Source: an optimization exercise on an open RTL-to-GDS flow (aim: small area and a short achievable clock period). Production flows keep margins and buffers that such runs may drop. Only simulation tests tie the RTL to the original design; equivalence was not proved. Some runs may be left out. An edit can pass the tests and still lose a function that they never use.

===== design/flow/config.mk =====
export PLATFORM = sky130hd
export DESIGN_NAME = ysyx_22050598_cpu
export DESIGN_NICKNAME = ysyx_22050598_cpu
export VERILOG_FILES = /design/flow/design.v
export SDC_FILE = /design/flow/constraint.sdc
export NUM_CORES = 8
export LEC_CHECK = 0
export CAP_MARGIN = 40
export CORE_MARGIN = 2
export CORE_UTILIZATION = 35
export CTS_CLUSTER_DIAMETER = 100
export CTS_CLUSTER_SIZE = 20
export SETUP_SLACK_MARGIN = 0.5
export SLEW_MARGIN = 30

===== design/flow/standard.sh =====
#!/bin/bash
# synth_recipe.tcl (not shown) runs the flow's synth.tcl, then flattens the netlist and writes it again
# the make line also repeats each setting of config.mk as NAME=value (left out here)
make -C /OpenROAD-flow-scripts/flow DESIGN_CONFIG=/design/flow/config.mk WORK_HOME=/design/flow/orfs CLKGATE_MAP_FILE= SYNTH_SCRIPT=/design/flow/synth_recipe.tcl "${@:-finish}"

===== design/flow/constraint.sdc =====
create_clock -name core_clock -period 16.0 [get_ports {clk}]
set_input_delay 3.2000 -clock core_clock [delete_from_list [all_inputs] [get_ports {clk}]]
set_output_delay 3.2000 -clock core_clock [all_outputs]
set_load 0.01 [all_outputs]

===== design/flow/design.v =====
module ysyx_22050598_sirv_gnrl_dfflr #(
  parameter DW = 32
) (
  input               lden, 
  input      [DW-1:0] dnxt,
  output     [DW-1:0] qout,
  input               clk,
  input               rst_n
);
reg [DW-1:0] qout_r;
always @(posedge clk) begin
  if (rst_n == 1'b0)
    qout_r <= {DW{1'b0}};
  else if (lden == 1'b1)
    qout_r <= dnxt;
end
assign qout = qout_r;
endmodule
module ysyx_22050598_sirv_gnrl_dffl #(
  parameter DW = 32
) (
  input               lden,
  input      [DW-1:0] dnxt,
  output     [DW-1:0] qout,
  input               clk
);
reg [DW-1:0] qout_r;
always @(posedge clk) begin
  if (lden == 1'b1)
    qout_r <= dnxt;
end
assign qout = qout_r;
endmodule
module ysyx_22050598_sirv_gnrl_dfflr_with_resetval #(
  parameter DW = 64, 
  parameter RESET_VAL = 0
  ) (
  input               lden, 
  input      [DW-1:0] dnxt,
  output     [DW-1:0] qout,
  input               clk,
  input               rst_n
);
  reg [DW-1:0] qout_r;
  always @(posedge clk) begin:DFFLR_WITH_RESETVAL
    if (rst_n == 1'b0) 
    qout_r <= RESET_VAL;
    else if (lden == 1'b1) 
    qout_r <= dnxt;
  end
  assign qout = qout_r;
endmodule
module S011HD1P_X32Y2D128_BW #(
    parameter AW = 6
) (
    output [127:0]       Q     ,
    input                CLK   ,
    input                CEN   ,
    input                WEN   ,
    input  [127:0]       BWEN  ,
    input  [AW-1:0]      A     ,
    input  [127:0]       D     
);
wire cen  = ~CEN;
wire wen  = ~WEN;
wire [127:0] bwen = ~BWEN;
reg [127:0] ram [(1<<AW)-1:0];
always @(posedge CLK) begin
    if(cen & wen) begin
        ram[A] <= (D & bwen) | (ram[A] & BWEN);
    end
end
   assign Q = {128{(cen & ~wen)}} & ram[A] ;
endmodule
module ysyx_22050598_EX_LS (
    input           clk                     ,
    input           rst                     ,
    input           ex_ls_stall             ,
    input   [63:0]  ex_ls_alu_rd_ls_data    ,
    input           ex_ls_alu_rd_data_en    ,
    input           ex_ls_load_en           ,
    input           ex_ls_store_en          ,
    input   [63:0]  ex_ls_store_data        ,
    input   [1:0]   ex_ls_ls_data_bus       ,
    input   [4:0]   ex_ls_write_rd_idx      ,
    input           ex_ls_load_unsigned     ,
    output [63:0]   ex_ls_alu_rd_ls_data_o  ,
    output [63:0]   ex_ls_store_data_o      ,
    output          ex_ls_alu_rd_data_en_o  ,
    output          ex_ls_load_en_o         , 
    output          ex_ls_store_en_o        ,  
    output [1:0]    ex_ls_ls_data_type_o    ,
    output [4:0]    ex_ls_rd_idx_o          ,
    output          ex_ls_load_unsigned_o   ,
    input           ex_ls_inst_is_ebreak    ,
    output          ex_ls_inst_is_ebreak_o  
);
    wire [63:0] ex_ls_alu_rd_ls_data_r  ;
    wire [63:0] ex_ls_store_data_r      ;
    wire        ex_ls_alu_rd_data_en_r  ;
    wire        ex_ls_load_en_r         ;
    wire        ex_ls_store_en_r        ;
    wire [1:0]  ex_ls_ls_data_bus_r     ;
    wire [4:0]  ex_ls_write_rd_idx_r    ;
    wire        ex_ls_inst_is_ebreak_r  ;
    wire        ex_ls_load_unsigned_r   ;
    wire ex_ls_en = ~ex_ls_stall;
    wire ex_ls_store_data_en = ex_ls_en & ex_ls_store_en;
    ysyx_22050598_sirv_gnrl_dffl  #(64) ex_ls_alu_rd_ls_data_dfflr(ex_ls_en           , ex_ls_alu_rd_ls_data, ex_ls_alu_rd_ls_data_r, clk);
    ysyx_22050598_sirv_gnrl_dfflr #(1)  ex_ls_rd_data_en_dfflr    (ex_ls_en           , ex_ls_alu_rd_data_en, ex_ls_alu_rd_data_en_r, clk, rst);
    ysyx_22050598_sirv_gnrl_dfflr #(1)  ex_ls_load_en_dfflr       (ex_ls_en           , ex_ls_load_en       , ex_ls_load_en_r       , clk, rst);
    ysyx_22050598_sirv_gnrl_dfflr #(1)  ex_ls_store_en_dfflr      (ex_ls_en           , ex_ls_store_en      , ex_ls_store_en_r      , clk, rst);
    ysyx_22050598_sirv_gnrl_dfflr #(2)  ex_ls_ls_data_bus_dfflr   (ex_ls_en           , ex_ls_ls_data_bus   , ex_ls_ls_data_bus_r   , clk, rst);
    ysyx_22050598_sirv_gnrl_dfflr #(5)  ex_ls_write_rd_idx_dfflr  (ex_ls_en           , ex_ls_write_rd_idx  , ex_ls_write_rd_idx_r  , clk, rst);
    ysyx_22050598_sirv_gnrl_dffl  #(64) ex_ls_store_data_dfflr    (ex_ls_store_data_en, ex_ls_store_data    , ex_ls_store_data_r    , clk);
    ysyx_22050598_sirv_gnrl_dfflr #(1)  ex_ls_load_unsigned_dfflr (ex_ls_en           , ex_ls_load_unsigned , ex_ls_load_unsigned_r , clk, rst);
    ysyx_22050598_sirv_gnrl_dfflr #(1)  ex_ls_inst_is_ebreak_dfflr(ex_ls_en           , ex_ls_inst_is_ebreak, ex_ls_inst_is_ebreak_r, clk, rst);
    assign ex_ls_alu_rd_data_en_o  = ex_ls_alu_rd_data_en_r ;
    assign ex_ls_load_en_o         = ex_ls_load_en_r        ;
    assign ex_ls_store_en_o        = ex_ls_store_en_r       ;
    assign ex_ls_ls_data_type_o    = ex_ls_ls_data_bus_r    ;
    assign ex_ls_rd_idx_o          = ex_ls_write_rd_idx_r   ;
    assign ex_ls_alu_rd_ls_data_o  = ex_ls_alu_rd_ls_data_r ;
    assign ex_ls_store_data_o      = ex_ls_store_data_r     ;
    assign ex_ls_load_unsigned_o   = ex_ls_load_unsigned_r  ;
    assign ex_ls_inst_is_ebreak_o  = ex_ls_inst_is_ebreak_r ;
endmodule
module ysyx_22050598_ID_EX (
    input            clk                      ,   
    input            rst                      ,
    input            id_ex_flush              ,
    input            id_ex_stall              ,
    input   [9:0]    id_ex_op_type            ,
    input   [63:0]   alu_op_a                 ,
    input   [63:0]   alu_op_b                 ,
    input   [63:0]   id_ex_pc                 ,
    input   [63:0]   id_ex_bs_zimm_data       ,
    input   [4:0]    id_write_rd_idx          ,
    input            id_ex_w_reg_en           ,
    input            id_ex_inst_is_ebreak     ,
    input            id_ex_inst_is_ecall      ,
    input            id_ex_inst_is_fencei     ,
    input            id_ex_inst_is_jalr       ,
    input            id_ex_inst_is_jal        ,
    input            id_ex_inst_is_store      ,
    input            id_ex_inst_is_set        ,
    input            id_ex_inst_is_srax       ,
    input            id_ex_inst_5_shamt       ,
    input            id_ex_inst_is_mret       ,
    input            id_inst_is_csri          ,
    input   [1:0]    id_ex_ls_data_bus        ,
    input            id_ex_inst_divrem_bus    ,
    input   [4:0]    id_ex_inst_mul_bus       ,
    input   [5:0]    id_ex_csr_bus            ,
    input   [5:0]    id_ex_branch_bus         ,
    input   [1:0]    id_ex_unsigned_bus       ,
    input            id_ex_ls_req             ,
    input            id_ex_inst_is_rv64       ,
    input            id_ex_inst_is_illegal    ,
    output  [9:0]    id_ex_op_type_o          ,
    output  [63:0]   alu_op_a_o               ,
    output  [63:0]   alu_op_b_o               ,
    output  [63:0]   id_ex_pc_o               ,
    output  [63:0]   id_ex_bs_zimm_data_o     ,
    output  [4:0]    id_write_rd_idx_o        ,
    output           id_ex_w_reg_en_o         ,
    output           id_ex_inst_is_ebreak_o   ,
    output           id_ex_inst_is_ecall_o    ,
    output           id_ex_inst_is_fencei_o   ,
    output           id_ex_inst_is_jalr_o     ,
    output           id_ex_inst_is_jal_o      ,
    output           id_ex_inst_is_store_o    ,
    output           id_ex_inst_is_set_o      ,
    output           id_ex_inst_is_srax_o     ,
    output           id_ex_inst_5_shamt_o     ,
    output           id_ex_inst_is_mret_o     ,
    output  [1:0]    id_ex_ls_data_bus_o      ,
    output           id_ex_inst_divrem_bus_o  ,
    output  [4:0]    id_ex_inst_mul_bus_o     ,
    output  [5:0]    id_ex_csr_bus_o          ,
    output  [5:0]    id_ex_branch_bus_o       ,
    output  [1:0]    id_ex_unsigned_bus_o     ,
    output           id_ex_ls_req_o           ,
    output           id_ex_inst_is_rv64_o     ,
    output           id_ex_inst_is_illegal_o 
);
    wire [9:0]  id_ex_inst_bus = {
                                  id_ex_inst_is_fencei  ,
                                  id_ex_inst_is_ebreak  , 
                                  id_ex_inst_is_ecall   , 
                                  id_ex_inst_is_jalr    , 
                                  id_ex_inst_is_jal     ,     
                                  id_ex_inst_is_store   , 
                                  id_ex_inst_is_set     , 
                                  id_ex_inst_is_srax    ,
                                  id_ex_inst_5_shamt    , 
                                  id_ex_inst_is_mret
                                 };
    wire [9:0]  temp_id_ex_inst_bus         = id_ex_flush ? 10'b0          : id_ex_inst_bus         ;
    wire [9:0]  temp_id_ex_op_type          = id_ex_flush ? 10'b1000000000 : id_ex_op_type          ;
    wire [63:0] temp_alu_op_a               = alu_op_a               ;
    wire [63:0] temp_alu_op_b               = alu_op_b               ;  
    wire [63:0] temp_id_ex_pc               = id_ex_pc               ;
    wire [63:0] temp_id_ex_bs_zimm_data     = id_ex_bs_zimm_data     ;
    wire [4:0]  temp_id_write_rd_idx        = id_ex_flush ? 5'b0           : id_write_rd_idx        ;
    wire        temp_id_ex_w_reg_en         = id_ex_flush ? 1'b0           : id_ex_w_reg_en         ;
    wire [1:0]  temp_id_ex_ls_data_bus      = id_ex_flush ? 2'b0           : id_ex_ls_data_bus      ;
    wire        temp_id_ex_inst_divrem_bus  = id_ex_flush ? 1'b0           : id_ex_inst_divrem_bus  ;
    wire [4:0]  temp_id_ex_inst_mul_bus     = id_ex_flush ? 5'b0           : id_ex_inst_mul_bus     ;
    wire [5:0]  temp_id_ex_csr_bus          = id_ex_flush ? 6'b0           : id_ex_csr_bus          ;
    wire [5:0]  temp_id_ex_branch_bus       = id_ex_flush ? 6'b0           : id_ex_branch_bus       ;
    wire [1:0]  temp_id_ex_unsigned_bus     = id_ex_flush ? 2'b0           : id_ex_unsigned_bus     ;
    wire        temp_id_ex_ls_req           = id_ex_flush ? 1'b0           : id_ex_ls_req           ;
    wire        temp_id_ex_inst_is_rv64     = id_ex_flush ? 1'b0           : id_ex_inst_is_rv64     ;
    wire        temp_id_ex_inst_is_illegal  = id_ex_flush ? 1'b0           : id_ex_inst_is_illegal  ;
    wire [9:0]  id_ex_inst_bus_r        ;
    wire [9:0]  id_ex_op_type_r         ;
    wire [63:0] alu_op_a_r              ;
    wire [63:0] alu_op_b_r              ;
    wire [63:0] id_ex_pc_r              ;
    wire [63:0] id_ex_bs_zimm_data_r    ;
    wire [4:0]  id_write_rd_idx_r       ;
    wire        id_ex_w_reg_en_r        ;
    wire [1:0]  id_ex_ls_data_bus_r     ;
    wire        id_ex_inst_divrem_bus_r ;
    wire [4:0]  id_ex_inst_mul_bus_r    ;
    wire [5:0]  id_ex_csr_bus_r         ;
    wire [5:0]  id_ex_branch_bus_r      ;
    wire [1:0]  id_ex_unsigned_bus_r    ;
    wire        id_ex_ls_req_r          ;
    wire        id_ex_inst_is_rv64_r    ;
    wire        id_ex_inst_is_illegal_r ;
    wire id_ex_en                   = ~id_ex_stall;
    wire id_ex_inst_btype           = |id_ex_branch_bus;
    wire id_ex_pc_en                = id_ex_en ;
    wire id_ex_den                  = id_ex_en ;
    ysyx_22050598_sirv_gnrl_dfflr #(10)  id_ex_inst_bus_dfflr         (id_ex_en     , temp_id_ex_inst_bus         , id_ex_inst_bus_r        , clk, rst);
    ysyx_22050598_sirv_gnrl_dfflr #(10) id_ex_op_type_dfflr           (id_ex_en     , temp_id_ex_op_type          , id_ex_op_type_r         , clk, rst);
    ysyx_22050598_sirv_gnrl_dffl  #(64) alu_op_a_dfflr                (id_ex_en     , temp_alu_op_a               , alu_op_a_r              , clk);
    ysyx_22050598_sirv_gnrl_dffl  #(64) alu_op_b_dfflr                (id_ex_en     , temp_alu_op_b               , alu_op_b_r              , clk);
    ysyx_22050598_sirv_gnrl_dffl  #(64) id_ex_pc_dfflr                (id_ex_pc_en  , temp_id_ex_pc               , id_ex_pc_r              , clk);
    ysyx_22050598_sirv_gnrl_dffl  #(64) id_ex_bs_zimm_data_dfflr      (id_ex_den    , temp_id_ex_bs_zimm_data     , id_ex_bs_zimm_data_r    , clk);
    ysyx_22050598_sirv_gnrl_dfflr #(5)  id_write_rd_idx_dfflr         (id_ex_en     , temp_id_write_rd_idx        , id_write_rd_idx_r       , clk, rst);
    ysyx_22050598_sirv_gnrl_dfflr #(1)  id_ex_w_reg_en_dfflr          (id_ex_en     , temp_id_ex_w_reg_en         , id_ex_w_reg_en_r        , clk, rst);
    ysyx_22050598_sirv_gnrl_dfflr #(2)  id_ex_ls_data_bus_dfflr       (id_ex_en     , temp_id_ex_ls_data_bus      , id_ex_ls_data_bus_r     , clk, rst);
    ysyx_22050598_sirv_gnrl_dfflr #(1)  id_ex_inst_divrem_bus_dfflr   (id_ex_en     , temp_id_ex_inst_divrem_bus  , id_ex_inst_divrem_bus_r , clk, rst);
    ysyx_22050598_sirv_gnrl_dfflr #(5)  id_ex_inst_mul_bus_dfflr      (id_ex_en     , temp_id_ex_inst_mul_bus     , id_ex_inst_mul_bus_r    , clk, rst);
    ysyx_22050598_sirv_gnrl_dfflr #(6)  id_ex_csr_bus_dfflr           (id_ex_en     , temp_id_ex_csr_bus          , id_ex_csr_bus_r         , clk, rst);
    ysyx_22050598_sirv_gnrl_dfflr #(6)  id_ex_branch_bus_dfflr        (id_ex_en     , temp_id_ex_branch_bus       , id_ex_branch_bus_r      , clk, rst);
    ysyx_22050598_sirv_gnrl_dfflr #(2)  id_ex_unsigned_bus_dfflr      (id_ex_en     , temp_id_ex_unsigned_bus     , id_ex_unsigned_bus_r    , clk, rst);
    ysyx_22050598_sirv_gnrl_dfflr #(1)  id_ex_ls_req_dfflr            (id_ex_en     , temp_id_ex_ls_req           , id_ex_ls_req_r          , clk, rst);
    ysyx_22050598_sirv_gnrl_dfflr #(1)  id_ex_inst_is_rv64_dfflr      (id_ex_en     , temp_id_ex_inst_is_rv64     , id_ex_inst_is_rv64_r    , clk, rst);
    ysyx_22050598_sirv_gnrl_dfflr #(1)  id_ex_inst_is_illegal_dfflr   (id_ex_en     , temp_id_ex_inst_is_illegal  , id_ex_inst_is_illegal_r , clk, rst);
    assign id_ex_op_type_o         = id_ex_op_type_r         ;
    assign alu_op_a_o              = alu_op_a_r              ;
    assign alu_op_b_o              = alu_op_b_r              ;
    assign id_ex_pc_o              = id_ex_pc_r              ;
    assign id_ex_bs_zimm_data_o    = id_ex_bs_zimm_data_r    ;
    assign id_write_rd_idx_o       = id_write_rd_idx_r       ;
    assign id_ex_w_reg_en_o        = id_ex_w_reg_en_r        ;
    assign id_ex_inst_is_fencei_o  = id_ex_inst_bus_r[9]     ;
    assign id_ex_inst_is_ebreak_o  = id_ex_inst_bus_r[8]     ;
    assign id_ex_inst_is_ecall_o   = id_ex_inst_bus_r[7]     ;
    assign id_ex_inst_is_jalr_o    = id_ex_inst_bus_r[6]     ;
    assign id_ex_inst_is_jal_o     = id_ex_inst_bus_r[5]     ;
    assign id_ex_inst_is_store_o   = id_ex_inst_bus_r[4]     ;
    assign id_ex_inst_is_set_o     = id_ex_inst_bus_r[3]     ;
    assign id_ex_inst_is_srax_o    = id_ex_inst_bus_r[2]     ;
    assign id_ex_inst_5_shamt_o    = id_ex_inst_bus_r[1]     ;
    assign id_ex_inst_is_mret_o    = id_ex_inst_bus_r[0]     ;
    assign id_ex_ls_data_bus_o     = id_ex_ls_data_bus_r     ;
    assign id_ex_inst_divrem_bus_o = id_ex_inst_divrem_bus_r ;
    assign id_ex_inst_mul_bus_o    = id_ex_inst_mul_bus_r    ;
    assign id_ex_csr_bus_o         = id_ex_csr_bus_r         ;
    assign id_ex_branch_bus_o      = id_ex_branch_bus_r      ;
    assign id_ex_unsigned_bus_o    = id_ex_unsigned_bus_r    ;
    assign id_ex_ls_req_o          = id_ex_ls_req_r          ;
    assign id_ex_inst_is_rv64_o    = id_ex_inst_is_rv64_r    ;
    assign id_ex_inst_is_illegal_o = id_ex_inst_is_illegal_r ;
endmodule
module ysyx_22050598_IF_ID(
    input           clk             ,
    input           rst             ,
    input [31:0]    if_inst         ,
    input [63:0]    if_pc_i         ,
    input           if_flush        ,
    input           if_stall        ,
    output [63:0]   if_pc_o         ,
    output [31:0]   if_inst_o       
);
    wire [31:0] temp_inst;
    wire [63:0] temp_pc  ;
    wire temp_flush;
    wire [63:0] pc_r;
    wire [31:0] inst_r;
    assign temp_inst = if_flush ? 32'h00000013 : if_inst; 
    assign temp_pc   = if_flush ? 64'h0        : if_pc_i;
    wire if_en = ~if_stall;
    ysyx_22050598_sirv_gnrl_dffl  #(64) pc_dfflr   (if_en, temp_pc    , pc_r   , clk);
    ysyx_22050598_sirv_gnrl_dfflr #(32) inst_dfflr (if_en, temp_inst  , inst_r , clk, rst);
    assign if_pc_o    = pc_r;
    assign if_inst_o  = inst_r;
endmodule
module ysyx_22050598_LS_WB (
    input         clk                   ,
    input         rst                   ,
    input         ls_wb_stall           ,
    input  [63:0] ls_wb_rd_data         ,
    input         ls_wb_rd_en           ,
    input  [4:0]  ls_wb_rd_idx          ,
    input         ls_wb_inst_is_ebreak  ,
    output [63:0] ls_wb_rd_data_o       ,
    output        ls_wb_rd_en_o         ,
    output [4:0]  ls_wb_rd_idx_o        ,
    output        ls_wb_inst_is_ebreak_o 
);
    wire ls_wb_en = ~ls_wb_stall ;
    wire  [63:0] ls_wb_rd_data_r   ;
    wire         ls_wb_rd_en_r     ;
    wire  [4:0]  ls_wb_rd_idx_r    ;
    wire         ls_wb_inst_is_ebreak_r ;
    ysyx_22050598_sirv_gnrl_dffl  #(64) ls_wb_rd_data_dfflr (ls_wb_en ,ls_wb_rd_data ,ls_wb_rd_data_r , clk);
    ysyx_22050598_sirv_gnrl_dfflr #(1)  ls_wb_rd_en_dfflr   (ls_wb_en ,ls_wb_rd_en   ,ls_wb_rd_en_r   , clk, rst);
    ysyx_22050598_sirv_gnrl_dfflr #(5)  ls_wb_rd_idx_dfflr  (ls_wb_en ,ls_wb_rd_idx  ,ls_wb_rd_idx_r  , clk, rst);
    ysyx_22050598_sirv_gnrl_dfflr #(1)  ls_wb_ebreak_dfflr  (ls_wb_en ,ls_wb_inst_is_ebreak ,ls_wb_inst_is_ebreak_r , clk, rst);
    assign ls_wb_rd_data_o =  ls_wb_rd_data_r ;
    assign ls_wb_rd_en_o   =  ls_wb_rd_en_r   ;
    assign ls_wb_rd_idx_o  =  ls_wb_rd_idx_r  ;
    assign ls_wb_inst_is_ebreak_o  =  ls_wb_inst_is_ebreak_r  ;
endmodule
module ysyx_22050598_cache (
    input            clk                    ,
    input            rst                    ,
    input            cpu_read_req           ,
    input            cpu_write_req          ,
    input  [63:0]    cpu_addr_a             , 
    input  [7:0]     cpu_wmask              ,
    input  [63:0]    cpu_write_data         ,
    output           cpu_data_ok            ,
    output [63:0]    cpu_read_data          ,
    output [63:0]    mem_req_addr           ,
    output [127:0]   mem_w_data             ,
    output           mem_req_r              ,
    output           mem_req_w              ,
    input  [127:0]   mem_r_data             ,
    input            mem_req_ready          ,
    input            unalign_st             , 
    input            adv                    , 
    input  [31:0]    adv_addr                
);
    localparam TW = 26;
    reg  [4:0] state_r;
    wire s_cmp  = state_r[0];
    wire s_wmem = state_r[1];
    wire s_fill = state_r[2];
    wire s_wline= state_r[3];
    wire s_rline= state_r[4];
    wire [31:0]   cpu_addr = unalign_st ? addr_b : addr_a;
    wire [1:0]    set_i = cpu_addr[5:4];
    wire cpu_req = cpu_read_req | cpu_write_req;
    wire [TW-1:0] tag_r   [0:15];
    wire [15:0]   valid_r ;
    wire [15:0]   dirty_r ;
    wire [127:0]  data_r  [0:15];
    function [3:0] lookup(input [31:0] x);
        integer k;
        begin
            for (k = 0; k < 4; k = k + 1)
                lookup[k] = valid_r[k*4 + x[5:4]] & (tag_r[k*4 + x[5:4]] == x[31:6]);
        end
    endfunction
    wire [31:0] addr_a = {cpu_addr_a[31:3], 3'b0};
    wire [28:0] addr_b_hi;
    ysyx_22050598_pfx_add #(29) u_addr_b (.a(cpu_addr_a[31:3]), .b(29'd0), .cin(1'b1), .s(addr_b_hi), .cout());
    wire [31:0] addr_b = {addr_b_hi, 3'b0};
    reg  [3:0] hit_a_r, hit_b_r;
    always @(posedge clk) begin
        if (rst == 1'b0) begin
            hit_a_r <= 4'b0;
            hit_b_r <= 4'b0;
        end else begin
            if (adv) hit_a_r <= lookup(adv_addr);
            else if (s_fill & (~unalign_st | ~cpu_addr_a[3])) hit_a_r <= way_r;
            hit_b_r <= lookup(addr_b);
        end
    end
    wire [3:0] hit_w = unalign_st ? hit_b_r : hit_a_r;
    wire [TW-1:0] way_tag [0:3];
    wire [127:0]  way_data[0:3];
    genvar w;
    generate
        for (w = 0; w < 4; w = w + 1) begin : g_way
            assign way_tag[w]  = tag_r[w*4 + set_i];
            assign way_data[w] = data_r[w*4 + set_i];
        end
    endgenerate
    wire hit = |hit_w;
    wire [1:0] lru_way;
    wire [3:0] chose = 4'b0001 << lru_way;
    wire line_dirty  = dirty_r[{lru_way, set_i}];
    wire [3:0] way_sel = hit ? hit_w : chose;
    wire [1:0] hit_idx = {hit_w[3] | hit_w[2], hit_w[3] | hit_w[1]};
    reg  [3:0]  way_r ;
    always @(posedge clk) begin
        if (s_cmp & cpu_req) way_r <= way_sel;
    end
    wire        off_r   = cpu_addr[3];
    wire [31:0] addr_r  = cpu_addr;
    wire [63:0] wdata_r = cpu_write_data;
    always @(posedge clk) begin
        if (rst == 1'b0) state_r <= 5'b00001;
        else begin
            if (s_cmp & cpu_req)
                state_r <= hit ? (cpu_read_req ? 5'b00001 : 5'b01000) : (line_dirty ? 5'b00010 : 5'b00100);
            if (s_wmem & mem_req_ready) state_r <= 5'b00100;
            if (s_fill & mem_req_ready) state_r <= cpu_read_req ? 5'b10000 : cpu_write_req ? 5'b01000 : 5'b00100;
            if (s_wline | s_rline) state_r <= 5'b00001;
        end
    end
    ysyx_22050598_cache_lru #(4) u_cache_lru (
        .clk            (clk                        ),
        .rst            (rst                        ),
        .wen            (s_cmp & cpu_req            ),
        .set_index      (set_i                      ),
        .way_index_i    (hit ? hit_idx : lru_way    ),
        .way_index_o    (lru_way                    )
    );
    wire [15:0] wmask_line = off_r ? {cpu_wmask, 8'b0} : {8'b0, cpu_wmask};
    wire [127:0] wline_data = {2{wdata_r}};
    genvar i, b;
    generate
        for (i = 0; i < 16; i = i + 1) begin : g_line
            wire sel = way_r[i/4] & (set_i == (i % 4));
            reg          v_q, d_q;
            reg [TW-1:0] t_q;
            reg [127:0]  l_q;
            always @(posedge clk) begin
                if (rst == 1'b0) begin
                    v_q <= 1'b0;
                    d_q <= 1'b0;
                end else begin
                    if (sel & s_fill) v_q <= 1'b1;
                    if (sel & (s_fill | s_wline)) d_q <= s_wline;
                end
                if (sel & s_fill) t_q <= addr_r[31:6];
            end
            for (b = 0; b < 16; b = b + 1) begin : g_byte
                always @(posedge clk) begin
                    if (sel & ((s_fill & mem_req_ready) | (s_wline & wmask_line[b])))
                        l_q[b*8 +: 8] <= s_wline ? wline_data[b*8 +: 8] : mem_r_data[b*8 +: 8];
                end
            end
            assign valid_r[i] = v_q;
            assign dirty_r[i] = d_q;
            assign tag_r[i]   = t_q;
            assign data_r[i]  = l_q;
        end
    endgenerate
    wire [127:0] hit_line = ({128{hit_w[0]}} & way_data[0]) |
                            ({128{hit_w[1]}} & way_data[1]) |
                            ({128{hit_w[2]}} & way_data[2]) |
                            ({128{hit_w[3]}} & way_data[3]) ;
    assign cpu_read_data = cpu_addr[3] ? hit_line[127:64] : hit_line[63:0];
    assign cpu_data_ok   = (hit & cpu_read_req & s_cmp) | s_wline | s_rline;
    wire [127:0] vic_line = ({128{way_r[0]}} & way_data[0]) |
                            ({128{way_r[1]}} & way_data[1]) |
                            ({128{way_r[2]}} & way_data[2]) |
                            ({128{way_r[3]}} & way_data[3]) ;
    wire [TW-1:0] vic_tag = ({TW{way_r[0]}} & way_tag[0]) |
                            ({TW{way_r[1]}} & way_tag[1]) |
                            ({TW{way_r[2]}} & way_tag[2]) |
                            ({TW{way_r[3]}} & way_tag[3]) ;
    assign mem_w_data   = vic_line;
    assign mem_req_addr = {32'b0, s_wmem ? {vic_tag, addr_r[5:0]} : addr_r};
    assign mem_req_r    = s_fill;
    assign mem_req_w    = s_wmem;
endmodule
module ysyx_22050598_cache_lru #(
    parameter DP = 64
) (
    input           clk         ,
    input           rst         ,
    input           wen         ,
    input   [$clog2(DP)-1:0]   set_index   ,
    input   [1:0]   way_index_i ,
    output  [1:0]   way_index_o
);
    wire [1:0] cache_lru_file [DP-1:0];
    wire [DP-1:0] cache_wen;
    genvar i;
    generate 
      for (i=0; i<DP; i=i+1) begin:cache_lru_ram
            assign cache_wen[i] = wen & (set_index == i) ;
            ysyx_22050598_set_cache_lru set_cache_ram (clk, rst, cache_wen[i], way_index_i, cache_lru_file[i]);
      end
    endgenerate 
    assign way_index_o = cache_lru_file[set_index];
endmodule
module ysyx_22050598_cache_tag_vaild #(
    parameter DW = 55,
    parameter DP = 64
) (
    input               clk                 ,
    input               rst                 ,
    input               wen                 ,
    input   [$clog2(DP)-1:0]       set_index           ,
    input   [DW-1:0]    tag_vaild_data_i    ,
    output  [DW-1:0]    tag_vaild_data_o
);
    wire [DW-1:0] cache_tag_vaild_file [DP-1:0];
    wire [DP-1:0] cache_wen;
    genvar i;
    generate 
      for (i=0; i<DP; i=i+1) begin:cache_tag_vaild_ram
            assign cache_wen[i] = wen & (set_index == i) ;
            ysyx_22050598_sirv_gnrl_dfflr #(DW) tag_vaild_ram (cache_wen[i], tag_vaild_data_i, cache_tag_vaild_file[i], clk, rst);
      end
    endgenerate 
    assign tag_vaild_data_o = cache_tag_vaild_file[set_index];
endmodule
module ysyx_22050598_core(
        input           clk                 ,
        input           rst                 ,
        output [63:0]   ifu_mem_addr        ,
        output          ifu_mem_valid       ,
        input  [127:0]  ifu_mem_data        ,
        input           ifu_mem_ready       ,
        output [63:0]   lsu_mem_addr        ,
        output [127:0]  lsu_mem_wdata       ,
        output          lsu_mem_r_req       ,
        output          lsu_mem_w_req       ,
        output          lsu_is_device       ,
        output [7:0]    lsu_wmask           ,
        input  [127:0]  lsu_mem_rdata       ,
        input           lsu_mem_ready
    );
    wire [63:0] ebreak_a0              ;
    wire [63:0] if_bpu_pc_op           ;
    wire        if_prdt_taken          ;
    wire [31:0] if_id_inst             ;
    wire [63:0] if_id_pc               ;
    wire [31:0] if_inst                ;
    wire [63:0] if_pc_i                ;
    wire [63:0] id_pc                  ;
    wire [31:0] id_inst                ;
    wire [9:0]  id_ex_op_type          ;
    wire [2:0]  id_op_a_sel            ; 
    wire [1:0]  id_op_b_sel            ; 
    wire [63:0] id_imm                 ;
    wire [4:0]  id_read_rs1_idx        ;
    wire [4:0]  id_read_rs2_idx        ;
    wire        id_ex_w_reg_en         ;
    wire [4:0]  id_write_rd_idx        ;
    wire        id_ex_inst_is_ebreak   ;
    wire        id_ex_inst_is_ecall    ;
    wire        id_ex_inst_is_fencei   ;
    wire        id_ex_inst_is_jalr     ;
    wire        id_ex_inst_is_jal      ;
    wire        id_ex_inst_is_store    ; 
    wire        id_ex_inst_is_set      ; 
    wire        id_ex_inst_is_srax     ; 
    wire        id_ex_inst_5_shamt     ;
    wire        id_ex_inst_is_mret     ;
    wire        id_ex_inst_is_csri     ;
    wire [1:0]  id_ex_ls_data_bus      ; 
    wire        id_ex_inst_divrem_bus  ; 
    wire [4:0]  id_ex_inst_mul_bus     ; 
    wire [5:0]  id_ex_csr_bus          ;
    wire [5:0]  id_ex_branch_bus       ;
    wire [1:0]  id_ex_unsigned_bus     ;
    wire        id_ex_ls_req           ; 
    wire        id_ex_inst_is_rv64     ;
    wire        id_inst_is_illegal     ;
    wire [63:0] id_read_rs1_data       ;
    wire [63:0] id_read_rs2_data       ;
    wire [63:0] id_ex_alu_op_a         ;
    wire [63:0] id_ex_alu_op_b         ;
    wire [63:0] id_ex_bs_zimm_data     ;
    wire        forward_load_stall     ;
    wire [9:0]  ex_op_type             ;
    wire [63:0] ex_alu_op_a            ;
    wire [63:0] ex_alu_op_b            ;
    wire [63:0] ex_pc                  ;
    wire [63:0] ex_bs_zimm_data        ;
    wire [4:0]  ex_write_rd_idx        ;
    wire        ex_w_reg_en            ;
    wire        ex_inst_is_ebreak      ;
    wire        ex_inst_is_ecall       ;
    wire        ex_inst_is_fencei      ;
    wire        ex_inst_is_jalr        ;
    wire        ex_inst_is_jal         ;
    wire        ex_inst_is_store       ;
    wire        ex_inst_is_set         ;
    wire        ex_inst_is_srax        ;
    wire        ex_inst_5_shamt        ;
    wire        ex_inst_is_mret        ;
    wire [1:0]  ex_ls_data_bus         ;
    wire        ex_inst_divrem_bus     ;
    wire [4:0]  ex_inst_mul_bus        ;
    wire [5:0]  ex_csr_bus             ;
    wire [5:0]  ex_branch_bus          ;
    wire [1:0]  ex_unsigned_bus        ;
    wire        ex_ls_req              ;
    wire        ex_inst_is_rv64        ;
    wire        ex_inst_is_illegal     ;
    wire [63:0] ex_ls_alu_rd_ls_data ; 
    wire        ex_ls_alu_rd_data_en ;
    wire [63:0] ex_ls_alu_pc         ;
    wire        ex_ls_alu_pc_en      ;
    wire        ex_ls_load_en        ;
    wire        ex_ls_store_en       ;
    wire [63:0] ex_ls_store_data     ;
    wire        muldiv_ready         ;
    wire        muldivout_valid      ;
    wire        ex_alu_flush         ;
    wire [31:0] ex_ls_addr           ;
    wire        csr_flush            ;
    wire [63:0] ex_csr_rd_pc_data    ;
    wire [63:0] ex_rd_data           ;
    wire        ex_pc_data_ena       ;
    wire [63:0] ex_pc_data           ;
    wire [63:0]   ls_alu_rd_ls_data  ;
    wire [63:0]   ls_store_data      ;
    wire          ls_alu_rd_data_en  ;
    wire          ls_load_en         ;
    wire          ls_store_en        ;
    wire [1:0]    ls_ls_data_type    ;
    wire [4:0]    ls_rd_idx          ;
    wire          ls_inst_is_ebreak  ;
    wire          ls_load_unsigned   ;
    wire          ls_unalign_stall   ;
    wire [63:0]   ls_wb_load_data    ;
    wire [63:0]   ls_rd_data         ;
    wire [63:0]   wb_rd_data         ;
    wire          wb_rd_en           ;
    wire [4:0]    wb_rd_idx          ;
    wire          wb_inst_is_ebreak  ;
    wire [2:0]    pipeline_flush     ;
    wire [4:0]    pipeline_stall     ;
    wire          ifu_stall          ;
    ysyx_22050598_ifu_bpu ysyx_22050598_ifu_bpu(
                        .if_inst                 (if_id_inst            ),
                        .bpu_pc_add_op           (if_bpu_pc_op          ),
                        .prdt_taken              (if_prdt_taken         )
                          );
    ysyx_22050598_ifu u_ysyx_22050598_ifu(
                        .clk                     (clk                   ),
                        .rst                     (rst                   ),
                        .pc_stall                (pipeline_stall[0]     ),
                        .flush_pc_en             (pipeline_flush[0]     ),
                        .flush_pc                (ex_pc_data            ),
                        .prdt_pc_en              (if_prdt_taken         ),
                        .prdt_pc_add_op          (if_bpu_pc_op          ),
                        .ifu_stall               (ifu_stall             ),
                        .pc_now                  (if_id_pc              ),
                        .id_inst                 (if_id_inst            ),
                        .ifu_mem_addr            (ifu_mem_addr          ),
                        .ifu_mem_valid           (ifu_mem_valid         ),
                        .ifu_mem_data            (ifu_mem_data          ),
                        .ifu_mem_ready           (ifu_mem_ready         )
                      );
    ysyx_22050598_IF_ID u_ysyx_22050598_IF_ID(
                        .clk                     (clk                   ),
                        .rst                     (rst                   ),
                        .if_inst                 (if_id_inst            ),
                        .if_pc_i                 (if_id_pc              ),
                        .if_flush                (pipeline_flush[1]     ),
                        .if_stall                (pipeline_stall[1]     ),
                        .if_pc_o                 (id_pc                 ),
                        .if_inst_o               (id_inst               )
                        );
    ysyx_22050598_idu_decode u_ysyx_22050598_idu_decode (
                        .id_inst_i               (id_inst               ),
                        .id_op_type_o            (id_ex_op_type         ),
                        .id_op_a_sel_o           (id_op_a_sel           ),
                        .id_op_b_sel_o           (id_op_b_sel           ),
                        .id_imm_o                (id_imm                ),
                        .id_read_rs1_idx_o       (id_read_rs1_idx       ),
                        .id_read_rs2_idx_o       (id_read_rs2_idx       ),
                        .id_w_reg_en_o           (id_ex_w_reg_en        ),
                        .id_write_rd_idx_o       (id_write_rd_idx       ),
                        .id_inst_is_ebreak_o     (id_ex_inst_is_ebreak  ),
                        .id_inst_is_ecall_o      (id_ex_inst_is_ecall   ),
                        .id_inst_is_fencei_o     (id_ex_inst_is_fencei  ),
                        .id_inst_is_jalr_o       (id_ex_inst_is_jalr    ),
                        .id_inst_is_jal_o        (id_ex_inst_is_jal     ),
                        .id_inst_is_store_o      (id_ex_inst_is_store   ),
                        .id_inst_is_set_o        (id_ex_inst_is_set     ),
                        .id_inst_is_srax_o       (id_ex_inst_is_srax    ),
                        .id_inst_5_shamt_o       (id_ex_inst_5_shamt    ),
                        .id_inst_is_mret_o       (id_ex_inst_is_mret    ),
                        .id_inst_is_csri_o       (id_ex_inst_is_csri    ),
                        .id_ls_data_bus_o        (id_ex_ls_data_bus     ),
                        .id_inst_divrem_bus_o    (id_ex_inst_divrem_bus ),
                        .id_inst_mul_bus_o       (id_ex_inst_mul_bus    ),
                        .id_csr_bus_o            (id_ex_csr_bus         ),
                        .id_branch_bus_o         (id_ex_branch_bus      ),
                        .id_unsigned_bus_o       (id_ex_unsigned_bus    ),
                        .id_ls_req_o             (id_ex_ls_req          ),
                        .id_inst_is_rv64_o       (id_ex_inst_is_rv64    ),
                        .id_inst_is_illegal_o    (id_inst_is_illegal    )
                             );
    ysyx_22050598_regfile u_ysyx_22050598_regfile (
                        .ebreak_a0               (ebreak_a0             ),
                        .clk                     (clk                   ),
                        .rst                     (rst                   ),
                        .read_rs1_idx            (id_read_rs1_idx       ),
                        .read_rs2_idx            (id_read_rs2_idx       ),
                        .read_rs1_data           (id_read_rs1_data      ),
                        .read_rs2_data           (id_read_rs2_data      ),
                        .write_en                (wb_rd_en              ),
                        .write_rd_idx            (wb_rd_idx             ),
                        .write_rd_data           (wb_rd_data            )
                          );
    ysyx_22050598_idu_forward ysyx_22050598_idu_forward (
                        .id_rs1_idx              (id_read_rs1_idx       ),
                        .id_rs2_idx              (id_read_rs2_idx       ),
                        .alu_op_a_sel            (id_op_a_sel           ),
                        .alu_op_b_sel            (id_op_b_sel           ),
                        .id_rd_idx               (id_write_rd_idx       ),
                        .rs1_data                (id_read_rs1_data      ),
                        .rs2_data                (id_read_rs2_data      ),
                        .id_imm                  (id_imm                ),
                        .pc_data                 (id_pc                 ),
                        .id_inst_is_csri         (id_ex_inst_is_csri    ),
                        .id_branch_bus           (id_ex_branch_bus      ),
                        .id_inst_is_store        (id_ex_inst_is_store   ),
                        .ex_rd_idx               (ex_write_rd_idx       ),
                        .ex_rd_en                (ex_ls_alu_rd_data_en  ),
                        .ex_load_en              (ex_ls_load_en         ),
                        .ex_alu_data             (ex_rd_data            ),
                        .mem_rd_idx              (ls_rd_idx             ),
                        .mem_rd_en               (ls_alu_rd_data_en     ),
                        .mem_data                (ls_rd_data            ),
                        .wb_rd_idx               (wb_rd_idx             ),
                        .wb_rd_en                (wb_rd_en              ),
                        .wb_data                 (wb_rd_data            ),
                        .forward_load_stall      (forward_load_stall    ),
                        .alu_op_a                (id_ex_alu_op_a        ),
                        .alu_op_b                (id_ex_alu_op_b        ),
                        .ex_bs_zimm_data         (id_ex_bs_zimm_data    )
                              );
    ysyx_22050598_ID_EX u_ysyx_22050598_ID_EX (
                        .clk                     (clk                   ),
                        .rst                     (rst                   ),
                        .id_ex_flush             (pipeline_flush[2]     ),
                        .id_ex_stall             (pipeline_stall[2]     ),
                        .id_ex_op_type           (id_ex_op_type         ),
                        .alu_op_a                (id_ex_alu_op_a        ),
                        .alu_op_b                (id_ex_alu_op_b        ),
                        .id_ex_pc                (id_pc                 ),
                        .id_ex_bs_zimm_data      (id_ex_bs_zimm_data    ),
                        .id_write_rd_idx         (id_write_rd_idx       ),
                        .id_ex_w_reg_en          (id_ex_w_reg_en        ),
                        .id_ex_inst_is_ebreak    (id_ex_inst_is_ebreak  ),
                        .id_ex_inst_is_ecall     (id_ex_inst_is_ecall   ),
                        .id_ex_inst_is_fencei    (id_ex_inst_is_fencei  ),
                        .id_ex_inst_is_jalr      (id_ex_inst_is_jalr    ),
                        .id_ex_inst_is_jal       (id_ex_inst_is_jal     ),
                        .id_ex_inst_is_store     (id_ex_inst_is_store   ),
                        .id_ex_inst_is_set       (id_ex_inst_is_set     ),
                        .id_ex_inst_is_srax      (id_ex_inst_is_srax    ),
                        .id_ex_inst_5_shamt      (id_ex_inst_5_shamt    ),
                        .id_ex_inst_is_mret      (id_ex_inst_is_mret    ),
                        .id_inst_is_csri         (id_ex_inst_is_csri    ),
                        .id_ex_ls_data_bus       (id_ex_ls_data_bus     ),
                        .id_ex_inst_divrem_bus   (id_ex_inst_divrem_bus ),
                        .id_ex_inst_mul_bus      (id_ex_inst_mul_bus    ),
                        .id_ex_csr_bus           (id_ex_csr_bus         ),
                        .id_ex_branch_bus        (id_ex_branch_bus      ),
                        .id_ex_unsigned_bus      (id_ex_unsigned_bus    ),
                        .id_ex_ls_req            (id_ex_ls_req          ),
                        .id_ex_inst_is_rv64      (id_ex_inst_is_rv64    ),
                        .id_ex_inst_is_illegal   (id_inst_is_illegal    ),
                        .id_ex_op_type_o         (ex_op_type            ),
                        .alu_op_a_o              (ex_alu_op_a           ),
                        .alu_op_b_o              (ex_alu_op_b           ),
                        .id_ex_pc_o              (ex_pc                 ),
                        .id_ex_bs_zimm_data_o    (ex_bs_zimm_data       ),
                        .id_write_rd_idx_o       (ex_write_rd_idx       ),
                        .id_ex_w_reg_en_o        (ex_w_reg_en           ),
                        .id_ex_inst_is_ebreak_o  (ex_inst_is_ebreak     ),
                        .id_ex_inst_is_ecall_o   (ex_inst_is_ecall      ),
                        .id_ex_inst_is_fencei_o  (ex_inst_is_fencei     ),
                        .id_ex_inst_is_jalr_o    (ex_inst_is_jalr       ),
                        .id_ex_inst_is_jal_o     (ex_inst_is_jal        ),
                        .id_ex_inst_is_store_o   (ex_inst_is_store      ),
                        .id_ex_inst_is_set_o     (ex_inst_is_set        ),
                        .id_ex_inst_is_srax_o    (ex_inst_is_srax       ),
                        .id_ex_inst_5_shamt_o    (ex_inst_5_shamt       ),
                        .id_ex_inst_is_mret_o    (ex_inst_is_mret       ),
                        .id_ex_ls_data_bus_o     (ex_ls_data_bus        ),
                        .id_ex_inst_divrem_bus_o (ex_inst_divrem_bus    ),
                        .id_ex_inst_mul_bus_o    (ex_inst_mul_bus       ),
                        .id_ex_csr_bus_o         (ex_csr_bus            ),
                        .id_ex_branch_bus_o      (ex_branch_bus         ),
                        .id_ex_unsigned_bus_o    (ex_unsigned_bus       ),
                        .id_ex_ls_req_o          (ex_ls_req             ),
                        .id_ex_inst_is_rv64_o    (ex_inst_is_rv64       ),
                        .id_ex_inst_is_illegal_o (ex_inst_is_illegal    )
                        );
    ysyx_22050598_exu_alu u_ysyx_22050598_exu_alu (
                        .clk                     (clk                   ),
                        .rst                     (rst                   ),
                        .ex_muldiv_hold          (ifu_stall | ls_unalign_stall),
                        .ex_alu_op_type          (ex_op_type            ),
                        .ex_alu_op_a             (ex_alu_op_a           ),
                        .ex_alu_op_b             (ex_alu_op_b           ),
                        .ex_pc                   (ex_pc                 ),
                        .ex_bs_zimm_data         (ex_bs_zimm_data       ),
                        .ex_write_reg_en         (ex_w_reg_en           ),
                        .ex_inst_is_jalr         (ex_inst_is_jalr       ),
                        .ex_inst_is_jal          (ex_inst_is_jal        ),
                        .ex_inst_is_store        (ex_inst_is_store      ),
                        .ex_inst_is_set          (ex_inst_is_set        ),
                        .ex_inst_is_srax         (ex_inst_is_srax       ),
                        .ex_inst_5_shamt         (ex_inst_5_shamt       ),
                        .ex_inst_divrem_bus      (ex_inst_divrem_bus    ),
                        .ex_inst_mul_bus         (ex_inst_mul_bus       ),
                        .ex_branch_bus           (ex_branch_bus         ),
                        .ex_unsigned_bus         (ex_unsigned_bus[1]    ),
                        .ex_ls_req               (ex_ls_req             ),
                        .ex_inst_is_rv64         (ex_inst_is_rv64       ),
                        .id_pc                   (id_pc                 ),
                        .ex_alu_flush_o          (ex_alu_flush          ),
                        .ex_alu_rd_ls_data       (ex_ls_alu_rd_ls_data  ),
                        .ex_ls_addr_o            (ex_ls_addr            ),
                        .ex_alu_rd_data_en       (ex_ls_alu_rd_data_en  ),
                        .ex_alu_pc_o             (ex_ls_alu_pc          ),
                        .ex_alu_pc_en_o          (ex_ls_alu_pc_en       ),
                        .ex_load_en_o            (ex_ls_load_en         ),
                        .ex_store_en_o           (ex_ls_store_en        ),
                        .ex_store_data_o         (ex_ls_store_data      ),
                        .muldiv_ready            (muldiv_ready          ),
                        .muldivout_valid         (muldivout_valid       )
                          );
    ysyx_22050598_exu_csr u_ysyx_22050598_exu_csr (
                        .clk                     (clk                   ),
                        .rst                     (rst                   ),
                        .csr_commit              (~pipeline_stall[2]    ),
                        .ex_csr_bus_i            (ex_csr_bus            ),
                        .csr_imm_i               (ex_alu_op_b           ),
                        .csr_reg_i               (ex_alu_op_a           ),
                        .csr_zimm_i              (ex_bs_zimm_data       ),
                        .csr_ecall_pc            (ex_pc                 ),
                        .ex_inst_is_mret_i       (ex_inst_is_mret       ),
                        .ex_inst_is_ecall_i      (ex_inst_is_ecall      ),
                        .id_pc                   (id_pc                 ),
                        .csr_flush_o             (csr_flush             ),
                        .csr_rd_pc_data          (ex_csr_rd_pc_data     )
                          );
    ysyx_22050598_exu_rd_pc_mux u_ysyx_22050598_exu_rd_pc_mux (
                        .csr_rd_pc_data          (ex_csr_rd_pc_data     ),
                        .alu_rd_data             (ex_ls_alu_rd_ls_data  ),
                        .alu_pc_data             (ex_ls_alu_pc          ),
                        .csr_rd_en               (|ex_csr_bus           ),
                        .alu_pc_en               (ex_ls_alu_pc_en       ),
                        .csr_mret                (ex_inst_is_mret       ),
                        .csr_ecall               (ex_inst_is_ecall      ),
                        .ex_pc_data_ena_o        (ex_pc_data_ena        ),
                        .ex_rd_data_o            (ex_rd_data            ),
                        .ex_pc_data_o            (ex_pc_data            )
                                );
    ysyx_22050598_EX_LS u_ysyx_22050598_EX_LS (
                        .clk                     (clk                   ),
                        .rst                     (rst                   ),
                        .ex_ls_stall             (pipeline_stall[3]     ),
                        .ex_ls_alu_rd_ls_data    (ex_rd_data            ),
                        .ex_ls_alu_rd_data_en    (ex_ls_alu_rd_data_en  ),
                        .ex_ls_load_en           (ex_ls_load_en         ),
                        .ex_ls_store_en          (ex_ls_store_en        ),
                        .ex_ls_store_data        (ex_ls_store_data      ),
                        .ex_ls_ls_data_bus       (ex_ls_data_bus        ),
                        .ex_ls_write_rd_idx      (ex_write_rd_idx       ),
                        .ex_ls_load_unsigned     (ex_unsigned_bus[0]    ),
                        .ex_ls_alu_rd_ls_data_o  (ls_alu_rd_ls_data     ),
                        .ex_ls_store_data_o      (ls_store_data         ),
                        .ex_ls_alu_rd_data_en_o  (ls_alu_rd_data_en     ),
                        .ex_ls_load_en_o         (ls_load_en            ),
                        .ex_ls_store_en_o        (ls_store_en           ),
                        .ex_ls_ls_data_type_o    (ls_ls_data_type       ),
                        .ex_ls_rd_idx_o          (ls_rd_idx             ),
                        .ex_ls_load_unsigned_o   (ls_load_unsigned      ),
                        .ex_ls_inst_is_ebreak    (ex_inst_is_ebreak     ),
                        .ex_ls_inst_is_ebreak_o  (ls_inst_is_ebreak     )
                        );
    ysyx_22050598_lsu u_ysyx_22050598_lsu (
                        .clk                     (clk                   ),
                        .rst                     (rst                   ),
                        .ls_store_data           (ls_store_data         ),
                        .ls_loc                  (ls_alu_rd_ls_data     ),
                        .load_en                 (ls_load_en            ),
                        .store_en                (ls_store_en           ),
                        .ls_type                 (ls_ls_data_type       ),
                        .load_unsigned           (ls_load_unsigned      ),
                        .lsu_stall               (pipeline_stall[3]     ),
                        .lsu_adv                 (~pipeline_stall[3]    ),
                        .lsu_adv_addr            (ex_ls_addr            ),
                        .unalign_stall           (ls_unalign_stall      ),
                        .load_data_o             (ls_wb_load_data       ),
                        .lsu_mem_addr            (lsu_mem_addr          ),
                        .lsu_mem_wdata           (lsu_mem_wdata         ),
                        .lsu_mem_r_req           (lsu_mem_r_req         ),
                        .lsu_mem_w_req           (lsu_mem_w_req         ),
                        .lsu_wmask               (lsu_wmask             ),
                        .lsu_is_device           (lsu_is_device         ),
                        .lsu_mem_rdata           (lsu_mem_rdata         ),
                        .lsu_mem_ready           (lsu_mem_ready         )
                      );
    ysyx_22050598_lsu_rd_mux ysyx_22050598_lsu_rd_mux (
                        .ls_alu_rd_data          (ls_alu_rd_ls_data     ),
                        .ls_lsu_rd_data          (ls_wb_load_data       ),
                        .ls_load_en              (ls_load_en            ),
                        .ls_rd_data              (ls_rd_data            )
                             );
    ysyx_22050598_LS_WB ysyx_22050598_LS_WB (
                        .clk                     (clk                   ),
                        .rst                     (rst                   ),
                        .ls_wb_stall             (pipeline_stall[4]     ),
                        .ls_wb_rd_data           (ls_rd_data            ),
                        .ls_wb_rd_en             (ls_alu_rd_data_en     ),
                        .ls_wb_rd_idx            (ls_rd_idx             ),
                        .ls_wb_inst_is_ebreak    (ls_inst_is_ebreak     ),
                        .ls_wb_rd_data_o         (wb_rd_data            ),
                        .ls_wb_rd_en_o           (wb_rd_en              ),
                        .ls_wb_rd_idx_o          (wb_rd_idx             ),
                        .ls_wb_inst_is_ebreak_o  (wb_inst_is_ebreak     )
                        );
    ysyx_22050598_pipeline_ctrl ysyx_22050598_pipeline_ctrl (
                        .pc_flush_in             (ex_alu_flush | csr_flush),
                        .forward_load_stall      (forward_load_stall    ),
                        .muldiv_ready            (muldiv_ready          ),
                        .muldivout_valid         (muldivout_valid       ),
                        .exu_is_mul              (ex_op_type[7]         ),
                        .exu_is_div              (ex_op_type[6]         ),
                        .exu_is_rem              (ex_op_type[5]         ),
                        .ifu_stall               (ifu_stall             ),
                        .lsu_unalign_stall       (ls_unalign_stall      ),
                        .pipeline_flush          (pipeline_flush        ),
                        .pipeline_stall          (pipeline_stall        )
                                );
endmodule
module ysyx_22050598_cpu(
    	input            clk             ,
    	input            rst             ,
    	output           M_AXI_AWID      ,
	output [63:0]    M_AXI_AWADDR    ,
	output [7:0]     M_AXI_AWLEN     ,
	output [2:0]     M_AXI_AWSIZE    ,
	output [1:0]     M_AXI_AWBURST   ,
	output [3:0]     M_AXI_AWCACHE   ,
	output [2:0]     M_AXI_AWPROT    ,
	output [3:0]     M_AXI_AWQOS     ,
	output           M_AXI_AWVALID   ,
	input            M_AXI_AWREADY   ,
	output [63:0]    M_AXI_WDATA     ,
	output [7:0]     M_AXI_WSTRB     ,
	output           M_AXI_WLAST     ,
	output           M_AXI_WVALID    ,
	input            M_AXI_WREADY    ,
	input            M_AXI_BID       ,
	input  [1:0]     M_AXI_BRESP     ,
	input            M_AXI_BVALID    ,
	output           M_AXI_BREADY    ,
	output           M_AXI_ARID      ,
	output [63:0]    M_AXI_ARADDR    ,
	output [7:0]     M_AXI_ARLEN     ,
	output [2:0]     M_AXI_ARSIZE    ,
	output [1:0]     M_AXI_ARBURST   ,
	output [3:0]     M_AXI_ARCACHE   ,
	output [2:0]     M_AXI_ARPROT    ,
	output [3:0]     M_AXI_ARQOS     ,
	output           M_AXI_ARVALID   ,
	input            M_AXI_ARREADY   ,
	input            M_AXI_RID       ,
	input  [63:0]    M_AXI_RDATA     ,
	input  [1:0]     M_AXI_RRESP     ,
	input            M_AXI_RLAST     ,
	input            M_AXI_RVALID    ,
	output           M_AXI_RREADY
);
    wire [63:0]   ifu_mem_addr        ;
    wire          ifu_mem_valid       ;
    wire [127:0]  ifu_mem_data        ;
    wire          ifu_mem_ready       ;
    wire [63:0]   lsu_mem_addr        ;
    wire [127:0]  lsu_mem_wdata       ;
    wire          lsu_mem_r_req       ;
    wire          lsu_mem_w_req       ;
    wire [7:0]    lsu_wmask           ;
    wire [63:0]   core_ifu_mem_addr   ;
    wire          core_ifu_mem_valid  ;
    wire [127:0]  core_ifu_mem_data   ;
    wire          core_ifu_mem_ready  ;
    wire [63:0]   core_lsu_mem_addr   ;
    wire [127:0]  core_lsu_mem_wdata  ;
    wire          core_lsu_mem_r_req  ;
    wire          core_lsu_mem_w_req  ;
    wire          core_lsu_is_device  ;
    wire [7:0]    core_lsu_wmask      ;
    wire [127:0]  core_lsu_mem_rdata  ;
    wire          core_lsu_mem_ready  ;
ysyx_22050598_core u_ysyx_22050598_core(
    .clk                 (clk               ),
    .rst                 (rst               ),
    .ifu_mem_addr        (core_ifu_mem_addr ),
    .ifu_mem_valid       (core_ifu_mem_valid),
    .ifu_mem_data        (core_ifu_mem_data ),
    .ifu_mem_ready       (core_ifu_mem_ready),
    .lsu_mem_addr        (core_lsu_mem_addr ),
    .lsu_mem_wdata       (core_lsu_mem_wdata),
    .lsu_mem_r_req       (core_lsu_mem_r_req),
    .lsu_mem_w_req       (core_lsu_mem_w_req),
    .lsu_wmask           (core_lsu_wmask    ),
    .lsu_is_device       (core_lsu_is_device),
    .lsu_mem_rdata       (core_lsu_mem_rdata),
    .lsu_mem_ready       (core_lsu_mem_ready)
);
    assign ifu_mem_addr  = {core_ifu_mem_addr[63:4],4'b0000};
    assign ifu_mem_valid = core_ifu_mem_valid ;
    assign lsu_mem_addr  = ({64{~core_lsu_is_device}} & {core_lsu_mem_addr[63:4],4'b0000}) | 
                           ({64{ core_lsu_is_device}} & core_lsu_mem_addr)                 ;
    assign lsu_mem_wdata = core_lsu_mem_wdata ;
    assign lsu_mem_r_req = core_lsu_mem_r_req ;
    assign lsu_mem_w_req = core_lsu_mem_w_req ;
    assign lsu_wmask     = ({8{core_lsu_is_device}} & core_lsu_wmask) | 
                           {8{~core_lsu_is_device}}                   ;
	wire m_axi_waddr_ok = M_AXI_AWVALID & M_AXI_AWREADY	        ;
	wire m_axi_wdata_ok = M_AXI_WVALID  & M_AXI_WREADY		    ;
    wire m_axi_wresp_ok = M_AXI_BVALID  & M_AXI_BREADY          ;
	wire m_axi_raddr_ok = M_AXI_ARVALID & M_AXI_ARREADY		    ;
	wire m_axi_rdata_ok = M_AXI_RVALID  & M_AXI_RREADY		    ;
    wire lsu_mem_w_req_r                                        ;
    wire write_posedge      = ~lsu_mem_w_req_r & lsu_mem_w_req  ;
    wire m_axi_awvalid_r                                        ;
    wire m_axi_awvalid_in   =  write_posedge                    ;
    wire m_axi_awvalid_ena  =  write_posedge | m_axi_waddr_ok   ;
    ysyx_22050598_sirv_gnrl_dfflr #(1) m_axi_w_posedge_dfflr(1'b1, lsu_mem_w_req, lsu_mem_w_req_r, clk, rst);
    ysyx_22050598_sirv_gnrl_dfflr #(1) m_axi_awvalid_dfflr(m_axi_awvalid_ena, m_axi_awvalid_in, m_axi_awvalid_r, clk, rst);
    wire m_axi_cnt_r                                            ;
    wire m_axi_cnt_in  =  ~m_axi_cnt_r                          ;   
    wire m_axi_cnt_ena =  ~core_lsu_is_device & m_axi_wdata_ok  ;
    ysyx_22050598_sirv_gnrl_dfflr #(1) m_axi_cnt_dfflr(m_axi_cnt_ena, m_axi_cnt_in, m_axi_cnt_r, clk, rst);
    wire m_axi_wlast = (core_lsu_is_device & m_axi_wdata_ok) | (~core_lsu_is_device & m_axi_wdata_ok & m_axi_cnt_r);
    wire m_axi_wvalid_r                                         ;
	wire m_axi_wvalid_in  = m_axi_waddr_ok                      ;     
    wire m_axi_wvalid_ena = m_axi_waddr_ok | m_axi_wlast        ;
	ysyx_22050598_sirv_gnrl_dfflr#(1) m_axi_wvalid_dfflr(m_axi_wvalid_ena, m_axi_wvalid_in, m_axi_wvalid_r, clk, rst);
    localparam READ_IDLE    = 2'b00                                  ;
    localparam LSU_READ     = 2'b10                                  ;
    localparam IFU_READ     = 2'b11                                  ;
    wire [1:0] state_r                                               ;
    wire       sta_is_idle          = (~state_r[1])                  ;
    wire       sta_is_lsu_read      = ( state_r[1]) & (~state_r[0])  ;
    wire       sta_is_ifu_read      = ( state_r[1]) & ( state_r[0])  ;
    wire       read_done            = M_AXI_RLAST & m_axi_rdata_ok   ;
    wire       sta_is_idle_exit_ena = sta_is_idle & (lsu_mem_r_req | ifu_mem_valid) ;
    wire       sta_is_lsu_exit_ena  = sta_is_lsu_read  & read_done   ;
    wire       sta_is_ifu_exit_ena  = sta_is_ifu_read  & read_done   ;
    wire [1:0] sta_is_idle_nxt      = lsu_mem_r_req ? LSU_READ : IFU_READ ;
    wire [1:0] sta_is_lsu_read_nxt  = ifu_mem_valid ? IFU_READ : READ_IDLE ;
    wire [1:0] sta_is_ifu_read_nxt  = lsu_mem_r_req ? LSU_READ : READ_IDLE ;
    wire       state_ena = sta_is_idle_exit_ena | 
                           sta_is_lsu_exit_ena  | 
                           sta_is_ifu_exit_ena  ;
    wire [1:0] state_nxt = ({2{sta_is_idle_exit_ena}} & sta_is_idle_nxt     ) |
                           ({2{sta_is_lsu_exit_ena }} & sta_is_lsu_read_nxt ) |
                           ({2{sta_is_ifu_exit_ena }} & sta_is_ifu_read_nxt ) ;
    wire lsu_ena = sta_is_lsu_read ;
    ysyx_22050598_sirv_gnrl_dfflr #(2) m_axi_read_fsm_dfflr(state_ena, state_nxt, state_r, clk, rst);
    wire read_start         = state_ena & state_nxt[1]                          ;
    wire m_axi_arvalid_r                                                        ;
    wire m_axi_arvalid_in   =  read_start                                       ;
    wire m_axi_arvalid_ena  =  read_start | m_axi_raddr_ok                      ;
    ysyx_22050598_sirv_gnrl_dfflr #(1) m_axi_arvalid_dfflr(m_axi_arvalid_ena, m_axi_arvalid_in, m_axi_arvalid_r, clk, rst);
    wire lsu_device_read = lsu_ena & core_lsu_is_device ;
    wire [63:0] m_axi_read_data_r ;
    wire        m_axi_read_data_ena = m_axi_rdata_ok & ~lsu_device_read & ~M_AXI_RLAST;
    ysyx_22050598_sirv_gnrl_dffl  #(64) m_axi_read_data_dfflr(m_axi_read_data_ena, M_AXI_RDATA, m_axi_read_data_r, clk);
    reg  [63:0] araddr_r ;
    reg         arlen0_r ;
    reg  [63:0] awaddr_r ;
    reg         awlen0_r ;
    reg  [63:0] wdata_r  ;
    reg  [7:0]  wstrb_r  ;
    wire        w_cnt_nxt = m_axi_cnt_r ^ m_axi_cnt_ena ;
    always @(posedge clk) begin
        if (read_start) begin
            araddr_r <= state_nxt[0] ? ifu_mem_addr : lsu_mem_addr;
            arlen0_r <= state_nxt[0] | ~core_lsu_is_device;
        end
        if (write_posedge) begin
            awaddr_r <= lsu_mem_addr;
            awlen0_r <= ~core_lsu_is_device;
        end
        wdata_r <= w_cnt_nxt ? lsu_mem_wdata[127:64] : lsu_mem_wdata[63:0];
        wstrb_r <= lsu_wmask;
    end
    assign M_AXI_AWID    = 1'b1             				 	                            ;
    assign M_AXI_AWLEN   = {7'b0,awlen0_r}                                                  ; 
    assign M_AXI_AWSIZE  = 3'b011 				 	                ;
    assign M_AXI_AWBURST = 2'b01                               ;
    assign M_AXI_AWCACHE = 4'b0010   ;
    assign M_AXI_AWPROT  = 3'b000                      |
						   3'b000                            |
		   				   3'b000             	                ;
    assign M_AXI_AWQOS   = 4'b0                            				 	                ;
    assign M_AXI_AWADDR  = awaddr_r                                                         ;
    assign M_AXI_AWVALID = m_axi_awvalid_r                     				                ;
    assign M_AXI_WSTRB   = wstrb_r                                                          ;
    assign M_AXI_WDATA   = wdata_r                                                          ;
    assign M_AXI_WLAST   = core_lsu_is_device | m_axi_cnt_r                                 ;
    assign M_AXI_WVALID  = m_axi_wvalid_r                   				                ;
    assign M_AXI_BREADY  = 1'b1                             				                ; 
    assign M_AXI_ARID    = lsu_ena ? 1'b1 : 1'b0                              		        ;
    assign M_AXI_ARADDR  = araddr_r                                                         ;
    assign M_AXI_ARLEN   = {7'b0,arlen0_r}                                                  ;
    assign M_AXI_ARSIZE  = 3'b011                      				;
    assign M_AXI_ARBURST = 2'b01                               ;
    assign M_AXI_ARCACHE = 4'b0010   ;
    assign M_AXI_ARPROT  = 3'b000                      |
						   3'b000                            |
		   				   3'b000                              ;                             			
    assign M_AXI_ARQOS   = 4'b0                              				                ;
    assign M_AXI_ARVALID = m_axi_arvalid_r                  				                ;
    assign M_AXI_RREADY  = 1'b1                                                             ;     
    assign core_ifu_mem_data  = {M_AXI_RDATA, m_axi_read_data_r} ;
    assign core_ifu_mem_ready = sta_is_ifu_exit_ena              ;
    assign core_lsu_mem_rdata = ({128{~core_lsu_is_device}} & {M_AXI_RDATA, m_axi_read_data_r}) |
                                ({128{ core_lsu_is_device}} & {2{M_AXI_RDATA}})                 ;
    assign core_lsu_mem_ready = sta_is_lsu_exit_ena | m_axi_wresp_ok;             				
endmodule
module ysyx_22050598_exu_alu (
    input         clk                 ,
    input         rst                 ,
    input         ex_muldiv_hold      , 
    input [9:0]   ex_alu_op_type      , 
    input [63:0]  ex_alu_op_a         , 
    input [63:0]  ex_alu_op_b         , 
    input [63:0]  ex_pc               , 
    input [63:0]  ex_bs_zimm_data     , 
    input         ex_write_reg_en     , 
    input         ex_inst_is_jalr     , 
    input         ex_inst_is_jal      , 
    input         ex_inst_is_store    , 
    input         ex_inst_is_set      , 
    input         ex_inst_is_srax     , 
    input         ex_inst_5_shamt     , 
    input         ex_inst_divrem_bus  , 
    input [4:0]   ex_inst_mul_bus     , 
    input [5:0]   ex_branch_bus       , 
    input         ex_unsigned_bus     , 
    input         ex_ls_req           , 
    input         ex_inst_is_rv64     , 
    input [63:0]  id_pc               , 
    output [63:0] ex_alu_rd_ls_data   , 
    output [31:0] ex_ls_addr_o        , 
    output        ex_alu_rd_data_en   ,
    output [63:0] ex_alu_pc_o         ,
    output        ex_alu_pc_en_o      ,
    output        ex_alu_flush_o      , 
    output        ex_load_en_o        ,
    output        ex_store_en_o       ,
    output [63:0] ex_store_data_o     ,
    output        muldiv_ready        ,
    output        muldivout_valid
);
    wire [63:0] a = ex_alu_op_a;
    wire [63:0] b = ex_alu_op_b;
    wire is_sub  = ex_alu_op_type[8];
    wire [63:0] sum;
    wire        sum_cout;
    ysyx_22050598_pfx_add #(64) u_add (.a(a), .b(is_sub ? ~b : b), .cin(is_sub), .s(sum), .cout(sum_cout));
    assign ex_ls_addr_o = sum[31:0];
    wire [63:0] sum_result = ex_inst_is_rv64 ? {{32{sum[31]}}, sum[31:0]} : sum;
    wire lt = (ex_unsigned_bus | ~(a[63] ^ b[63])) ? ~sum_cout : a[63];
    wire eq = (a == b);
    wire mul_valid = ex_alu_op_type[7];
    wire div_valid = ex_alu_op_type[6] | ex_alu_op_type[5];
    wire muldivw = ex_inst_is_rv64;
    wire [1:0] mul_signed = ({2{ex_inst_mul_bus[4] | ex_inst_mul_bus[3] | ex_inst_mul_bus[0]}} & 2'b11) |
                            ({2{ex_inst_mul_bus[2]}} & 2'b10)                                           ;
    wire div_signed = ex_inst_divrem_bus;
    wire [63:0] result_hi ;
    wire [63:0] result_lo ;
    wire [63:0] quotient  ;
    wire [63:0] remainder ;
    ysyx_22050598_muldiv u_ysyx_22050598__muldiv(
    .clk             (clk             ),
    .rst             (rst             ),
    .mul_valid       (mul_valid       ),
    .div_valid       (div_valid       ),
    .muldiv_flush    (1'b0            ),
    .muldiv_hold     (ex_muldiv_hold  ),
    .muldivw         (muldivw         ),
    .mul_signed      (mul_signed      ),
    .div_signed      (div_signed      ),
    .muldiv_rs1      (a               ),
    .muldiv_rs2      (b               ),
    .muldiv_ready    (muldiv_ready    ),
    .out_valid       (muldivout_valid ),
    .result_hi       (result_hi       ),
    .result_lo       (result_lo       ),
    .quotient        (quotient        ),
    .remainder       (remainder       )
    );
    wire [63:0] mul_result = ({64{ex_inst_mul_bus[4]}} & result_lo) |
                             ({64{ex_inst_mul_bus[3] | ex_inst_mul_bus[2] | ex_inst_mul_bus[1]}} & result_hi) |
                             ({64{ex_inst_mul_bus[0]}} & {{32{result_lo[31]}},result_lo[31:0]})  ;
    wire [63:0] div_result = ex_inst_is_rv64 ? {{32{quotient[31] }},quotient[31:0] } : quotient  ;
    wire [63:0] mod_result = ex_inst_is_rv64 ? {{32{remainder[31]}},remainder[31:0]} : remainder ;
    wire        shl               = ex_alu_op_type[4];
    wire [63:0] sh_in_64          = shl ? reverse64(a)        : a       ;
    wire [31:0] sh_in_32          = shl ? reverse32(a[31:0])  : a[31:0] ;
    wire [64:0] shift_op_a_32     = {{33{(ex_inst_is_srax & sh_in_32[31])}}, sh_in_32} ;
    wire [64:0] shift_op_a_64     = {(ex_inst_is_srax & sh_in_64[63]), sh_in_64} ;
    wire [64:0] shift_op_a        = ex_inst_is_rv64 ? shift_op_a_32 : shift_op_a_64 ;
    wire [5:0]  shift_op_b        = ex_inst_5_shamt ? {1'b0, b[4:0]} : b[5:0] ;
    wire [64:0] sh_res            = ($signed(shift_op_a)) >>> shift_op_b ;
    wire [31:0] sh_res_32_rev     = reverse32(sh_res[31:0]);
    wire [63:0] sh_res_64_rev     = reverse64(sh_res[63:0]);
    wire [63:0] shift_result      = ex_inst_is_rv64 ? (shl ? {{32{sh_res_32_rev[31]}}, sh_res_32_rev} : {{32{sh_res[31]}}, sh_res[31:0]})
                                                    : (shl ? sh_res_64_rev : sh_res[63:0]);
    function [63:0] reverse64(input [63:0] in);
     integer i;
       for(i=0; i< 64; i=i+1) begin
        reverse64[i] = in[63-i];
       end
    endfunction
    function [31:0] reverse32(input [31:0] in);
     integer i;
       for(i=0; i< 32; i=i+1) begin
        reverse32[i] = in[31-i];
       end
    endfunction
    wire ex_inst_brach_en = |ex_branch_bus ;
    wire branch_en = (ex_branch_bus[5] &  eq) | (ex_branch_bus[4] & ~eq) |
                     (ex_branch_bus[3] &  lt) | (ex_branch_bus[2] & ~lt) |
                     (ex_branch_bus[1] &  lt) | (ex_branch_bus[0] & ~lt) ;
    wire [63:0] pc4;
    wire [63:0] br_tgt;
    ysyx_22050598_pfx_add #(64) u_pc4 (.a(ex_pc), .b(64'd4), .cin(1'b0), .s(pc4), .cout());
    ysyx_22050598_pfx_add #(64) u_tgt (.a(ex_pc), .b(ex_bs_zimm_data), .cin(1'b0), .s(br_tgt), .cout());
    function eq_sum(input [63:0] x, input [63:0] y, input [63:0] z, input cin);
        reg [63:0] need, gen;
        begin
            need = x ^ y ^ z;
            gen  = (x & y) | ((x ^ y) & ~z);
            eq_sum = (need == {gen[62:0], cin});
        end
    endfunction
    wire eq_tgt  = eq_sum(ex_pc, ex_bs_zimm_data, id_pc, 1'b0);
    wire eq_pc4  = eq_sum(ex_pc, 64'd4, id_pc, 1'b0);
    wire eq_jalr = eq_sum(a, b, {id_pc[63:1], a[0] ^ b[0]}, 1'b0) & ~id_pc[0];
    assign ex_alu_flush_o = (ex_inst_brach_en & (branch_en ? ~eq_tgt : ~eq_pc4)) |
                            (ex_inst_is_jalr & ~eq_jalr);
    assign ex_alu_pc_o    = ex_inst_brach_en ? (branch_en ? br_tgt : pc4) : {sum[63:1], 1'b0};
    assign ex_alu_pc_en_o = ex_inst_brach_en | ex_inst_is_jalr ;
    wire add_or_sub = ex_alu_op_type[8] | ex_alu_op_type[9];
    wire ex_inst_jump_en = ex_inst_is_jal | ex_inst_is_jalr;
    assign ex_alu_rd_ls_data = ({64{add_or_sub & ~ex_inst_is_set & ~ex_inst_jump_en}} & sum_result)
                             | ({64{ex_inst_is_set & ~ex_inst_jump_en}} & {63'b0, lt})
                             | ({64{ex_inst_jump_en  }} & pc4)
                             | ({64{ex_alu_op_type[7]}} & mul_result)
                             | ({64{ex_alu_op_type[6]}} & div_result)
                             | ({64{ex_alu_op_type[5]}} & mod_result)
                             | ({64{ex_alu_op_type[4] | ex_alu_op_type[3]}} & shift_result)
                             | ({64{ex_alu_op_type[2]}} & (a | b))
                             | ({64{ex_alu_op_type[1]}} & (a & b))
                             | ({64{ex_alu_op_type[0]}} & (a ^ b));
    assign ex_load_en_o       = ex_ls_req & (~ex_inst_is_store);
    assign ex_store_en_o      = ex_inst_is_store;
    assign ex_store_data_o    = ex_bs_zimm_data;
    assign ex_alu_rd_data_en  = ex_write_reg_en;
endmodule
module ysyx_22050598_exu_csr (
    input         clk                ,
    input         rst                ,
    input         csr_commit         , 
    input [5:0]   ex_csr_bus_i       ,
    input [63:0]  csr_imm_i          ,
    input [63:0]  csr_reg_i          ,
    input [63:0]  csr_zimm_i         ,
    input [63:0]  csr_ecall_pc       ,
    input         ex_inst_is_mret_i  ,
    input         ex_inst_is_ecall_i ,
    input  [63:0] id_pc              ,
    output        csr_flush_o        ,
    output [63:0] csr_rd_pc_data 
);
    wire [64-1:0] csr_mstatus_data ;
    wire [64-1:0] csr_mtvec_data   ;
    wire [64-1:0] csr_mepc_data    ;
    wire [64-1:0] csr_mcause_data  ;
    wire [64-1:0] csr_mstatus_data_r ;
    wire [64-1:0] csr_mtvec_data_r   ;
    wire [64-1:0] csr_mepc_data_r    ;
    wire [64-1:0] csr_mcause_data_r  ;
    wire mstatus_r_ena ;
    wire mtvec_r_ena   ;
    wire mepc_r_ena    ;
    wire mcause_r_ena  ;
    wire csr_ena = |ex_csr_bus_i; 
    wire [64-1:0] read_csr_data  ;
    wire [64-1:0] write_csr_data ;
    wire csr_imm_is_0x300 = ~(|(csr_imm_i[11:0] ^ 12'h300));
    wire csr_imm_is_0x305 = ~(|(csr_imm_i[11:0] ^ 12'h305));
    wire csr_imm_is_0x341 = ~(|(csr_imm_i[11:0] ^ 12'h341));
    wire csr_imm_is_0x342 = ~(|(csr_imm_i[11:0] ^ 12'h342));
    wire csr_mstatus_ena = (csr_imm_is_0x300 & csr_ena) ;
    wire csr_mtvec_ena   = (csr_imm_is_0x305 & csr_ena) ;
    wire csr_mepc_ena    = (csr_imm_is_0x341 & csr_ena) ;
    wire csr_mcause_ena  = (csr_imm_is_0x342 & csr_ena) ;
    wire write_csr_or = (ex_csr_bus_i[4] | ex_csr_bus_i[1]);
    wire [63:0] write_csr_or_data1 = read_csr_data & {64{write_csr_or}};
    wire [63:0] write_csr_or_data2 = ({64{ex_csr_bus_i[4]}} & csr_reg_i)  | 
                                     ({64{ex_csr_bus_i[1]}} & csr_zimm_i) ; 
    wire [63:0] write_csr_or_data = write_csr_or_data1 | write_csr_or_data2;
    wire write_csr_self = (ex_csr_bus_i[5] | ex_csr_bus_i[2]);
    wire [63:0] write_csr_self_data = ({64{ex_csr_bus_i[5]}} & csr_reg_i)  | 
                                      ({64{ex_csr_bus_i[2]}} & csr_zimm_i) ; 
    wire write_csr_and = (ex_csr_bus_i[3] | ex_csr_bus_i[0]);
    wire [63:0] write_csr_and_data1 = read_csr_data & {64{write_csr_and}};
    wire [63:0] write_csr_and_data2 = ({64{ex_csr_bus_i[3]}} & csr_reg_i)  | 
                                      ({64{ex_csr_bus_i[0]}} & csr_zimm_i) ; 
    wire [63:0] write_csr_and_data = write_csr_and_data1 & (~write_csr_and_data2);
    assign read_csr_data = ({64{csr_mstatus_ena}} & csr_mstatus_data_r) |
                           ({64{csr_mtvec_ena}}   & csr_mtvec_data_r  ) | 
                           ({64{csr_mepc_ena}}    & csr_mepc_data_r   ) |
                           ({64{csr_mcause_ena}}  & csr_mcause_data_r ) ;
    assign write_csr_data = ({64{write_csr_self}} & write_csr_self_data) | 
                            ({64{write_csr_or}}   & write_csr_or_data  ) | 
                            ({64{write_csr_and}}  & write_csr_and_data ) ;
    assign mstatus_r_ena    = csr_commit & csr_mstatus_ena  ; 
    assign mtvec_r_ena      = csr_commit & csr_mtvec_ena    ;
    assign mepc_r_ena       = csr_commit & (csr_mepc_ena    | ex_inst_is_ecall_i);
    assign mcause_r_ena     = csr_commit & (csr_mcause_ena  | ex_inst_is_ecall_i);
    assign csr_mstatus_data = (write_csr_data & {64{csr_mstatus_ena   }}) ; 
    assign csr_mtvec_data   = (write_csr_data & {64{csr_mtvec_ena     }}) ;
    assign csr_mepc_data    = (write_csr_data & {64{csr_mepc_ena      }}) | 
                              (csr_ecall_pc   & {64{ex_inst_is_ecall_i}}) ;
    assign csr_mcause_data  = (write_csr_data & {64{csr_mcause_ena }})    |  
                              (64'h0b         & {64{ex_inst_is_ecall_i }});
    wire [64-1:0] mstatus_q, mtvec_q, mepc_q, mcause_q;
    reg  [3:0] csr_valid_r;
    always @(posedge clk) begin
        if (rst == 1'b0) csr_valid_r <= 4'b0;
        else csr_valid_r <= csr_valid_r | {mcause_r_ena, mepc_r_ena, mtvec_r_ena, mstatus_r_ena};
    end
    ysyx_22050598_sirv_gnrl_dffl #(64) mstatus_dfflr(mstatus_r_ena, csr_mstatus_data, mstatus_q, clk);
    ysyx_22050598_sirv_gnrl_dffl #(64) mtvec_dfflr  (mtvec_r_ena  , csr_mtvec_data  , mtvec_q  , clk);
    ysyx_22050598_sirv_gnrl_dffl #(64) mepc_dfflr   (mepc_r_ena   , csr_mepc_data   , mepc_q   , clk);
    ysyx_22050598_sirv_gnrl_dffl #(64) mcause_dfflr (mcause_r_ena , csr_mcause_data , mcause_q , clk);
    assign csr_mstatus_data_r = csr_valid_r[0] ? mstatus_q : 64'h0000000a00001800;
    assign csr_mtvec_data_r   = mtvec_q  & {64{csr_valid_r[1]}};
    assign csr_mepc_data_r    = mepc_q   & {64{csr_valid_r[2]}};
    assign csr_mcause_data_r  = mcause_q & {64{csr_valid_r[3]}};
    assign csr_rd_pc_data = (read_csr_data    & {64{csr_ena}})            |
                            (csr_mtvec_data_r & {64{ex_inst_is_ecall_i}}) |
                            (csr_mepc_data_r  & {64{ex_inst_is_mret_i}})  ;
    assign csr_flush_o = (ex_inst_is_ecall_i & (csr_mtvec_data_r != id_pc)) |
                         (ex_inst_is_mret_i  & (csr_mepc_data_r  != id_pc)) ;
endmodule
module ysyx_22050598_exu_rd_pc_mux (
    input [63:0]   csr_rd_pc_data   ,
    input [63:0]   alu_rd_data      ,
    input [63:0]   alu_pc_data      ,
    input          csr_rd_en        ,
    input          alu_pc_en        ,
    input          csr_mret         ,
    input          csr_ecall        ,
    output         ex_pc_data_ena_o ,
    output [63:0]  ex_rd_data_o     ,
    output [63:0]  ex_pc_data_o 
);
    wire csr_pc_en = csr_ecall | csr_mret;
    assign ex_pc_data_ena_o = alu_pc_en | csr_pc_en ;
    assign ex_rd_data_o = csr_rd_en ? csr_rd_pc_data : alu_rd_data;
    assign ex_pc_data_o = csr_pc_en ? csr_rd_pc_data : alu_pc_data;
endmodule
module ysyx_22050598_pfx_add #(
    parameter W = 64
) (
    input  [W-1:0] a   ,
    input  [W-1:0] b   ,
    input          cin ,
    output [W-1:0] s   ,
    output         cout
);
    localparam L = $clog2(W);
    wire [W-1:0] p0 = a ^ b;
    wire [W-1:0] g0 = a & b;
    wire [W-1:0] gl [0:L];
    wire [W-1:0] pl [0:L];
    assign gl[0] = {g0[W-1:1], g0[0] | (p0[0] & cin)};
    assign pl[0] = p0;
    genvar l, i;
    generate
        for (l = 0; l < L; l = l + 1) begin : g_lvl
            for (i = 0; i < W; i = i + 1) begin : g_bit
                if (i >= (1 << l)) begin : g_op
                    assign gl[l+1][i] = gl[l][i] | (pl[l][i] & gl[l][i-(1<<l)]);
                    assign pl[l+1][i] = pl[l][i] & pl[l][i-(1<<l)];
                end else begin : g_pass
                    assign gl[l+1][i] = gl[l][i];
                    assign pl[l+1][i] = pl[l][i];
                end
            end
        end
    endgenerate
    assign s    = p0 ^ {gl[L][W-2:0], cin};
    assign cout = gl[L][W-1];
endmodule
module ysyx_22050598_idu_decode (
    input [31:0]  id_inst_i             ,
    output [9:0]  id_op_type_o          ,
    output [2:0]  id_op_a_sel_o         , 
    output [1:0]  id_op_b_sel_o         , 
    output [63:0] id_imm_o              ,
    output [4:0]  id_read_rs1_idx_o     ,
    output [4:0]  id_read_rs2_idx_o     ,
    output        id_w_reg_en_o         ,
    output [4:0]  id_write_rd_idx_o     ,
    output        id_inst_is_ebreak_o   ,
    output        id_inst_is_ecall_o    ,
    output        id_inst_is_fencei_o   ,
    output        id_inst_is_jalr_o     ,
    output        id_inst_is_jal_o      ,
    output        id_inst_is_store_o    , 
    output        id_inst_is_set_o      , 
    output        id_inst_is_srax_o     , 
    output        id_inst_5_shamt_o     ,
    output        id_inst_is_mret_o     ,
    output        id_inst_is_csri_o     ,
    output [1:0]  id_ls_data_bus_o      , 
    output        id_inst_divrem_bus_o  , 
    output [4:0]  id_inst_mul_bus_o     , 
    output [5:0]  id_csr_bus_o          ,
    output [5:0]  id_branch_bus_o       ,
    output [1:0]  id_unsigned_bus_o     ,
    output        id_ls_req_o           , 
    output        id_inst_is_rv64_o     ,
    output        id_inst_is_illegal_o 
);
    wire [2:0] func3  = id_inst_i[14:12];
    wire func3_000     = ~func3[2] & ~func3[1] & ~func3[0] ;
    wire func3_001     = ~func3[2] & ~func3[1] &  func3[0] ;
    wire func3_010     = ~func3[2] &  func3[1] & ~func3[0] ;
    wire func3_011     = ~func3[2] &  func3[1] &  func3[0] ;
    wire func3_100     =  func3[2] & ~func3[1] & ~func3[0] ;
    wire func3_101     =  func3[2] & ~func3[1] &  func3[0] ;
    wire func3_110     =  func3[2] &  func3[1] & ~func3[0] ;
    wire func3_111     =  func3[2] &  func3[1] &  func3[0] ;
    wire [6:0] func7  = id_inst_i[31:25];
    wire func7_0000000 = ~(|func7) ;
    wire func7_0100000 = ~func7[6] &  func7[5] & ~func7[4] & ~func7[3] & ~func7[2] & ~func7[1] & ~func7[0] ;
    wire func7_0000001 = ~func7[6] & ~func7[5] & ~func7[4] & ~func7[3] & ~func7[2] & ~func7[1] &  func7[0] ;
    wire func7_0000100 = ~func7[6] & ~func7[5] & ~func7[4] & ~func7[3] &  func7[2] & ~func7[1] & ~func7[0] ;
    wire func7_0001000 = ~func7[6] & ~func7[5] & ~func7[4] &  func7[3] & ~func7[2] & ~func7[1] & ~func7[0] ;
    wire func7_0010000 = ~func7[6] & ~func7[5] &  func7[4] & ~func7[3] & ~func7[2] & ~func7[1] & ~func7[0] ;
    wire func7_0011000 = ~func7[6] & ~func7[5] &  func7[4] &  func7[3] & ~func7[2] & ~func7[1] & ~func7[0] ;   
    wire func6_010000  = ~func7[6] &  func7[5] & ~func7[4] & ~func7[3] & ~func7[2] & ~func7[1] ;
    wire func6_000000  = ~(|func7[6:1]);
    wire [4:0] rs1_idx = id_inst_i[19:15];
    wire [4:0] rs2_idx = id_inst_i[24:20];
    wire [4:0] rd_idx  = id_inst_i[11:7];
    wire rs1_00000     = ~(|rs1_idx);
    wire rs2_00000     = ~(|rs2_idx);
    wire rs2_00001     = ~rs2_idx[4] & ~rs2_idx[3] & ~rs2_idx[2] & ~rs2_idx[1] &  rs2_idx[0] ;
    wire rs2_00010     = ~rs2_idx[4] & ~rs2_idx[3] & ~rs2_idx[2] &  rs2_idx[1] & ~rs2_idx[0] ;
    wire rd_00000      = ~(|rd_idx);
    wire [6:0] opcode  = id_inst_i[6:0];
    wire opcode_alui   = ~(|(opcode ^ 7'b00_100_11   ));
    wire opcode_alur   = ~(|(opcode ^ 7'b01_100_11   ));
    wire opcode_aluiw  = ~(|(opcode ^ 7'b00_110_11  ));
    wire opcode_alurw  = ~(|(opcode ^ 7'b01_110_11  ));
    wire opcode_auipc  = ~(|(opcode ^ 7'b00_101_11  ));
    wire opcode_branch = ~(|(opcode ^ 7'b11_000_11 ));
    wire opcode_jal    = ~(|(opcode ^ 7'b11_011_11    ));
    wire opcode_jalr   = ~(|(opcode ^ 7'b11_001_11   ));
    wire opcode_load   = ~(|(opcode ^ 7'b00_000_11   ));
    wire opcode_store  = ~(|(opcode ^ 7'b01_000_11  ));
    wire opcode_lui    = ~(|(opcode ^ 7'b01_101_11    ));
    wire opcode_system = ~(|(opcode ^ 7'b11_100_11 ));
    wire opcode_fence  = ~(|(opcode ^ 7'b00_011_11  ));
    wire inst_addi     = (opcode_alui & func3_000);
    wire inst_slti     = (opcode_alui & func3_010);
    wire inst_sltiu    = (opcode_alui & func3_011); 
    wire inst_xori     = (opcode_alui & func3_100);
    wire inst_ori      = (opcode_alui & func3_110);
    wire inst_andi     = (opcode_alui & func3_111);
    wire inst_slli     = (opcode_alui & func3_001 & func6_000000);
    wire inst_srli     = (opcode_alui & func3_101 & func6_000000);
    wire inst_srai     = (opcode_alui & func3_101 & func6_010000);
    wire inst_addiw    = (opcode_aluiw & func3_000);
    wire inst_slliw    = (opcode_aluiw & func3_001 & func6_000000);
    wire inst_srliw    = (opcode_aluiw & func3_101 & func6_000000);
    wire inst_sraiw    = (opcode_aluiw & func3_101 & func6_010000);
    wire inst_add      = (opcode_alur & func3_000 & func7_0000000);
    wire inst_sub      = (opcode_alur & func3_000 & func7_0100000);
    wire inst_sll      = (opcode_alur & func3_001 & func7_0000000);
    wire inst_slt      = (opcode_alur & func3_010 & func7_0000000);
    wire inst_sltu     = (opcode_alur & func3_011 & func7_0000000); 
    wire inst_xor      = (opcode_alur & func3_100 & func7_0000000);
    wire inst_srl      = (opcode_alur & func3_101 & func7_0000000);
    wire inst_sra      = (opcode_alur & func3_101 & func7_0100000);
    wire inst_or       = (opcode_alur & func3_110 & func7_0000000);
    wire inst_and      = (opcode_alur & func3_111 & func7_0000000);
    wire inst_div      = (opcode_alur & func3_100 & func7_0000001);
    wire inst_divu     = (opcode_alur & func3_101 & func7_0000001); 
    wire inst_mul      = (opcode_alur & func3_000 & func7_0000001);
    wire inst_mulh     = (opcode_alur & func3_001 & func7_0000001);
    wire inst_mulhsu   = (opcode_alur & func3_010 & func7_0000001); 
    wire inst_mulhu    = (opcode_alur & func3_011 & func7_0000001); 
    wire inst_rem      = (opcode_alur & func3_110 & func7_0000001);
    wire inst_remu     = (opcode_alur & func3_111 & func7_0000001); 
    wire inst_addw     = (opcode_alurw & func3_000 & func7_0000000);
    wire inst_subw     = (opcode_alurw & func3_000 & func7_0100000);
    wire inst_sllw     = (opcode_alurw & func3_001 & func7_0000000);
    wire inst_srlw     = (opcode_alurw & func3_101 & func7_0000000);
    wire inst_sraw     = (opcode_alurw & func3_101 & func7_0100000);
    wire inst_mulw     = (opcode_alurw & func3_000 & func7_0000001);
    wire inst_divw     = (opcode_alurw & func3_100 & func7_0000001);
    wire inst_divuw    = (opcode_alurw & func3_101 & func7_0000001); 
    wire inst_remw     = (opcode_alurw & func3_110 & func7_0000001);
    wire inst_remuw    = (opcode_alurw & func3_111 & func7_0000001); 
    wire inst_beq      = (opcode_branch & func3_000);
    wire inst_bne      = (opcode_branch & func3_001);
    wire inst_blt      = (opcode_branch & func3_100);
    wire inst_bge      = (opcode_branch & func3_101);
    wire inst_bltu     = (opcode_branch & func3_110); 
    wire inst_bgeu     = (opcode_branch & func3_111); 
    wire inst_jal      = opcode_jal ;
    wire inst_jalr     = opcode_jalr & func3_000; 
    wire inst_lui      = opcode_lui  ;
    wire inst_auipc    = opcode_auipc;
    wire inst_lb       = (opcode_load & func3_000);
    wire inst_lbu      = (opcode_load & func3_100); 
    wire inst_ld       = (opcode_load & func3_011);
    wire inst_lh       = (opcode_load & func3_001);
    wire inst_lhu      = (opcode_load & func3_101); 
    wire inst_lw       = (opcode_load & func3_010);
    wire inst_lwu      = (opcode_load & func3_110); 
    wire inst_sb       = (opcode_store & func3_000);
    wire inst_sh       = (opcode_store & func3_001);
    wire inst_sw       = (opcode_store & func3_010);
    wire inst_sd       = (opcode_store & func3_011);
    wire inst_ebreak   = (opcode_system & func3_000 & func7_0000000 & rs1_00000 & rs2_00001 & rd_00000);
    wire inst_ecall    = (opcode_system & func3_000 & func7_0000000 & rs1_00000 & rs2_00000 & rd_00000);
    wire inst_mret     = (opcode_system & func3_000 & func7_0011000 & rs1_00000 & rs2_00010 & rd_00000);
    wire inst_fencei   = (opcode_fence  & func3_001 & func7_0000000 & rs1_00000 & rs2_00000 & rd_00000);
    wire inst_csrrw    = (opcode_system & func3_001);
    wire inst_csrrs    = (opcode_system & func3_010);
    wire inst_csrrc    = (opcode_system & func3_011);
    wire inst_csrrwi   = (opcode_system & func3_101);
    wire inst_csrrsi   = (opcode_system & func3_110);
    wire inst_csrrci   = (opcode_system & func3_111);
    wire csr_need_rs1 = inst_csrrw  | inst_csrrs  | inst_csrrc ;
    wire inst_is_csri = inst_csrrwi | inst_csrrsi | inst_csrrci;
    wire inst_is_csr  = csr_need_rs1 | inst_is_csri;
    wire [9:0] inst_opcode; 
    wire inst_set_en = inst_slt | inst_slti | inst_sltiu | inst_sltu;
    assign inst_opcode[9] = inst_add    | inst_addi | inst_addiw | inst_addw  
                          | inst_auipc  | inst_jalr | inst_jal   | opcode_store
                          | opcode_load | inst_lui  ;
    assign inst_opcode[8] = inst_sub | inst_subw | inst_set_en | opcode_branch;
    assign inst_opcode[7] = inst_mul | inst_mulh | inst_mulhsu | inst_mulhu | inst_mulw ;
    assign inst_opcode[6] = inst_div | inst_divu | inst_divuw | inst_divw ;
    assign inst_opcode[5] = inst_rem | inst_remu | inst_remuw | inst_remw ;
    assign inst_opcode[4] = inst_sll | inst_slli | inst_slliw | inst_sllw ;
    assign inst_opcode[3] = inst_sra | inst_srai | inst_sraiw | inst_sraw 
                          | inst_srl | inst_srli | inst_srliw | inst_srlw ; 
    assign inst_opcode[2] = inst_or  | inst_ori  ;
    assign inst_opcode[1] = inst_and | inst_andi ; 
    assign inst_opcode[0] = inst_xor | inst_xori ;
    wire cmp_unsigned     = inst_sltu | inst_sltiu | inst_bltu | inst_bgeu  ;
    wire load_unsigned    =  inst_lbu | inst_lhu   | inst_lwu               ; 
    wire [5:0] inst_type; 
    assign inst_type[5] = opcode_alur | opcode_alurw;
    assign inst_type[4] = opcode_alui | opcode_aluiw | opcode_jalr | opcode_load | inst_is_csr;
    assign inst_type[3] = opcode_store ;
    assign inst_type[2] = opcode_branch ;
    assign inst_type[1] = opcode_lui | opcode_auipc;
    assign inst_type[0] = opcode_jal ;
    wire [63:0] Iimm = {{53{id_inst_i[31]}}, id_inst_i[30:20]};
    wire [63:0] Simm = {{53{id_inst_i[31]}}, id_inst_i[30:25], id_inst_i[11:7]};
    wire [63:0] Bimm = {{52{id_inst_i[31]}}, id_inst_i[7], id_inst_i[30:25], id_inst_i[11:8], 1'b0};
    wire [63:0] Uimm = {{32{id_inst_i[31]}}, id_inst_i[31:12], 12'b0};
    wire [63:0] Jimm = {{44{id_inst_i[31]}}, id_inst_i[19:12], id_inst_i[20], id_inst_i[30:21], 1'b0};   
    wire [63:0] imm = ({64{inst_type[4]}} & Iimm)
                    | ({64{inst_type[3]}} & Simm)
                    | ({64{inst_type[2]}} & Bimm)
                    | ({64{inst_type[1]}} & Uimm)
                    | ({64{inst_type[0]}} & Jimm);
    wire [2:0] alu_operand_sel_a; 
    wire [1:0] alu_operand_sel_b; 
    assign alu_operand_sel_a[2] = inst_type[5]  | inst_type[4]  | inst_type[3] | inst_type[2];  
    assign alu_operand_sel_a[1] = opcode_jal | opcode_auipc  ;  
    assign alu_operand_sel_a[0] = opcode_lui ;  
    assign alu_operand_sel_b[1] = inst_type[5] | inst_type[2] ; 
    assign alu_operand_sel_b[0] = inst_type[4] | inst_type[3] | inst_type[1] | inst_type[0];
    wire [1:0] ls_type =  
                         ({2{(inst_lh | inst_lhu | inst_sh)}} & 2'b01)
                       | ({2{(inst_lw | inst_lwu | inst_sw)}} & 2'b10)
                       | ({2{(inst_ld | inst_sd)}} & 2'b11);
    assign id_op_type_o    = inst_opcode;
    assign id_op_a_sel_o   = alu_operand_sel_a;
    assign id_op_b_sel_o   = alu_operand_sel_b;
    assign id_imm_o = imm;
    assign id_read_rs1_idx_o = rs1_idx;
    assign id_read_rs2_idx_o = rs2_idx;
    assign id_w_reg_en_o     = inst_type[5] | inst_type[4] | inst_type[1] | inst_type[0] ; 
    assign id_write_rd_idx_o = rd_idx;
    assign id_inst_is_ebreak_o = inst_ebreak;
    assign id_inst_is_ecall_o  = inst_ecall;
    assign id_inst_is_fencei_o = inst_fencei;
    assign id_inst_is_mret_o   = inst_mret;
    assign id_inst_is_jalr_o   = inst_jalr ;
    assign id_inst_is_jal_o    = opcode_jal;
    assign id_inst_is_store_o  = opcode_store;
    assign id_inst_is_srax_o   = inst_sra | inst_srai | inst_sraiw | inst_sraw;
    assign id_inst_5_shamt_o   = inst_sraw| inst_srlw | inst_sllw  ;
    assign id_inst_is_set_o    = inst_set_en;
    assign id_inst_is_csri_o   = inst_is_csri;
    assign id_csr_bus_o         = {inst_csrrw , inst_csrrs , inst_csrrc  , inst_csrrwi ,inst_csrrsi , inst_csrrci};
    assign id_branch_bus_o      = {inst_beq   , inst_bne   , inst_blt    , inst_bge    , inst_bltu  , inst_bgeu};
    assign id_inst_mul_bus_o    = {inst_mul   , inst_mulh  , inst_mulhsu , inst_mulhu  , inst_mulw};
    assign id_inst_divrem_bus_o = inst_rem  | inst_remw | inst_div | inst_divw;
    assign id_ls_data_bus_o     = ls_type ;
    assign id_unsigned_bus_o    = {cmp_unsigned, load_unsigned};
    assign id_ls_req_o          = opcode_load | opcode_store ;
    wire rv64_inst           = opcode_alurw | opcode_aluiw ; 
    assign id_inst_is_rv64_o = rv64_inst;
    wire sxxiw_shamt_legl = ~id_inst_i[25];  
    wire sxxiw_shamt_ilgl = (inst_slliw | inst_srliw | inst_sraiw) & (~sxxiw_shamt_legl);
    assign id_inst_is_illegal_o = sxxiw_shamt_ilgl;
 endmodule
module ysyx_22050598_idu_forward (
    input [4:0]      id_rs1_idx        ,
    input [4:0]      id_rs2_idx        ,
    input [2:0]      alu_op_a_sel      , 
    input [1:0]      alu_op_b_sel      , 
    input [4:0]      id_rd_idx         ,
    input [63:0]     rs1_data          ,
    input [63:0]     rs2_data          ,
    input [63:0]     id_imm            ,
    input [63:0]     pc_data           ,
    input [5:0]      id_branch_bus     ,
    input            id_inst_is_csri   ,
    input            id_inst_is_store  ,
    input [4:0]      ex_rd_idx         ,
    input            ex_rd_en          , 
    input            ex_load_en        ,
    input [63:0]     ex_alu_data       ,
    input [4:0]      mem_rd_idx        ,
    input            mem_rd_en         , 
    input [63:0]     mem_data          ,
    input [4:0]      wb_rd_idx         ,
    input            wb_rd_en          ,
    input [63:0]     wb_data           ,
    output           forward_load_stall,
    output [63:0]    alu_op_a          ,
    output [63:0]    alu_op_b          ,
    output [63:0]    ex_bs_zimm_data
   );
    wire rs1_used = alu_op_a_sel[2];
    wire rs2_used = alu_op_b_sel[1] | id_inst_is_store;
    wire ex_ok  = ex_rd_en & ~ex_load_en & (|ex_rd_idx);
    wire mem_ok = mem_rd_en & (|mem_rd_idx);
    wire wb_ok  = wb_rd_en  & (|wb_rd_idx);
    wire ex_hit1  = ex_ok  & (ex_rd_idx  == id_rs1_idx) & rs1_used;
    wire mem_hit1 = mem_ok & (mem_rd_idx == id_rs1_idx) & rs1_used;
    wire wb_hit1  = wb_ok  & (wb_rd_idx  == id_rs1_idx) & rs1_used;
    wire ex_hit2  = ex_ok  & (ex_rd_idx  == id_rs2_idx) & rs2_used;
    wire mem_hit2 = mem_ok & (mem_rd_idx == id_rs2_idx) & rs2_used;
    wire wb_hit2  = wb_ok  & (wb_rd_idx  == id_rs2_idx) & rs2_used;
    wire s1_ex  = ex_hit1;
    wire s1_mem = ~ex_hit1 & mem_hit1;
    wire s1_wb  = ~ex_hit1 & ~mem_hit1 & wb_hit1;
    wire s1_rf  = ~ex_hit1 & ~mem_hit1 & ~wb_hit1;
    wire s2_ex  = ex_hit2;
    wire s2_mem = ~ex_hit2 & mem_hit2;
    wire s2_wb  = ~ex_hit2 & ~mem_hit2 & wb_hit2;
    wire s2_rf  = ~ex_hit2 & ~mem_hit2 & ~wb_hit2;
    wire a_ex  = rs1_used & s1_ex;
    wire a_mem = rs1_used & s1_mem;
    wire a_wb  = rs1_used & s1_wb;
    wire a_rf  = rs1_used & s1_rf;
    wire a_pc  = alu_op_a_sel[1];
    assign alu_op_a = ({64{a_ex }} & ex_alu_data) |
                      ({64{a_mem}} & mem_data   ) |
                      ({64{a_wb }} & wb_data    ) |
                      ({64{a_rf }} & rs1_data   ) |
                      ({64{a_pc }} & pc_data    ) ;
    wire b_rs  = alu_op_b_sel[1];
    wire b_imm = alu_op_b_sel[0];
    assign alu_op_b = ({64{b_rs & s2_ex }} & ex_alu_data) |
                      ({64{b_rs & s2_mem}} & mem_data   ) |
                      ({64{b_rs & s2_wb }} & wb_data    ) |
                      ({64{b_rs & s2_rf }} & rs2_data   ) |
                      ({64{b_imm      }} & id_imm     ) ;
    wire z_br  = |id_branch_bus;
    wire z_st  = id_inst_is_store;
    assign ex_bs_zimm_data = ({64{z_br}} & id_imm) |
                             ({64{z_st & s2_ex }} & ex_alu_data) |
                             ({64{z_st & s2_mem}} & mem_data   ) |
                             ({64{z_st & s2_wb }} & wb_data    ) |
                             ({64{z_st & s2_rf }} & rs2_data   ) |
                             ({64{id_inst_is_csri}} & {59'd0, id_rs1_idx});
    wire ex_load_stall_rs1    = ex_load_en & (ex_rd_idx == (id_rs1_idx & {5{rs1_used}})) & (|ex_rd_idx);
    wire ex_load_stall_rs2    = ex_load_en & (ex_rd_idx == (id_rs2_idx & {5{rs2_used}})) & (|ex_rd_idx);
    assign forward_load_stall = ex_load_stall_rs1 | ex_load_stall_rs2 ;
endmodule
module ysyx_22050598_ifu(
input           clk               ,
input           rst               ,
input           pc_stall          ,
input           flush_pc_en       ,
input  [63:0]   flush_pc          ,
input           prdt_pc_en        ,
input  [63:0]   prdt_pc_add_op    ,
output          ifu_stall         ,
output [63:0]   pc_now            ,
output [31:0]   id_inst           ,
output [63:0]   ifu_mem_addr      ,
output          ifu_mem_valid     ,
input  [127:0]  ifu_mem_data      ,
input           ifu_mem_ready
);
    localparam TW = 26;
    reg  [31:0] pc_r;
    reg  [2:0] state_r;
    wire s_cmp  = state_r[0];
    wire s_fill = state_r[1];
    wire s_rline= state_r[2];
    wire [TW-1:0] tag_r   [0:15];
    wire [15:0]   valid_r ;
    wire [127:0]  data_r  [0:15];
    wire [3:0]  set_oh  = 4'b0001 << pc_r[5:4];
    wire [15:0] word_oh = 16'h0001 << pc_r[5:2];
    wire [15:0] tag_eq;
    wire [3:0]  hit_w;
    wire [31:0] inst_w [0:3];
    genvar i, w;
    generate
        for (i = 0; i < 16; i = i + 1) begin : g_cmp
            assign tag_eq[i] = valid_r[i] & (tag_r[i] == pc_r[31:6]);
        end
        for (w = 0; w < 4; w = w + 1) begin : g_way
            assign hit_w[w] = |(set_oh & tag_eq[w*4 +: 4]);
            wire [31:0] wd [0:15];
            wire [31:0] acc [0:16];
            assign acc[0] = 32'd0;
            for (i = 0; i < 16; i = i + 1) begin : g_word
                assign acc[i+1] = acc[i] | ({32{word_oh[i]}} & data_r[w*4 + i/4][(i%4)*32 +: 32]);
            end
            assign inst_w[w] = acc[16];
        end
    endgenerate
    wire hit = |hit_w;
    wire [31:0] inst = ({32{hit_w[0]}} & inst_w[0]) | ({32{hit_w[1]}} & inst_w[1]) |
                       ({32{hit_w[2]}} & inst_w[2]) | ({32{hit_w[3]}} & inst_w[3]) ;
    wire is_jal = (inst[6:0] == 7'b11_011_11);
    wire is_bxx = (inst[6:0] == 7'b11_000_11);
    wire [20:0] jimm = {inst[31], inst[19:12], inst[20], inst[30:21], 1'b0};
    wire [12:0] bimm = {inst[31], inst[7], inst[30:25], inst[11:8], 1'b0};
    wire [20:0] j_lo; wire j_c;
    wire [12:0] b_lo; wire b_c;
    ysyx_22050598_pfx_add #(21) u_jadd (.a(pc_r[20:0]), .b(jimm), .cin(1'b0), .s(j_lo), .cout(j_c));
    ysyx_22050598_pfx_add #(13) u_badd (.a(pc_r[12:0]), .b(bimm), .cin(1'b0), .s(b_lo), .cout(b_c));
    wire [10:0] j_hi_p, j_hi_m;
    wire [18:0] b_hi_p, b_hi_m;
    ysyx_22050598_pfx_add #(11) u_jhp (.a(pc_r[31:21]), .b(11'd0),    .cin(1'b1), .s(j_hi_p), .cout());
    ysyx_22050598_pfx_add #(11) u_jhm (.a(pc_r[31:21]), .b({11{1'b1}}), .cin(1'b0), .s(j_hi_m), .cout());
    ysyx_22050598_pfx_add #(19) u_bhp (.a(pc_r[31:13]), .b(19'd0),    .cin(1'b1), .s(b_hi_p), .cout());
    ysyx_22050598_pfx_add #(19) u_bhm (.a(pc_r[31:13]), .b({19{1'b1}}), .cin(1'b0), .s(b_hi_m), .cout());
    wire [10:0] j_hi = (j_c == jimm[20]) ? pc_r[31:21] : j_c ? j_hi_p : j_hi_m;
    wire [18:0] b_hi = (b_c == bimm[12]) ? pc_r[31:13] : b_c ? b_hi_p : b_hi_m;
    wire [31:0] pc_j = {j_hi, j_lo};
    wire [31:0] pc_b = {b_hi, b_lo};
    wire [29:0] pc_4_hi;
    ysyx_22050598_pfx_add #(30) u_pc4 (.a(pc_r[31:2]), .b(30'd0), .cin(1'b1), .s(pc_4_hi), .cout());
    wire [31:0] pc_4 = {pc_4_hi, pc_r[1:0]};
    wire [31:0] pc_pred = is_jal ? pc_j : (is_bxx & inst[31]) ? pc_b : pc_4;
    wire [31:0] pc_in   = flush_pc_en ? flush_pc[31:0] : pc_pred;
    always @(posedge clk) begin
        if (rst == 1'b0) pc_r <= 32'h80000000;
        else if (~pc_stall) pc_r <= pc_in;
    end
    wire [1:0] lru_way;
    wire [3:0] chose = 4'b0001 << lru_way;
    wire [1:0] hit_idx = {hit_w[3] | hit_w[2], hit_w[3] | hit_w[1]};
    reg  [3:0]  way_r ;
    always @(posedge clk) begin
        if (s_cmp) way_r <= hit ? hit_w : chose;
    end
    wire [31:0] addr_r = pc_r;
    always @(posedge clk) begin
        if (rst == 1'b0) state_r <= 3'b001;
        else begin
            if (s_cmp & ~hit) state_r <= 3'b010;
            if (s_fill & ifu_mem_ready) state_r <= 3'b100;
            if (s_rline) state_r <= 3'b001;
        end
    end
    ysyx_22050598_cache_lru #(4) u_cache_lru (
        .clk            (clk                        ),
        .rst            (rst                        ),
        .wen            (s_cmp                      ),
        .set_index      (pc_r[5:4]                  ),
        .way_index_i    (hit ? hit_idx : lru_way    ),
        .way_index_o    (lru_way                    )
    );
    generate
        for (i = 0; i < 16; i = i + 1) begin : g_line
            wire sel = way_r[i/4] & (addr_r[5:4] == (i % 4));
            reg          v_q;
            reg [TW-1:0] t_q;
            reg [127:0]  l_q;
            always @(posedge clk) begin
                if (rst == 1'b0) v_q <= 1'b0;
                else if (sel & s_fill) v_q <= 1'b1;
                if (sel & s_fill) t_q <= addr_r[31:6];
                if (sel & s_fill & ifu_mem_ready) l_q <= ifu_mem_data;
            end
            assign valid_r[i] = v_q;
            assign tag_r[i]   = t_q;
            assign data_r[i]  = l_q;
        end
    endgenerate
    assign ifu_mem_addr  = {32'b0, addr_r};
    assign ifu_mem_valid = s_fill;
    assign pc_now        = {32'b0, pc_r};
    assign ifu_stall     = ~((hit & s_cmp) | s_rline);
    assign id_inst       = inst;
endmodule
module ysyx_22050598_ifu_bpu(
    input  [31:0] if_inst           ,
    output [63:0] bpu_pc_add_op     ,
    output        prdt_taken                  
);
    wire inst_is_jal  = (if_inst[6:0] == 7'b11_011_11   );
    wire inst_is_bxx  = (if_inst[6:0] == 7'b11_000_11);
    wire [63:0] Bimm = {{52{if_inst[31]}}, if_inst[7]    , if_inst[30:25], if_inst[11:8] , 1'b0};
    wire [63:0] Jimm = {{44{if_inst[31]}}, if_inst[19:12], if_inst[20]   , if_inst[30:21], 1'b0};  
    assign bpu_pc_add_op  = ({64{inst_is_jal }} & Jimm) |
                            ({64{inst_is_bxx }} & Bimm) ; 
    assign prdt_taken   = inst_is_jal | (inst_is_bxx & Bimm[63]) ; 
endmodule
module ysyx_22050598_lsu (
    input           clk             ,
    input           rst             ,
    input [63:0]    ls_store_data   ,
    input [63:0]    ls_loc          ,
    input           load_en         ,
    input           store_en        ,
    input [1:0]     ls_type         ,
    input           load_unsigned   ,
    input           lsu_stall       ,
    input           lsu_adv         , 
    input  [31:0]   lsu_adv_addr    , 
    output          unalign_stall   ,
    output [63:0]   load_data_o     ,
    output [63:0]   lsu_mem_addr    ,
    output [127:0]  lsu_mem_wdata   ,
    output          lsu_mem_r_req   ,
    output          lsu_mem_w_req   ,
    output          lsu_is_device   ,
    output [7:0]    lsu_wmask       ,
    input  [127:0]  lsu_mem_rdata   ,
    input           lsu_mem_ready   
);
    wire addr_is_device = (ls_loc[31] & ~ls_loc[30] & ls_loc[29] & ~ls_loc[28]) ;
    wire cpu_data_ok ;
    wire unalign_state_r                               ; 
    wire state_is_lsu_idle         = ~unalign_state_r  ;
    wire state_is_lsu_unalign      =  unalign_state_r  ;
    wire lsu_unalign ;
    wire device_sta_is_done ;
    wire lsu_ena = (load_en | store_en) ;
    wire device_exit_ena = ( addr_is_device & lsu_mem_ready) | device_sta_is_done;
    wire normal_exit_ena = (~addr_is_device & cpu_data_ok  );
    wire exit_ena = (device_exit_ena | normal_exit_ena);
    wire state_is_idle_exit_ena    =  state_is_lsu_idle & lsu_unalign & lsu_ena & exit_ena ; 
    wire state_is_unalign_exit_ena =  state_is_lsu_unalign & exit_ena; 
    wire unalign_state_ena = state_is_idle_exit_ena | state_is_unalign_exit_ena ;
    wire unalign_state_nxt = state_is_lsu_idle;
    ysyx_22050598_sirv_gnrl_dfflr #(1) lsu_fsm_dfflr(unalign_state_ena, unalign_state_nxt, unalign_state_r, clk, rst);
    wire size_b  = (~ls_type[1]) & (~ls_type[0]) ;
    wire size_h  = (~ls_type[1]) & ( ls_type[0]) ;
    wire size_w  = ( ls_type[1]) & (~ls_type[0]) ;
    wire size_d  = ( ls_type[1]) & ( ls_type[0]) ;
    wire loc_000 = (~ls_loc[2]) & (~ls_loc[1]) & (~ls_loc[0]) ;
    wire loc_001 = (~ls_loc[2]) & (~ls_loc[1]) & ( ls_loc[0]) ;
    wire loc_010 = (~ls_loc[2]) & ( ls_loc[1]) & (~ls_loc[0]) ;
    wire loc_011 = (~ls_loc[2]) & ( ls_loc[1]) & ( ls_loc[0]) ;
    wire loc_100 = ( ls_loc[2]) & (~ls_loc[1]) & (~ls_loc[0]) ;
    wire loc_101 = ( ls_loc[2]) & (~ls_loc[1]) & ( ls_loc[0]) ;
    wire loc_110 = ( ls_loc[2]) & ( ls_loc[1]) & (~ls_loc[0]) ;
    wire loc_111 = ( ls_loc[2]) & ( ls_loc[1]) & ( ls_loc[0]) ;
    wire unalign_h_111 = (size_h & loc_111);
    wire unalign_w_101 = (size_w & loc_101);
    wire unalign_w_110 = (size_w & loc_110);
    wire unalign_w_111 = (size_w & loc_111);
    wire unalign_d_001 = (size_d & loc_001);
    wire unalign_d_010 = (size_d & loc_010);
    wire unalign_d_011 = (size_d & loc_011);
    wire unalign_d_100 = (size_d & loc_100);
    wire unalign_d_101 = (size_d & loc_101);
    wire unalign_d_110 = (size_d & loc_110);
    wire unalign_d_111 = (size_d & loc_111);
    assign lsu_unalign = unalign_h_111      |
                         unalign_w_101      |
                         unalign_w_110      |
                         unalign_w_111      |
                         (size_d & ~loc_000);
    wire [63:0] rdata;
    wire [63:0] device_load_data  = ({64{device_sta_is_done}} & device_load_data_r) | ({64{~device_sta_is_done}} & lsu_mem_rdata[63:0]);
    wire [63:0] align_rdata       = ({64{~lsu_unalign & ~addr_is_device}} & rdata) | ({64{addr_is_device}} & device_load_data);
    wire unalign_load_data_ena    = (lsu_unalign & state_is_lsu_idle & load_en);
    wire [63:0] unalign_rdata     = ({64{~addr_is_device}} & rdata) | ({64{addr_is_device}} & device_load_data);
    wire [7:0] align_load_data_b  = ({8{loc_000}} & align_rdata[7:0])    |
                                    ({8{loc_001}} & align_rdata[15:8])   |
                                    ({8{loc_010}} & align_rdata[23:16])  |
                                    ({8{loc_011}} & align_rdata[31:24])  |
                                    ({8{loc_100}} & align_rdata[39:32])  |
                                    ({8{loc_101}} & align_rdata[47:40])  |
                                    ({8{loc_110}} & align_rdata[55:48])  |
                                    ({8{loc_111}} & align_rdata[63:56])  ;
    wire [15:0] align_load_data_h = ({16{loc_000}} & align_rdata[15:0])  |
                                    ({16{loc_001}} & align_rdata[23:8])  |
                                    ({16{loc_010}} & align_rdata[31:16]) |
                                    ({16{loc_011}} & align_rdata[39:24]) |
                                    ({16{loc_100}} & align_rdata[47:32]) |
                                    ({16{loc_101}} & align_rdata[55:40]) |
                                    ({16{loc_110}} & align_rdata[63:48]) ;
    wire [31:0] align_load_data_w = ({32{loc_000}} & align_rdata[31:0])  |
                                    ({32{loc_001}} & align_rdata[39:8])  |
                                    ({32{loc_010}} & align_rdata[47:16]) |
                                    ({32{loc_011}} & align_rdata[55:24]) |
                                    ({32{loc_100}} & align_rdata[63:32]) ; 
    wire [63:0] align_load_data   = ({64{size_b}}  & {{56{align_load_data_b[7]  & ~load_unsigned}},align_load_data_b }) |
                                    ({64{size_h}}  & {{48{align_load_data_h[15] & ~load_unsigned}},align_load_data_h }) | 
                                    ({64{size_w}}  & {{32{align_load_data_w[31] & ~load_unsigned}},align_load_data_w }) |
                                    ({64{size_d}}  & align_rdata ) ;
    wire [55:0] idle_unalign_load_data_r ;
    wire [55:0] idle_unalign_load_data  = ({56{unalign_d_010}} & {8'b0 ,unalign_rdata[63:16]}) |
                                          ({56{unalign_d_011}} & {16'b0,unalign_rdata[63:24]}) |
                                          ({56{unalign_d_100}} & {24'b0,unalign_rdata[63:32]}) |
                                          ({56{unalign_w_101}} & {32'b0,unalign_rdata[63:40]}) |
                                          ({56{unalign_d_101}} & {32'b0,unalign_rdata[63:40]}) |
                                          ({56{unalign_w_110}} & {40'b0,unalign_rdata[63:48]}) |
                                          ({56{unalign_d_110}} & {40'b0,unalign_rdata[63:48]}) |
                                          ({56{unalign_h_111}} & {48'b0,unalign_rdata[63:56]}) |
                                          ({56{unalign_w_111}} & {48'b0,unalign_rdata[63:56]}) |
                                          ({56{unalign_d_111}} & {48'b0,unalign_rdata[63:56]}) |
                                          ({56{unalign_d_001}} & unalign_rdata[63:8]         ) ;
    wire [63:0] temp_unalign_load_data = ({64{unalign_h_111 & state_is_lsu_unalign}} & {48'b0,unalign_rdata[7:0] ,idle_unalign_load_data_r[7:0] }) |
                                         ({64{unalign_w_101 & state_is_lsu_unalign}} & {32'b0,unalign_rdata[7:0] ,idle_unalign_load_data_r[23:0]}) |
                                         ({64{unalign_w_110 & state_is_lsu_unalign}} & {32'b0,unalign_rdata[15:0],idle_unalign_load_data_r[15:0]}) |
                                         ({64{unalign_w_111 & state_is_lsu_unalign}} & {32'b0,unalign_rdata[23:0],idle_unalign_load_data_r[7:0] }) |
                                         ({64{unalign_d_001 & state_is_lsu_unalign}} & {unalign_rdata[7:0] ,idle_unalign_load_data_r[55:0]})       |
                                         ({64{unalign_d_010 & state_is_lsu_unalign}} & {unalign_rdata[15:0],idle_unalign_load_data_r[47:0]})       |
                                         ({64{unalign_d_011 & state_is_lsu_unalign}} & {unalign_rdata[23:0],idle_unalign_load_data_r[39:0]})       |
                                         ({64{unalign_d_100 & state_is_lsu_unalign}} & {unalign_rdata[31:0],idle_unalign_load_data_r[31:0]})       |
                                         ({64{unalign_d_101 & state_is_lsu_unalign}} & {unalign_rdata[39:0],idle_unalign_load_data_r[23:0]})       |
                                         ({64{unalign_d_110 & state_is_lsu_unalign}} & {unalign_rdata[47:0],idle_unalign_load_data_r[15:0]})       |
                                         ({64{unalign_d_111 & state_is_lsu_unalign}} & {unalign_rdata[55:0],idle_unalign_load_data_r[7:0]})        ;
    wire [63:0] unalign_load_data = ({64{size_h}}  & {{48{temp_unalign_load_data[15] & ~load_unsigned}},temp_unalign_load_data[15:0]}) | 
                                    ({64{size_w}}  & {{32{temp_unalign_load_data[31] & ~load_unsigned}},temp_unalign_load_data[31:0]}) |
                                    ({64{size_d}}  & temp_unalign_load_data ) ;                                 
    wire [63:0] load_data  = ({64{state_is_lsu_idle}} & align_load_data) | ({64{state_is_lsu_unalign}} & unalign_load_data );
    ysyx_22050598_sirv_gnrl_dffl  #(56) unalign_load_data_dfflr(unalign_load_data_ena, idle_unalign_load_data, idle_unalign_load_data_r, clk);
    wire [7:0]  wmask;
    wire [7:0] idle_wmask_b = ({8{loc_000}} & 8'b00000001)  |
                              ({8{loc_001}} & 8'b00000010)  |
                              ({8{loc_010}} & 8'b00000100)  |
                              ({8{loc_011}} & 8'b00001000)  |
                              ({8{loc_100}} & 8'b00010000)  |
                              ({8{loc_101}} & 8'b00100000)  |
                              ({8{loc_110}} & 8'b01000000)  |
                              ({8{loc_111}} & 8'b10000000)  ;
    wire [7:0] idle_wmask_h = ({8{loc_000}} & 8'b00000011) |
                              ({8{loc_001}} & 8'b00000110) |
                              ({8{loc_010}} & 8'b00001100) |
                              ({8{loc_011}} & 8'b00011000) |
                              ({8{loc_100}} & 8'b00110000) |
                              ({8{loc_101}} & 8'b01100000) |
                              ({8{loc_110}} & 8'b11000000) |
                              ({8{loc_111}} & 8'b10000000) ;  
    wire [7:0] idle_wmask_w = ({8{loc_000}} & 8'b00001111) |
                              ({8{loc_001}} & 8'b00011110) |
                              ({8{loc_010}} & 8'b00111100) |
                              ({8{loc_011}} & 8'b01111000) |
                              ({8{loc_100}} & 8'b11110000) |
                              ({8{loc_101}} & 8'b11100000) |
                              ({8{loc_110}} & 8'b11000000) |
                              ({8{loc_111}} & 8'b10000000) ;
    wire [7:0] idle_wmask_d = ({8{loc_000}} & 8'b11111111) |
                              ({8{loc_001}} & 8'b11111110) |
                              ({8{loc_010}} & 8'b11111100) |
                              ({8{loc_011}} & 8'b11111000) |
                              ({8{loc_100}} & 8'b11110000) |
                              ({8{loc_101}} & 8'b11100000) |
                              ({8{loc_110}} & 8'b11000000) |
                              ({8{loc_111}} & 8'b10000000) ;
    wire [7:0] idle_wmask = ({8{size_b}} & idle_wmask_b ) |
                            ({8{size_h}} & idle_wmask_h ) |
                            ({8{size_w}} & idle_wmask_w ) |
                            ({8{size_d}} & idle_wmask_d ) ;
    wire [7:0] unalign_wmask_h = ({8{unalign_h_111}} & 8'b00000001) ;  
    wire [7:0] unalign_wmask_w = ({8{unalign_w_101}} & 8'b00000001) |
                                 ({8{unalign_w_110}} & 8'b00000011) |
                                 ({8{unalign_w_111}} & 8'b00000111) ;
    wire [7:0] unalign_wmask_d = ({8{unalign_d_001}} & 8'b00000001) |
                                 ({8{unalign_d_010}} & 8'b00000011) |
                                 ({8{unalign_d_011}} & 8'b00000111) |
                                 ({8{unalign_d_100}} & 8'b00001111) |
                                 ({8{unalign_d_101}} & 8'b00011111) |
                                 ({8{unalign_d_110}} & 8'b00111111) |
                                 ({8{unalign_d_111}} & 8'b01111111) ;
    wire [7:0] unalign_wmask   = ({8{size_h}} & unalign_wmask_h ) |
                                 ({8{size_w}} & unalign_wmask_w ) |
                                 ({8{size_d}} & unalign_wmask_d ) ;
    assign wmask = ({8{state_is_lsu_idle}} & idle_wmask) | ({8{state_is_lsu_unalign}} & unalign_wmask) ;
    wire [63:0] normal_store_data = ls_store_data ; 
    wire [63:0] idle_data_b  = {8{normal_store_data[7:0]}} ;
    wire [63:0] idle_data_h  = ({64{loc_000}} & {4{normal_store_data[15:0]}})             | 
                               ({64{loc_010}} & {4{normal_store_data[15:0]}})             |
                               ({64{loc_100}} & {4{normal_store_data[15:0]}})             |
                               ({64{loc_110}} & {4{normal_store_data[15:0]}})             |
                               ({64{loc_001}} & {8'b0,{3{normal_store_data[15:0]}},8'b0}) |
                               ({64{loc_011}} & {8'b0,{3{normal_store_data[15:0]}},8'b0}) |
                               ({64{loc_101}} & {8'b0,{3{normal_store_data[15:0]}},8'b0}) |
                               ({64{loc_111}} & {normal_store_data[7:0],56'b0})           ;
    wire [63:0] idle_data_w  = ({64{loc_000}} & {2{normal_store_data[31:0]}})           |
                               ({64{loc_100}} & {2{normal_store_data[31:0]}})           |
                               ({64{loc_001}} & {24'b0,normal_store_data[31:0],8'b0 })  |
                               ({64{loc_010}} & {16'b0,normal_store_data[31:0],16'b0})  |
                               ({64{loc_011}} & {8'b0,normal_store_data[31:0],24'b0})   |
                               ({64{loc_101}} & {normal_store_data[23:0],40'b0})        |
                               ({64{loc_110}} & {normal_store_data[15:0],48'b0})        |
                               ({64{loc_111}} & {normal_store_data[7:0],56'b0})         ;
    wire [63:0] idle_data_d  = ({64{loc_000}} & normal_store_data)                |
                               ({64{loc_001}} & {normal_store_data[55:0],8'b0 })  |
                               ({64{loc_010}} & {normal_store_data[47:0],16'b0})  |
                               ({64{loc_011}} & {normal_store_data[39:0],24'b0})  |
                               ({64{loc_100}} & {normal_store_data[31:0],32'b0})  |
                               ({64{loc_101}} & {normal_store_data[23:0],40'b0})  |
                               ({64{loc_110}} & {normal_store_data[15:0],48'b0})  |
                               ({64{loc_111}} & {normal_store_data[7:0] ,56'b0})  ;
    wire [63:0] idle_data = ({64{size_b}} & idle_data_b ) |
                            ({64{size_h}} & idle_data_h ) |
                            ({64{size_w}} & idle_data_w ) |
                            ({64{size_d}} & idle_data_d ) ;
    wire [63:0] unalign_data_h  = {8{normal_store_data[15:8]}} ;  
    wire [63:0] unalign_data_w  = ({64{unalign_w_101}} & {56'b0,normal_store_data[31:24]}) |
                                  ({64{unalign_w_110}} & {48'b0,normal_store_data[31:16]}) |
                                  ({64{unalign_w_111}} & {40'b0,normal_store_data[31:8]})  ;
    wire [63:0] unalign_data_d  = ({64{unalign_d_001}} & {56'b0,normal_store_data[63:56]})  |
                                  ({64{unalign_d_010}} & {48'b0,normal_store_data[63:48]})  |
                                  ({64{unalign_d_011}} & {40'b0,normal_store_data[63:40]})  |
                                  ({64{unalign_d_100}} & {32'b0,normal_store_data[63:32]})  |
                                  ({64{unalign_d_101}} & {24'b0,normal_store_data[63:24]})  |
                                  ({64{unalign_d_110}} & {16'b0,normal_store_data[63:16]})  |
                                  ({64{unalign_d_111}} & {8'b0 ,normal_store_data[63:8] })  ;
    wire [63:0] unalign_data =  ({64{size_h}} & unalign_data_h ) |
                                ({64{size_w}} & unalign_data_w ) |
                                ({64{size_d}} & unalign_data_d ) ;
    wire [63:0] normal_wdata = ({64{state_is_lsu_idle}} & idle_data) | ({64{state_is_lsu_unalign}} & unalign_data);
    wire         cpu_read_req  = load_en  & ~addr_is_device ;
    wire         cpu_write_req = store_en & ~addr_is_device ; 
    wire [63:0]  cache_mem_addr                             ;
    wire [127:0] cache_mem_wdata                            ;
    wire         cache_mem_r                                ;
    wire         cache_mem_w                                ;
    ysyx_22050598_cache u_ysyx_22050598_dcache (
        .clk                    (clk            ),
        .rst                    (rst            ),
        .cpu_read_req           (cpu_read_req   ),
        .cpu_write_req          (cpu_write_req  ),
        .cpu_addr_a             (ls_loc         ),
        .unalign_st             (state_is_lsu_unalign),
        .adv                    (lsu_adv        ),
        .adv_addr               (lsu_adv_addr   ),
        .cpu_wmask              (wmask          ),
        .cpu_write_data         (normal_wdata   ),
        .cpu_data_ok            (cpu_data_ok    ),
        .cpu_read_data          (rdata          ),
        .mem_req_addr           (cache_mem_addr ),
        .mem_w_data             (cache_mem_wdata),
        .mem_req_r              (cache_mem_r    ), 
        .mem_req_w              (cache_mem_w    ),   
        .mem_r_data             (lsu_mem_rdata  ),
        .mem_req_ready          (lsu_mem_ready  )
    );
    localparam DEVICE_IDLE  = 2'b00 ;
    localparam DEVICE_WRITE = 2'b01 ;
    localparam DEVICE_READ  = 2'b10 ;
    localparam DEVICE_DONE  = 2'b11 ;
    wire [1:0] device_state_r ;
    wire       device_sta_is_idle  = ~device_state_r[1] & ~device_state_r[0];
    wire       device_sta_is_write = ~device_state_r[1] &  device_state_r[0];
    wire       device_sta_is_read  =  device_state_r[1] & ~device_state_r[0];
    assign     device_sta_is_done  =  device_state_r[1] &  device_state_r[0];
    wire   device_sta_is_idle_exit_ena   = device_sta_is_idle  & lsu_ena & addr_is_device  ; 
    wire   device_sta_is_write_exit_ena  = device_sta_is_write & lsu_mem_ready             ;
    wire   device_sta_is_read_exit_ena   = device_sta_is_read  & lsu_mem_ready             ;
    wire   device_sta_is_done_exit_ena   = device_sta_is_done  & ~lsu_stall                ;
    wire [1:0] device_sta_is_idle_nxt  = load_en    ? DEVICE_READ : DEVICE_WRITE           ; 
    wire [1:0] device_sta_is_write_nxt = lsu_stall  ? DEVICE_DONE : DEVICE_IDLE            ;
    wire [1:0] device_sta_is_read_nxt  = lsu_stall  ? DEVICE_DONE : DEVICE_IDLE            ;
    wire [1:0] device_sta_is_done_nxt  = DEVICE_IDLE                                       ;
    wire       device_ena = device_sta_is_idle_exit_ena  | 
                            device_sta_is_write_exit_ena | 
                            device_sta_is_read_exit_ena  |
                            device_sta_is_done_exit_ena  ;
    wire [1:0] device_nxt = ({2{device_sta_is_idle_exit_ena }} & device_sta_is_idle_nxt ) |
                            ({2{device_sta_is_write_exit_ena}} & device_sta_is_write_nxt) |
                            ({2{device_sta_is_read_exit_ena }} & device_sta_is_read_nxt ) |
                            ({2{device_sta_is_done_exit_ena }} & device_sta_is_done_nxt ) ;
    ysyx_22050598_sirv_gnrl_dfflr #(2) device_dfflr(device_ena, device_nxt, device_state_r, clk, rst); 
    wire        device_load_data_ena = device_sta_is_read_exit_ena ;
    wire [63:0] device_load_data_r ;
    ysyx_22050598_sirv_gnrl_dffl  #(64) device_load_data_dfflr(device_load_data_ena, lsu_mem_rdata[63:0], device_load_data_r, clk);               
    wire [63:0] device_wdata = ({64{size_b}} & {8{ls_store_data[7:0]}})  |
                               ({64{size_h}} & {4{ls_store_data[15:0]}}) |
                               ({64{size_w}} & {2{ls_store_data[31:0]}}) |
                               ({64{size_d}} & ls_store_data)            ;
    assign lsu_mem_addr     = ({64{~addr_is_device}}  & cache_mem_addr ) | ({64{addr_is_device & state_is_lsu_idle}} & {ls_loc[63:3],3'b0}) ;
    assign lsu_mem_wdata    = ({128{~addr_is_device}} & cache_mem_wdata) | ({128{addr_is_device}} & {2{device_wdata}}); 
    assign lsu_mem_r_req    = (cache_mem_r | device_sta_is_read );
    assign lsu_mem_w_req    = (cache_mem_w | device_sta_is_write); 
    assign lsu_is_device    = device_sta_is_read | device_sta_is_write ;
    assign lsu_wmask        = wmask ;
    assign unalign_stall = ( lsu_unalign & state_is_lsu_idle & lsu_ena            ) | 
                           (~lsu_unalign & state_is_lsu_idle & ~exit_ena & lsu_ena) | 
                           ( state_is_lsu_unalign & ~exit_ena                     ) ; 
    assign load_data_o   = load_data ;
    wire device_unalign = addr_is_device & lsu_unalign ;
endmodule
module ysyx_22050598_lsu_rd_mux (
    input  [63:0]  ls_alu_rd_data ,
    input  [63:0]  ls_lsu_rd_data ,
    input          ls_load_en     ,
    output [63:0]  ls_rd_data    
);
  assign ls_rd_data = ls_load_en ? ls_lsu_rd_data : ls_alu_rd_data ;
endmodule
module ysyx_22050598_muldiv(
    input           clk             ,
    input           rst             ,
    input           mul_valid       ,
    input           div_valid       ,
    input           muldiv_flush    ,
    input           muldiv_hold     ,
    input           muldivw         ,
    input  [1:0]    mul_signed      ,
    input           div_signed      ,
    input  [63:0]   muldiv_rs1      ,
    input  [63:0]   muldiv_rs2      ,
    output          muldiv_ready    ,
    output          out_valid       ,
    output [63:0]   result_hi       ,
    output [63:0]   result_lo       ,
    output [63:0]   quotient        ,
    output [63:0]   remainder
    );
    reg  [1:0] st_r ;
    reg  [5:0] cnt_r;
    wire st_idle = (st_r == 2'b00);
    wire st_mul  = (st_r == 2'b01);
    wire st_div  = (st_r == 2'b10);
    wire st_done = (st_r == 2'b11);
    wire mul_last = muldivw ? (cnt_r == 6'd16) : (cnt_r == 6'd32);
    wire div_last = muldivw ? (cnt_r == 6'd31) : (cnt_r == 6'd63);
    wire start_mul = st_idle & mul_valid;
    wire start_div = st_idle & div_valid;
    always @(posedge clk) begin
        if (rst == 1'b0) st_r <= 2'b00;
        else if (st_idle) st_r <= {div_valid, mul_valid};
        else if ((st_mul & mul_last) | (st_div & div_last)) st_r <= 2'b11;
        else if (st_done & ~muldiv_hold) st_r <= 2'b00;
    end
    always @(posedge clk) begin
        if (rst == 1'b0) cnt_r <= 6'd0;
        else if (st_idle) cnt_r <= 6'd0;
        else if (st_mul | st_div) cnt_r <= cnt_r + 6'd1;
    end
    reg  [67:0] acc_r ;    
    reg  [65:0] lo_r  ;    
    reg  [65:0] op_r  ;    
    reg         bprev_r;
    reg         q_neg_r;
    reg         r_neg_r;
    wire m1_sign = (mul_signed != 2'b00) & (muldivw ? muldiv_rs1[31] : muldiv_rs1[63]);
    wire m2_sign = (mul_signed == 2'b11) & (muldivw ? muldiv_rs2[31] : muldiv_rs2[63]);
    wire [65:0] m_init  = muldivw ? {{34{m1_sign}}, muldiv_rs1[31:0]} : {{2{m1_sign}}, muldiv_rs1};
    wire [65:0] l_init  = muldivw ? {{34{m2_sign}}, muldiv_rs2[31:0]} : {{2{m2_sign}}, muldiv_rs2};
    wire d1_sign = div_signed & (muldivw ? muldiv_rs1[31] : muldiv_rs1[63]);
    wire d2_sign = div_signed & (muldivw ? muldiv_rs2[31] : muldiv_rs2[63]);
    wire [63:0] d_a  = muldivw ? {{32{d1_sign}}, muldiv_rs1[31:0]} : muldiv_rs1;
    wire [63:0] d_b  = muldivw ? {{32{d2_sign}}, muldiv_rs2[31:0]} : muldiv_rs2;
    wire [63:0] abs_a;
    wire [63:0] abs_b;
    ysyx_22050598_pfx_add #(64) u_aneg (.a(d1_sign ? ~d_a : d_a), .b(64'd0), .cin(d1_sign), .s(abs_a), .cout());
    ysyx_22050598_pfx_add #(64) u_bneg (.a(d2_sign ? ~d_b : d_b), .b(64'd0), .cin(d2_sign), .s(abs_b), .cout());
    wire div_by_zero = muldivw ? ~(|muldiv_rs2[31:0]) : ~(|muldiv_rs2);
    wire [2:0]  bcode = {lo_r[1:0], bprev_r};
    wire        b_neg  = lo_r[1] & ~(lo_r[0] & bprev_r);
    wire        b_two  = (bcode == 3'b011) | (bcode == 3'b100);
    wire        b_zero = (bcode == 3'b000) | (bcode == 3'b111);
    wire [67:0] pp     = b_zero ? 68'd0 : b_two ? {op_r[65], op_r, 1'b0} : {{2{op_r[65]}}, op_r};
    wire [64:0] r_sh   = {acc_r[63:0], lo_r[63]};
    wire [67:0] add_a  = st_mul ? acc_r : {3'b0, r_sh};
    wire [67:0] add_b  = st_mul ? (b_neg ? ~pp : pp) : ~{4'b0, op_r[63:0]};
    wire        add_c  = st_mul ? b_neg : 1'b1;
    wire [67:0] sum;
    ysyx_22050598_pfx_add #(68) u_add (.a(add_a), .b(add_b), .cin(add_c), .s(sum), .cout());
    wire        d_ok   = ~sum[65];
    always @(posedge clk) begin
        if (start_mul) begin
            acc_r   <= 68'd0;
            lo_r    <= l_init;
            op_r    <= m_init;
            bprev_r <= 1'b0;
        end else if (start_div) begin
            acc_r   <= 68'd0;
            lo_r    <= {2'b0, muldivw ? {abs_a[31:0], 32'd0} : abs_a};
            op_r    <= {2'b0, abs_b};
            q_neg_r <= (d1_sign ^ d2_sign) & ~div_by_zero;
            r_neg_r <= d1_sign;
        end else if (st_mul) begin
            acc_r   <= {{2{sum[67]}}, sum[67:2]};
            lo_r    <= {sum[1:0], lo_r[65:2]};
            bprev_r <= lo_r[1];
        end else if (st_div) begin
            acc_r   <= {4'b0, d_ok ? sum[63:0] : r_sh[63:0]};
            lo_r    <= {2'b0, lo_r[62:0], d_ok};
        end
    end
    assign result_hi = {acc_r[61:0], lo_r[65:64]};
    assign result_lo = {lo_r[63:32], muldivw ? lo_r[63:32] : lo_r[31:0]};
    wire [63:0] q_abs = lo_r[63:0];
    wire [63:0] r_abs = acc_r[63:0];
    wire [63:0] q_sig;
    wire [63:0] r_sig;
    ysyx_22050598_pfx_add #(64) u_qneg (.a(q_neg_r ? ~q_abs : q_abs), .b(64'd0), .cin(q_neg_r), .s(q_sig), .cout());
    ysyx_22050598_pfx_add #(64) u_rneg (.a(r_neg_r ? ~r_abs : r_abs), .b(64'd0), .cin(r_neg_r), .s(r_sig), .cout());
    assign quotient  = q_sig;
    assign remainder = r_sig;
    assign muldiv_ready = st_idle;
    assign out_valid    = st_done;
endmodule
module ysyx_22050598_pipeline_ctrl (
    input         pc_flush_in       ,
    output [2:0]  pipeline_flush    ,
    input         muldiv_ready      ,
    input         muldivout_valid   ,
    input         exu_is_mul        ,
    input         exu_is_div        ,
    input         exu_is_rem        ,
    input         ifu_stall         ,
    input         lsu_unalign_stall ,
    input         forward_load_stall,
    output [4:0]  pipeline_stall    
);
    wire pc_flush_ena           = pc_flush_in ;
    wire inst_is_muldiv         = exu_is_mul | exu_is_div | exu_is_rem ;
    wire muldiv_stall           = (~muldivout_valid) & inst_is_muldiv;
    assign pipeline_flush   = ({3{forward_load_stall}} & 3'b100) |
                              ({3{pc_flush_ena      }} & 3'b111) ;
    assign pipeline_stall   = ({5{forward_load_stall}} & 5'b00011) |
                              ({5{muldiv_stall | lsu_unalign_stall | ifu_stall}} & 5'b11111) ;
endmodule
module ysyx_22050598_regfile (
    input                                     clk             ,
    input                                     rst             ,
    input  [5-1:0] read_rs1_idx    ,
    input  [5-1:0] read_rs2_idx    ,
    output [64-1:0]   read_rs1_data   ,
    output [64-1:0]   read_rs2_data   ,  
    input                                     write_en        ,
    input  [5-1:0] write_rd_idx    ,
    input  [64-1:0]   write_rd_data   ,
    output [63:0]                             ebreak_a0
);
    wire [64-1:0] rf_r [31:0];
    wire [31:0] rf_wen;
    genvar i;
    generate 
      for (i=0; i<32; i=i+1) begin:regfile
        if(i==0) begin  
            assign rf_wen[i] = 1'b0;
            assign rf_r[i] = 64'b0;
        end
        else begin
            assign rf_wen[i] = write_en & (write_rd_idx == i) ;
            ysyx_22050598_sirv_gnrl_dffl #(64) regfile_dfflr(rf_wen[i], write_rd_data, rf_r[i], clk);
        end
      end
    endgenerate
  reg [31:0] rf_valid_r;
  always @(posedge clk) begin
    if (rst == 1'b0) rf_valid_r <= 32'b0;
    else rf_valid_r <= rf_valid_r | rf_wen;
  end
  assign read_rs1_data = rf_r[read_rs1_idx] & {64{rf_valid_r[read_rs1_idx]}};
  assign read_rs2_data = rf_r[read_rs2_idx] & {64{rf_valid_r[read_rs2_idx]}};
  assign ebreak_a0     = rf_r[10];
endmodule
module ysyx_22050598_set_cache_lru (
    input           clk             ,
    input           rst             ,
    input           wen             ,
    input  [1:0]    way_index_i     ,
    output [1:0]    way_index_o
);
    wire [1:0] way0_way1_data;
    wire [1:0] way1_way2_data;
    wire [1:0] way2_way3_data;
    wire [1:0] way3_out_data ;
    wire not_way_0 = (|(way_index_i ^ way0_way1_data)) & wen       ;
    wire not_way_1 = (|(way_index_i ^ way1_way2_data)) & not_way_0 ;
    wire not_way_2 = (|(way_index_i ^ way2_way3_data)) & not_way_1 ;
    ysyx_22050598_sirv_gnrl_dfflr_with_resetval #(2,2'b00) u_cache_lru_reg_way0 (
    .lden         (wen            ), 
    .dnxt         (way_index_i    ),
    .qout         (way0_way1_data ),
    .clk          (clk            ),
    .rst_n        (rst            )
    );
    ysyx_22050598_sirv_gnrl_dfflr_with_resetval #(2,2'b01) u_cache_lru_reg_way1 (
    .lden         (not_way_0      ), 
    .dnxt         (way0_way1_data ),
    .qout         (way1_way2_data ),
    .clk          (clk            ),
    .rst_n        (rst            )
    );
    ysyx_22050598_sirv_gnrl_dfflr_with_resetval #(2,2'b10) u_cache_lru_reg_way2 (
    .lden         (not_way_1      ), 
    .dnxt         (way1_way2_data ),
    .qout         (way2_way3_data ),
    .clk          (clk            ),
    .rst_n        (rst            )
    );
    ysyx_22050598_sirv_gnrl_dfflr_with_resetval #(2,2'b11) u_cache_lru_reg_way3 (
    .lden         (not_way_2      ), 
    .dnxt         (way2_way3_data ),
    .qout         (way3_out_data  ),
    .clk          (clk            ),
    .rst_n        (rst            )
    );
    assign way_index_o = way3_out_data;
endmodule

===== design/flow/flow/setup_margin.txt =====
10.5

===== design/flow/flow/run.sh =====
#!/bin/bash
set -uo pipefail
here=$(pwd)
margin=$(tr -d ' \n' < flow/setup_margin.txt)
bash standard.sh synth > "$here/make_synth.log" 2>&1 || { echo "synthesis failed, see make_synth.log"; exit 1; }
bash standard.sh SETUP_SLACK_MARGIN="$margin" finish > "$here/make_layout.log" 2>&1 || { echo "layout failed, see make_layout.log"; exit 1; }
test -s out/final.def || { echo "no out/final.def"; exit 1; }
echo "flow done (setup slack margin $margin)"

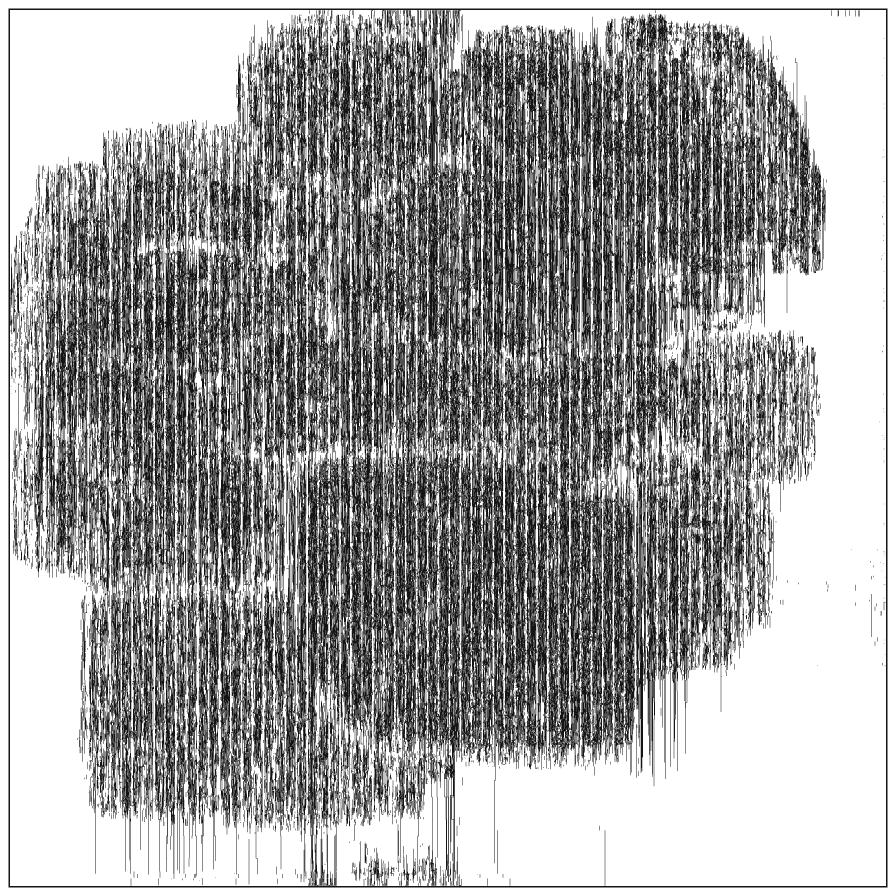
Fig. 1. Met2 routing (run 1).
The longest straight run is 237 um. The layer holds 40% of the routed length. The wires run mostly vertical.

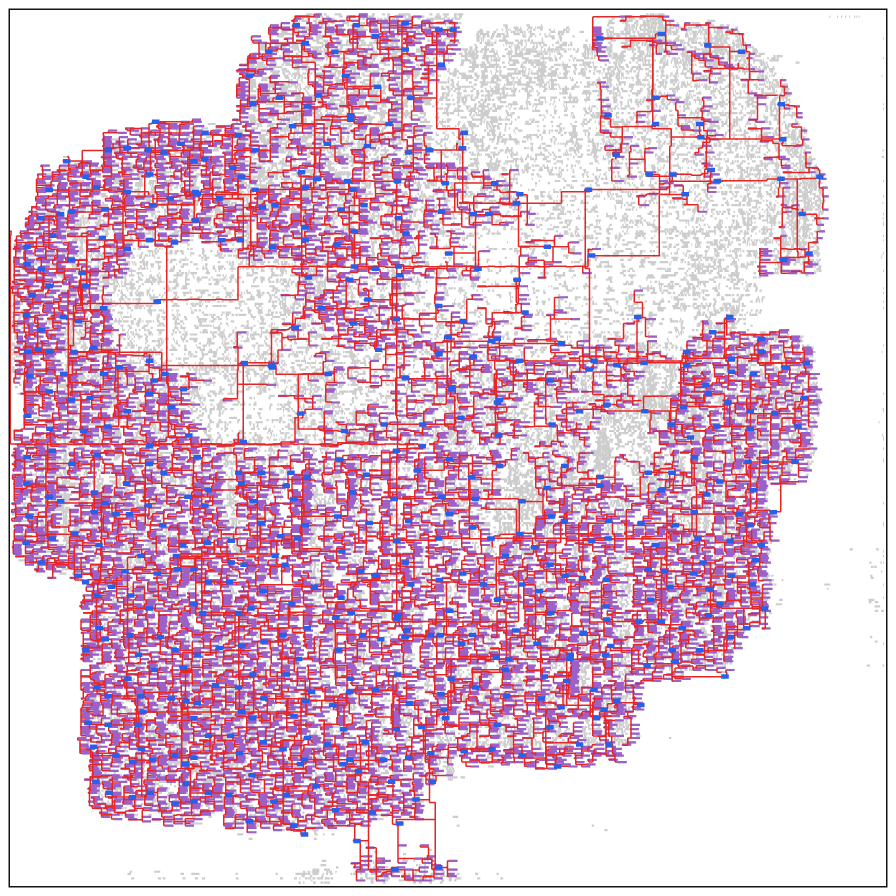
Fig. 2. Clock wires, drivers and flops (run 1).
Key: clock wires = red [length 98.7 mm]; flip-flops = purple [count 8514]; cells driving clock nets = blue [count 533]
There are 534 routed clock nets. Position of the flops: all over the die.

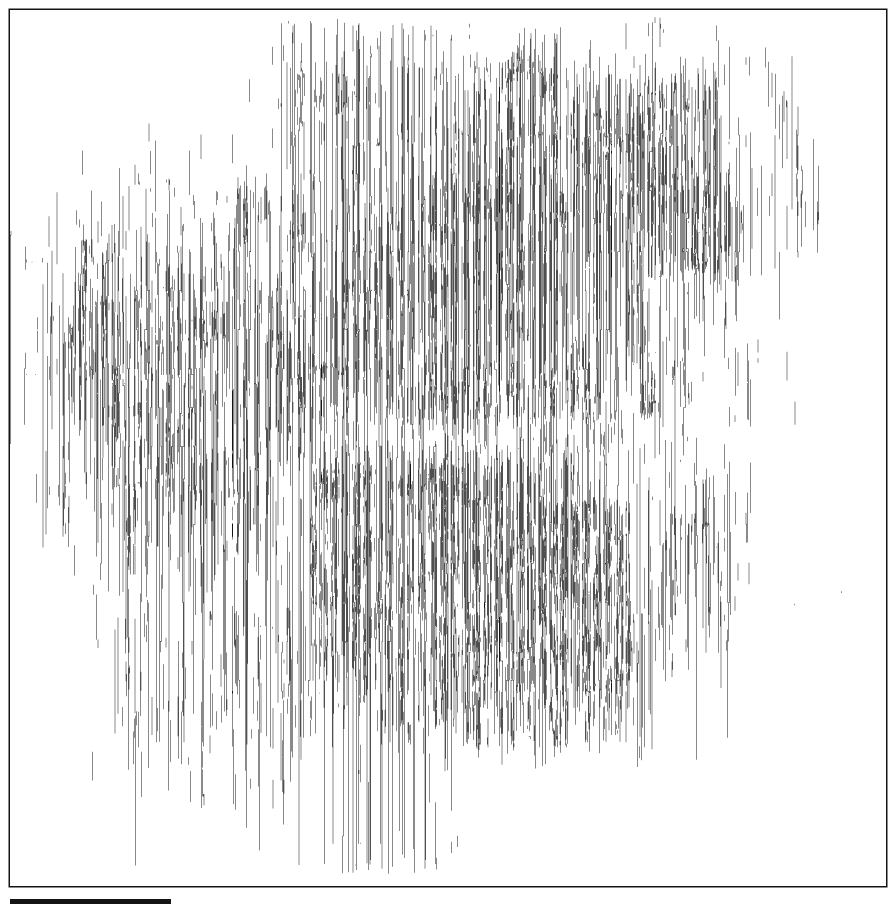
Fig. 3. Metal 4 (run 1).
The bar under the picture is 200 um long.
The layer carries 243 mm of wire. The longest straight run is 520 um. The wires run mostly vertical.

==> impl_metrics.toml, run 1 <==
[min_path]
hold_depth = 2

[die]
pin_count = 334
dieArea_um2 = 1180000
start_util_pct = 35.1

[setup_path]
cp.required_ns = 17.04
regToRegSetupSlack_ns = 9.58

[grt]
grt_max_degree = 145
grt_use_total_pct = 36.1
overflow = 0

[sta]
worst_slew_pin_slew_ns = 1.18
relSlewSlack_pct = 20.8
setup_viol_count_final = 0
hold_violations = 0
skew_ns = 0.151
fin_crit_sh_pct = 40.1

[layout]
insertedDiodeCount = 370
n_all_buffers = 3266
final-seq-area_um2 = 251000
seq_cell_count = 8514
nClkBuffers = 675
nets = 32900
drive_above_1_share_pct = 20.6

[synthesis]
synthCells = 31100
syn_avg_cell_area_um2 = 13.2
synth_cell_types = 108
async_flop_share_pct = 0
yosysWarnings = 28
yosysSeqAreaShare_pct = 61.2
yosys.area.top_type = "edfxtp_1"
netlist_top_cells_count = "8065 x edfxtp_1, 2033 x a22oi_1, 2015 x nor2_1, 1997 x clkbuf_1, 1874 x nand2_1"
synth-edff-count = 8065
synth_area_leaders = "edfxtp_1 59%, mux4_2 5.0%, a22oi_1 3.7%, dfxtp_1 2.2%, nor2_1 1.8%"
yosys_register_bits = 8514

[outcome]
status = "finished clean"

[placement]
portBuffers = 272

[job]
cap_violations = 0

[clocking]
cts_hold_buf = 0

[drt]
route.met2.wl_um = 894000
vias = 340000
==> run 1: through the flow <==
step                hold slack, ns  std cells  utilization, %  setup WS, ns  instance area [um^2]
floorplan                    0.415      31200               -          8.27                412000
global placement             0.435      45900            37.5          6.86                438000
detailed placement           0.445      46300            37.9          6.90                443000
CTS                          0.464      47800            40.7          9.72                475000
global route                 0.491      48300            41.2          9.50                482000
finish                       0.464      48500            41.3          9.58                482000
==> run 1: cells by family after synthesis <==
group / Yosys count / synth area share, %
AO/OA/AOI/OAI: 8845 / 15.6
XOR/XNOR: 1482 / 3.17
adder cells (fa/ha/maj): 451 / 1.50
buffers and inverters: 3092 / 3.01
flip-flops: 8514 / 61.2
multiplexers: 1987 / 7.80
other: 2 / 0.00183
AND/OR/NAND/NOR: 6760 / 7.72
==> run 1: worst max-delay path: stages, from the launching register on <==
cell,delay (ns)
dfxtp_4,0.42
clkinvlp_4,0.13
ha_4,0.23
buf_4,0.15
clkinvlp_4,0.20
nor2_4,0.07
buf_12,0.16
bufbuf_16,0.45
a221o_1,0.39
a221oi_2,0.17
nand4_1,0.12
a221o_2,0.46
buf_16,0.20
ha_4,0.19
or3_4,0.34
o2111a_1,0.29
o21ai_2,0.17
a21oi_2,0.08
o211ai_1,0.43
nand2_4,0.14
buf_8,0.19
buf_4,0.15
mux2i_1,0.11
mux2_4,0.30
o2111a_1,0.24
a211o_1,0.26
==> run 1: cells in the final DEF, fill, tap and decap left out, types with 331 or more instances in the layout <==
cell       Yosys  routed
edfxtp_1    8065    8065
a22oi_1     2033    2009
buf_4        120    1957
nand2_1     1874    1786
nor2_1      2015    1770
o21ai_0     1313    1138
a21oi_1     1173    1057
mux4_2       917     917
nand3_1      914     865
xor2_1       834     816
a221oi_1     756     707
a22o_1       703     698
xnor2_1      646     618
clkbuf_16      0     571
mux2i_1      580     538
nand4_1      471     471
mux2_2       488     452
dfxtp_1      449     391
inv_1        435     385
diode_2        0     370
a222oi_1     366     366
ha_1         382     331
==> run 1: per-layer routing <==
layer  GRT usage [%]  vias to the layer above
met5           0.986                        -
li1                -                   127000
met2            49.7                    33200
met4            31.4                      136
met1            43.2                   172000
met3            15.2                     8092
==> run 1: repair_timing <==
item	in CTS	in global routing
buffers inserted	637	211
setup endpoints to repair	4353	1437
cloned	129	27
pin swaps	332	272
resized for setup	1522	575
==> inputs of run 2 (changes only) <==
--- a/design/flow/design.v
+++ b/design/flow/design.v
@@ -1762,10 +1762,2 @@
                        ({32{hit_w[2]}} & inst_w[2]) | ({32{hit_w[3]}} & inst_w[3]) ;
-    wire is_jal = (inst[6:0] == 7'b11_011_11);
-    wire is_bxx = (inst[6:0] == 7'b11_000_11);
-    wire [20:0] jimm = {inst[31], inst[19:12], inst[20], inst[30:21], 1'b0};
-    wire [12:0] bimm = {inst[31], inst[7], inst[30:25], inst[11:8], 1'b0};
-    wire [20:0] j_lo; wire j_c;
-    wire [12:0] b_lo; wire b_c;
-    ysyx_22050598_pfx_add #(21) u_jadd (.a(pc_r[20:0]), .b(jimm), .cin(1'b0), .s(j_lo), .cout(j_c));
-    ysyx_22050598_pfx_add #(13) u_badd (.a(pc_r[12:0]), .b(bimm), .cin(1'b0), .s(b_lo), .cout(b_c));
     wire [10:0] j_hi_p, j_hi_m;
@@ -1776,6 +1768,2 @@
     ysyx_22050598_pfx_add #(19) u_bhm (.a(pc_r[31:13]), .b({19{1'b1}}), .cin(1'b0), .s(b_hi_m), .cout());
-    wire [10:0] j_hi = (j_c == jimm[20]) ? pc_r[31:21] : j_c ? j_hi_p : j_hi_m;
-    wire [18:0] b_hi = (b_c == bimm[12]) ? pc_r[31:13] : b_c ? b_hi_p : b_hi_m;
-    wire [31:0] pc_j = {j_hi, j_lo};
-    wire [31:0] pc_b = {b_hi, b_lo};
     wire [29:0] pc_4_hi;
@@ -1783,3 +1771,21 @@
     wire [31:0] pc_4 = {pc_4_hi, pc_r[1:0]};
-    wire [31:0] pc_pred = is_jal ? pc_j : (is_bxx & inst[31]) ? pc_b : pc_4;
+    wire [31:0] pred_w [0:3];
+    generate
+        for (w = 0; w < 4; w = w + 1) begin : g_pred
+            wire [31:0] iw = inst_w[w];
+            wire is_jal = (iw[6:0] == 7'b11_011_11);
+            wire is_bxx = (iw[6:0] == 7'b11_000_11);
+            wire [20:0] jimm = {iw[31], iw[19:12], iw[20], iw[30:21], 1'b0};
+            wire [12:0] bimm = {iw[31], iw[7], iw[30:25], iw[11:8], 1'b0};
+            wire [20:0] j_lo; wire j_c;
+            wire [12:0] b_lo; wire b_c;
+            ysyx_22050598_pfx_add #(21) u_jadd (.a(pc_r[20:0]), .b(jimm), .cin(1'b0), .s(j_lo), .cout(j_c));
+            ysyx_22050598_pfx_add #(13) u_badd (.a(pc_r[12:0]), .b(bimm), .cin(1'b0), .s(b_lo), .cout(b_c));
+            wire [10:0] j_hi = (j_c == jimm[20]) ? pc_r[31:21] : j_c ? j_hi_p : j_hi_m;
+            wire [18:0] b_hi = (b_c == bimm[12]) ? pc_r[31:13] : b_c ? b_hi_p : b_hi_m;
+            assign pred_w[w] = is_jal ? {j_hi, j_lo} : (is_bxx & iw[31]) ? {b_hi, b_lo} : pc_4;
+        end
+    endgenerate
+    wire [31:0] pc_pred = ({32{hit_w[0]}} & pred_w[0]) | ({32{hit_w[1]}} & pred_w[1]) |
+                          ({32{hit_w[2]}} & pred_w[2]) | ({32{hit_w[3]}} & pred_w[3]) ;
     wire [31:0] pc_in   = flush_pc_en ? flush_pc[31:0] : pc_pred;
@@ -1918,29 +1924,26 @@
     wire [63:0] device_load_data  = ({64{device_sta_is_done}} & device_load_data_r) | ({64{~device_sta_is_done}} & lsu_mem_rdata[63:0]);
-    wire [63:0] align_rdata       = ({64{~lsu_unalign & ~addr_is_device}} & rdata) | ({64{addr_is_device}} & device_load_data);
     wire unalign_load_data_ena    = (lsu_unalign & state_is_lsu_idle & load_en);
     wire [63:0] unalign_rdata     = ({64{~addr_is_device}} & rdata) | ({64{addr_is_device}} & device_load_data);
-    wire [7:0] align_load_data_b  = ({8{loc_000}} & align_rdata[7:0])    |
-                                    ({8{loc_001}} & align_rdata[15:8])   |
-                                    ({8{loc_010}} & align_rdata[23:16])  |
-                                    ({8{loc_011}} & align_rdata[31:24])  |
-                                    ({8{loc_100}} & align_rdata[39:32])  |
-                                    ({8{loc_101}} & align_rdata[47:40])  |
-                                    ({8{loc_110}} & align_rdata[55:48])  |
-                                    ({8{loc_111}} & align_rdata[63:56])  ;
-    wire [15:0] align_load_data_h = ({16{loc_000}} & align_rdata[15:0])  |
-                                    ({16{loc_001}} & align_rdata[23:8])  |
-                                    ({16{loc_010}} & align_rdata[31:16]) |
-                                    ({16{loc_011}} & align_rdata[39:24]) |
-                                    ({16{loc_100}} & align_rdata[47:32]) |
-                                    ({16{loc_101}} & align_rdata[55:40]) |
-                                    ({16{loc_110}} & align_rdata[63:48]) ;
-    wire [31:0] align_load_data_w = ({32{loc_000}} & align_rdata[31:0])  |
-                                    ({32{loc_001}} & align_rdata[39:8])  |
-                                    ({32{loc_010}} & align_rdata[47:16]) |
-                                    ({32{loc_011}} & align_rdata[55:24]) |
-                                    ({32{loc_100}} & align_rdata[63:32]) ; 
-    wire [63:0] align_load_data   = ({64{size_b}}  & {{56{align_load_data_b[7]  & ~load_unsigned}},align_load_data_b }) |
-                                    ({64{size_h}}  & {{48{align_load_data_h[15] & ~load_unsigned}},align_load_data_h }) | 
-                                    ({64{size_w}}  & {{32{align_load_data_w[31] & ~load_unsigned}},align_load_data_w }) |
-                                    ({64{size_d}}  & align_rdata ) ;
+    wire [7:0]  ld_loc  = {loc_111, loc_110, loc_101, loc_100, loc_011, loc_010, loc_001, loc_000};
+    wire [3:0]  ld_size = {size_d, size_w, size_h, size_b};
+    function [63:0] align_ld(input [63:0] x, input [7:0] lc, input [3:0] sz, input uns);
+        reg [7:0]  b;
+        reg [15:0] h;
+        reg [31:0] w;
+        begin
+            b = ({8{lc[0]}} & x[7:0])   | ({8{lc[1]}} & x[15:8])  | ({8{lc[2]}} & x[23:16]) | ({8{lc[3]}} & x[31:24]) |
+                ({8{lc[4]}} & x[39:32]) | ({8{lc[5]}} & x[47:40]) | ({8{lc[6]}} & x[55:48]) | ({8{lc[7]}} & x[63:56]);
+            h = ({16{lc[0]}} & x[15:0])  | ({16{lc[1]}} & x[23:8])  | ({16{lc[2]}} & x[31:16]) | ({16{lc[3]}} & x[39:24]) |
+                ({16{lc[4]}} & x[47:32]) | ({16{lc[5]}} & x[55:40]) | ({16{lc[6]}} & x[63:48]);
+            w = ({32{lc[0]}} & x[31:0])  | ({32{lc[1]}} & x[39:8])  | ({32{lc[2]}} & x[47:16]) | ({32{lc[3]}} & x[55:24]) |
+                ({32{lc[4]}} & x[63:32]);
+            align_ld = ({64{sz[0]}} & {{56{b[7]  & ~uns}}, b}) |
+                       ({64{sz[1]}} & {{48{h[15] & ~uns}}, h}) |
+                       ({64{sz[2]}} & {{32{w[31] & ~uns}}, w}) |
+                       ({64{sz[3]}} & x);
+        end
+    endfunction
+    wire [63:0] align_load_data = align_ld(rdata & {64{~lsu_unalign & ~addr_is_device}}, ld_loc, ld_size, load_unsigned) |
+                                  align_ld(lsu_mem_rdata[63:0] & {64{addr_is_device & ~device_sta_is_done}}, ld_loc, ld_size, load_unsigned) |
+                                  align_ld(device_load_data_r & {64{addr_is_device & device_sta_is_done}}, ld_loc, ld_size, load_unsigned);
     wire [55:0] idle_unalign_load_data_r ;
@@ -2192,3 +2195,2 @@
     reg  [65:0] op_r  ;    
-    reg         bprev_r;
     reg         q_neg_r;
@@ -2208,6 +2210,9 @@
     wire div_by_zero = muldivw ? ~(|muldiv_rs2[31:0]) : ~(|muldiv_rs2);
-    wire [2:0]  bcode = {lo_r[1:0], bprev_r};
-    wire        b_neg  = lo_r[1] & ~(lo_r[0] & bprev_r);
-    wire        b_two  = (bcode == 3'b011) | (bcode == 3'b100);
-    wire        b_zero = (bcode == 3'b000) | (bcode == 3'b111);
+    function [2:0] booth(input [2:0] c);    
+        booth = {c[2] & ~(c[1] & c[0]), (c == 3'b011) | (c == 3'b100), (c == 3'b000) | (c == 3'b111)};
+    endfunction
+    reg  [2:0]  bd_r;
+    wire        b_neg  = bd_r[2];
+    wire        b_two  = bd_r[1];
+    wire        b_zero = bd_r[0];
     wire [67:0] pp     = b_zero ? 68'd0 : b_two ? {op_r[65], op_r, 1'b0} : {{2{op_r[65]}}, op_r};
@@ -2222,2 +2227,3 @@
         if (start_mul) begin
+            bd_r    <= booth({l_init[1:0], 1'b0});
             acc_r   <= 68'd0;
@@ -2225,3 +2231,2 @@
             op_r    <= m_init;
-            bprev_r <= 1'b0;
         end else if (start_div) begin
@@ -2233,5 +2238,5 @@
         end else if (st_mul) begin
+            bd_r    <= booth(lo_r[3:1]);
             acc_r   <= {{2{sum[67]}}, sum[67:2]};
             lo_r    <= {sum[1:0], lo_r[65:2]};
-            bprev_r <= lo_r[1];
         end else if (st_div) begin
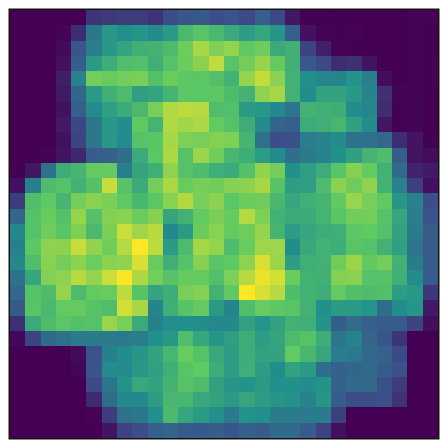
Fig. 4. Signal metal coverage by tile (run 2).
28 x 28 tiles, from dark purple (low) to yellow (high), scaled to the fullest tile. Values are wire area over tile area, all layers added.
The densest ninth of the die: middle. 55% of the tiles are over half the peak. The mean over all tiles is 0.37. The fullest tile reaches 0.78. The emptiest ninth of the die: top right.

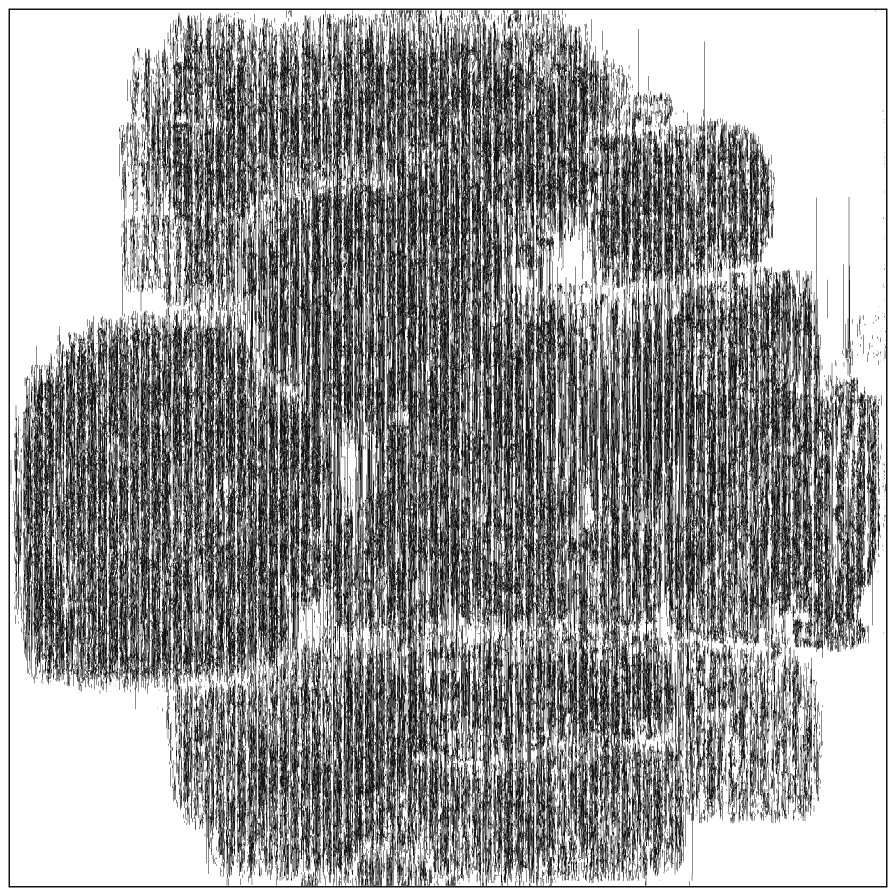
Fig. 5. Met2 routing (run 2).
30929 nets have wire on it. The layer holds 40% of the routed length. The wires run mostly vertical. The longest straight run is 335 um. The layer carries 985 mm of wire.

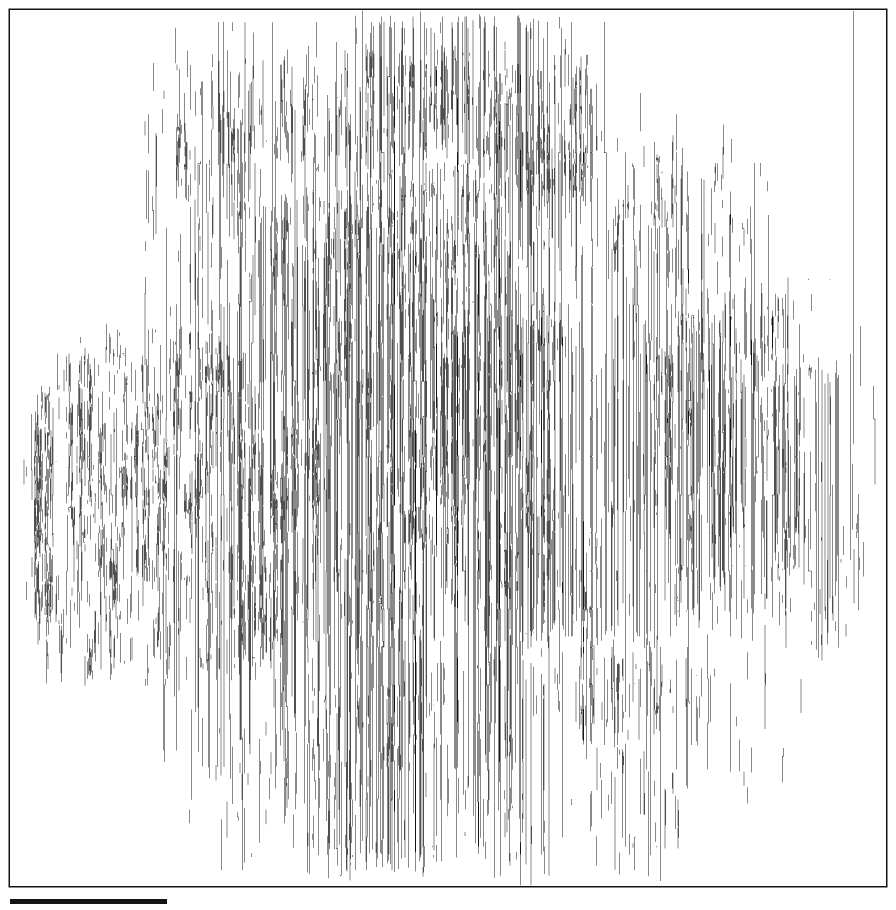
Fig. 6. Metal 4 (run 2).
The bar under the picture is 200 um long.
The layer carries 257 mm of wire. 2002 nets have wire on it. The layer holds 10% of the routed length. The longest straight run is 760 um. The wires run mostly vertical.

==> impl_metrics.toml, run 2 <==
[outcome]
status = "finished clean"

[layout]
nets = 36700
final_common_cell = "edfxtp_1"
final-clk-cell-share_pct = 3.28
buf_share_pct = 7.03
fillers = 114000
multiInputGateArea_um2 = 175000
nClkBuffers = 682
insertedDiodeCount = 410
areaGrowthSynthToFinish_pct = 16.7
drive_above_1_share_pct = 18.3
mostFrequentLayoutCells = "8068 x edfxtp_1, 2637 x nand2_1, 2064 x buf_4"
final-seq-area_um2 = 251000
multi_input_area_share_pct = 34.9
largestClassByArea = "registers"
seq_share_pct = 50.1
seq_cell_count = 8516
n_all_buffers = 3335

[drt]
routed_via_density = 6.96
drt_iter0_drc = 74100
firstDrtPassIters = 13
drc_errors = 0
vias = 370000
routed_wl_um = 2490000
wl_per_cell_um = 46.9

[placement]
portBuffers = 272
pre_cts_ws_ns = 6.83
place_congestion = 1.04
dp_hpwl_um = 1690000

[die]
die_x_um = 1110
tap-cell-count = 16400
dieArea_um2 = 1240000
core-area_um2 = 1230000
start_util_pct = 35.1
die_h_um = 1110
pin_count = 334

[setup_path]
cp.required_ns = 17.04
worstPathArrival_ns = 7.05
cp_max_fo = 7
cp_slowest_stage_delay_ns = 0.54
crit_path_start_kind = "flop"
crit_slowest_cell = "or4_4"
crit_chain = "inv_4, ha_4, buf_12, and2_4, buf_16, a22o_4, a2111oi_4, nand4_1, ha_4, nand4_1, buf_6, a211oi_4, o41ai_4, buf_12, and2_4, or2_1, buf_6, o2111a_1, a2111oi_4, o2111ai_1, or4_4, o211a_1, o21a_1"
worstSetupEndpointType = "flop"

[sta]
slew_violations = 0
fin_crit_ns = 6.02
setup_tns_ns = 0
rsz0062_at_grt = "true"
setup_viol_count_final = 0
fmax_mhz = 166
hold_violations = 0
worst_slack_ns = 9.98
fin_crit_sh_pct = 37.6
skew_ns = 0.190
worst_slew_pin_slew_ns = 1.27
relSlewSlack_pct = 15.5

[grt]
grt_use_total_pct = 38.4
grt_pass1_wl_um = 3220000
antenna_found_initial = 319
grt_pass1_vias = 333000
overflow = 0
grt_max_degree = 103

[clocking]
cts_hold_buf = 0
path_clk_slew_ns = 0.09
clock_sinks = 8516
cts_tree = "yes"
cts_buffers = 548
clock_path_buffers = 5
cts-root-buf = "clkbuf_16"

[synthesis]
syn_avg_cell_area_um2 = 12.3
synth.most_common_cell = "edfxtp_1"
synth_cell_types = 126
yosysTopAreaCellShare_pct = 56.3
netlist_top_cells_count = "8068 x edfxtp_1, 2702 x nand2_1, 2227 x nor2_1, 2052 x clkbuf_1, 1982 x a22oi_1"
synthCells = 35000
yosys.area.top_type = "edfxtp_1"
synth-edff-count = 8068
synth_area_leaders = "edfxtp_1 56%, a22oi_1 3.5%, mux4_2 3.3%, mux2i_1 2.7%, nand2_1 2.4%"
yosysSeqAreaShare_pct = 58.4
async_flop_share_pct = 0
netlist_area_um2 = 430000
synth_ff_type = "edfxtp_1"
yosysWarnings = 29
yosys_register_bits = 8516

[job]
cap_violations = 0

[min_path]
hold_path.class = "flop to flop"
==> run 2: changes by cell type after synthesis, sizes merged, moves of 152 or more <==
| cell | before | now |
|---|---|---|
| mux2i | 582 | 1166 |
| buf | 643 | 831 |
| nor2 | 2017 | 2230 |
| o21ai | 1330 | 1767 |
| xnor2 | 648 | 800 |
| a22o | 703 | 539 |
| nor3 | 296 | 472 |
| and2 | 84 | 293 |
| nand2 | 1875 | 2702 |
| mux4 | 917 | 639 |
| a21oi | 1173 | 1467 |
==> run 2: kinds of logic (layout without fill, tap and decap cells) <==
kind of cell	count (synthesis)	count (layout)	share of synthesized area [%]
AND/OR/NAND/NOR	8555	8565	9.35
other	2	465	0.00174
buffers and inverters	3391	4652	3.22
multiplexers	2279	2282	7.30
XOR/XNOR	1603	1603	3.26
adder cells (fa/ha/maj)	534	534	1.68
AO/OA/AOI/OAI	10200	10200	16.8
flip-flops	8516	8516	58.4
==> run 2: timing repair <==
action | in CTS | in global routing
resized for setup | 1464 | 564
setup buffers | 480 | 175
gates cloned | 78 | 20
setup endpoints to repair | 3788 | 968
pin swaps | 258 | 225
hold endpoints to repair | 0 | 0
==> run 2: path summary, 6_finish.rpt <==
| path | depth (start not counted) | slack [ns] | end | start |
|---|---|---|---|---|
| worst max-delay path | 23 | 9.98 | flop | flop |
| worst max register to register | 23 | 9.98 | flop | flop |
| worst min register to register | 2 | 0.47 | flop | flop |
| worst min-delay path | 2 | 0.47 | flop | flop |
==> run 2: per-stage QoR <==
step | util [%] | std cells | hold slack (ns) | area [um^2]
CTS | 40.4 | 52400 | 0.471 | 495000
global route | 40.9 | 52900 | 0.496 | 502000
floorplan | - | 35100 | 0.418 | 432000
detailed placement | 38.0 | 51000 | 0.450 | 466000
global placement | 37.4 | 50600 | 0.438 | 459000
finish | 40.9 | 53100 | 0.468 | 502000
==> run 2: worst max-delay path: cells and delay by family (launching register included) <==
kind | cells | cell delay [ns]
and+or+nand+nor | 6 | 1.69
adders and majority gates | 2 | 0.68
buffers and inverters | 6 | 0.91
AOI/OAI and AO/OA | 9 | 2.04
DFF | 1 | 0.47
==> run 2: layer usage <==
layer,GRT usage [%],up-vias,wire (um)
met4,31.6,104,257000
li1,-,141000,-
met5,0,-,775
met1,48.1,187000,885000
met3,14.4,7439,364000
met2,52.4,34200,985000
==> inputs of run 3 (changes only) <==
--- a/design/flow/design.v
+++ b/design/flow/design.v
@@ -1739,3 +1739,3 @@
     wire [3:0]  set_oh  = 4'b0001 << pc_r[5:4];
-    wire [15:0] word_oh = 16'h0001 << pc_r[5:2];
+    reg  [15:0] word_oh;
     wire [15:0] tag_eq;
@@ -1792,4 +1792,9 @@
     always @(posedge clk) begin
-        if (rst == 1'b0) pc_r <= 32'h80000000;
-        else if (~pc_stall) pc_r <= pc_in;
+        if (rst == 1'b0) begin
+            pc_r    <= 32'h80000000;
+            word_oh <= 16'h0001;
+        end else if (~pc_stall) begin
+            pc_r    <= pc_in;
+            word_oh <= 16'h0001 << pc_in[5:2];
+        end
     end
@@ -1923,3 +1928,3 @@
     wire [63:0] rdata;
-    wire [63:0] device_load_data  = ({64{device_sta_is_done}} & device_load_data_r) | ({64{~device_sta_is_done}} & lsu_mem_rdata[63:0]);
+    wire [63:0] device_load_data  = ({64{device_sta_is_done}} & device_load_data_r) | ({64{~device_sta_is_done}} & lsu_mem_rdata[127:64]);
     wire unalign_load_data_ena    = (lsu_unalign & state_is_lsu_idle & load_en);
@@ -1946,3 +1951,3 @@
     wire [63:0] align_load_data = align_ld(rdata & {64{~lsu_unalign & ~addr_is_device}}, ld_loc, ld_size, load_unsigned) |
-                                  align_ld(lsu_mem_rdata[63:0] & {64{addr_is_device & ~device_sta_is_done}}, ld_loc, ld_size, load_unsigned) |
+                                  align_ld(lsu_mem_rdata[127:64] & {64{addr_is_device & ~device_sta_is_done}}, ld_loc, ld_size, load_unsigned) |
                                   align_ld(device_load_data_r & {64{addr_is_device & device_sta_is_done}}, ld_loc, ld_size, load_unsigned);
@@ -2127,3 +2132,3 @@
     wire [63:0] device_load_data_r ;
-    ysyx_22050598_sirv_gnrl_dffl  #(64) device_load_data_dfflr(device_load_data_ena, lsu_mem_rdata[63:0], device_load_data_r, clk);               
+    ysyx_22050598_sirv_gnrl_dffl  #(64) device_load_data_dfflr(device_load_data_ena, lsu_mem_rdata[127:64], device_load_data_r, clk);               
     wire [63:0] device_wdata = ({64{size_b}} & {8{ls_store_data[7:0]}})  |
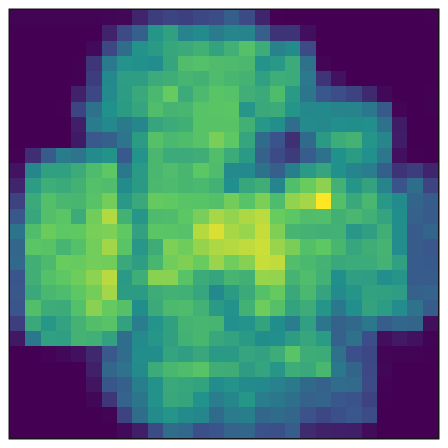
Fig. 7. Signal metal coverage by tile (run 3).
28 x 28 tiles, from dark purple (low) to yellow (high), scaled to the fullest tile. Values are wire area over tile area, all layers added.
The emptiest ninth of the die: top right. The mean over all tiles is 0.38. The densest ninth of the die: middle. 48% of the tiles are over half the peak. The fullest tile reaches 0.92. 20% of the tiles are nearly empty.

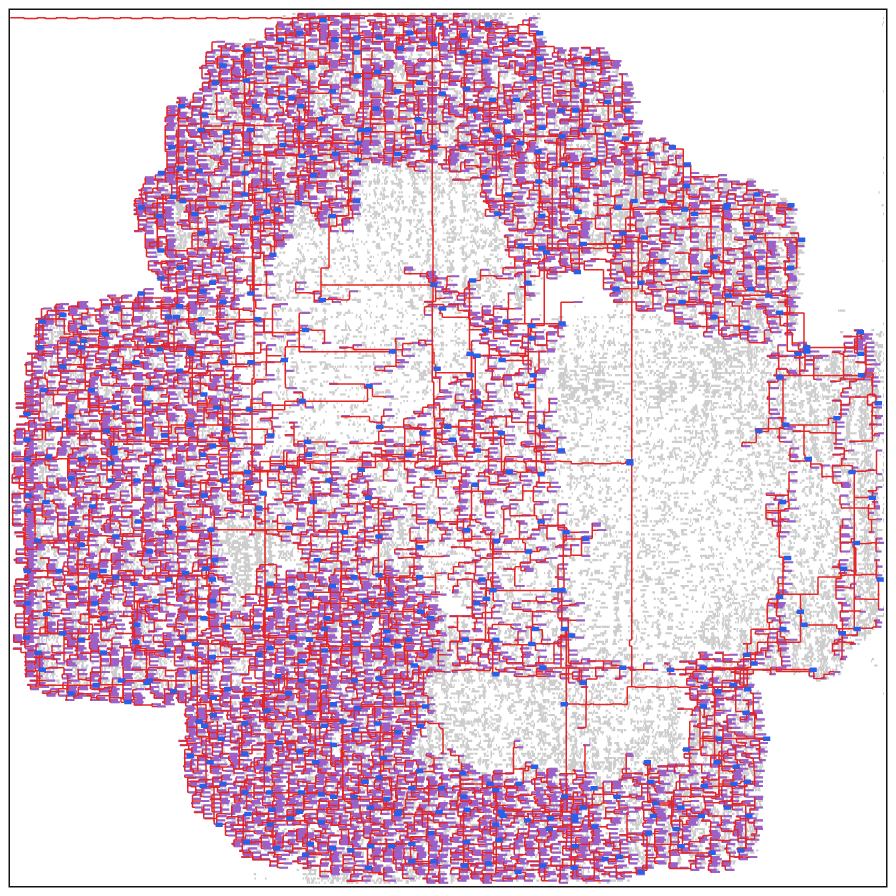
Fig. 8. Clock wires, drivers and flops (run 3).
Layout Skew: 0.199 ns
Skew-Pair Late Insertion Delay: 1.27 ns

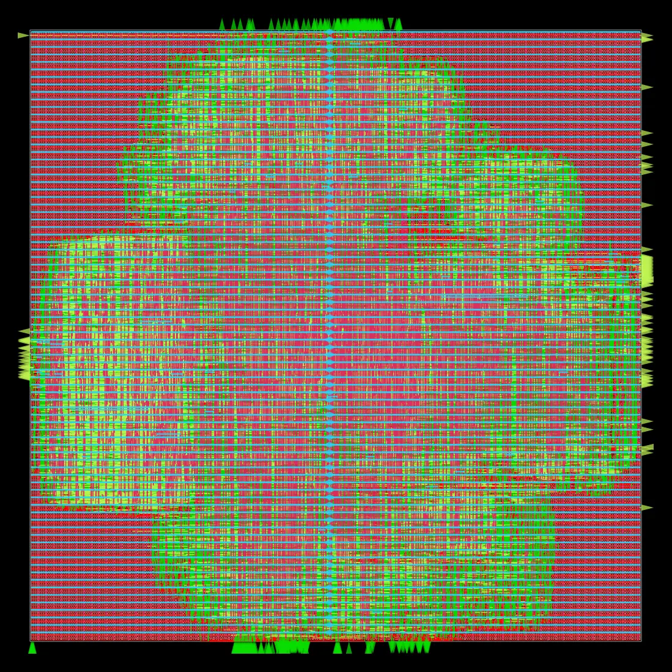
Fig. 9. Top view of the die (run 3).
finished layout cell area: 494000 um^2
die area: 1230000 um^2
Die X: 1110 um
Site Rows: 405
Core Util, Final: 40.7%

==> impl_metrics.toml, run 3 <==
[synthesis]
synth_ff_type = "edfxtp_1"
synth_cell_types = 110
yosys_register_bits = 8532
netlist_area_um2 = 426000
synth_area_leaders = "edfxtp_1 57%, a22oi_1 4.0%, mux4_2 3.6%, nand2_1 2.3%, dfxtp_1 2.2%"
yosysTopAreaCellShare_pct = 56.8
yosysSeqAreaShare_pct = 59.0
async_flop_share_pct = 0
synth-edff-count = 8068
synthCells = 34600
synth.most_common_cell = "edfxtp_1"
syn_avg_cell_area_um2 = 12.3
yosys.area.top_type = "edfxtp_1"
netlist_top_cells_count = "8068 x edfxtp_1, 2608 x nand2_1, 2414 x nor2_1, 2283 x a22oi_1, 2167 x clkbuf_1"
yosysWarnings = 29

[layout]
drive_above_1_share_pct = 17.3
nets = 36100
areaGrowthSynthToFinish_pct = 15.9
fillers = 113000
final_common_cell = "edfxtp_1"
mostFrequentLayoutCells = "8068 x edfxtp_1, 2552 x nand2_1, 2263 x a22oi_1"

[sta]
worst_slew_pin_slew_ns = 1.17
hold_violations = 0
setup_viol_count_final = 0
fin_crit_ns = 5.85
rsz0062_at_grt = "true"
fmax_mhz = 171
relSlewSlack_pct = 21.9
worst_hold_slack_ns = 0.467
fin_crit_sh_pct = 36.6
setup_tns_ns = 0
slew_violations = 0

[clocking]
cts_buffers = 544
clock_sinks = 8532
htree_levels = 6
cts_tree = "yes"
clock_path_buffers = 5
cts-root-buf = "clkbuf_16"
path_clk_slew_ns = 0.10

[setup_path]
cp_slowest_stage_delay_ns = 0.70
crit_slowest_cell = "or3_1"
worstPathArrival_ns = 6.78
crit_chain = "buf_4, clkbuf_8, buf_4, nor2b_4, buf_4, nand2_1, buf_4, nor2_2, buf_4, or3_1, a22oi_1, o21ai_0, a2111oi_4, or2_4, inv_1"
crit_buf_inv = 7
crit_path_start_kind = "flop"
worstSetupEndpointType = "flop"
crit_top_cell = "buf_4"
critical_path.top_delay_family = "buffers and inverters"
cp.required_ns = 16.92
cp_max_fo = 37

[die]
start_util_pct = 35.1
core-area_um2 = 1220000
pin_count = 334

[drt]
drc_errors = 0
routed_wl_um = 2490000
ant_nets = 0
vias = 373000
routed_via_density = 7.11
wl_per_cell_um = 47.5
firstDrtPassIters = 22
drt_iter0_drc = 80600

[grt]
grt_use_total_pct = 38.6
grt_pass1_vias = 332000
grt_max_degree = 134
antenna_found_initial = 345
grt_pass1_wl_um = 3200000
overflow = 0

[placement]
place_congestion = 1.11
dp_hpwl_um = 1670000
portBuffers = 272
postPlaceCellArea_um2 = 462000

[job]
cap_violations = 0

[outcome]
status = "finished clean"

[min_path]
hold_path.class = "flop to flop"
-- run 3: cell types whose count changed in the layout (fill, tap and decap cells not counted), moves of 100 or more --
cell	delta
o211ai_1	-111
diode_2	+185
xor2_1	-151
buf_4	-100
and2_1	-170
nor2_1	+251
xnor2_1	+113
a22oi_1	+306
mux2i_1	-397
-- run 3: cells by family (layout without fill, tap and decap cells) --
group,count (synthesis),count (layout),share of synthesized area [%]
AOI/OAI and AO/OA,10200,10200,17.0
DFF,8532,8532,59.0
and+or+nand+nor,8483,8485,9.33
buffers and inverters,3461,4537,3.25
muxes,1857,1859,6.47
xor gates and xnor gates,1593,1593,3.27
adders and majority gates,529,529,1.68
other,2,650,0.00176
-- run 3: per-layer routing --
| metal | track usage (%) | vias up | share of wire [%] |
|---|---|---|---|
| li1 | - | 139000 | - |
| met1 | 47.2 | 187000 | 34 |
| met5 | 0.255 | - | 0.037 |
| met4 | 33.1 | 90 | 11 |
| met2 | 52.5 | 37600 | 39 |
| met3 | 15.8 | 8520 | 15 |
-- run 3: layout make-up --
| class | count | area, um^2 | share of cell area (%) |
|---|---|---|---|
| Multi-Input combinational cell | 22700 | 169000 | 34.3 |
| Antenna cell | 595 | 1490 | 0.301 |
| Tap cell | 16100 | 20100 | 4.07 |
| Timing Repair Buffer | 3154 | 32900 | 6.66 |
| Inverter | 550 | 2180 | 0.440 |
| Sequential cell | 8532 | 252000 | 50.9 |
| Timing Repair inverter | 1 | 8.76 | 0.00177 |
| Clock inverter | 124 | 1930 | 0.391 |
| Clock buffer | 708 | 14400 | 2.92 |
-- run 3: path summary, 6_finish.rpt --
path | cells after the start | endpoint | from | slack [ns]
setup / recovery | 15 | flop | flop | 10.15
hold / removal | 0 | flop | m_axi_read_data_dfflr.qout_r[46] | 0.47
setup reg to reg | 15 | flop | flop | 10.15
hold reg to reg | 0 | flop | m_axi_read_data_dfflr.qout_r[46] | 0.47
-- run 3: per-stage QoR --
step	setup WS (ns)	std cells
after floorplan	8.30	34700
after global placement	6.84	49900
after detailed placement	7.08	50300
after CTS	10.26	51500
after global routing	10.27	52100
final	10.15	52400
-- run 3: timing repair --
item / CTS / global route
buffers inserted: 307 / 123
endpoints found under the hold margin: 0 / 0
hold buffers: 0 / 0
pin swaps: 115 / 120
gates resized for setup: 926 / 506
cloned: 73 / 25
setup endpoints to repair: 3423 / 794
==> inputs of run 4 (changes only) <==
--- a/design/flow/config.mk
+++ b/design/flow/config.mk
@@ -7,3 +7,3 @@
 export LEC_CHECK = 0
-export CAP_MARGIN = 40
+export CAP_MARGIN = 20
 export CORE_MARGIN = 2
@@ -13,2 +13,2 @@
 export SETUP_SLACK_MARGIN = 0.5
-export SLEW_MARGIN = 30
+export SLEW_MARGIN = 20
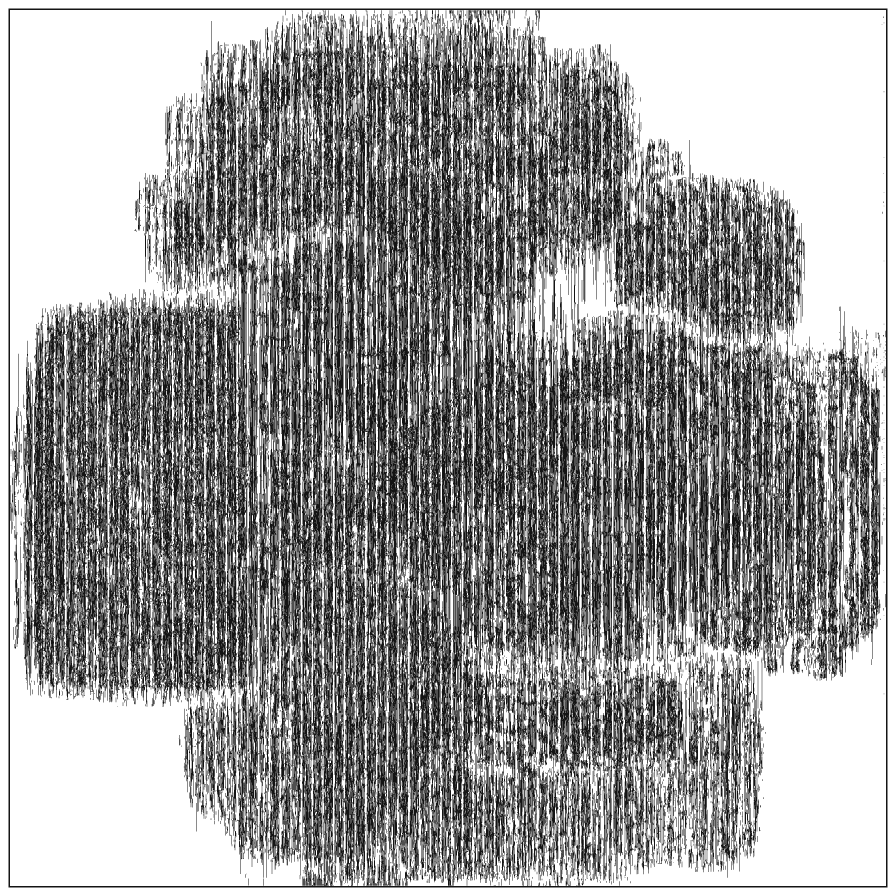
Fig. 10. Met2 routing (run 4).
The layer holds 39% of the routed length. 30083 nets have wire on it. The wires run mostly vertical. The layer carries 980 mm of wire. The longest straight run is 330 um.

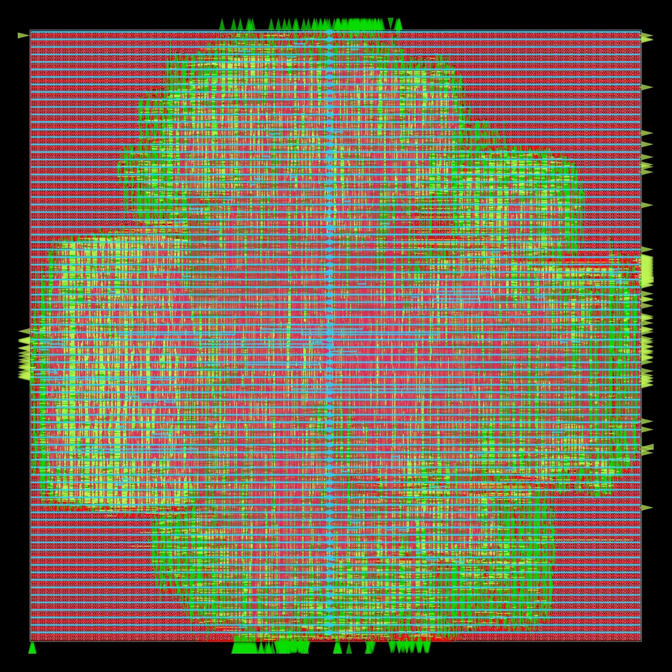
Fig. 11. Top view of the die (run 4).
Core Util, Final: 40.3%
finished layout cell area: 490000 um^2
final WL: 2490000 um
Die H: 1110 um

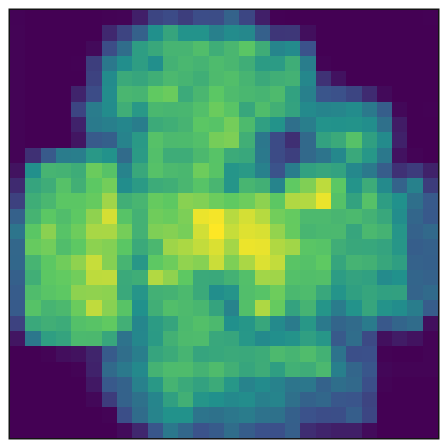
Fig. 12. Signal metal coverage by tile (run 4).
28 x 28 tiles, from dark purple (low) to yellow (high), scaled to the fullest tile. Values are wire area over tile area, all layers added.
The densest ninth of the die: middle. 20% of the tiles are nearly empty. The emptiest ninth of the die: top right. 50% of the tiles are over half the peak.

==> impl_metrics.toml, run 4 <==
[outcome]
status = "finished clean"

[sta]
setup_tns_ns = 0
fin_crit_ns = 5.93
slew_violations = 0
worst_slew_pin_slew_ns = 1.38
worst_hold_slack_ns = 0.464
setup_viol_count_final = 0
worst_slack_ns = 10.07
skew_ns = 0.192
fin_crit_sh_pct = 37.1

[synthesis]
yosys_register_bits = 8532
yosysTopAreaCellShare_pct = 56.8
yosysWarnings = 29
syn_avg_cell_area_um2 = 12.3
synth_cell_types = 110
synthCells = 34600
async_flop_share_pct = 0
synth.most_common_cell = "edfxtp_1"

[die]
start_util_pct = 35.1
core-area_um2 = 1220000
dieArea_um2 = 1230000
placementRows = 405

[layout]
layout.cells.non_filler = 52000
nets = 35600

[setup_path]
crit_chain = "buf_4, or2_2, nor2_4, buf_4, buf_4, buf_4, a22oi_1, nand3_1, nor3_1, a211oi_2, a21oi_1, o21ai_0, mux2_2, a221o_1"
worstPathArrival_ns = 7.04
cp_max_fo = 23
crit_buf_inv = 4
crit_path_start_kind = "flop"
crit_top_cell = "buf_4"
worstSetupEndpointType = "flop"
crit_slowest_cell = "a211oi_2"

[clocking]
htree_levels = 6
cts-root-buf = "clkbuf_16"
insertion_delay_ns = 1.27
path_clk_slew_ns = 0.10
cts_tree = "yes"
clock_path_buffers = 5

[drt]
wl_per_cell_um = 47.9
ant_nets = 0
drc_errors = 0

[placement]
dp_hpwl_um = 1650000

[grt]
grt_pass1_vias = 331000
grt_use_total_pct = 38.6
antenna_found_initial = 367
[run 4: cells by family (layout without fill, tap and decap cells)]
logic type,after synthesis,count (layout),share of synthesized area (%)
buffers and inverters,3461,4071,3.25
adders and majority gates,529,529,1.68
xor gates and xnor gates,1593,1593,3.27
AOI/OAI and AO/OA,10200,10200,17.0
DFF,8532,8532,59.0
muxes,1857,1859,6.47
other,2,716,0.00176
and+or+nand+nor,8483,8485,9.33
[run 4: cell type report]
type | instances | area (um^2)
fillers | 113000 | 725000
flip-flops and latches | 8532 | 252000
multi-input cells | 22700 | 170000
repair buffers | 2709 | 28200
well taps | 16100 | 20100
clock buffers | 688 | 14200
inverters | 550 | 2190
clock inverters | 123 | 1890
diodes | 661 | 1650
repair inverters | 1 | 8.76
[run 4: repair_timing]
item,4_1_cts,5_1_grt
setup endpoints to repair,3974,1001
setup buffers,339,189
pin swaps,137,181
cloned,69,36
gates resized for setup,1171,576
[run 4: worst register-to-register path, cell delays in order, from the launching register on]
cell	delay, ns
dfxtp_1	0.30
buf_4	0.26
or2_2	0.69
nor2_4	0.30
buf_4	0.50
buf_4	0.62
buf_4	0.69
a22oi_1	0.22
nand3_1	0.12
nor3_1	0.06
a211oi_2	1.07
a21oi_1	0.24
o21ai_0	0.37
mux2_2	0.22
a221o_1	0.15
[run 4: metal layers]
metal	vias to the layer above	routed length [um]	GRT usage (%)
met5	-	2930	1.35
met4	146	272000	33.7
met3	8769	387000	16.6
met2	36900	980000	52.1
met1	186000	852000	46.5
li1	138000	-	-
[run 4: worst min-delay path by stage]
stage | slack, ns | from | cells past startpoint | endpoint
finish | 0.46 | m_axi_read_data_dfflr.qout_r[46] | 0 | flop
global route | 0.49 | flop | 2 | flop
CTS | 0.46 | flop | 2 | flop
detailed placement | 0.45 | m_axi_read_data_dfflr.qout_r[46] | 0 | flop
global placement | 0.43 | m_axi_read_data_dfflr.qout_r[46] | 0 | flop
floorplan | 0.42 | flop | 0 | flop
==> inputs of run 5 (changes only) <==
--- a/design/flow/design.v
+++ b/design/flow/design.v
@@ -347,2 +347,3 @@
     input            unalign_st             , 
+    input            unalign_nxt            , 
     input            adv                    , 
@@ -358,3 +359,3 @@
     wire [31:0]   cpu_addr = unalign_st ? addr_b : addr_a;
-    wire [1:0]    set_i = cpu_addr[5:4];
+    wire [1:0]    set_i = set_r;    
     wire cpu_req = cpu_read_req | cpu_write_req;
@@ -375,3 +376,6 @@
     wire [31:0] addr_b = {addr_b_hi, 3'b0};
-    reg  [3:0] hit_a_r, hit_b_r;
+    reg  [3:0] hit_a_r, hit_w_r;
+    reg  [1:0] set_r;
+    wire [3:0] hit_a_nxt = adv ? lookup(adv_addr) :
+                           (s_fill & (~unalign_st | ~cpu_addr_a[3])) ? way_r : hit_a_r;
     always @(posedge clk) begin
@@ -379,10 +383,10 @@
             hit_a_r <= 4'b0;
-            hit_b_r <= 4'b0;
+            hit_w_r <= 4'b0;
         end else begin
-            if (adv) hit_a_r <= lookup(adv_addr);
-            else if (s_fill & (~unalign_st | ~cpu_addr_a[3])) hit_a_r <= way_r;
-            hit_b_r <= lookup(addr_b);
+            hit_a_r <= hit_a_nxt;
+            hit_w_r <= unalign_nxt ? lookup(addr_b) : hit_a_nxt;
         end
+        set_r <= adv ? adv_addr[5:4] : unalign_nxt ? addr_b[5:4] : addr_a[5:4];
     end
-    wire [3:0] hit_w = unalign_st ? hit_b_r : hit_a_r;
+    wire [3:0] hit_w = hit_w_r;
     wire [TW-1:0] way_tag [0:3];
@@ -1085,2 +1089,3 @@
     reg  [7:0]  wstrb_r  ;
+    reg         wlast_r  ;
     wire        w_cnt_nxt = m_axi_cnt_r ^ m_axi_cnt_ena ;
@@ -1097,2 +1102,3 @@
         wstrb_r <= lsu_wmask;
+        wlast_r <= core_lsu_is_device | w_cnt_nxt;
     end
@@ -1111,3 +1117,3 @@
     assign M_AXI_WDATA   = wdata_r                                                          ;
-    assign M_AXI_WLAST   = core_lsu_is_device | m_axi_cnt_r                                 ;
+    assign M_AXI_WLAST   = wlast_r                                                          ;
     assign M_AXI_WVALID  = m_axi_wvalid_r                   				                ;
@@ -2091,2 +2097,3 @@
         .unalign_st             (state_is_lsu_unalign),
+        .unalign_nxt            (unalign_state_ena ? unalign_state_nxt : unalign_state_r),
         .adv                    (lsu_adv        ),
--- a/design/flow/config.mk
+++ b/design/flow/config.mk
@@ -7,3 +7,3 @@
 export LEC_CHECK = 0
-export CAP_MARGIN = 20
+export CAP_MARGIN = 40
 export CORE_MARGIN = 2
@@ -13,2 +13,2 @@
 export SETUP_SLACK_MARGIN = 0.5
-export SLEW_MARGIN = 20
+export SLEW_MARGIN = 30
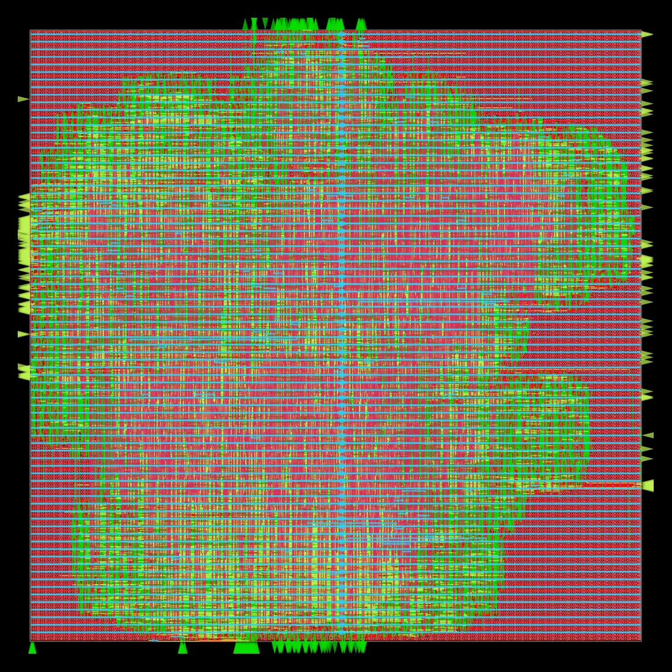
Fig. 13. Top view of the die (run 5).
final WL: 2390000 um
Die H: 1100 um

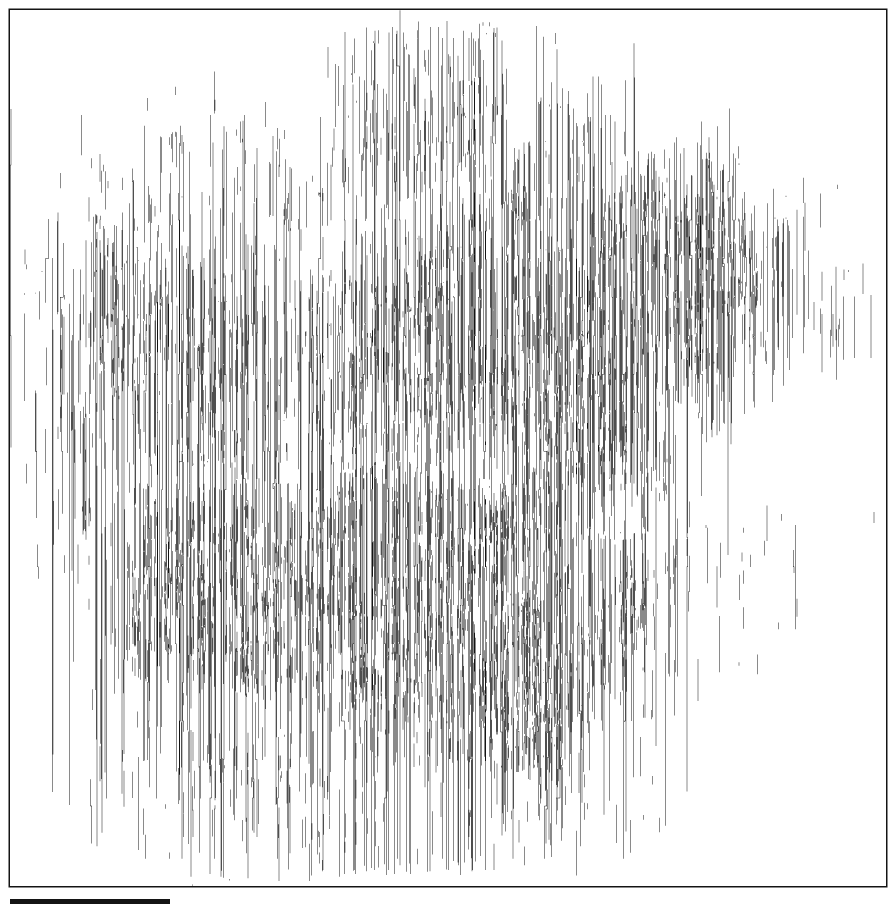
Fig. 14. Metal 4 (run 5).
The bar under the picture is 200 um long.
The layer holds 11% of the routed length. The longest straight run is 669 um. 1999 nets have wire on it. The layer carries 263 mm of wire.

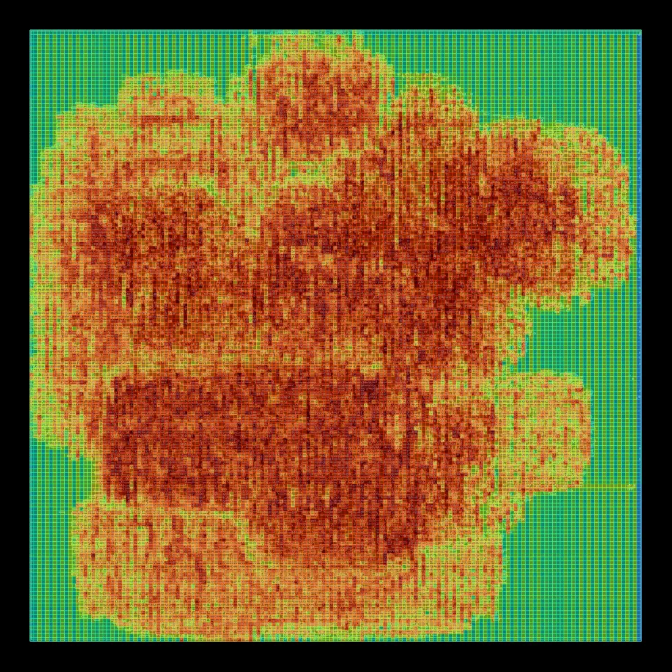
Fig. 15. Track usage over the die (run 5).
Total GRT Usage: 37.7%
met3 usage in global routing: 14.7%
met1 Use GR: 46.5%
Core Util, Final: 40.4%

==> impl_metrics.toml, run 5 <==
[outcome]
status = "finished clean"

[layout]
nets = 34000
mostFrequentLayoutCells = "8068 x edfxtp_1, 2005 x a22oi_1, 1893 x nor2_1"
final-seq-area_um2 = 252000
final_common_cell = "edfxtp_1"
design_area_um2 = 484000
multiInputGateArea_um2 = 162000
fillers = 112000

[setup_path]
crit_top_cell = "buf_6"
cp.required_ns = 17.01
crit_chain = "buf_6, inv_1, ha_1, nor4_4, nand4_1, nor4_4, mux2i_2, buf_4, o31ai_2, buf_6, or4_1, a31oi_2, buf_6, mux2i_4, and2_1, a32oi_1, nor2_1"
cp_max_fo = 8
worstPathArrival_ns = 6.80
crit_slowest_cell = "nor4_4"
worstSetupEndpointType = "flop"
critical_path.top_delay_family = "simple AND/OR/NAND/NOR gates"
crit_path_start_kind = "flop"
crit_buf_inv = 5
crit_cells = 17

[synthesis]
netlist_top_cells_count = "8068 x edfxtp_1, 2104 x nor2_1, 2102 x clkbuf_1, 2011 x a22oi_1, 1637 x nand2_1"
synth.area.mux_share_pct = 6.84
synthCells = 32500
synth.most_common_cell = "edfxtp_1"
synth_cell_types = 110
netlist_area_um2 = 419000
synth_compound_gate_area_share_pct = 16.8
syn_avg_cell_area_um2 = 12.9
synth_ff_type = "edfxtp_1"
yosysTopAreaCellShare_pct = 57.8
yosys.area.top_type = "edfxtp_1"
yosysWarnings = 29
synthXorXnorAreaFrac_pct = 3.34
synth_area_leaders = "edfxtp_1 58%, mux4_2 5.0%, a22oi_1 3.6%, dfxtp_1 2.2%, a22o_1 2.2%"
yosys_register_bits = 8535
synth-edff-count = 8068

[clocking]
cts_tree = "yes"
insertion_delay_ns = 1.27
clock_sinks = 8535
path_clk_slew_ns = 0.10
htree_levels = 6
clock_path_buffers = 5

[sta]
fin_crit_ns = 5.79
fmax_mhz = 173
fin_crit_sh_pct = 36.2
hold_violations = 0
worst_slew_pin_slew_ns = 1.18
setup_viol_count_final = 0
skew_ns = 0.158
relSlewSlack_pct = 19.7
worst_slack_ns = 10.21
setup_tns_ns = 0

[grt]
antenna_found_initial = 346
grt_pass1_vias = 316000
overflow = 0
grt_max_degree = 124

[die]
core-area_um2 = 1200000
placementRows = 402
pin_count = 334
die_x_um = 1100
start_util_pct = 35.0

[drt]
drc_errors = 0
routed_via_density = 7.02
wl_per_cell_um = 47.9
vias = 351000
ant_nets = 0

[placement]
dp_hpwl_um = 1610000
place_congestion = 1.07
portBuffers = 272
pre_cts_ws_ns = 6.82

[job]
cap_violations = 0

[min_path]
hold_path.class = "flop to flop"
## run 5: cell types whose count changed in the layout (fill, tap and decap cells not counted), moves of 164 or more
cell / previous run / this run
a22oi_1: 2261 / 2005
a22o_1: 628 / 1045
mux4_2: 683 / 923
a221oi_1: 683 / 1011
mux2_2: 372 / 201
a222oi_1: 387 / 191
nor2_1: 2217 / 1893
and2_1: 95 / 259
nand2_1: 2549 / 1596
mux2i_1: 694 / 493
diode_2: 661 / 403
## run 5: layer usage
layer | global-route usage (%) | up-vias | part of all wire [%]
met1 | 46.5 | 179000 | 35
met3 | 14.7 | 7452 | 15
li1 | - | 132000 | -
met5 | 0.445 | - | 0.086
met4 | 33.0 | 148 | 11
met2 | 51.1 | 32300 | 39
## run 5: what timing repair did
item | 4_1_cts | 5_1_grt
resized for setup | 849 | 434
endpoints found under the setup margin | 2027 | 643
setup buffers | 242 | 150
pin swaps | 75 | 111
gates cloned | 48 | 26
## run 5: cell type report
cell class	count	area share [%]
repair inverters	2	0.00362
multi-input cells	20800	33.5
well taps	16000	4.13
clock buffers	669	2.92
diodes	403	0.208
flip-flops and latches	8535	52.1
inverters	472	0.382
clock inverters	121	0.370
repair buffers	3005	6.43
## run 5: path summary, 6_finish.rpt
check,endpoint,slack [ns],start
max reg2reg,flop,10.21,flop
max,flop,10.21,flop
min,flop,0.47,flop
min reg2reg,flop,0.47,flop
## run 5: logic make-up (layout without fill, tap and decap cells)
kind of cell	count (synthesis)	in the layout
AOI/OAI and AO/OA	9768	9769
xor gates and xnor gates	1599	1600
buffers and inverters	3250	4269
other	2	458
muxes	1685	1685
adders and majority gates	533	533
and+or+nand+nor	7159	7161
DFF	8535	8535
## run 5: metrics by stage
step                      instances
after floorplan               32600
after global placement        47700
after global routing          49800
after CTS                     49200
after detailed placement      48200
final                         50000
==> inputs of run 6 (changes only) <==
--- a/design/flow/design.v
+++ b/design/flow/design.v
@@ -805,2 +805,8 @@
                         );
+    wire [11:0] id_csr_num = id_inst[31:20];
+    wire [3:0]  id_csr_sel = {id_csr_num == 12'h342, id_csr_num == 12'h341, id_csr_num == 12'h305, id_csr_num == 12'h300};
+    reg  [3:0]  ex_csr_sel_r;
+    always @(posedge clk) begin
+        if (~pipeline_stall[2]) ex_csr_sel_r <= id_csr_sel;
+    end
     ysyx_22050598_exu_alu u_ysyx_22050598_exu_alu (
@@ -846,2 +852,3 @@
                         .csr_imm_i               (ex_alu_op_b           ),
+                        .csr_sel_i               (ex_csr_sel_r          ),
                         .csr_reg_i               (ex_alu_op_a           ),
@@ -1287,2 +1294,3 @@
     input [63:0]  csr_imm_i          ,
+    input [3:0]   csr_sel_i          , 
     input [63:0]  csr_reg_i          ,
@@ -1311,6 +1319,6 @@
     wire [64-1:0] write_csr_data ;
-    wire csr_imm_is_0x300 = ~(|(csr_imm_i[11:0] ^ 12'h300));
-    wire csr_imm_is_0x305 = ~(|(csr_imm_i[11:0] ^ 12'h305));
-    wire csr_imm_is_0x341 = ~(|(csr_imm_i[11:0] ^ 12'h341));
-    wire csr_imm_is_0x342 = ~(|(csr_imm_i[11:0] ^ 12'h342));
+    wire csr_imm_is_0x300 = csr_sel_i[0];
+    wire csr_imm_is_0x305 = csr_sel_i[1];
+    wire csr_imm_is_0x341 = csr_sel_i[2];
+    wire csr_imm_is_0x342 = csr_sel_i[3];
     wire csr_mstatus_ena = (csr_imm_is_0x300 & csr_ena) ;
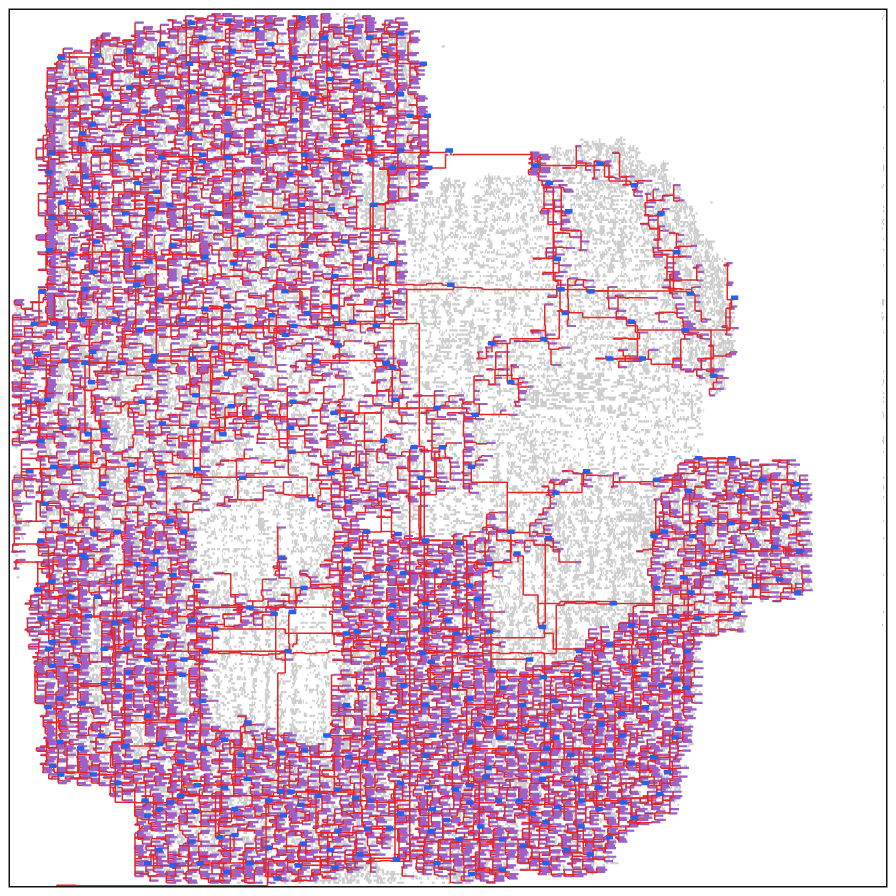
Fig. 16. Clock wires, drivers and flops (run 6).
Key: flip-flops = purple [count 8539]; clock wires = red [length 97.5 mm]; cells driving clock nets = blue [count 493]
Position of the flops: all over the die.

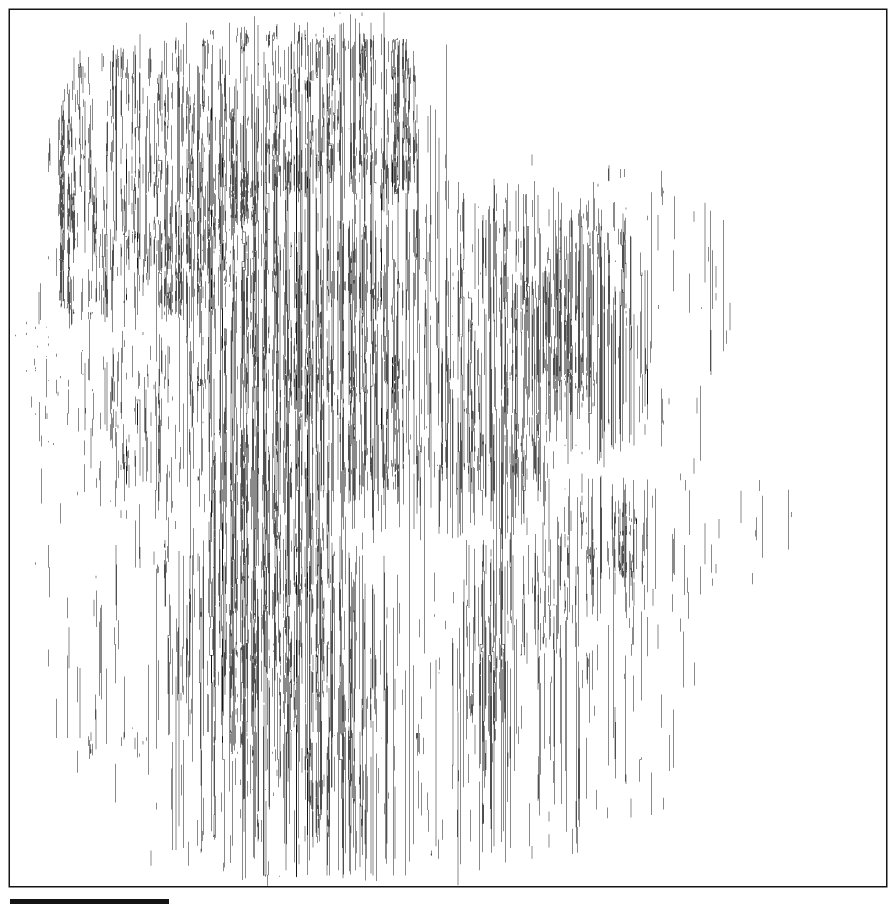
Fig. 17. Metal 4 (run 6).
The bar under the picture is 200 um long.
final WL: 2180000 um
vias after detailed routing: 351000

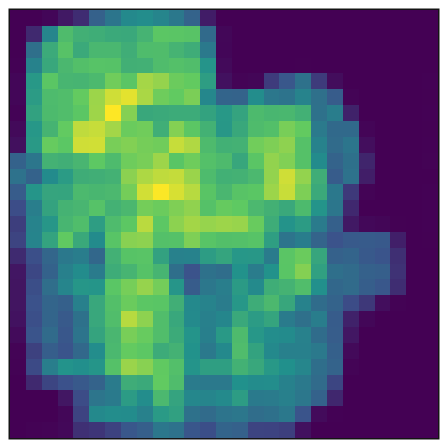
Fig. 18. Signal metal coverage by tile (run 6).
27 x 27 tiles, from dark purple (low) to yellow (high), scaled to the fullest tile. Values are wire area over tile area, all layers added.
41% of the tiles are over half the peak. 26% of the tiles are nearly empty. The fullest tile reaches 0.87.

==> impl_metrics.toml, run 6 <==
[drt]
drc_errors = 0
route.met2.wl_um = 860000
wl_met1_um = 759000
firstDrtPassIters = 14
top_layer_used = "met5"
drt_iter0_drc = 75500
wl_met3_um = 365000
wl_per_cell_um = 43.8
ant_nets = 0
routed_via_density = 7.04

[setup_path]
cp.required_ns = 16.97
reg2reg_depth = 12
regToRegSetupSlack_ns = 10.08
worstPathArrival_ns = 6.88
cp_max_fo = 31
worstSetupEndpointType = "flop"

[placement]
pre_cts_ws_ns = 7.84
postPlaceCellArea_um2 = 452000
dp_hpwl_um = 1420000
portBuffers = 272

[layout]
nets = 34000
drive_above_1_share_pct = 15.4
mostFrequentLayoutCells = "8072 x edfxtp_1, 2250 x nand2_1, 1907 x nor2_1"
design_area_um2 = 478000

[job]
cap_violations = 0

[sta]
worst_slack_ns = 10.08
rsz0062_at_grt = "true"
skew_ns = 0.169
relSlewSlack_pct = 19.1
fin_crit_sh_pct = 37.0
slew_violations = 0
setup_viol_count_final = 0
fmax_mhz = 169
worst_slew_pin_slew_ns = 1.21
hold_violations = 0
setup_tns_ns = 0
worst_hold_slack_ns = 0.476

[synthesis]
yosysSeqAreaShare_pct = 59.9
yosys_register_bits = 8539
syn_avg_cell_area_um2 = 12.7
synth_cell_types = 122
yosysTopAreaCellShare_pct = 57.7
async_flop_share_pct = 0
synth_area_leaders = "edfxtp_1 58%, mux4_2 4.5%, a22oi_1 3.4%, a221oi_1 2.3%, dfxtp_1 2.2%"
yosysWarnings = 30
yosys.area.top_type = "edfxtp_1"
netlist_area_um2 = 420000
netlist_top_cells_count = "8072 x edfxtp_1, 2283 x nand2_1, 2119 x nor2_1, 2042 x clkbuf_1, 1877 x a22oi_1"
synthCells = 33000

[clocking]
insertion_delay_ns = 1.28
cts-root-buf = "clkbuf_16"
htree_levels = 5
clock_path_buffers = 5
clock_sinks = 8539

[die]
pin_count = 334
die_x_um = 1100
start_util_pct = 35.1
die_h_um = 1100
placementRows = 402
core-area_um2 = 1200000

[grt]
overflow = 0
grt_use_total_pct = 34.1
antenna_found_initial = 301
grt_max_degree = 158
grt_pass1_vias = 316000

[min_path]
hold_path.class = "flop to flop"
hold_depth = 2

[outcome]
status = "finished clean"
-- run 6: worst max-delay path by stage --
stage / startpoint / end / depth (start not counted)
floorplan: M_AXI_RVALID / flop / 3
global placement: M_AXI_RVALID / flop / 13
detailed placement: M_AXI_RDATA[23] / flop / 15
CTS: flop / flop / 14
global route: M_AXI_RDATA[47] / flop / 13
finish: flop / flop / 12
-- run 6: kinds of logic (layout without fill, tap and decap cells) --
logic type / count (synthesis) / in the layout / synth area share (%)
AOI/OAI and AO/OA: 9852 / 9853 / 17.2
DFF: 8539 / 8539 / 59.9
and+or+nand+nor: 7697 / 7699 / 8.65
buffers and inverters: 3311 / 3878 / 3.21
xor gates and xnor gates: 1582 / 1582 / 3.31
muxes: 1486 / 1486 / 6.08
adders and majority gates: 532 / 532 / 1.72
other: 2 / 286 / 0.00179
-- run 6: critical path: stages (launching register included) --
cell and delay, ns:
dfxtp_1 0.57, buf_4 0.48, nand3b_1 0.45, nor2_4 0.50, buf_4 0.74, buf_4 0.93
a22oi_1 0.17, nand3_1 0.17, nor3_1 0.08, buf_2 0.19, nor2_1 0.59, a222oi_1 0.24
o221ai_1 0.22
-- run 6: layout make-up --
type | count | area (um^2)
sequential | 8539 | 252000
timing repair inverter | 2 | 25.0
fill | 111000 | 720000
timing repair buffer | 2646 | 27500
tap | 16000 | 20000
clock buffer | 700 | 13200
inverter | 469 | 1900
antenna | 231 | 578
clock inverter | 61 | 898
multi-input combinational | 21200 | 162000
-- run 6: metal layers --
layer / vias to the layer above / GRT usage, %
met4: 191 / 24.3
met2: 33900 / 46.5
met5: - / 0.695
met1: 176000 / 42.8
li1: 132000 / -
met3: 7820 / 15.3
-- run 6: metrics by stage --
| step | std cells | util, % |
|---|---|---|
| after floorplan | 33100 | - |
| after global placement | 47900 | 37.3 |
| after detailed placement | 48300 | 37.7 |
| after CTS | 49300 | 39.4 |
| after global routing | 49700 | 39.9 |
| final | 49800 | 39.9 |
-- run 6: what timing repair did --
| action | CTS | global route |
|---|---|---|
| gates cloned | 40 | 21 |
| pin swaps | 74 | 70 |
| setup buffers | 226 | 134 |
| gates resized for setup | 747 | 376 |
| endpoints found under the setup margin | 1819 | 1135 |
==> inputs of run 7 (changes only) <==
==> design/flow/flow/setup_margin.txt (replaced) <==
10
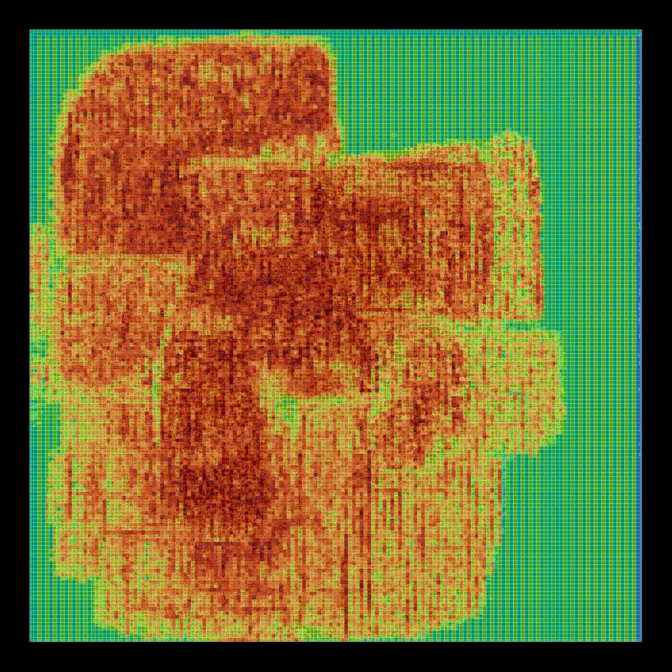
Fig. 19. Track usage over the die (run 7).
GRT met2 Usage: 46.6%
met1 Use GR: 42.5%
drt wl/cell: 43.5 um
Core Util, Final: 39.6%
GR peak layer: met2

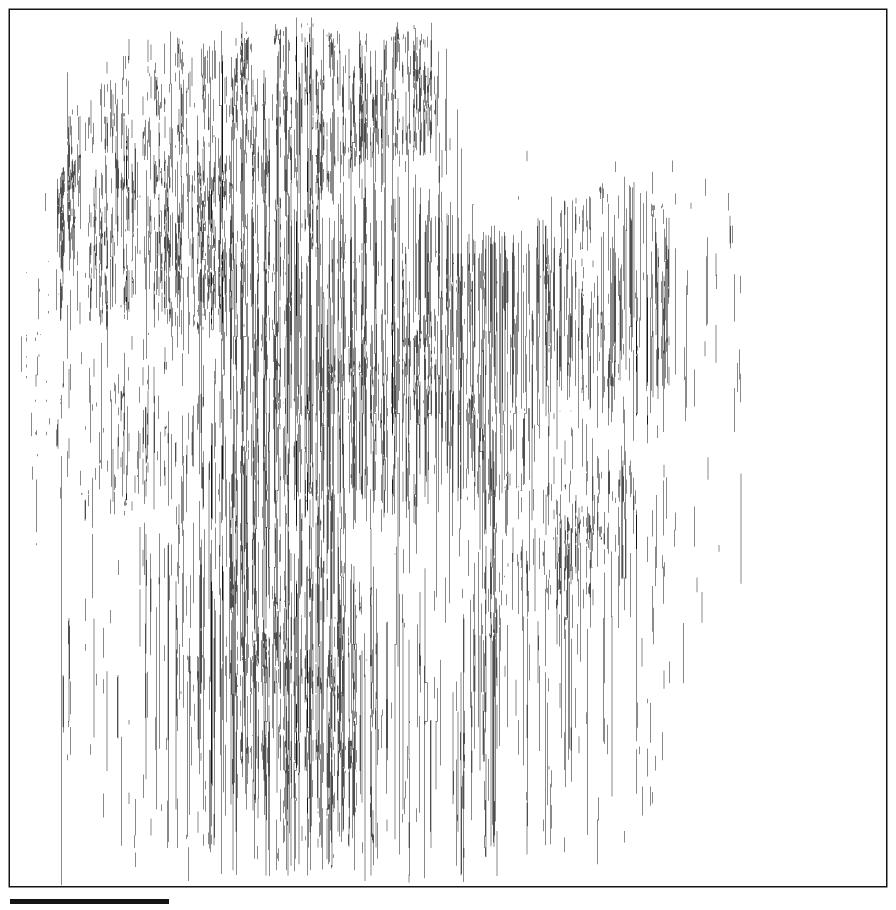
Fig. 20. Metal 4 (run 7).
The bar under the picture is 200 um long.
The layer holds 8.6% of the routed length. 1904 nets have wire on it. The wires run mostly vertical. The layer carries 185 mm of wire. The longest straight run is 539 um.

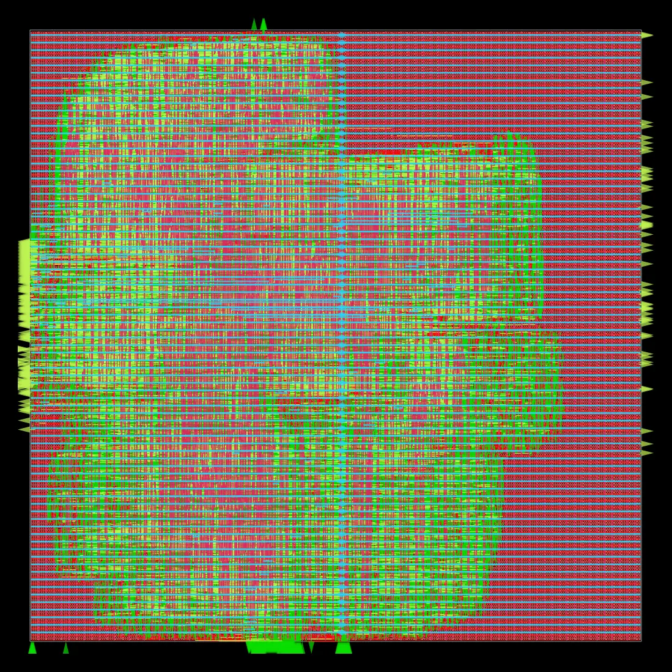
Fig. 21. Top view of the die (run 7).
Site Rows: 402
Post-Layout Cell Count: 49600
Die X: 1100 um

==> impl_metrics.toml, run 7 <==
[drt]
drt_iter0_drc = 72100
drc_errors = 0
ant_nets = 0
wl_met1_um = 757000
firstDrtPassIters = 15
route.met2.wl_um = 856000
top_layer_used = "met5"
routed_wl_um = 2150000
routed_via_density = 7.00
wl_met3_um = 353000
vias = 347000

[grt]
grt_pass1_vias = 315000
antenna_found_initial = 258
grt_max_degree = 125
grt_use_total_pct = 33.9
overflow = 0
grt_pass1_wl_um = 2830000

[setup_path]
crit_path_start_kind = "flop"
worstPathArrival_ns = 7.37
cp_max_fo = 41
worstSetupPathType = "flop to flop"
cp.required_ns = 17.01
worstSetupEndpointType = "flop"

[synthesis]
synth_ff_type = "edfxtp_1"
netlist_top_cells_count = "8072 x edfxtp_1, 2283 x nand2_1, 2119 x nor2_1, 2042 x clkbuf_1, 1877 x a22oi_1"
synthCells = 33000
synth_cell_types = 122
synth-edff-count = 8072
netlist_area_um2 = 420000
yosysTopAreaCellShare_pct = 57.7
synth_area_leaders = "edfxtp_1 58%, mux4_2 4.5%, a22oi_1 3.4%, a221oi_1 2.3%, dfxtp_1 2.2%"
yosysWarnings = 30
async_flop_share_pct = 0
yosys.area.top_type = "edfxtp_1"
yosysSeqAreaShare_pct = 59.9
syn_avg_cell_area_um2 = 12.7
synth.most_common_cell = "edfxtp_1"
yosys_register_bits = 8539

[clocking]
htree_levels = 6
clock_sinks = 8539
cts_tree = "yes"
cts_buffers = 530
clock_path_buffers = 5
path_clk_slew_ns = 0.10
cts-root-buf = "clkbuf_16"
cts_hold_buf = 0
insertion_delay_ns = 1.24

[layout]
nets = 33800
final-seq-area_um2 = 252000
multiInputGateArea_um2 = 160000
final_common_cell = "edfxtp_1"
fillers = 111000
mostFrequentLayoutCells = "8072 x edfxtp_1, 2257 x nand2_1, 1941 x nor2_1"
areaGrowthSynthToFinish_pct = 12.8
drive_above_1_share_pct = 14.3

[min_path]
hold_path.class = "flop to flop"

[die]
dieArea_um2 = 1210000
pin_count = 334
core-area_um2 = 1200000
start_util_pct = 35.1

[sta]
fin_crit_ns = 6.35
rsz0062_at_grt = "true"
skew_ns = 0.170
relSlewSlack_pct = 13.0
setup_viol_count_final = 0
slew_violations = 0
setup_tns_ns = 0
hold_violations = 0
fin_crit_sh_pct = 39.7
fmax_mhz = 157
worst_slew_pin_slew_ns = 1.31

[placement]
portBuffers = 272
dp_hpwl_um = 1420000
place_congestion = 1.09

[job]
cap_violations = 0

[outcome]
status = "finished clean"
run 7: kinds of logic (layout without fill, tap and decap cells):
kind of cell	after synthesis	count (layout)	synth area share [%]
AO/OA/AOI/OAI	9852	9852	17.2
flip-flops	8539	8539	59.9
AND/OR/NAND/NOR	7697	7698	8.65
buffers and inverters	3311	3672	3.21
XOR/XNOR	1582	1582	3.31
multiplexers	1486	1486	6.08
adder cells (fa/ha/maj)	532	532	1.72
other	2	253	0.00179
run 7: worst paths after layout:
path | end | slack [ns] | cells past startpoint
min reg2reg | flop | 0.47 | 1
max reg2reg | flop | 9.65 | 12
max | flop | 9.65 | 12
min | flop | 0.47 | 1
run 7: per-stage QoR:
step           cell area, um^2  hold slack (ns)  std cells  setup WS, ns
6_report                474000            0.475      49600          9.65
5_1_grt                 474000            0.469      49400          9.80
3_3_place_gp            446000            0.439      47900          7.30
2_1_floorplan           421000            0.424      33100          8.30
4_1_cts                 470000            0.422      49100         10.00
3_5_place_dp            452000            0.455      48300          7.44
run 7: critical path, stage by stage (launching register included):
cell and delay, ns:
dfxtp_1 1.02, nand2_1 0.25, nor4_1 0.63, or4_1 0.61, nor2_1 0.21, nor2_1 0.47, nand2_1 0.13, nor3_2 0.11
buf_4 0.61, buf_4 0.81, o21ai_0 0.57, nand2_1 0.26, a221o_1 0.16
run 7: layout make-up:
class	count	share of cell area (%)
multi-input cells	21200	33.7
repair inverters	2	0.00370
flip-flops and latches	8539	53.2
repair buffers	2466	5.20
clock inverters	101	0.299
clock buffers	634	2.91
inverters	469	0.396
well taps	16000	4.21
diodes	198	0.105
run 7: timing repair:
| item | CTS | global route |
|---|---|---|
| pin swaps | 20 | 26 |
| setup endpoints to repair | 1266 | 450 |
| cloned | 14 | 7 |
| buffers inserted | 100 | 59 |
| gates resized for setup | 279 | 192 |
run 7: per-layer routing:
| layer | up-vias | global-route usage [%] |
|---|---|---|
| met2 | 33300 | 46.6 |
| li1 | 132000 | - |
| met5 | - | 1.16 |
| met4 | 145 | 23.0 |
| met1 | 174000 | 42.5 |
| met3 | 7241 | 15.2 |
==> inputs of run 8 (changes only) <==
==> design/flow/flow/setup_margin.txt (replaced) <==
10.5
--- a/design/flow/config.mk
+++ b/design/flow/config.mk
@@ -9,3 +9,3 @@
 export CORE_MARGIN = 2
-export CORE_UTILIZATION = 35
+export CORE_UTILIZATION = 45
 export CTS_CLUSTER_DIAMETER = 100
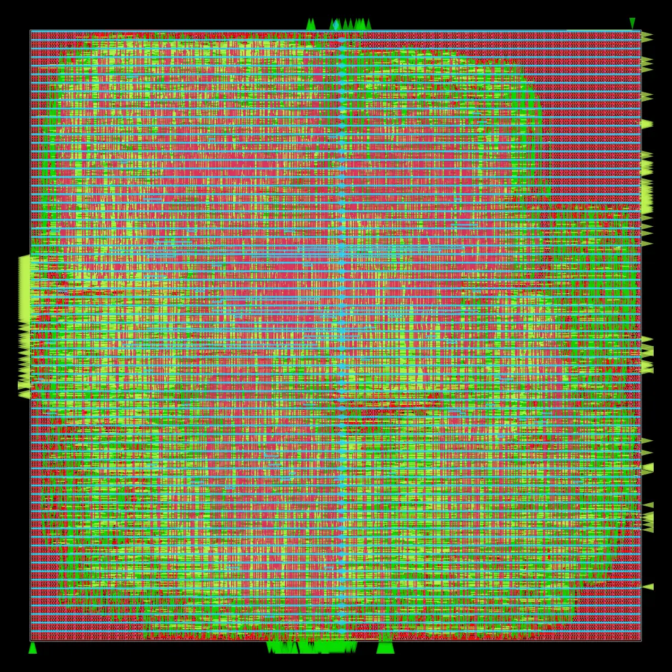
Fig. 22. Top view of the die (run 8).
Die H: 970 um
Core Util, Final: 50.8%

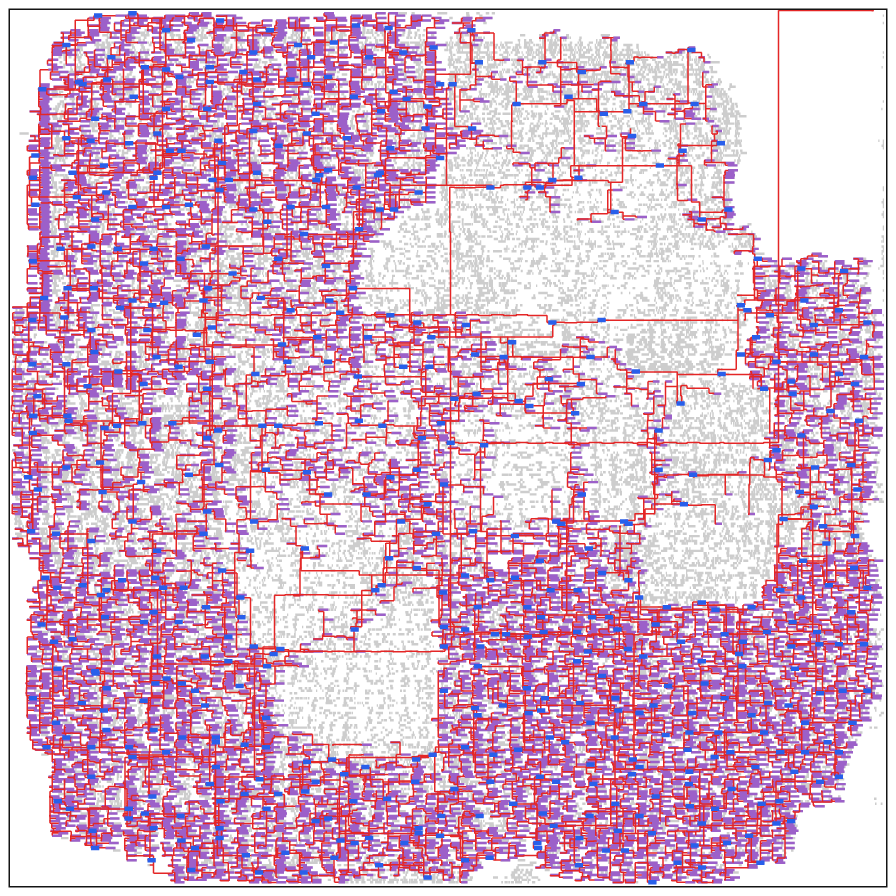
Fig. 23. Clock wires, drivers and flops (run 8).
Key: clock wires = red [length 98.8 mm]; flip-flops = purple [count 8539]; cells driving clock nets = blue [count 542]
There are 543 routed clock nets. Position of the flops: all over the die.

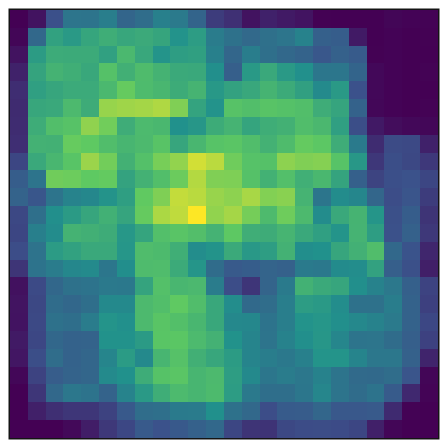
Fig. 24. Signal metal coverage by tile (run 8).
24 x 24 tiles, from dark purple (low) to yellow (high), scaled to the fullest tile. Values are wire area over tile area, all layers added.
7.1% of the tiles are nearly empty. The mean over all tiles is 0.44. The emptiest ninth of the die: top right. 45% of the tiles are over half the peak. The fullest tile reaches 0.98. The densest ninth of the die: middle.

==> impl_metrics.toml, run 8 <==
[setup_path]
critical_path.top_delay_family = "buffers and inverters"
worstSetupEndpointType = "flop"
cp.required_ns = 16.81
crit_chain = "or2_2, buf_4, buf_6, nor4_2, buf_6, buf_4, buf_6, o211ai_1, a21oi_1, nand4_1, a21oi_2, a21oi_1, a21o_1"
crit_slowest_cell = "nand4_1"
crit_buf_inv = 5
worstPathArrival_ns = 6.71
worstSetupPathType = "flop to flop"

[synthesis]
synth_cell_types = 122
syn_avg_cell_area_um2 = 12.7
yosys_register_bits = 8539
yosysTopAreaCellShare_pct = 57.7
yosys.area.top_type = "edfxtp_1"
synthCells = 33000
async_flop_share_pct = 0
synth_area_leaders = "edfxtp_1 58%, mux4_2 4.5%, a22oi_1 3.4%, a221oi_1 2.3%, dfxtp_1 2.2%"
netlist_area_um2 = 420000
synth_ff_type = "edfxtp_1"
netlist_top_cells_count = "8072 x edfxtp_1, 2283 x nand2_1, 2119 x nor2_1, 2042 x clkbuf_1, 1877 x a22oi_1"
yosysSeqAreaShare_pct = 59.9
yosysWarnings = 30

[die]
core-area_um2 = 933000
die_x_um = 970
start_util_pct = 45.1
dieArea_um2 = 942000
pin_count = 334
placementRows = 355

[grt]
overflow = 0
grt_pass1_vias = 316000
grt_pass1_wl_um = 2840000
grt_max_degree = 129
antenna_found_initial = 306
grt_use_total_pct = 44.0

[sta]
setup_tns_ns = 0
fmax_mhz = 170
setup_viol_count_final = 0
relSlewSlack_pct = 12.7
fin_crit_sh_pct = 36.9
rsz0062_at_grt = "true"
slew_violations = 0
hold_violations = 0
fin_crit_ns = 5.90
worst_slew_pin_slew_ns = 1.31
skew_ns = 0.140

[clocking]
clock_path_buffers = 5
clock_sinks = 8539
insertion_delay_ns = 1.15
cts_tree = "yes"

[drt]
drc_errors = 0
ant_nets = 0
drt_iter0_drc = 74600
wl_per_cell_um = 46.9
firstDrtPassIters = 15
routed_wl_um = 2170000

[job]
cap_violations = 0

[layout]
areaGrowthSynthToFinish_pct = 12.8
nets = 34000
drive_above_1_share_pct = 15.8
final_common_cell = "edfxtp_1"
mostFrequentLayoutCells = "8072 x edfxtp_1, 2248 x nand2_1, 1892 x nor2_1"

[placement]
dp_hpwl_um = 1410000
postPlaceCellArea_um2 = 446000
place_congestion = 1.09

[min_path]
hold_path.class = "flop to flop"

[outcome]
status = "finished clean"
==> run 8: cell families (layout without fill, tap and decap cells) <==
group / count (synthesis) / in the layout / share of synthesized area (%)
flops: 8539 / 8539 / 59.9
other cells: 2 / 458 / 0.00179
simple gates: 7697 / 7702 / 8.65
xor+xnor: 1582 / 1582 / 3.31
compound gates: 9852 / 9852 / 17.2
buf+inv: 3311 / 3865 / 3.21
fa+ha+maj: 532 / 532 / 1.72
mux: 1486 / 1486 / 6.08
==> run 8: layer usage <==
layer  vias to the layer above  global-route usage (%)  part of all wire, %  wire (um)
li1                     133000                       -                    -          -
met1                    176000                    55.5                   35     750000
met2                     35300                    59.5                   39     852000
met3                      8057                    21.1                   17     377000
met4                       129                    29.3                  8.8     191000
met5                         -                    2.41                 0.15       3270
==> run 8: through the flow <==
stage               hold slack [ns]  setup WS [ns]  util (%)  std cells
floorplan                     0.424           8.30         -      33100
global placement              0.439           7.38      47.4      44300
detailed placement            0.451           7.70      47.9      44600
CTS                           0.472          10.50      50.2      45600
global route                  0.483          10.38      50.8      46100
finish                        0.471          10.10      50.8      46300
==> run 8: final timing paths <==
kind         startpoint  endpoint  depth (start not counted)
min                flop      flop                          1
max                flop      flop                         13
min reg2reg        flop      flop                          1
max reg2reg        flop      flop                         13
==> run 8: what timing repair did <==
| action | in CTS | in global routing |
|---|---|---|
| hold buffers | 0 | 0 |
| gates cloned | 42 | 30 |
| buffers inserted | 222 | 151 |
| pin swaps | 63 | 84 |
| hold endpoints to repair | 0 | 0 |
| setup endpoints to repair | 2177 | 1003 |
| gates resized for setup | 633 | 389 |
==> run 8: cell type report <==
type	instances	area, um^2
repair buffers	2655	26900
multi-input cells	21200	162000
diodes	403	1010
clock buffers	649	14100
flip-flops and latches	8539	252000
fillers	79800	458000
inverters	469	1850
well taps	12300	15400
repair inverters	2	17.5
clock inverters	90	1160

==> notes/layouts.md <==
Pictures saved along the way, in no particular order.

Track usage over the die.
image #1
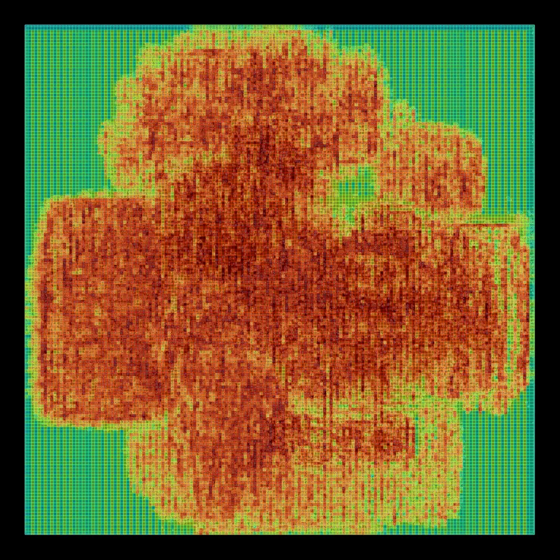
image #2
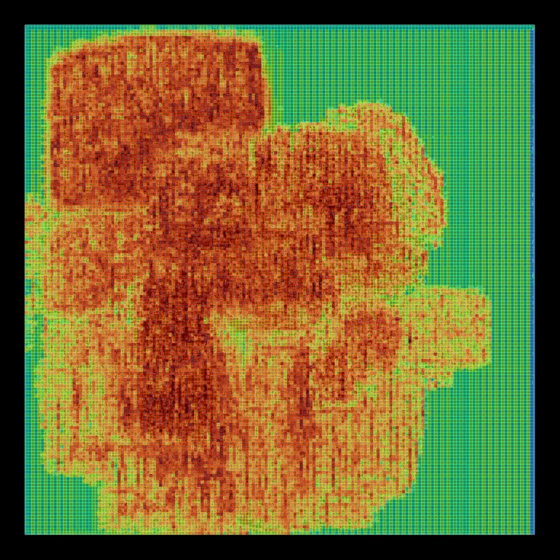
image #3
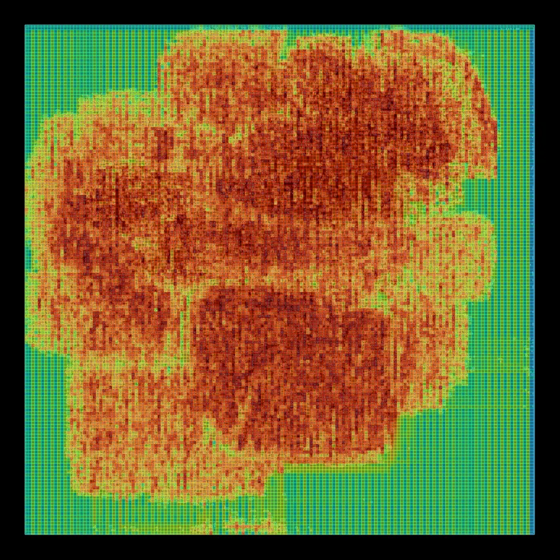
image #4
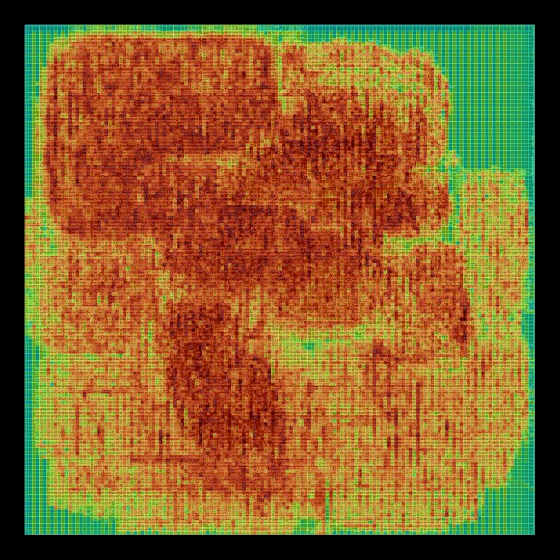
| picture | from |
|---|---|
| image #2 | run 6 |
| image #4 | run 8 |
| image #3 | run 1 |
| image #1 | run 4 |
The one with the highest utilization is image #4.

[separate check: timing with driven ports]
How much do the figures lean on ideal ports? The routed layouts below were timed once more, with nothing changed but the port constraints.
Step 1 assumes that a clkbuf_16 drives the clock port and a buf_2 every other input.
Step 2, shift: input delay + t, output delay - t, t = (earliest + latest rising clock arrival at the registers) / 2. This alone moves slack from input paths to output paths.
Three values: no drivers, after step 1, after step 2; two values: the first two.
run	t, ns	setup WS [ns]	worst setup path at the end
run 1	1.321	9.579 / 9.579 / 8.786	input to register
run 2	1.382	9.982 / 9.982 / 8.944	input to register
run 3	1.361	10.148 / 10.105 / 9.156	input to register
run 4	1.361	10.066 / 10.066 / 9.082	input to register
run 5	1.357	10.211 / 10.211 / 8.858	input to register
run 6	1.363	10.082 / 10.082 / 8.932	input to register
run 7	1.348	9.647 / 9.647 / 8.660	input to register
run 8	1.249	10.101 / 10.101 / 9.244	input to register
After both steps every run listed still meets setup and hold. The setup slack of run 5, which loses most, moves by 0.000 ns with the drivers and by -1.353 ns with both steps.
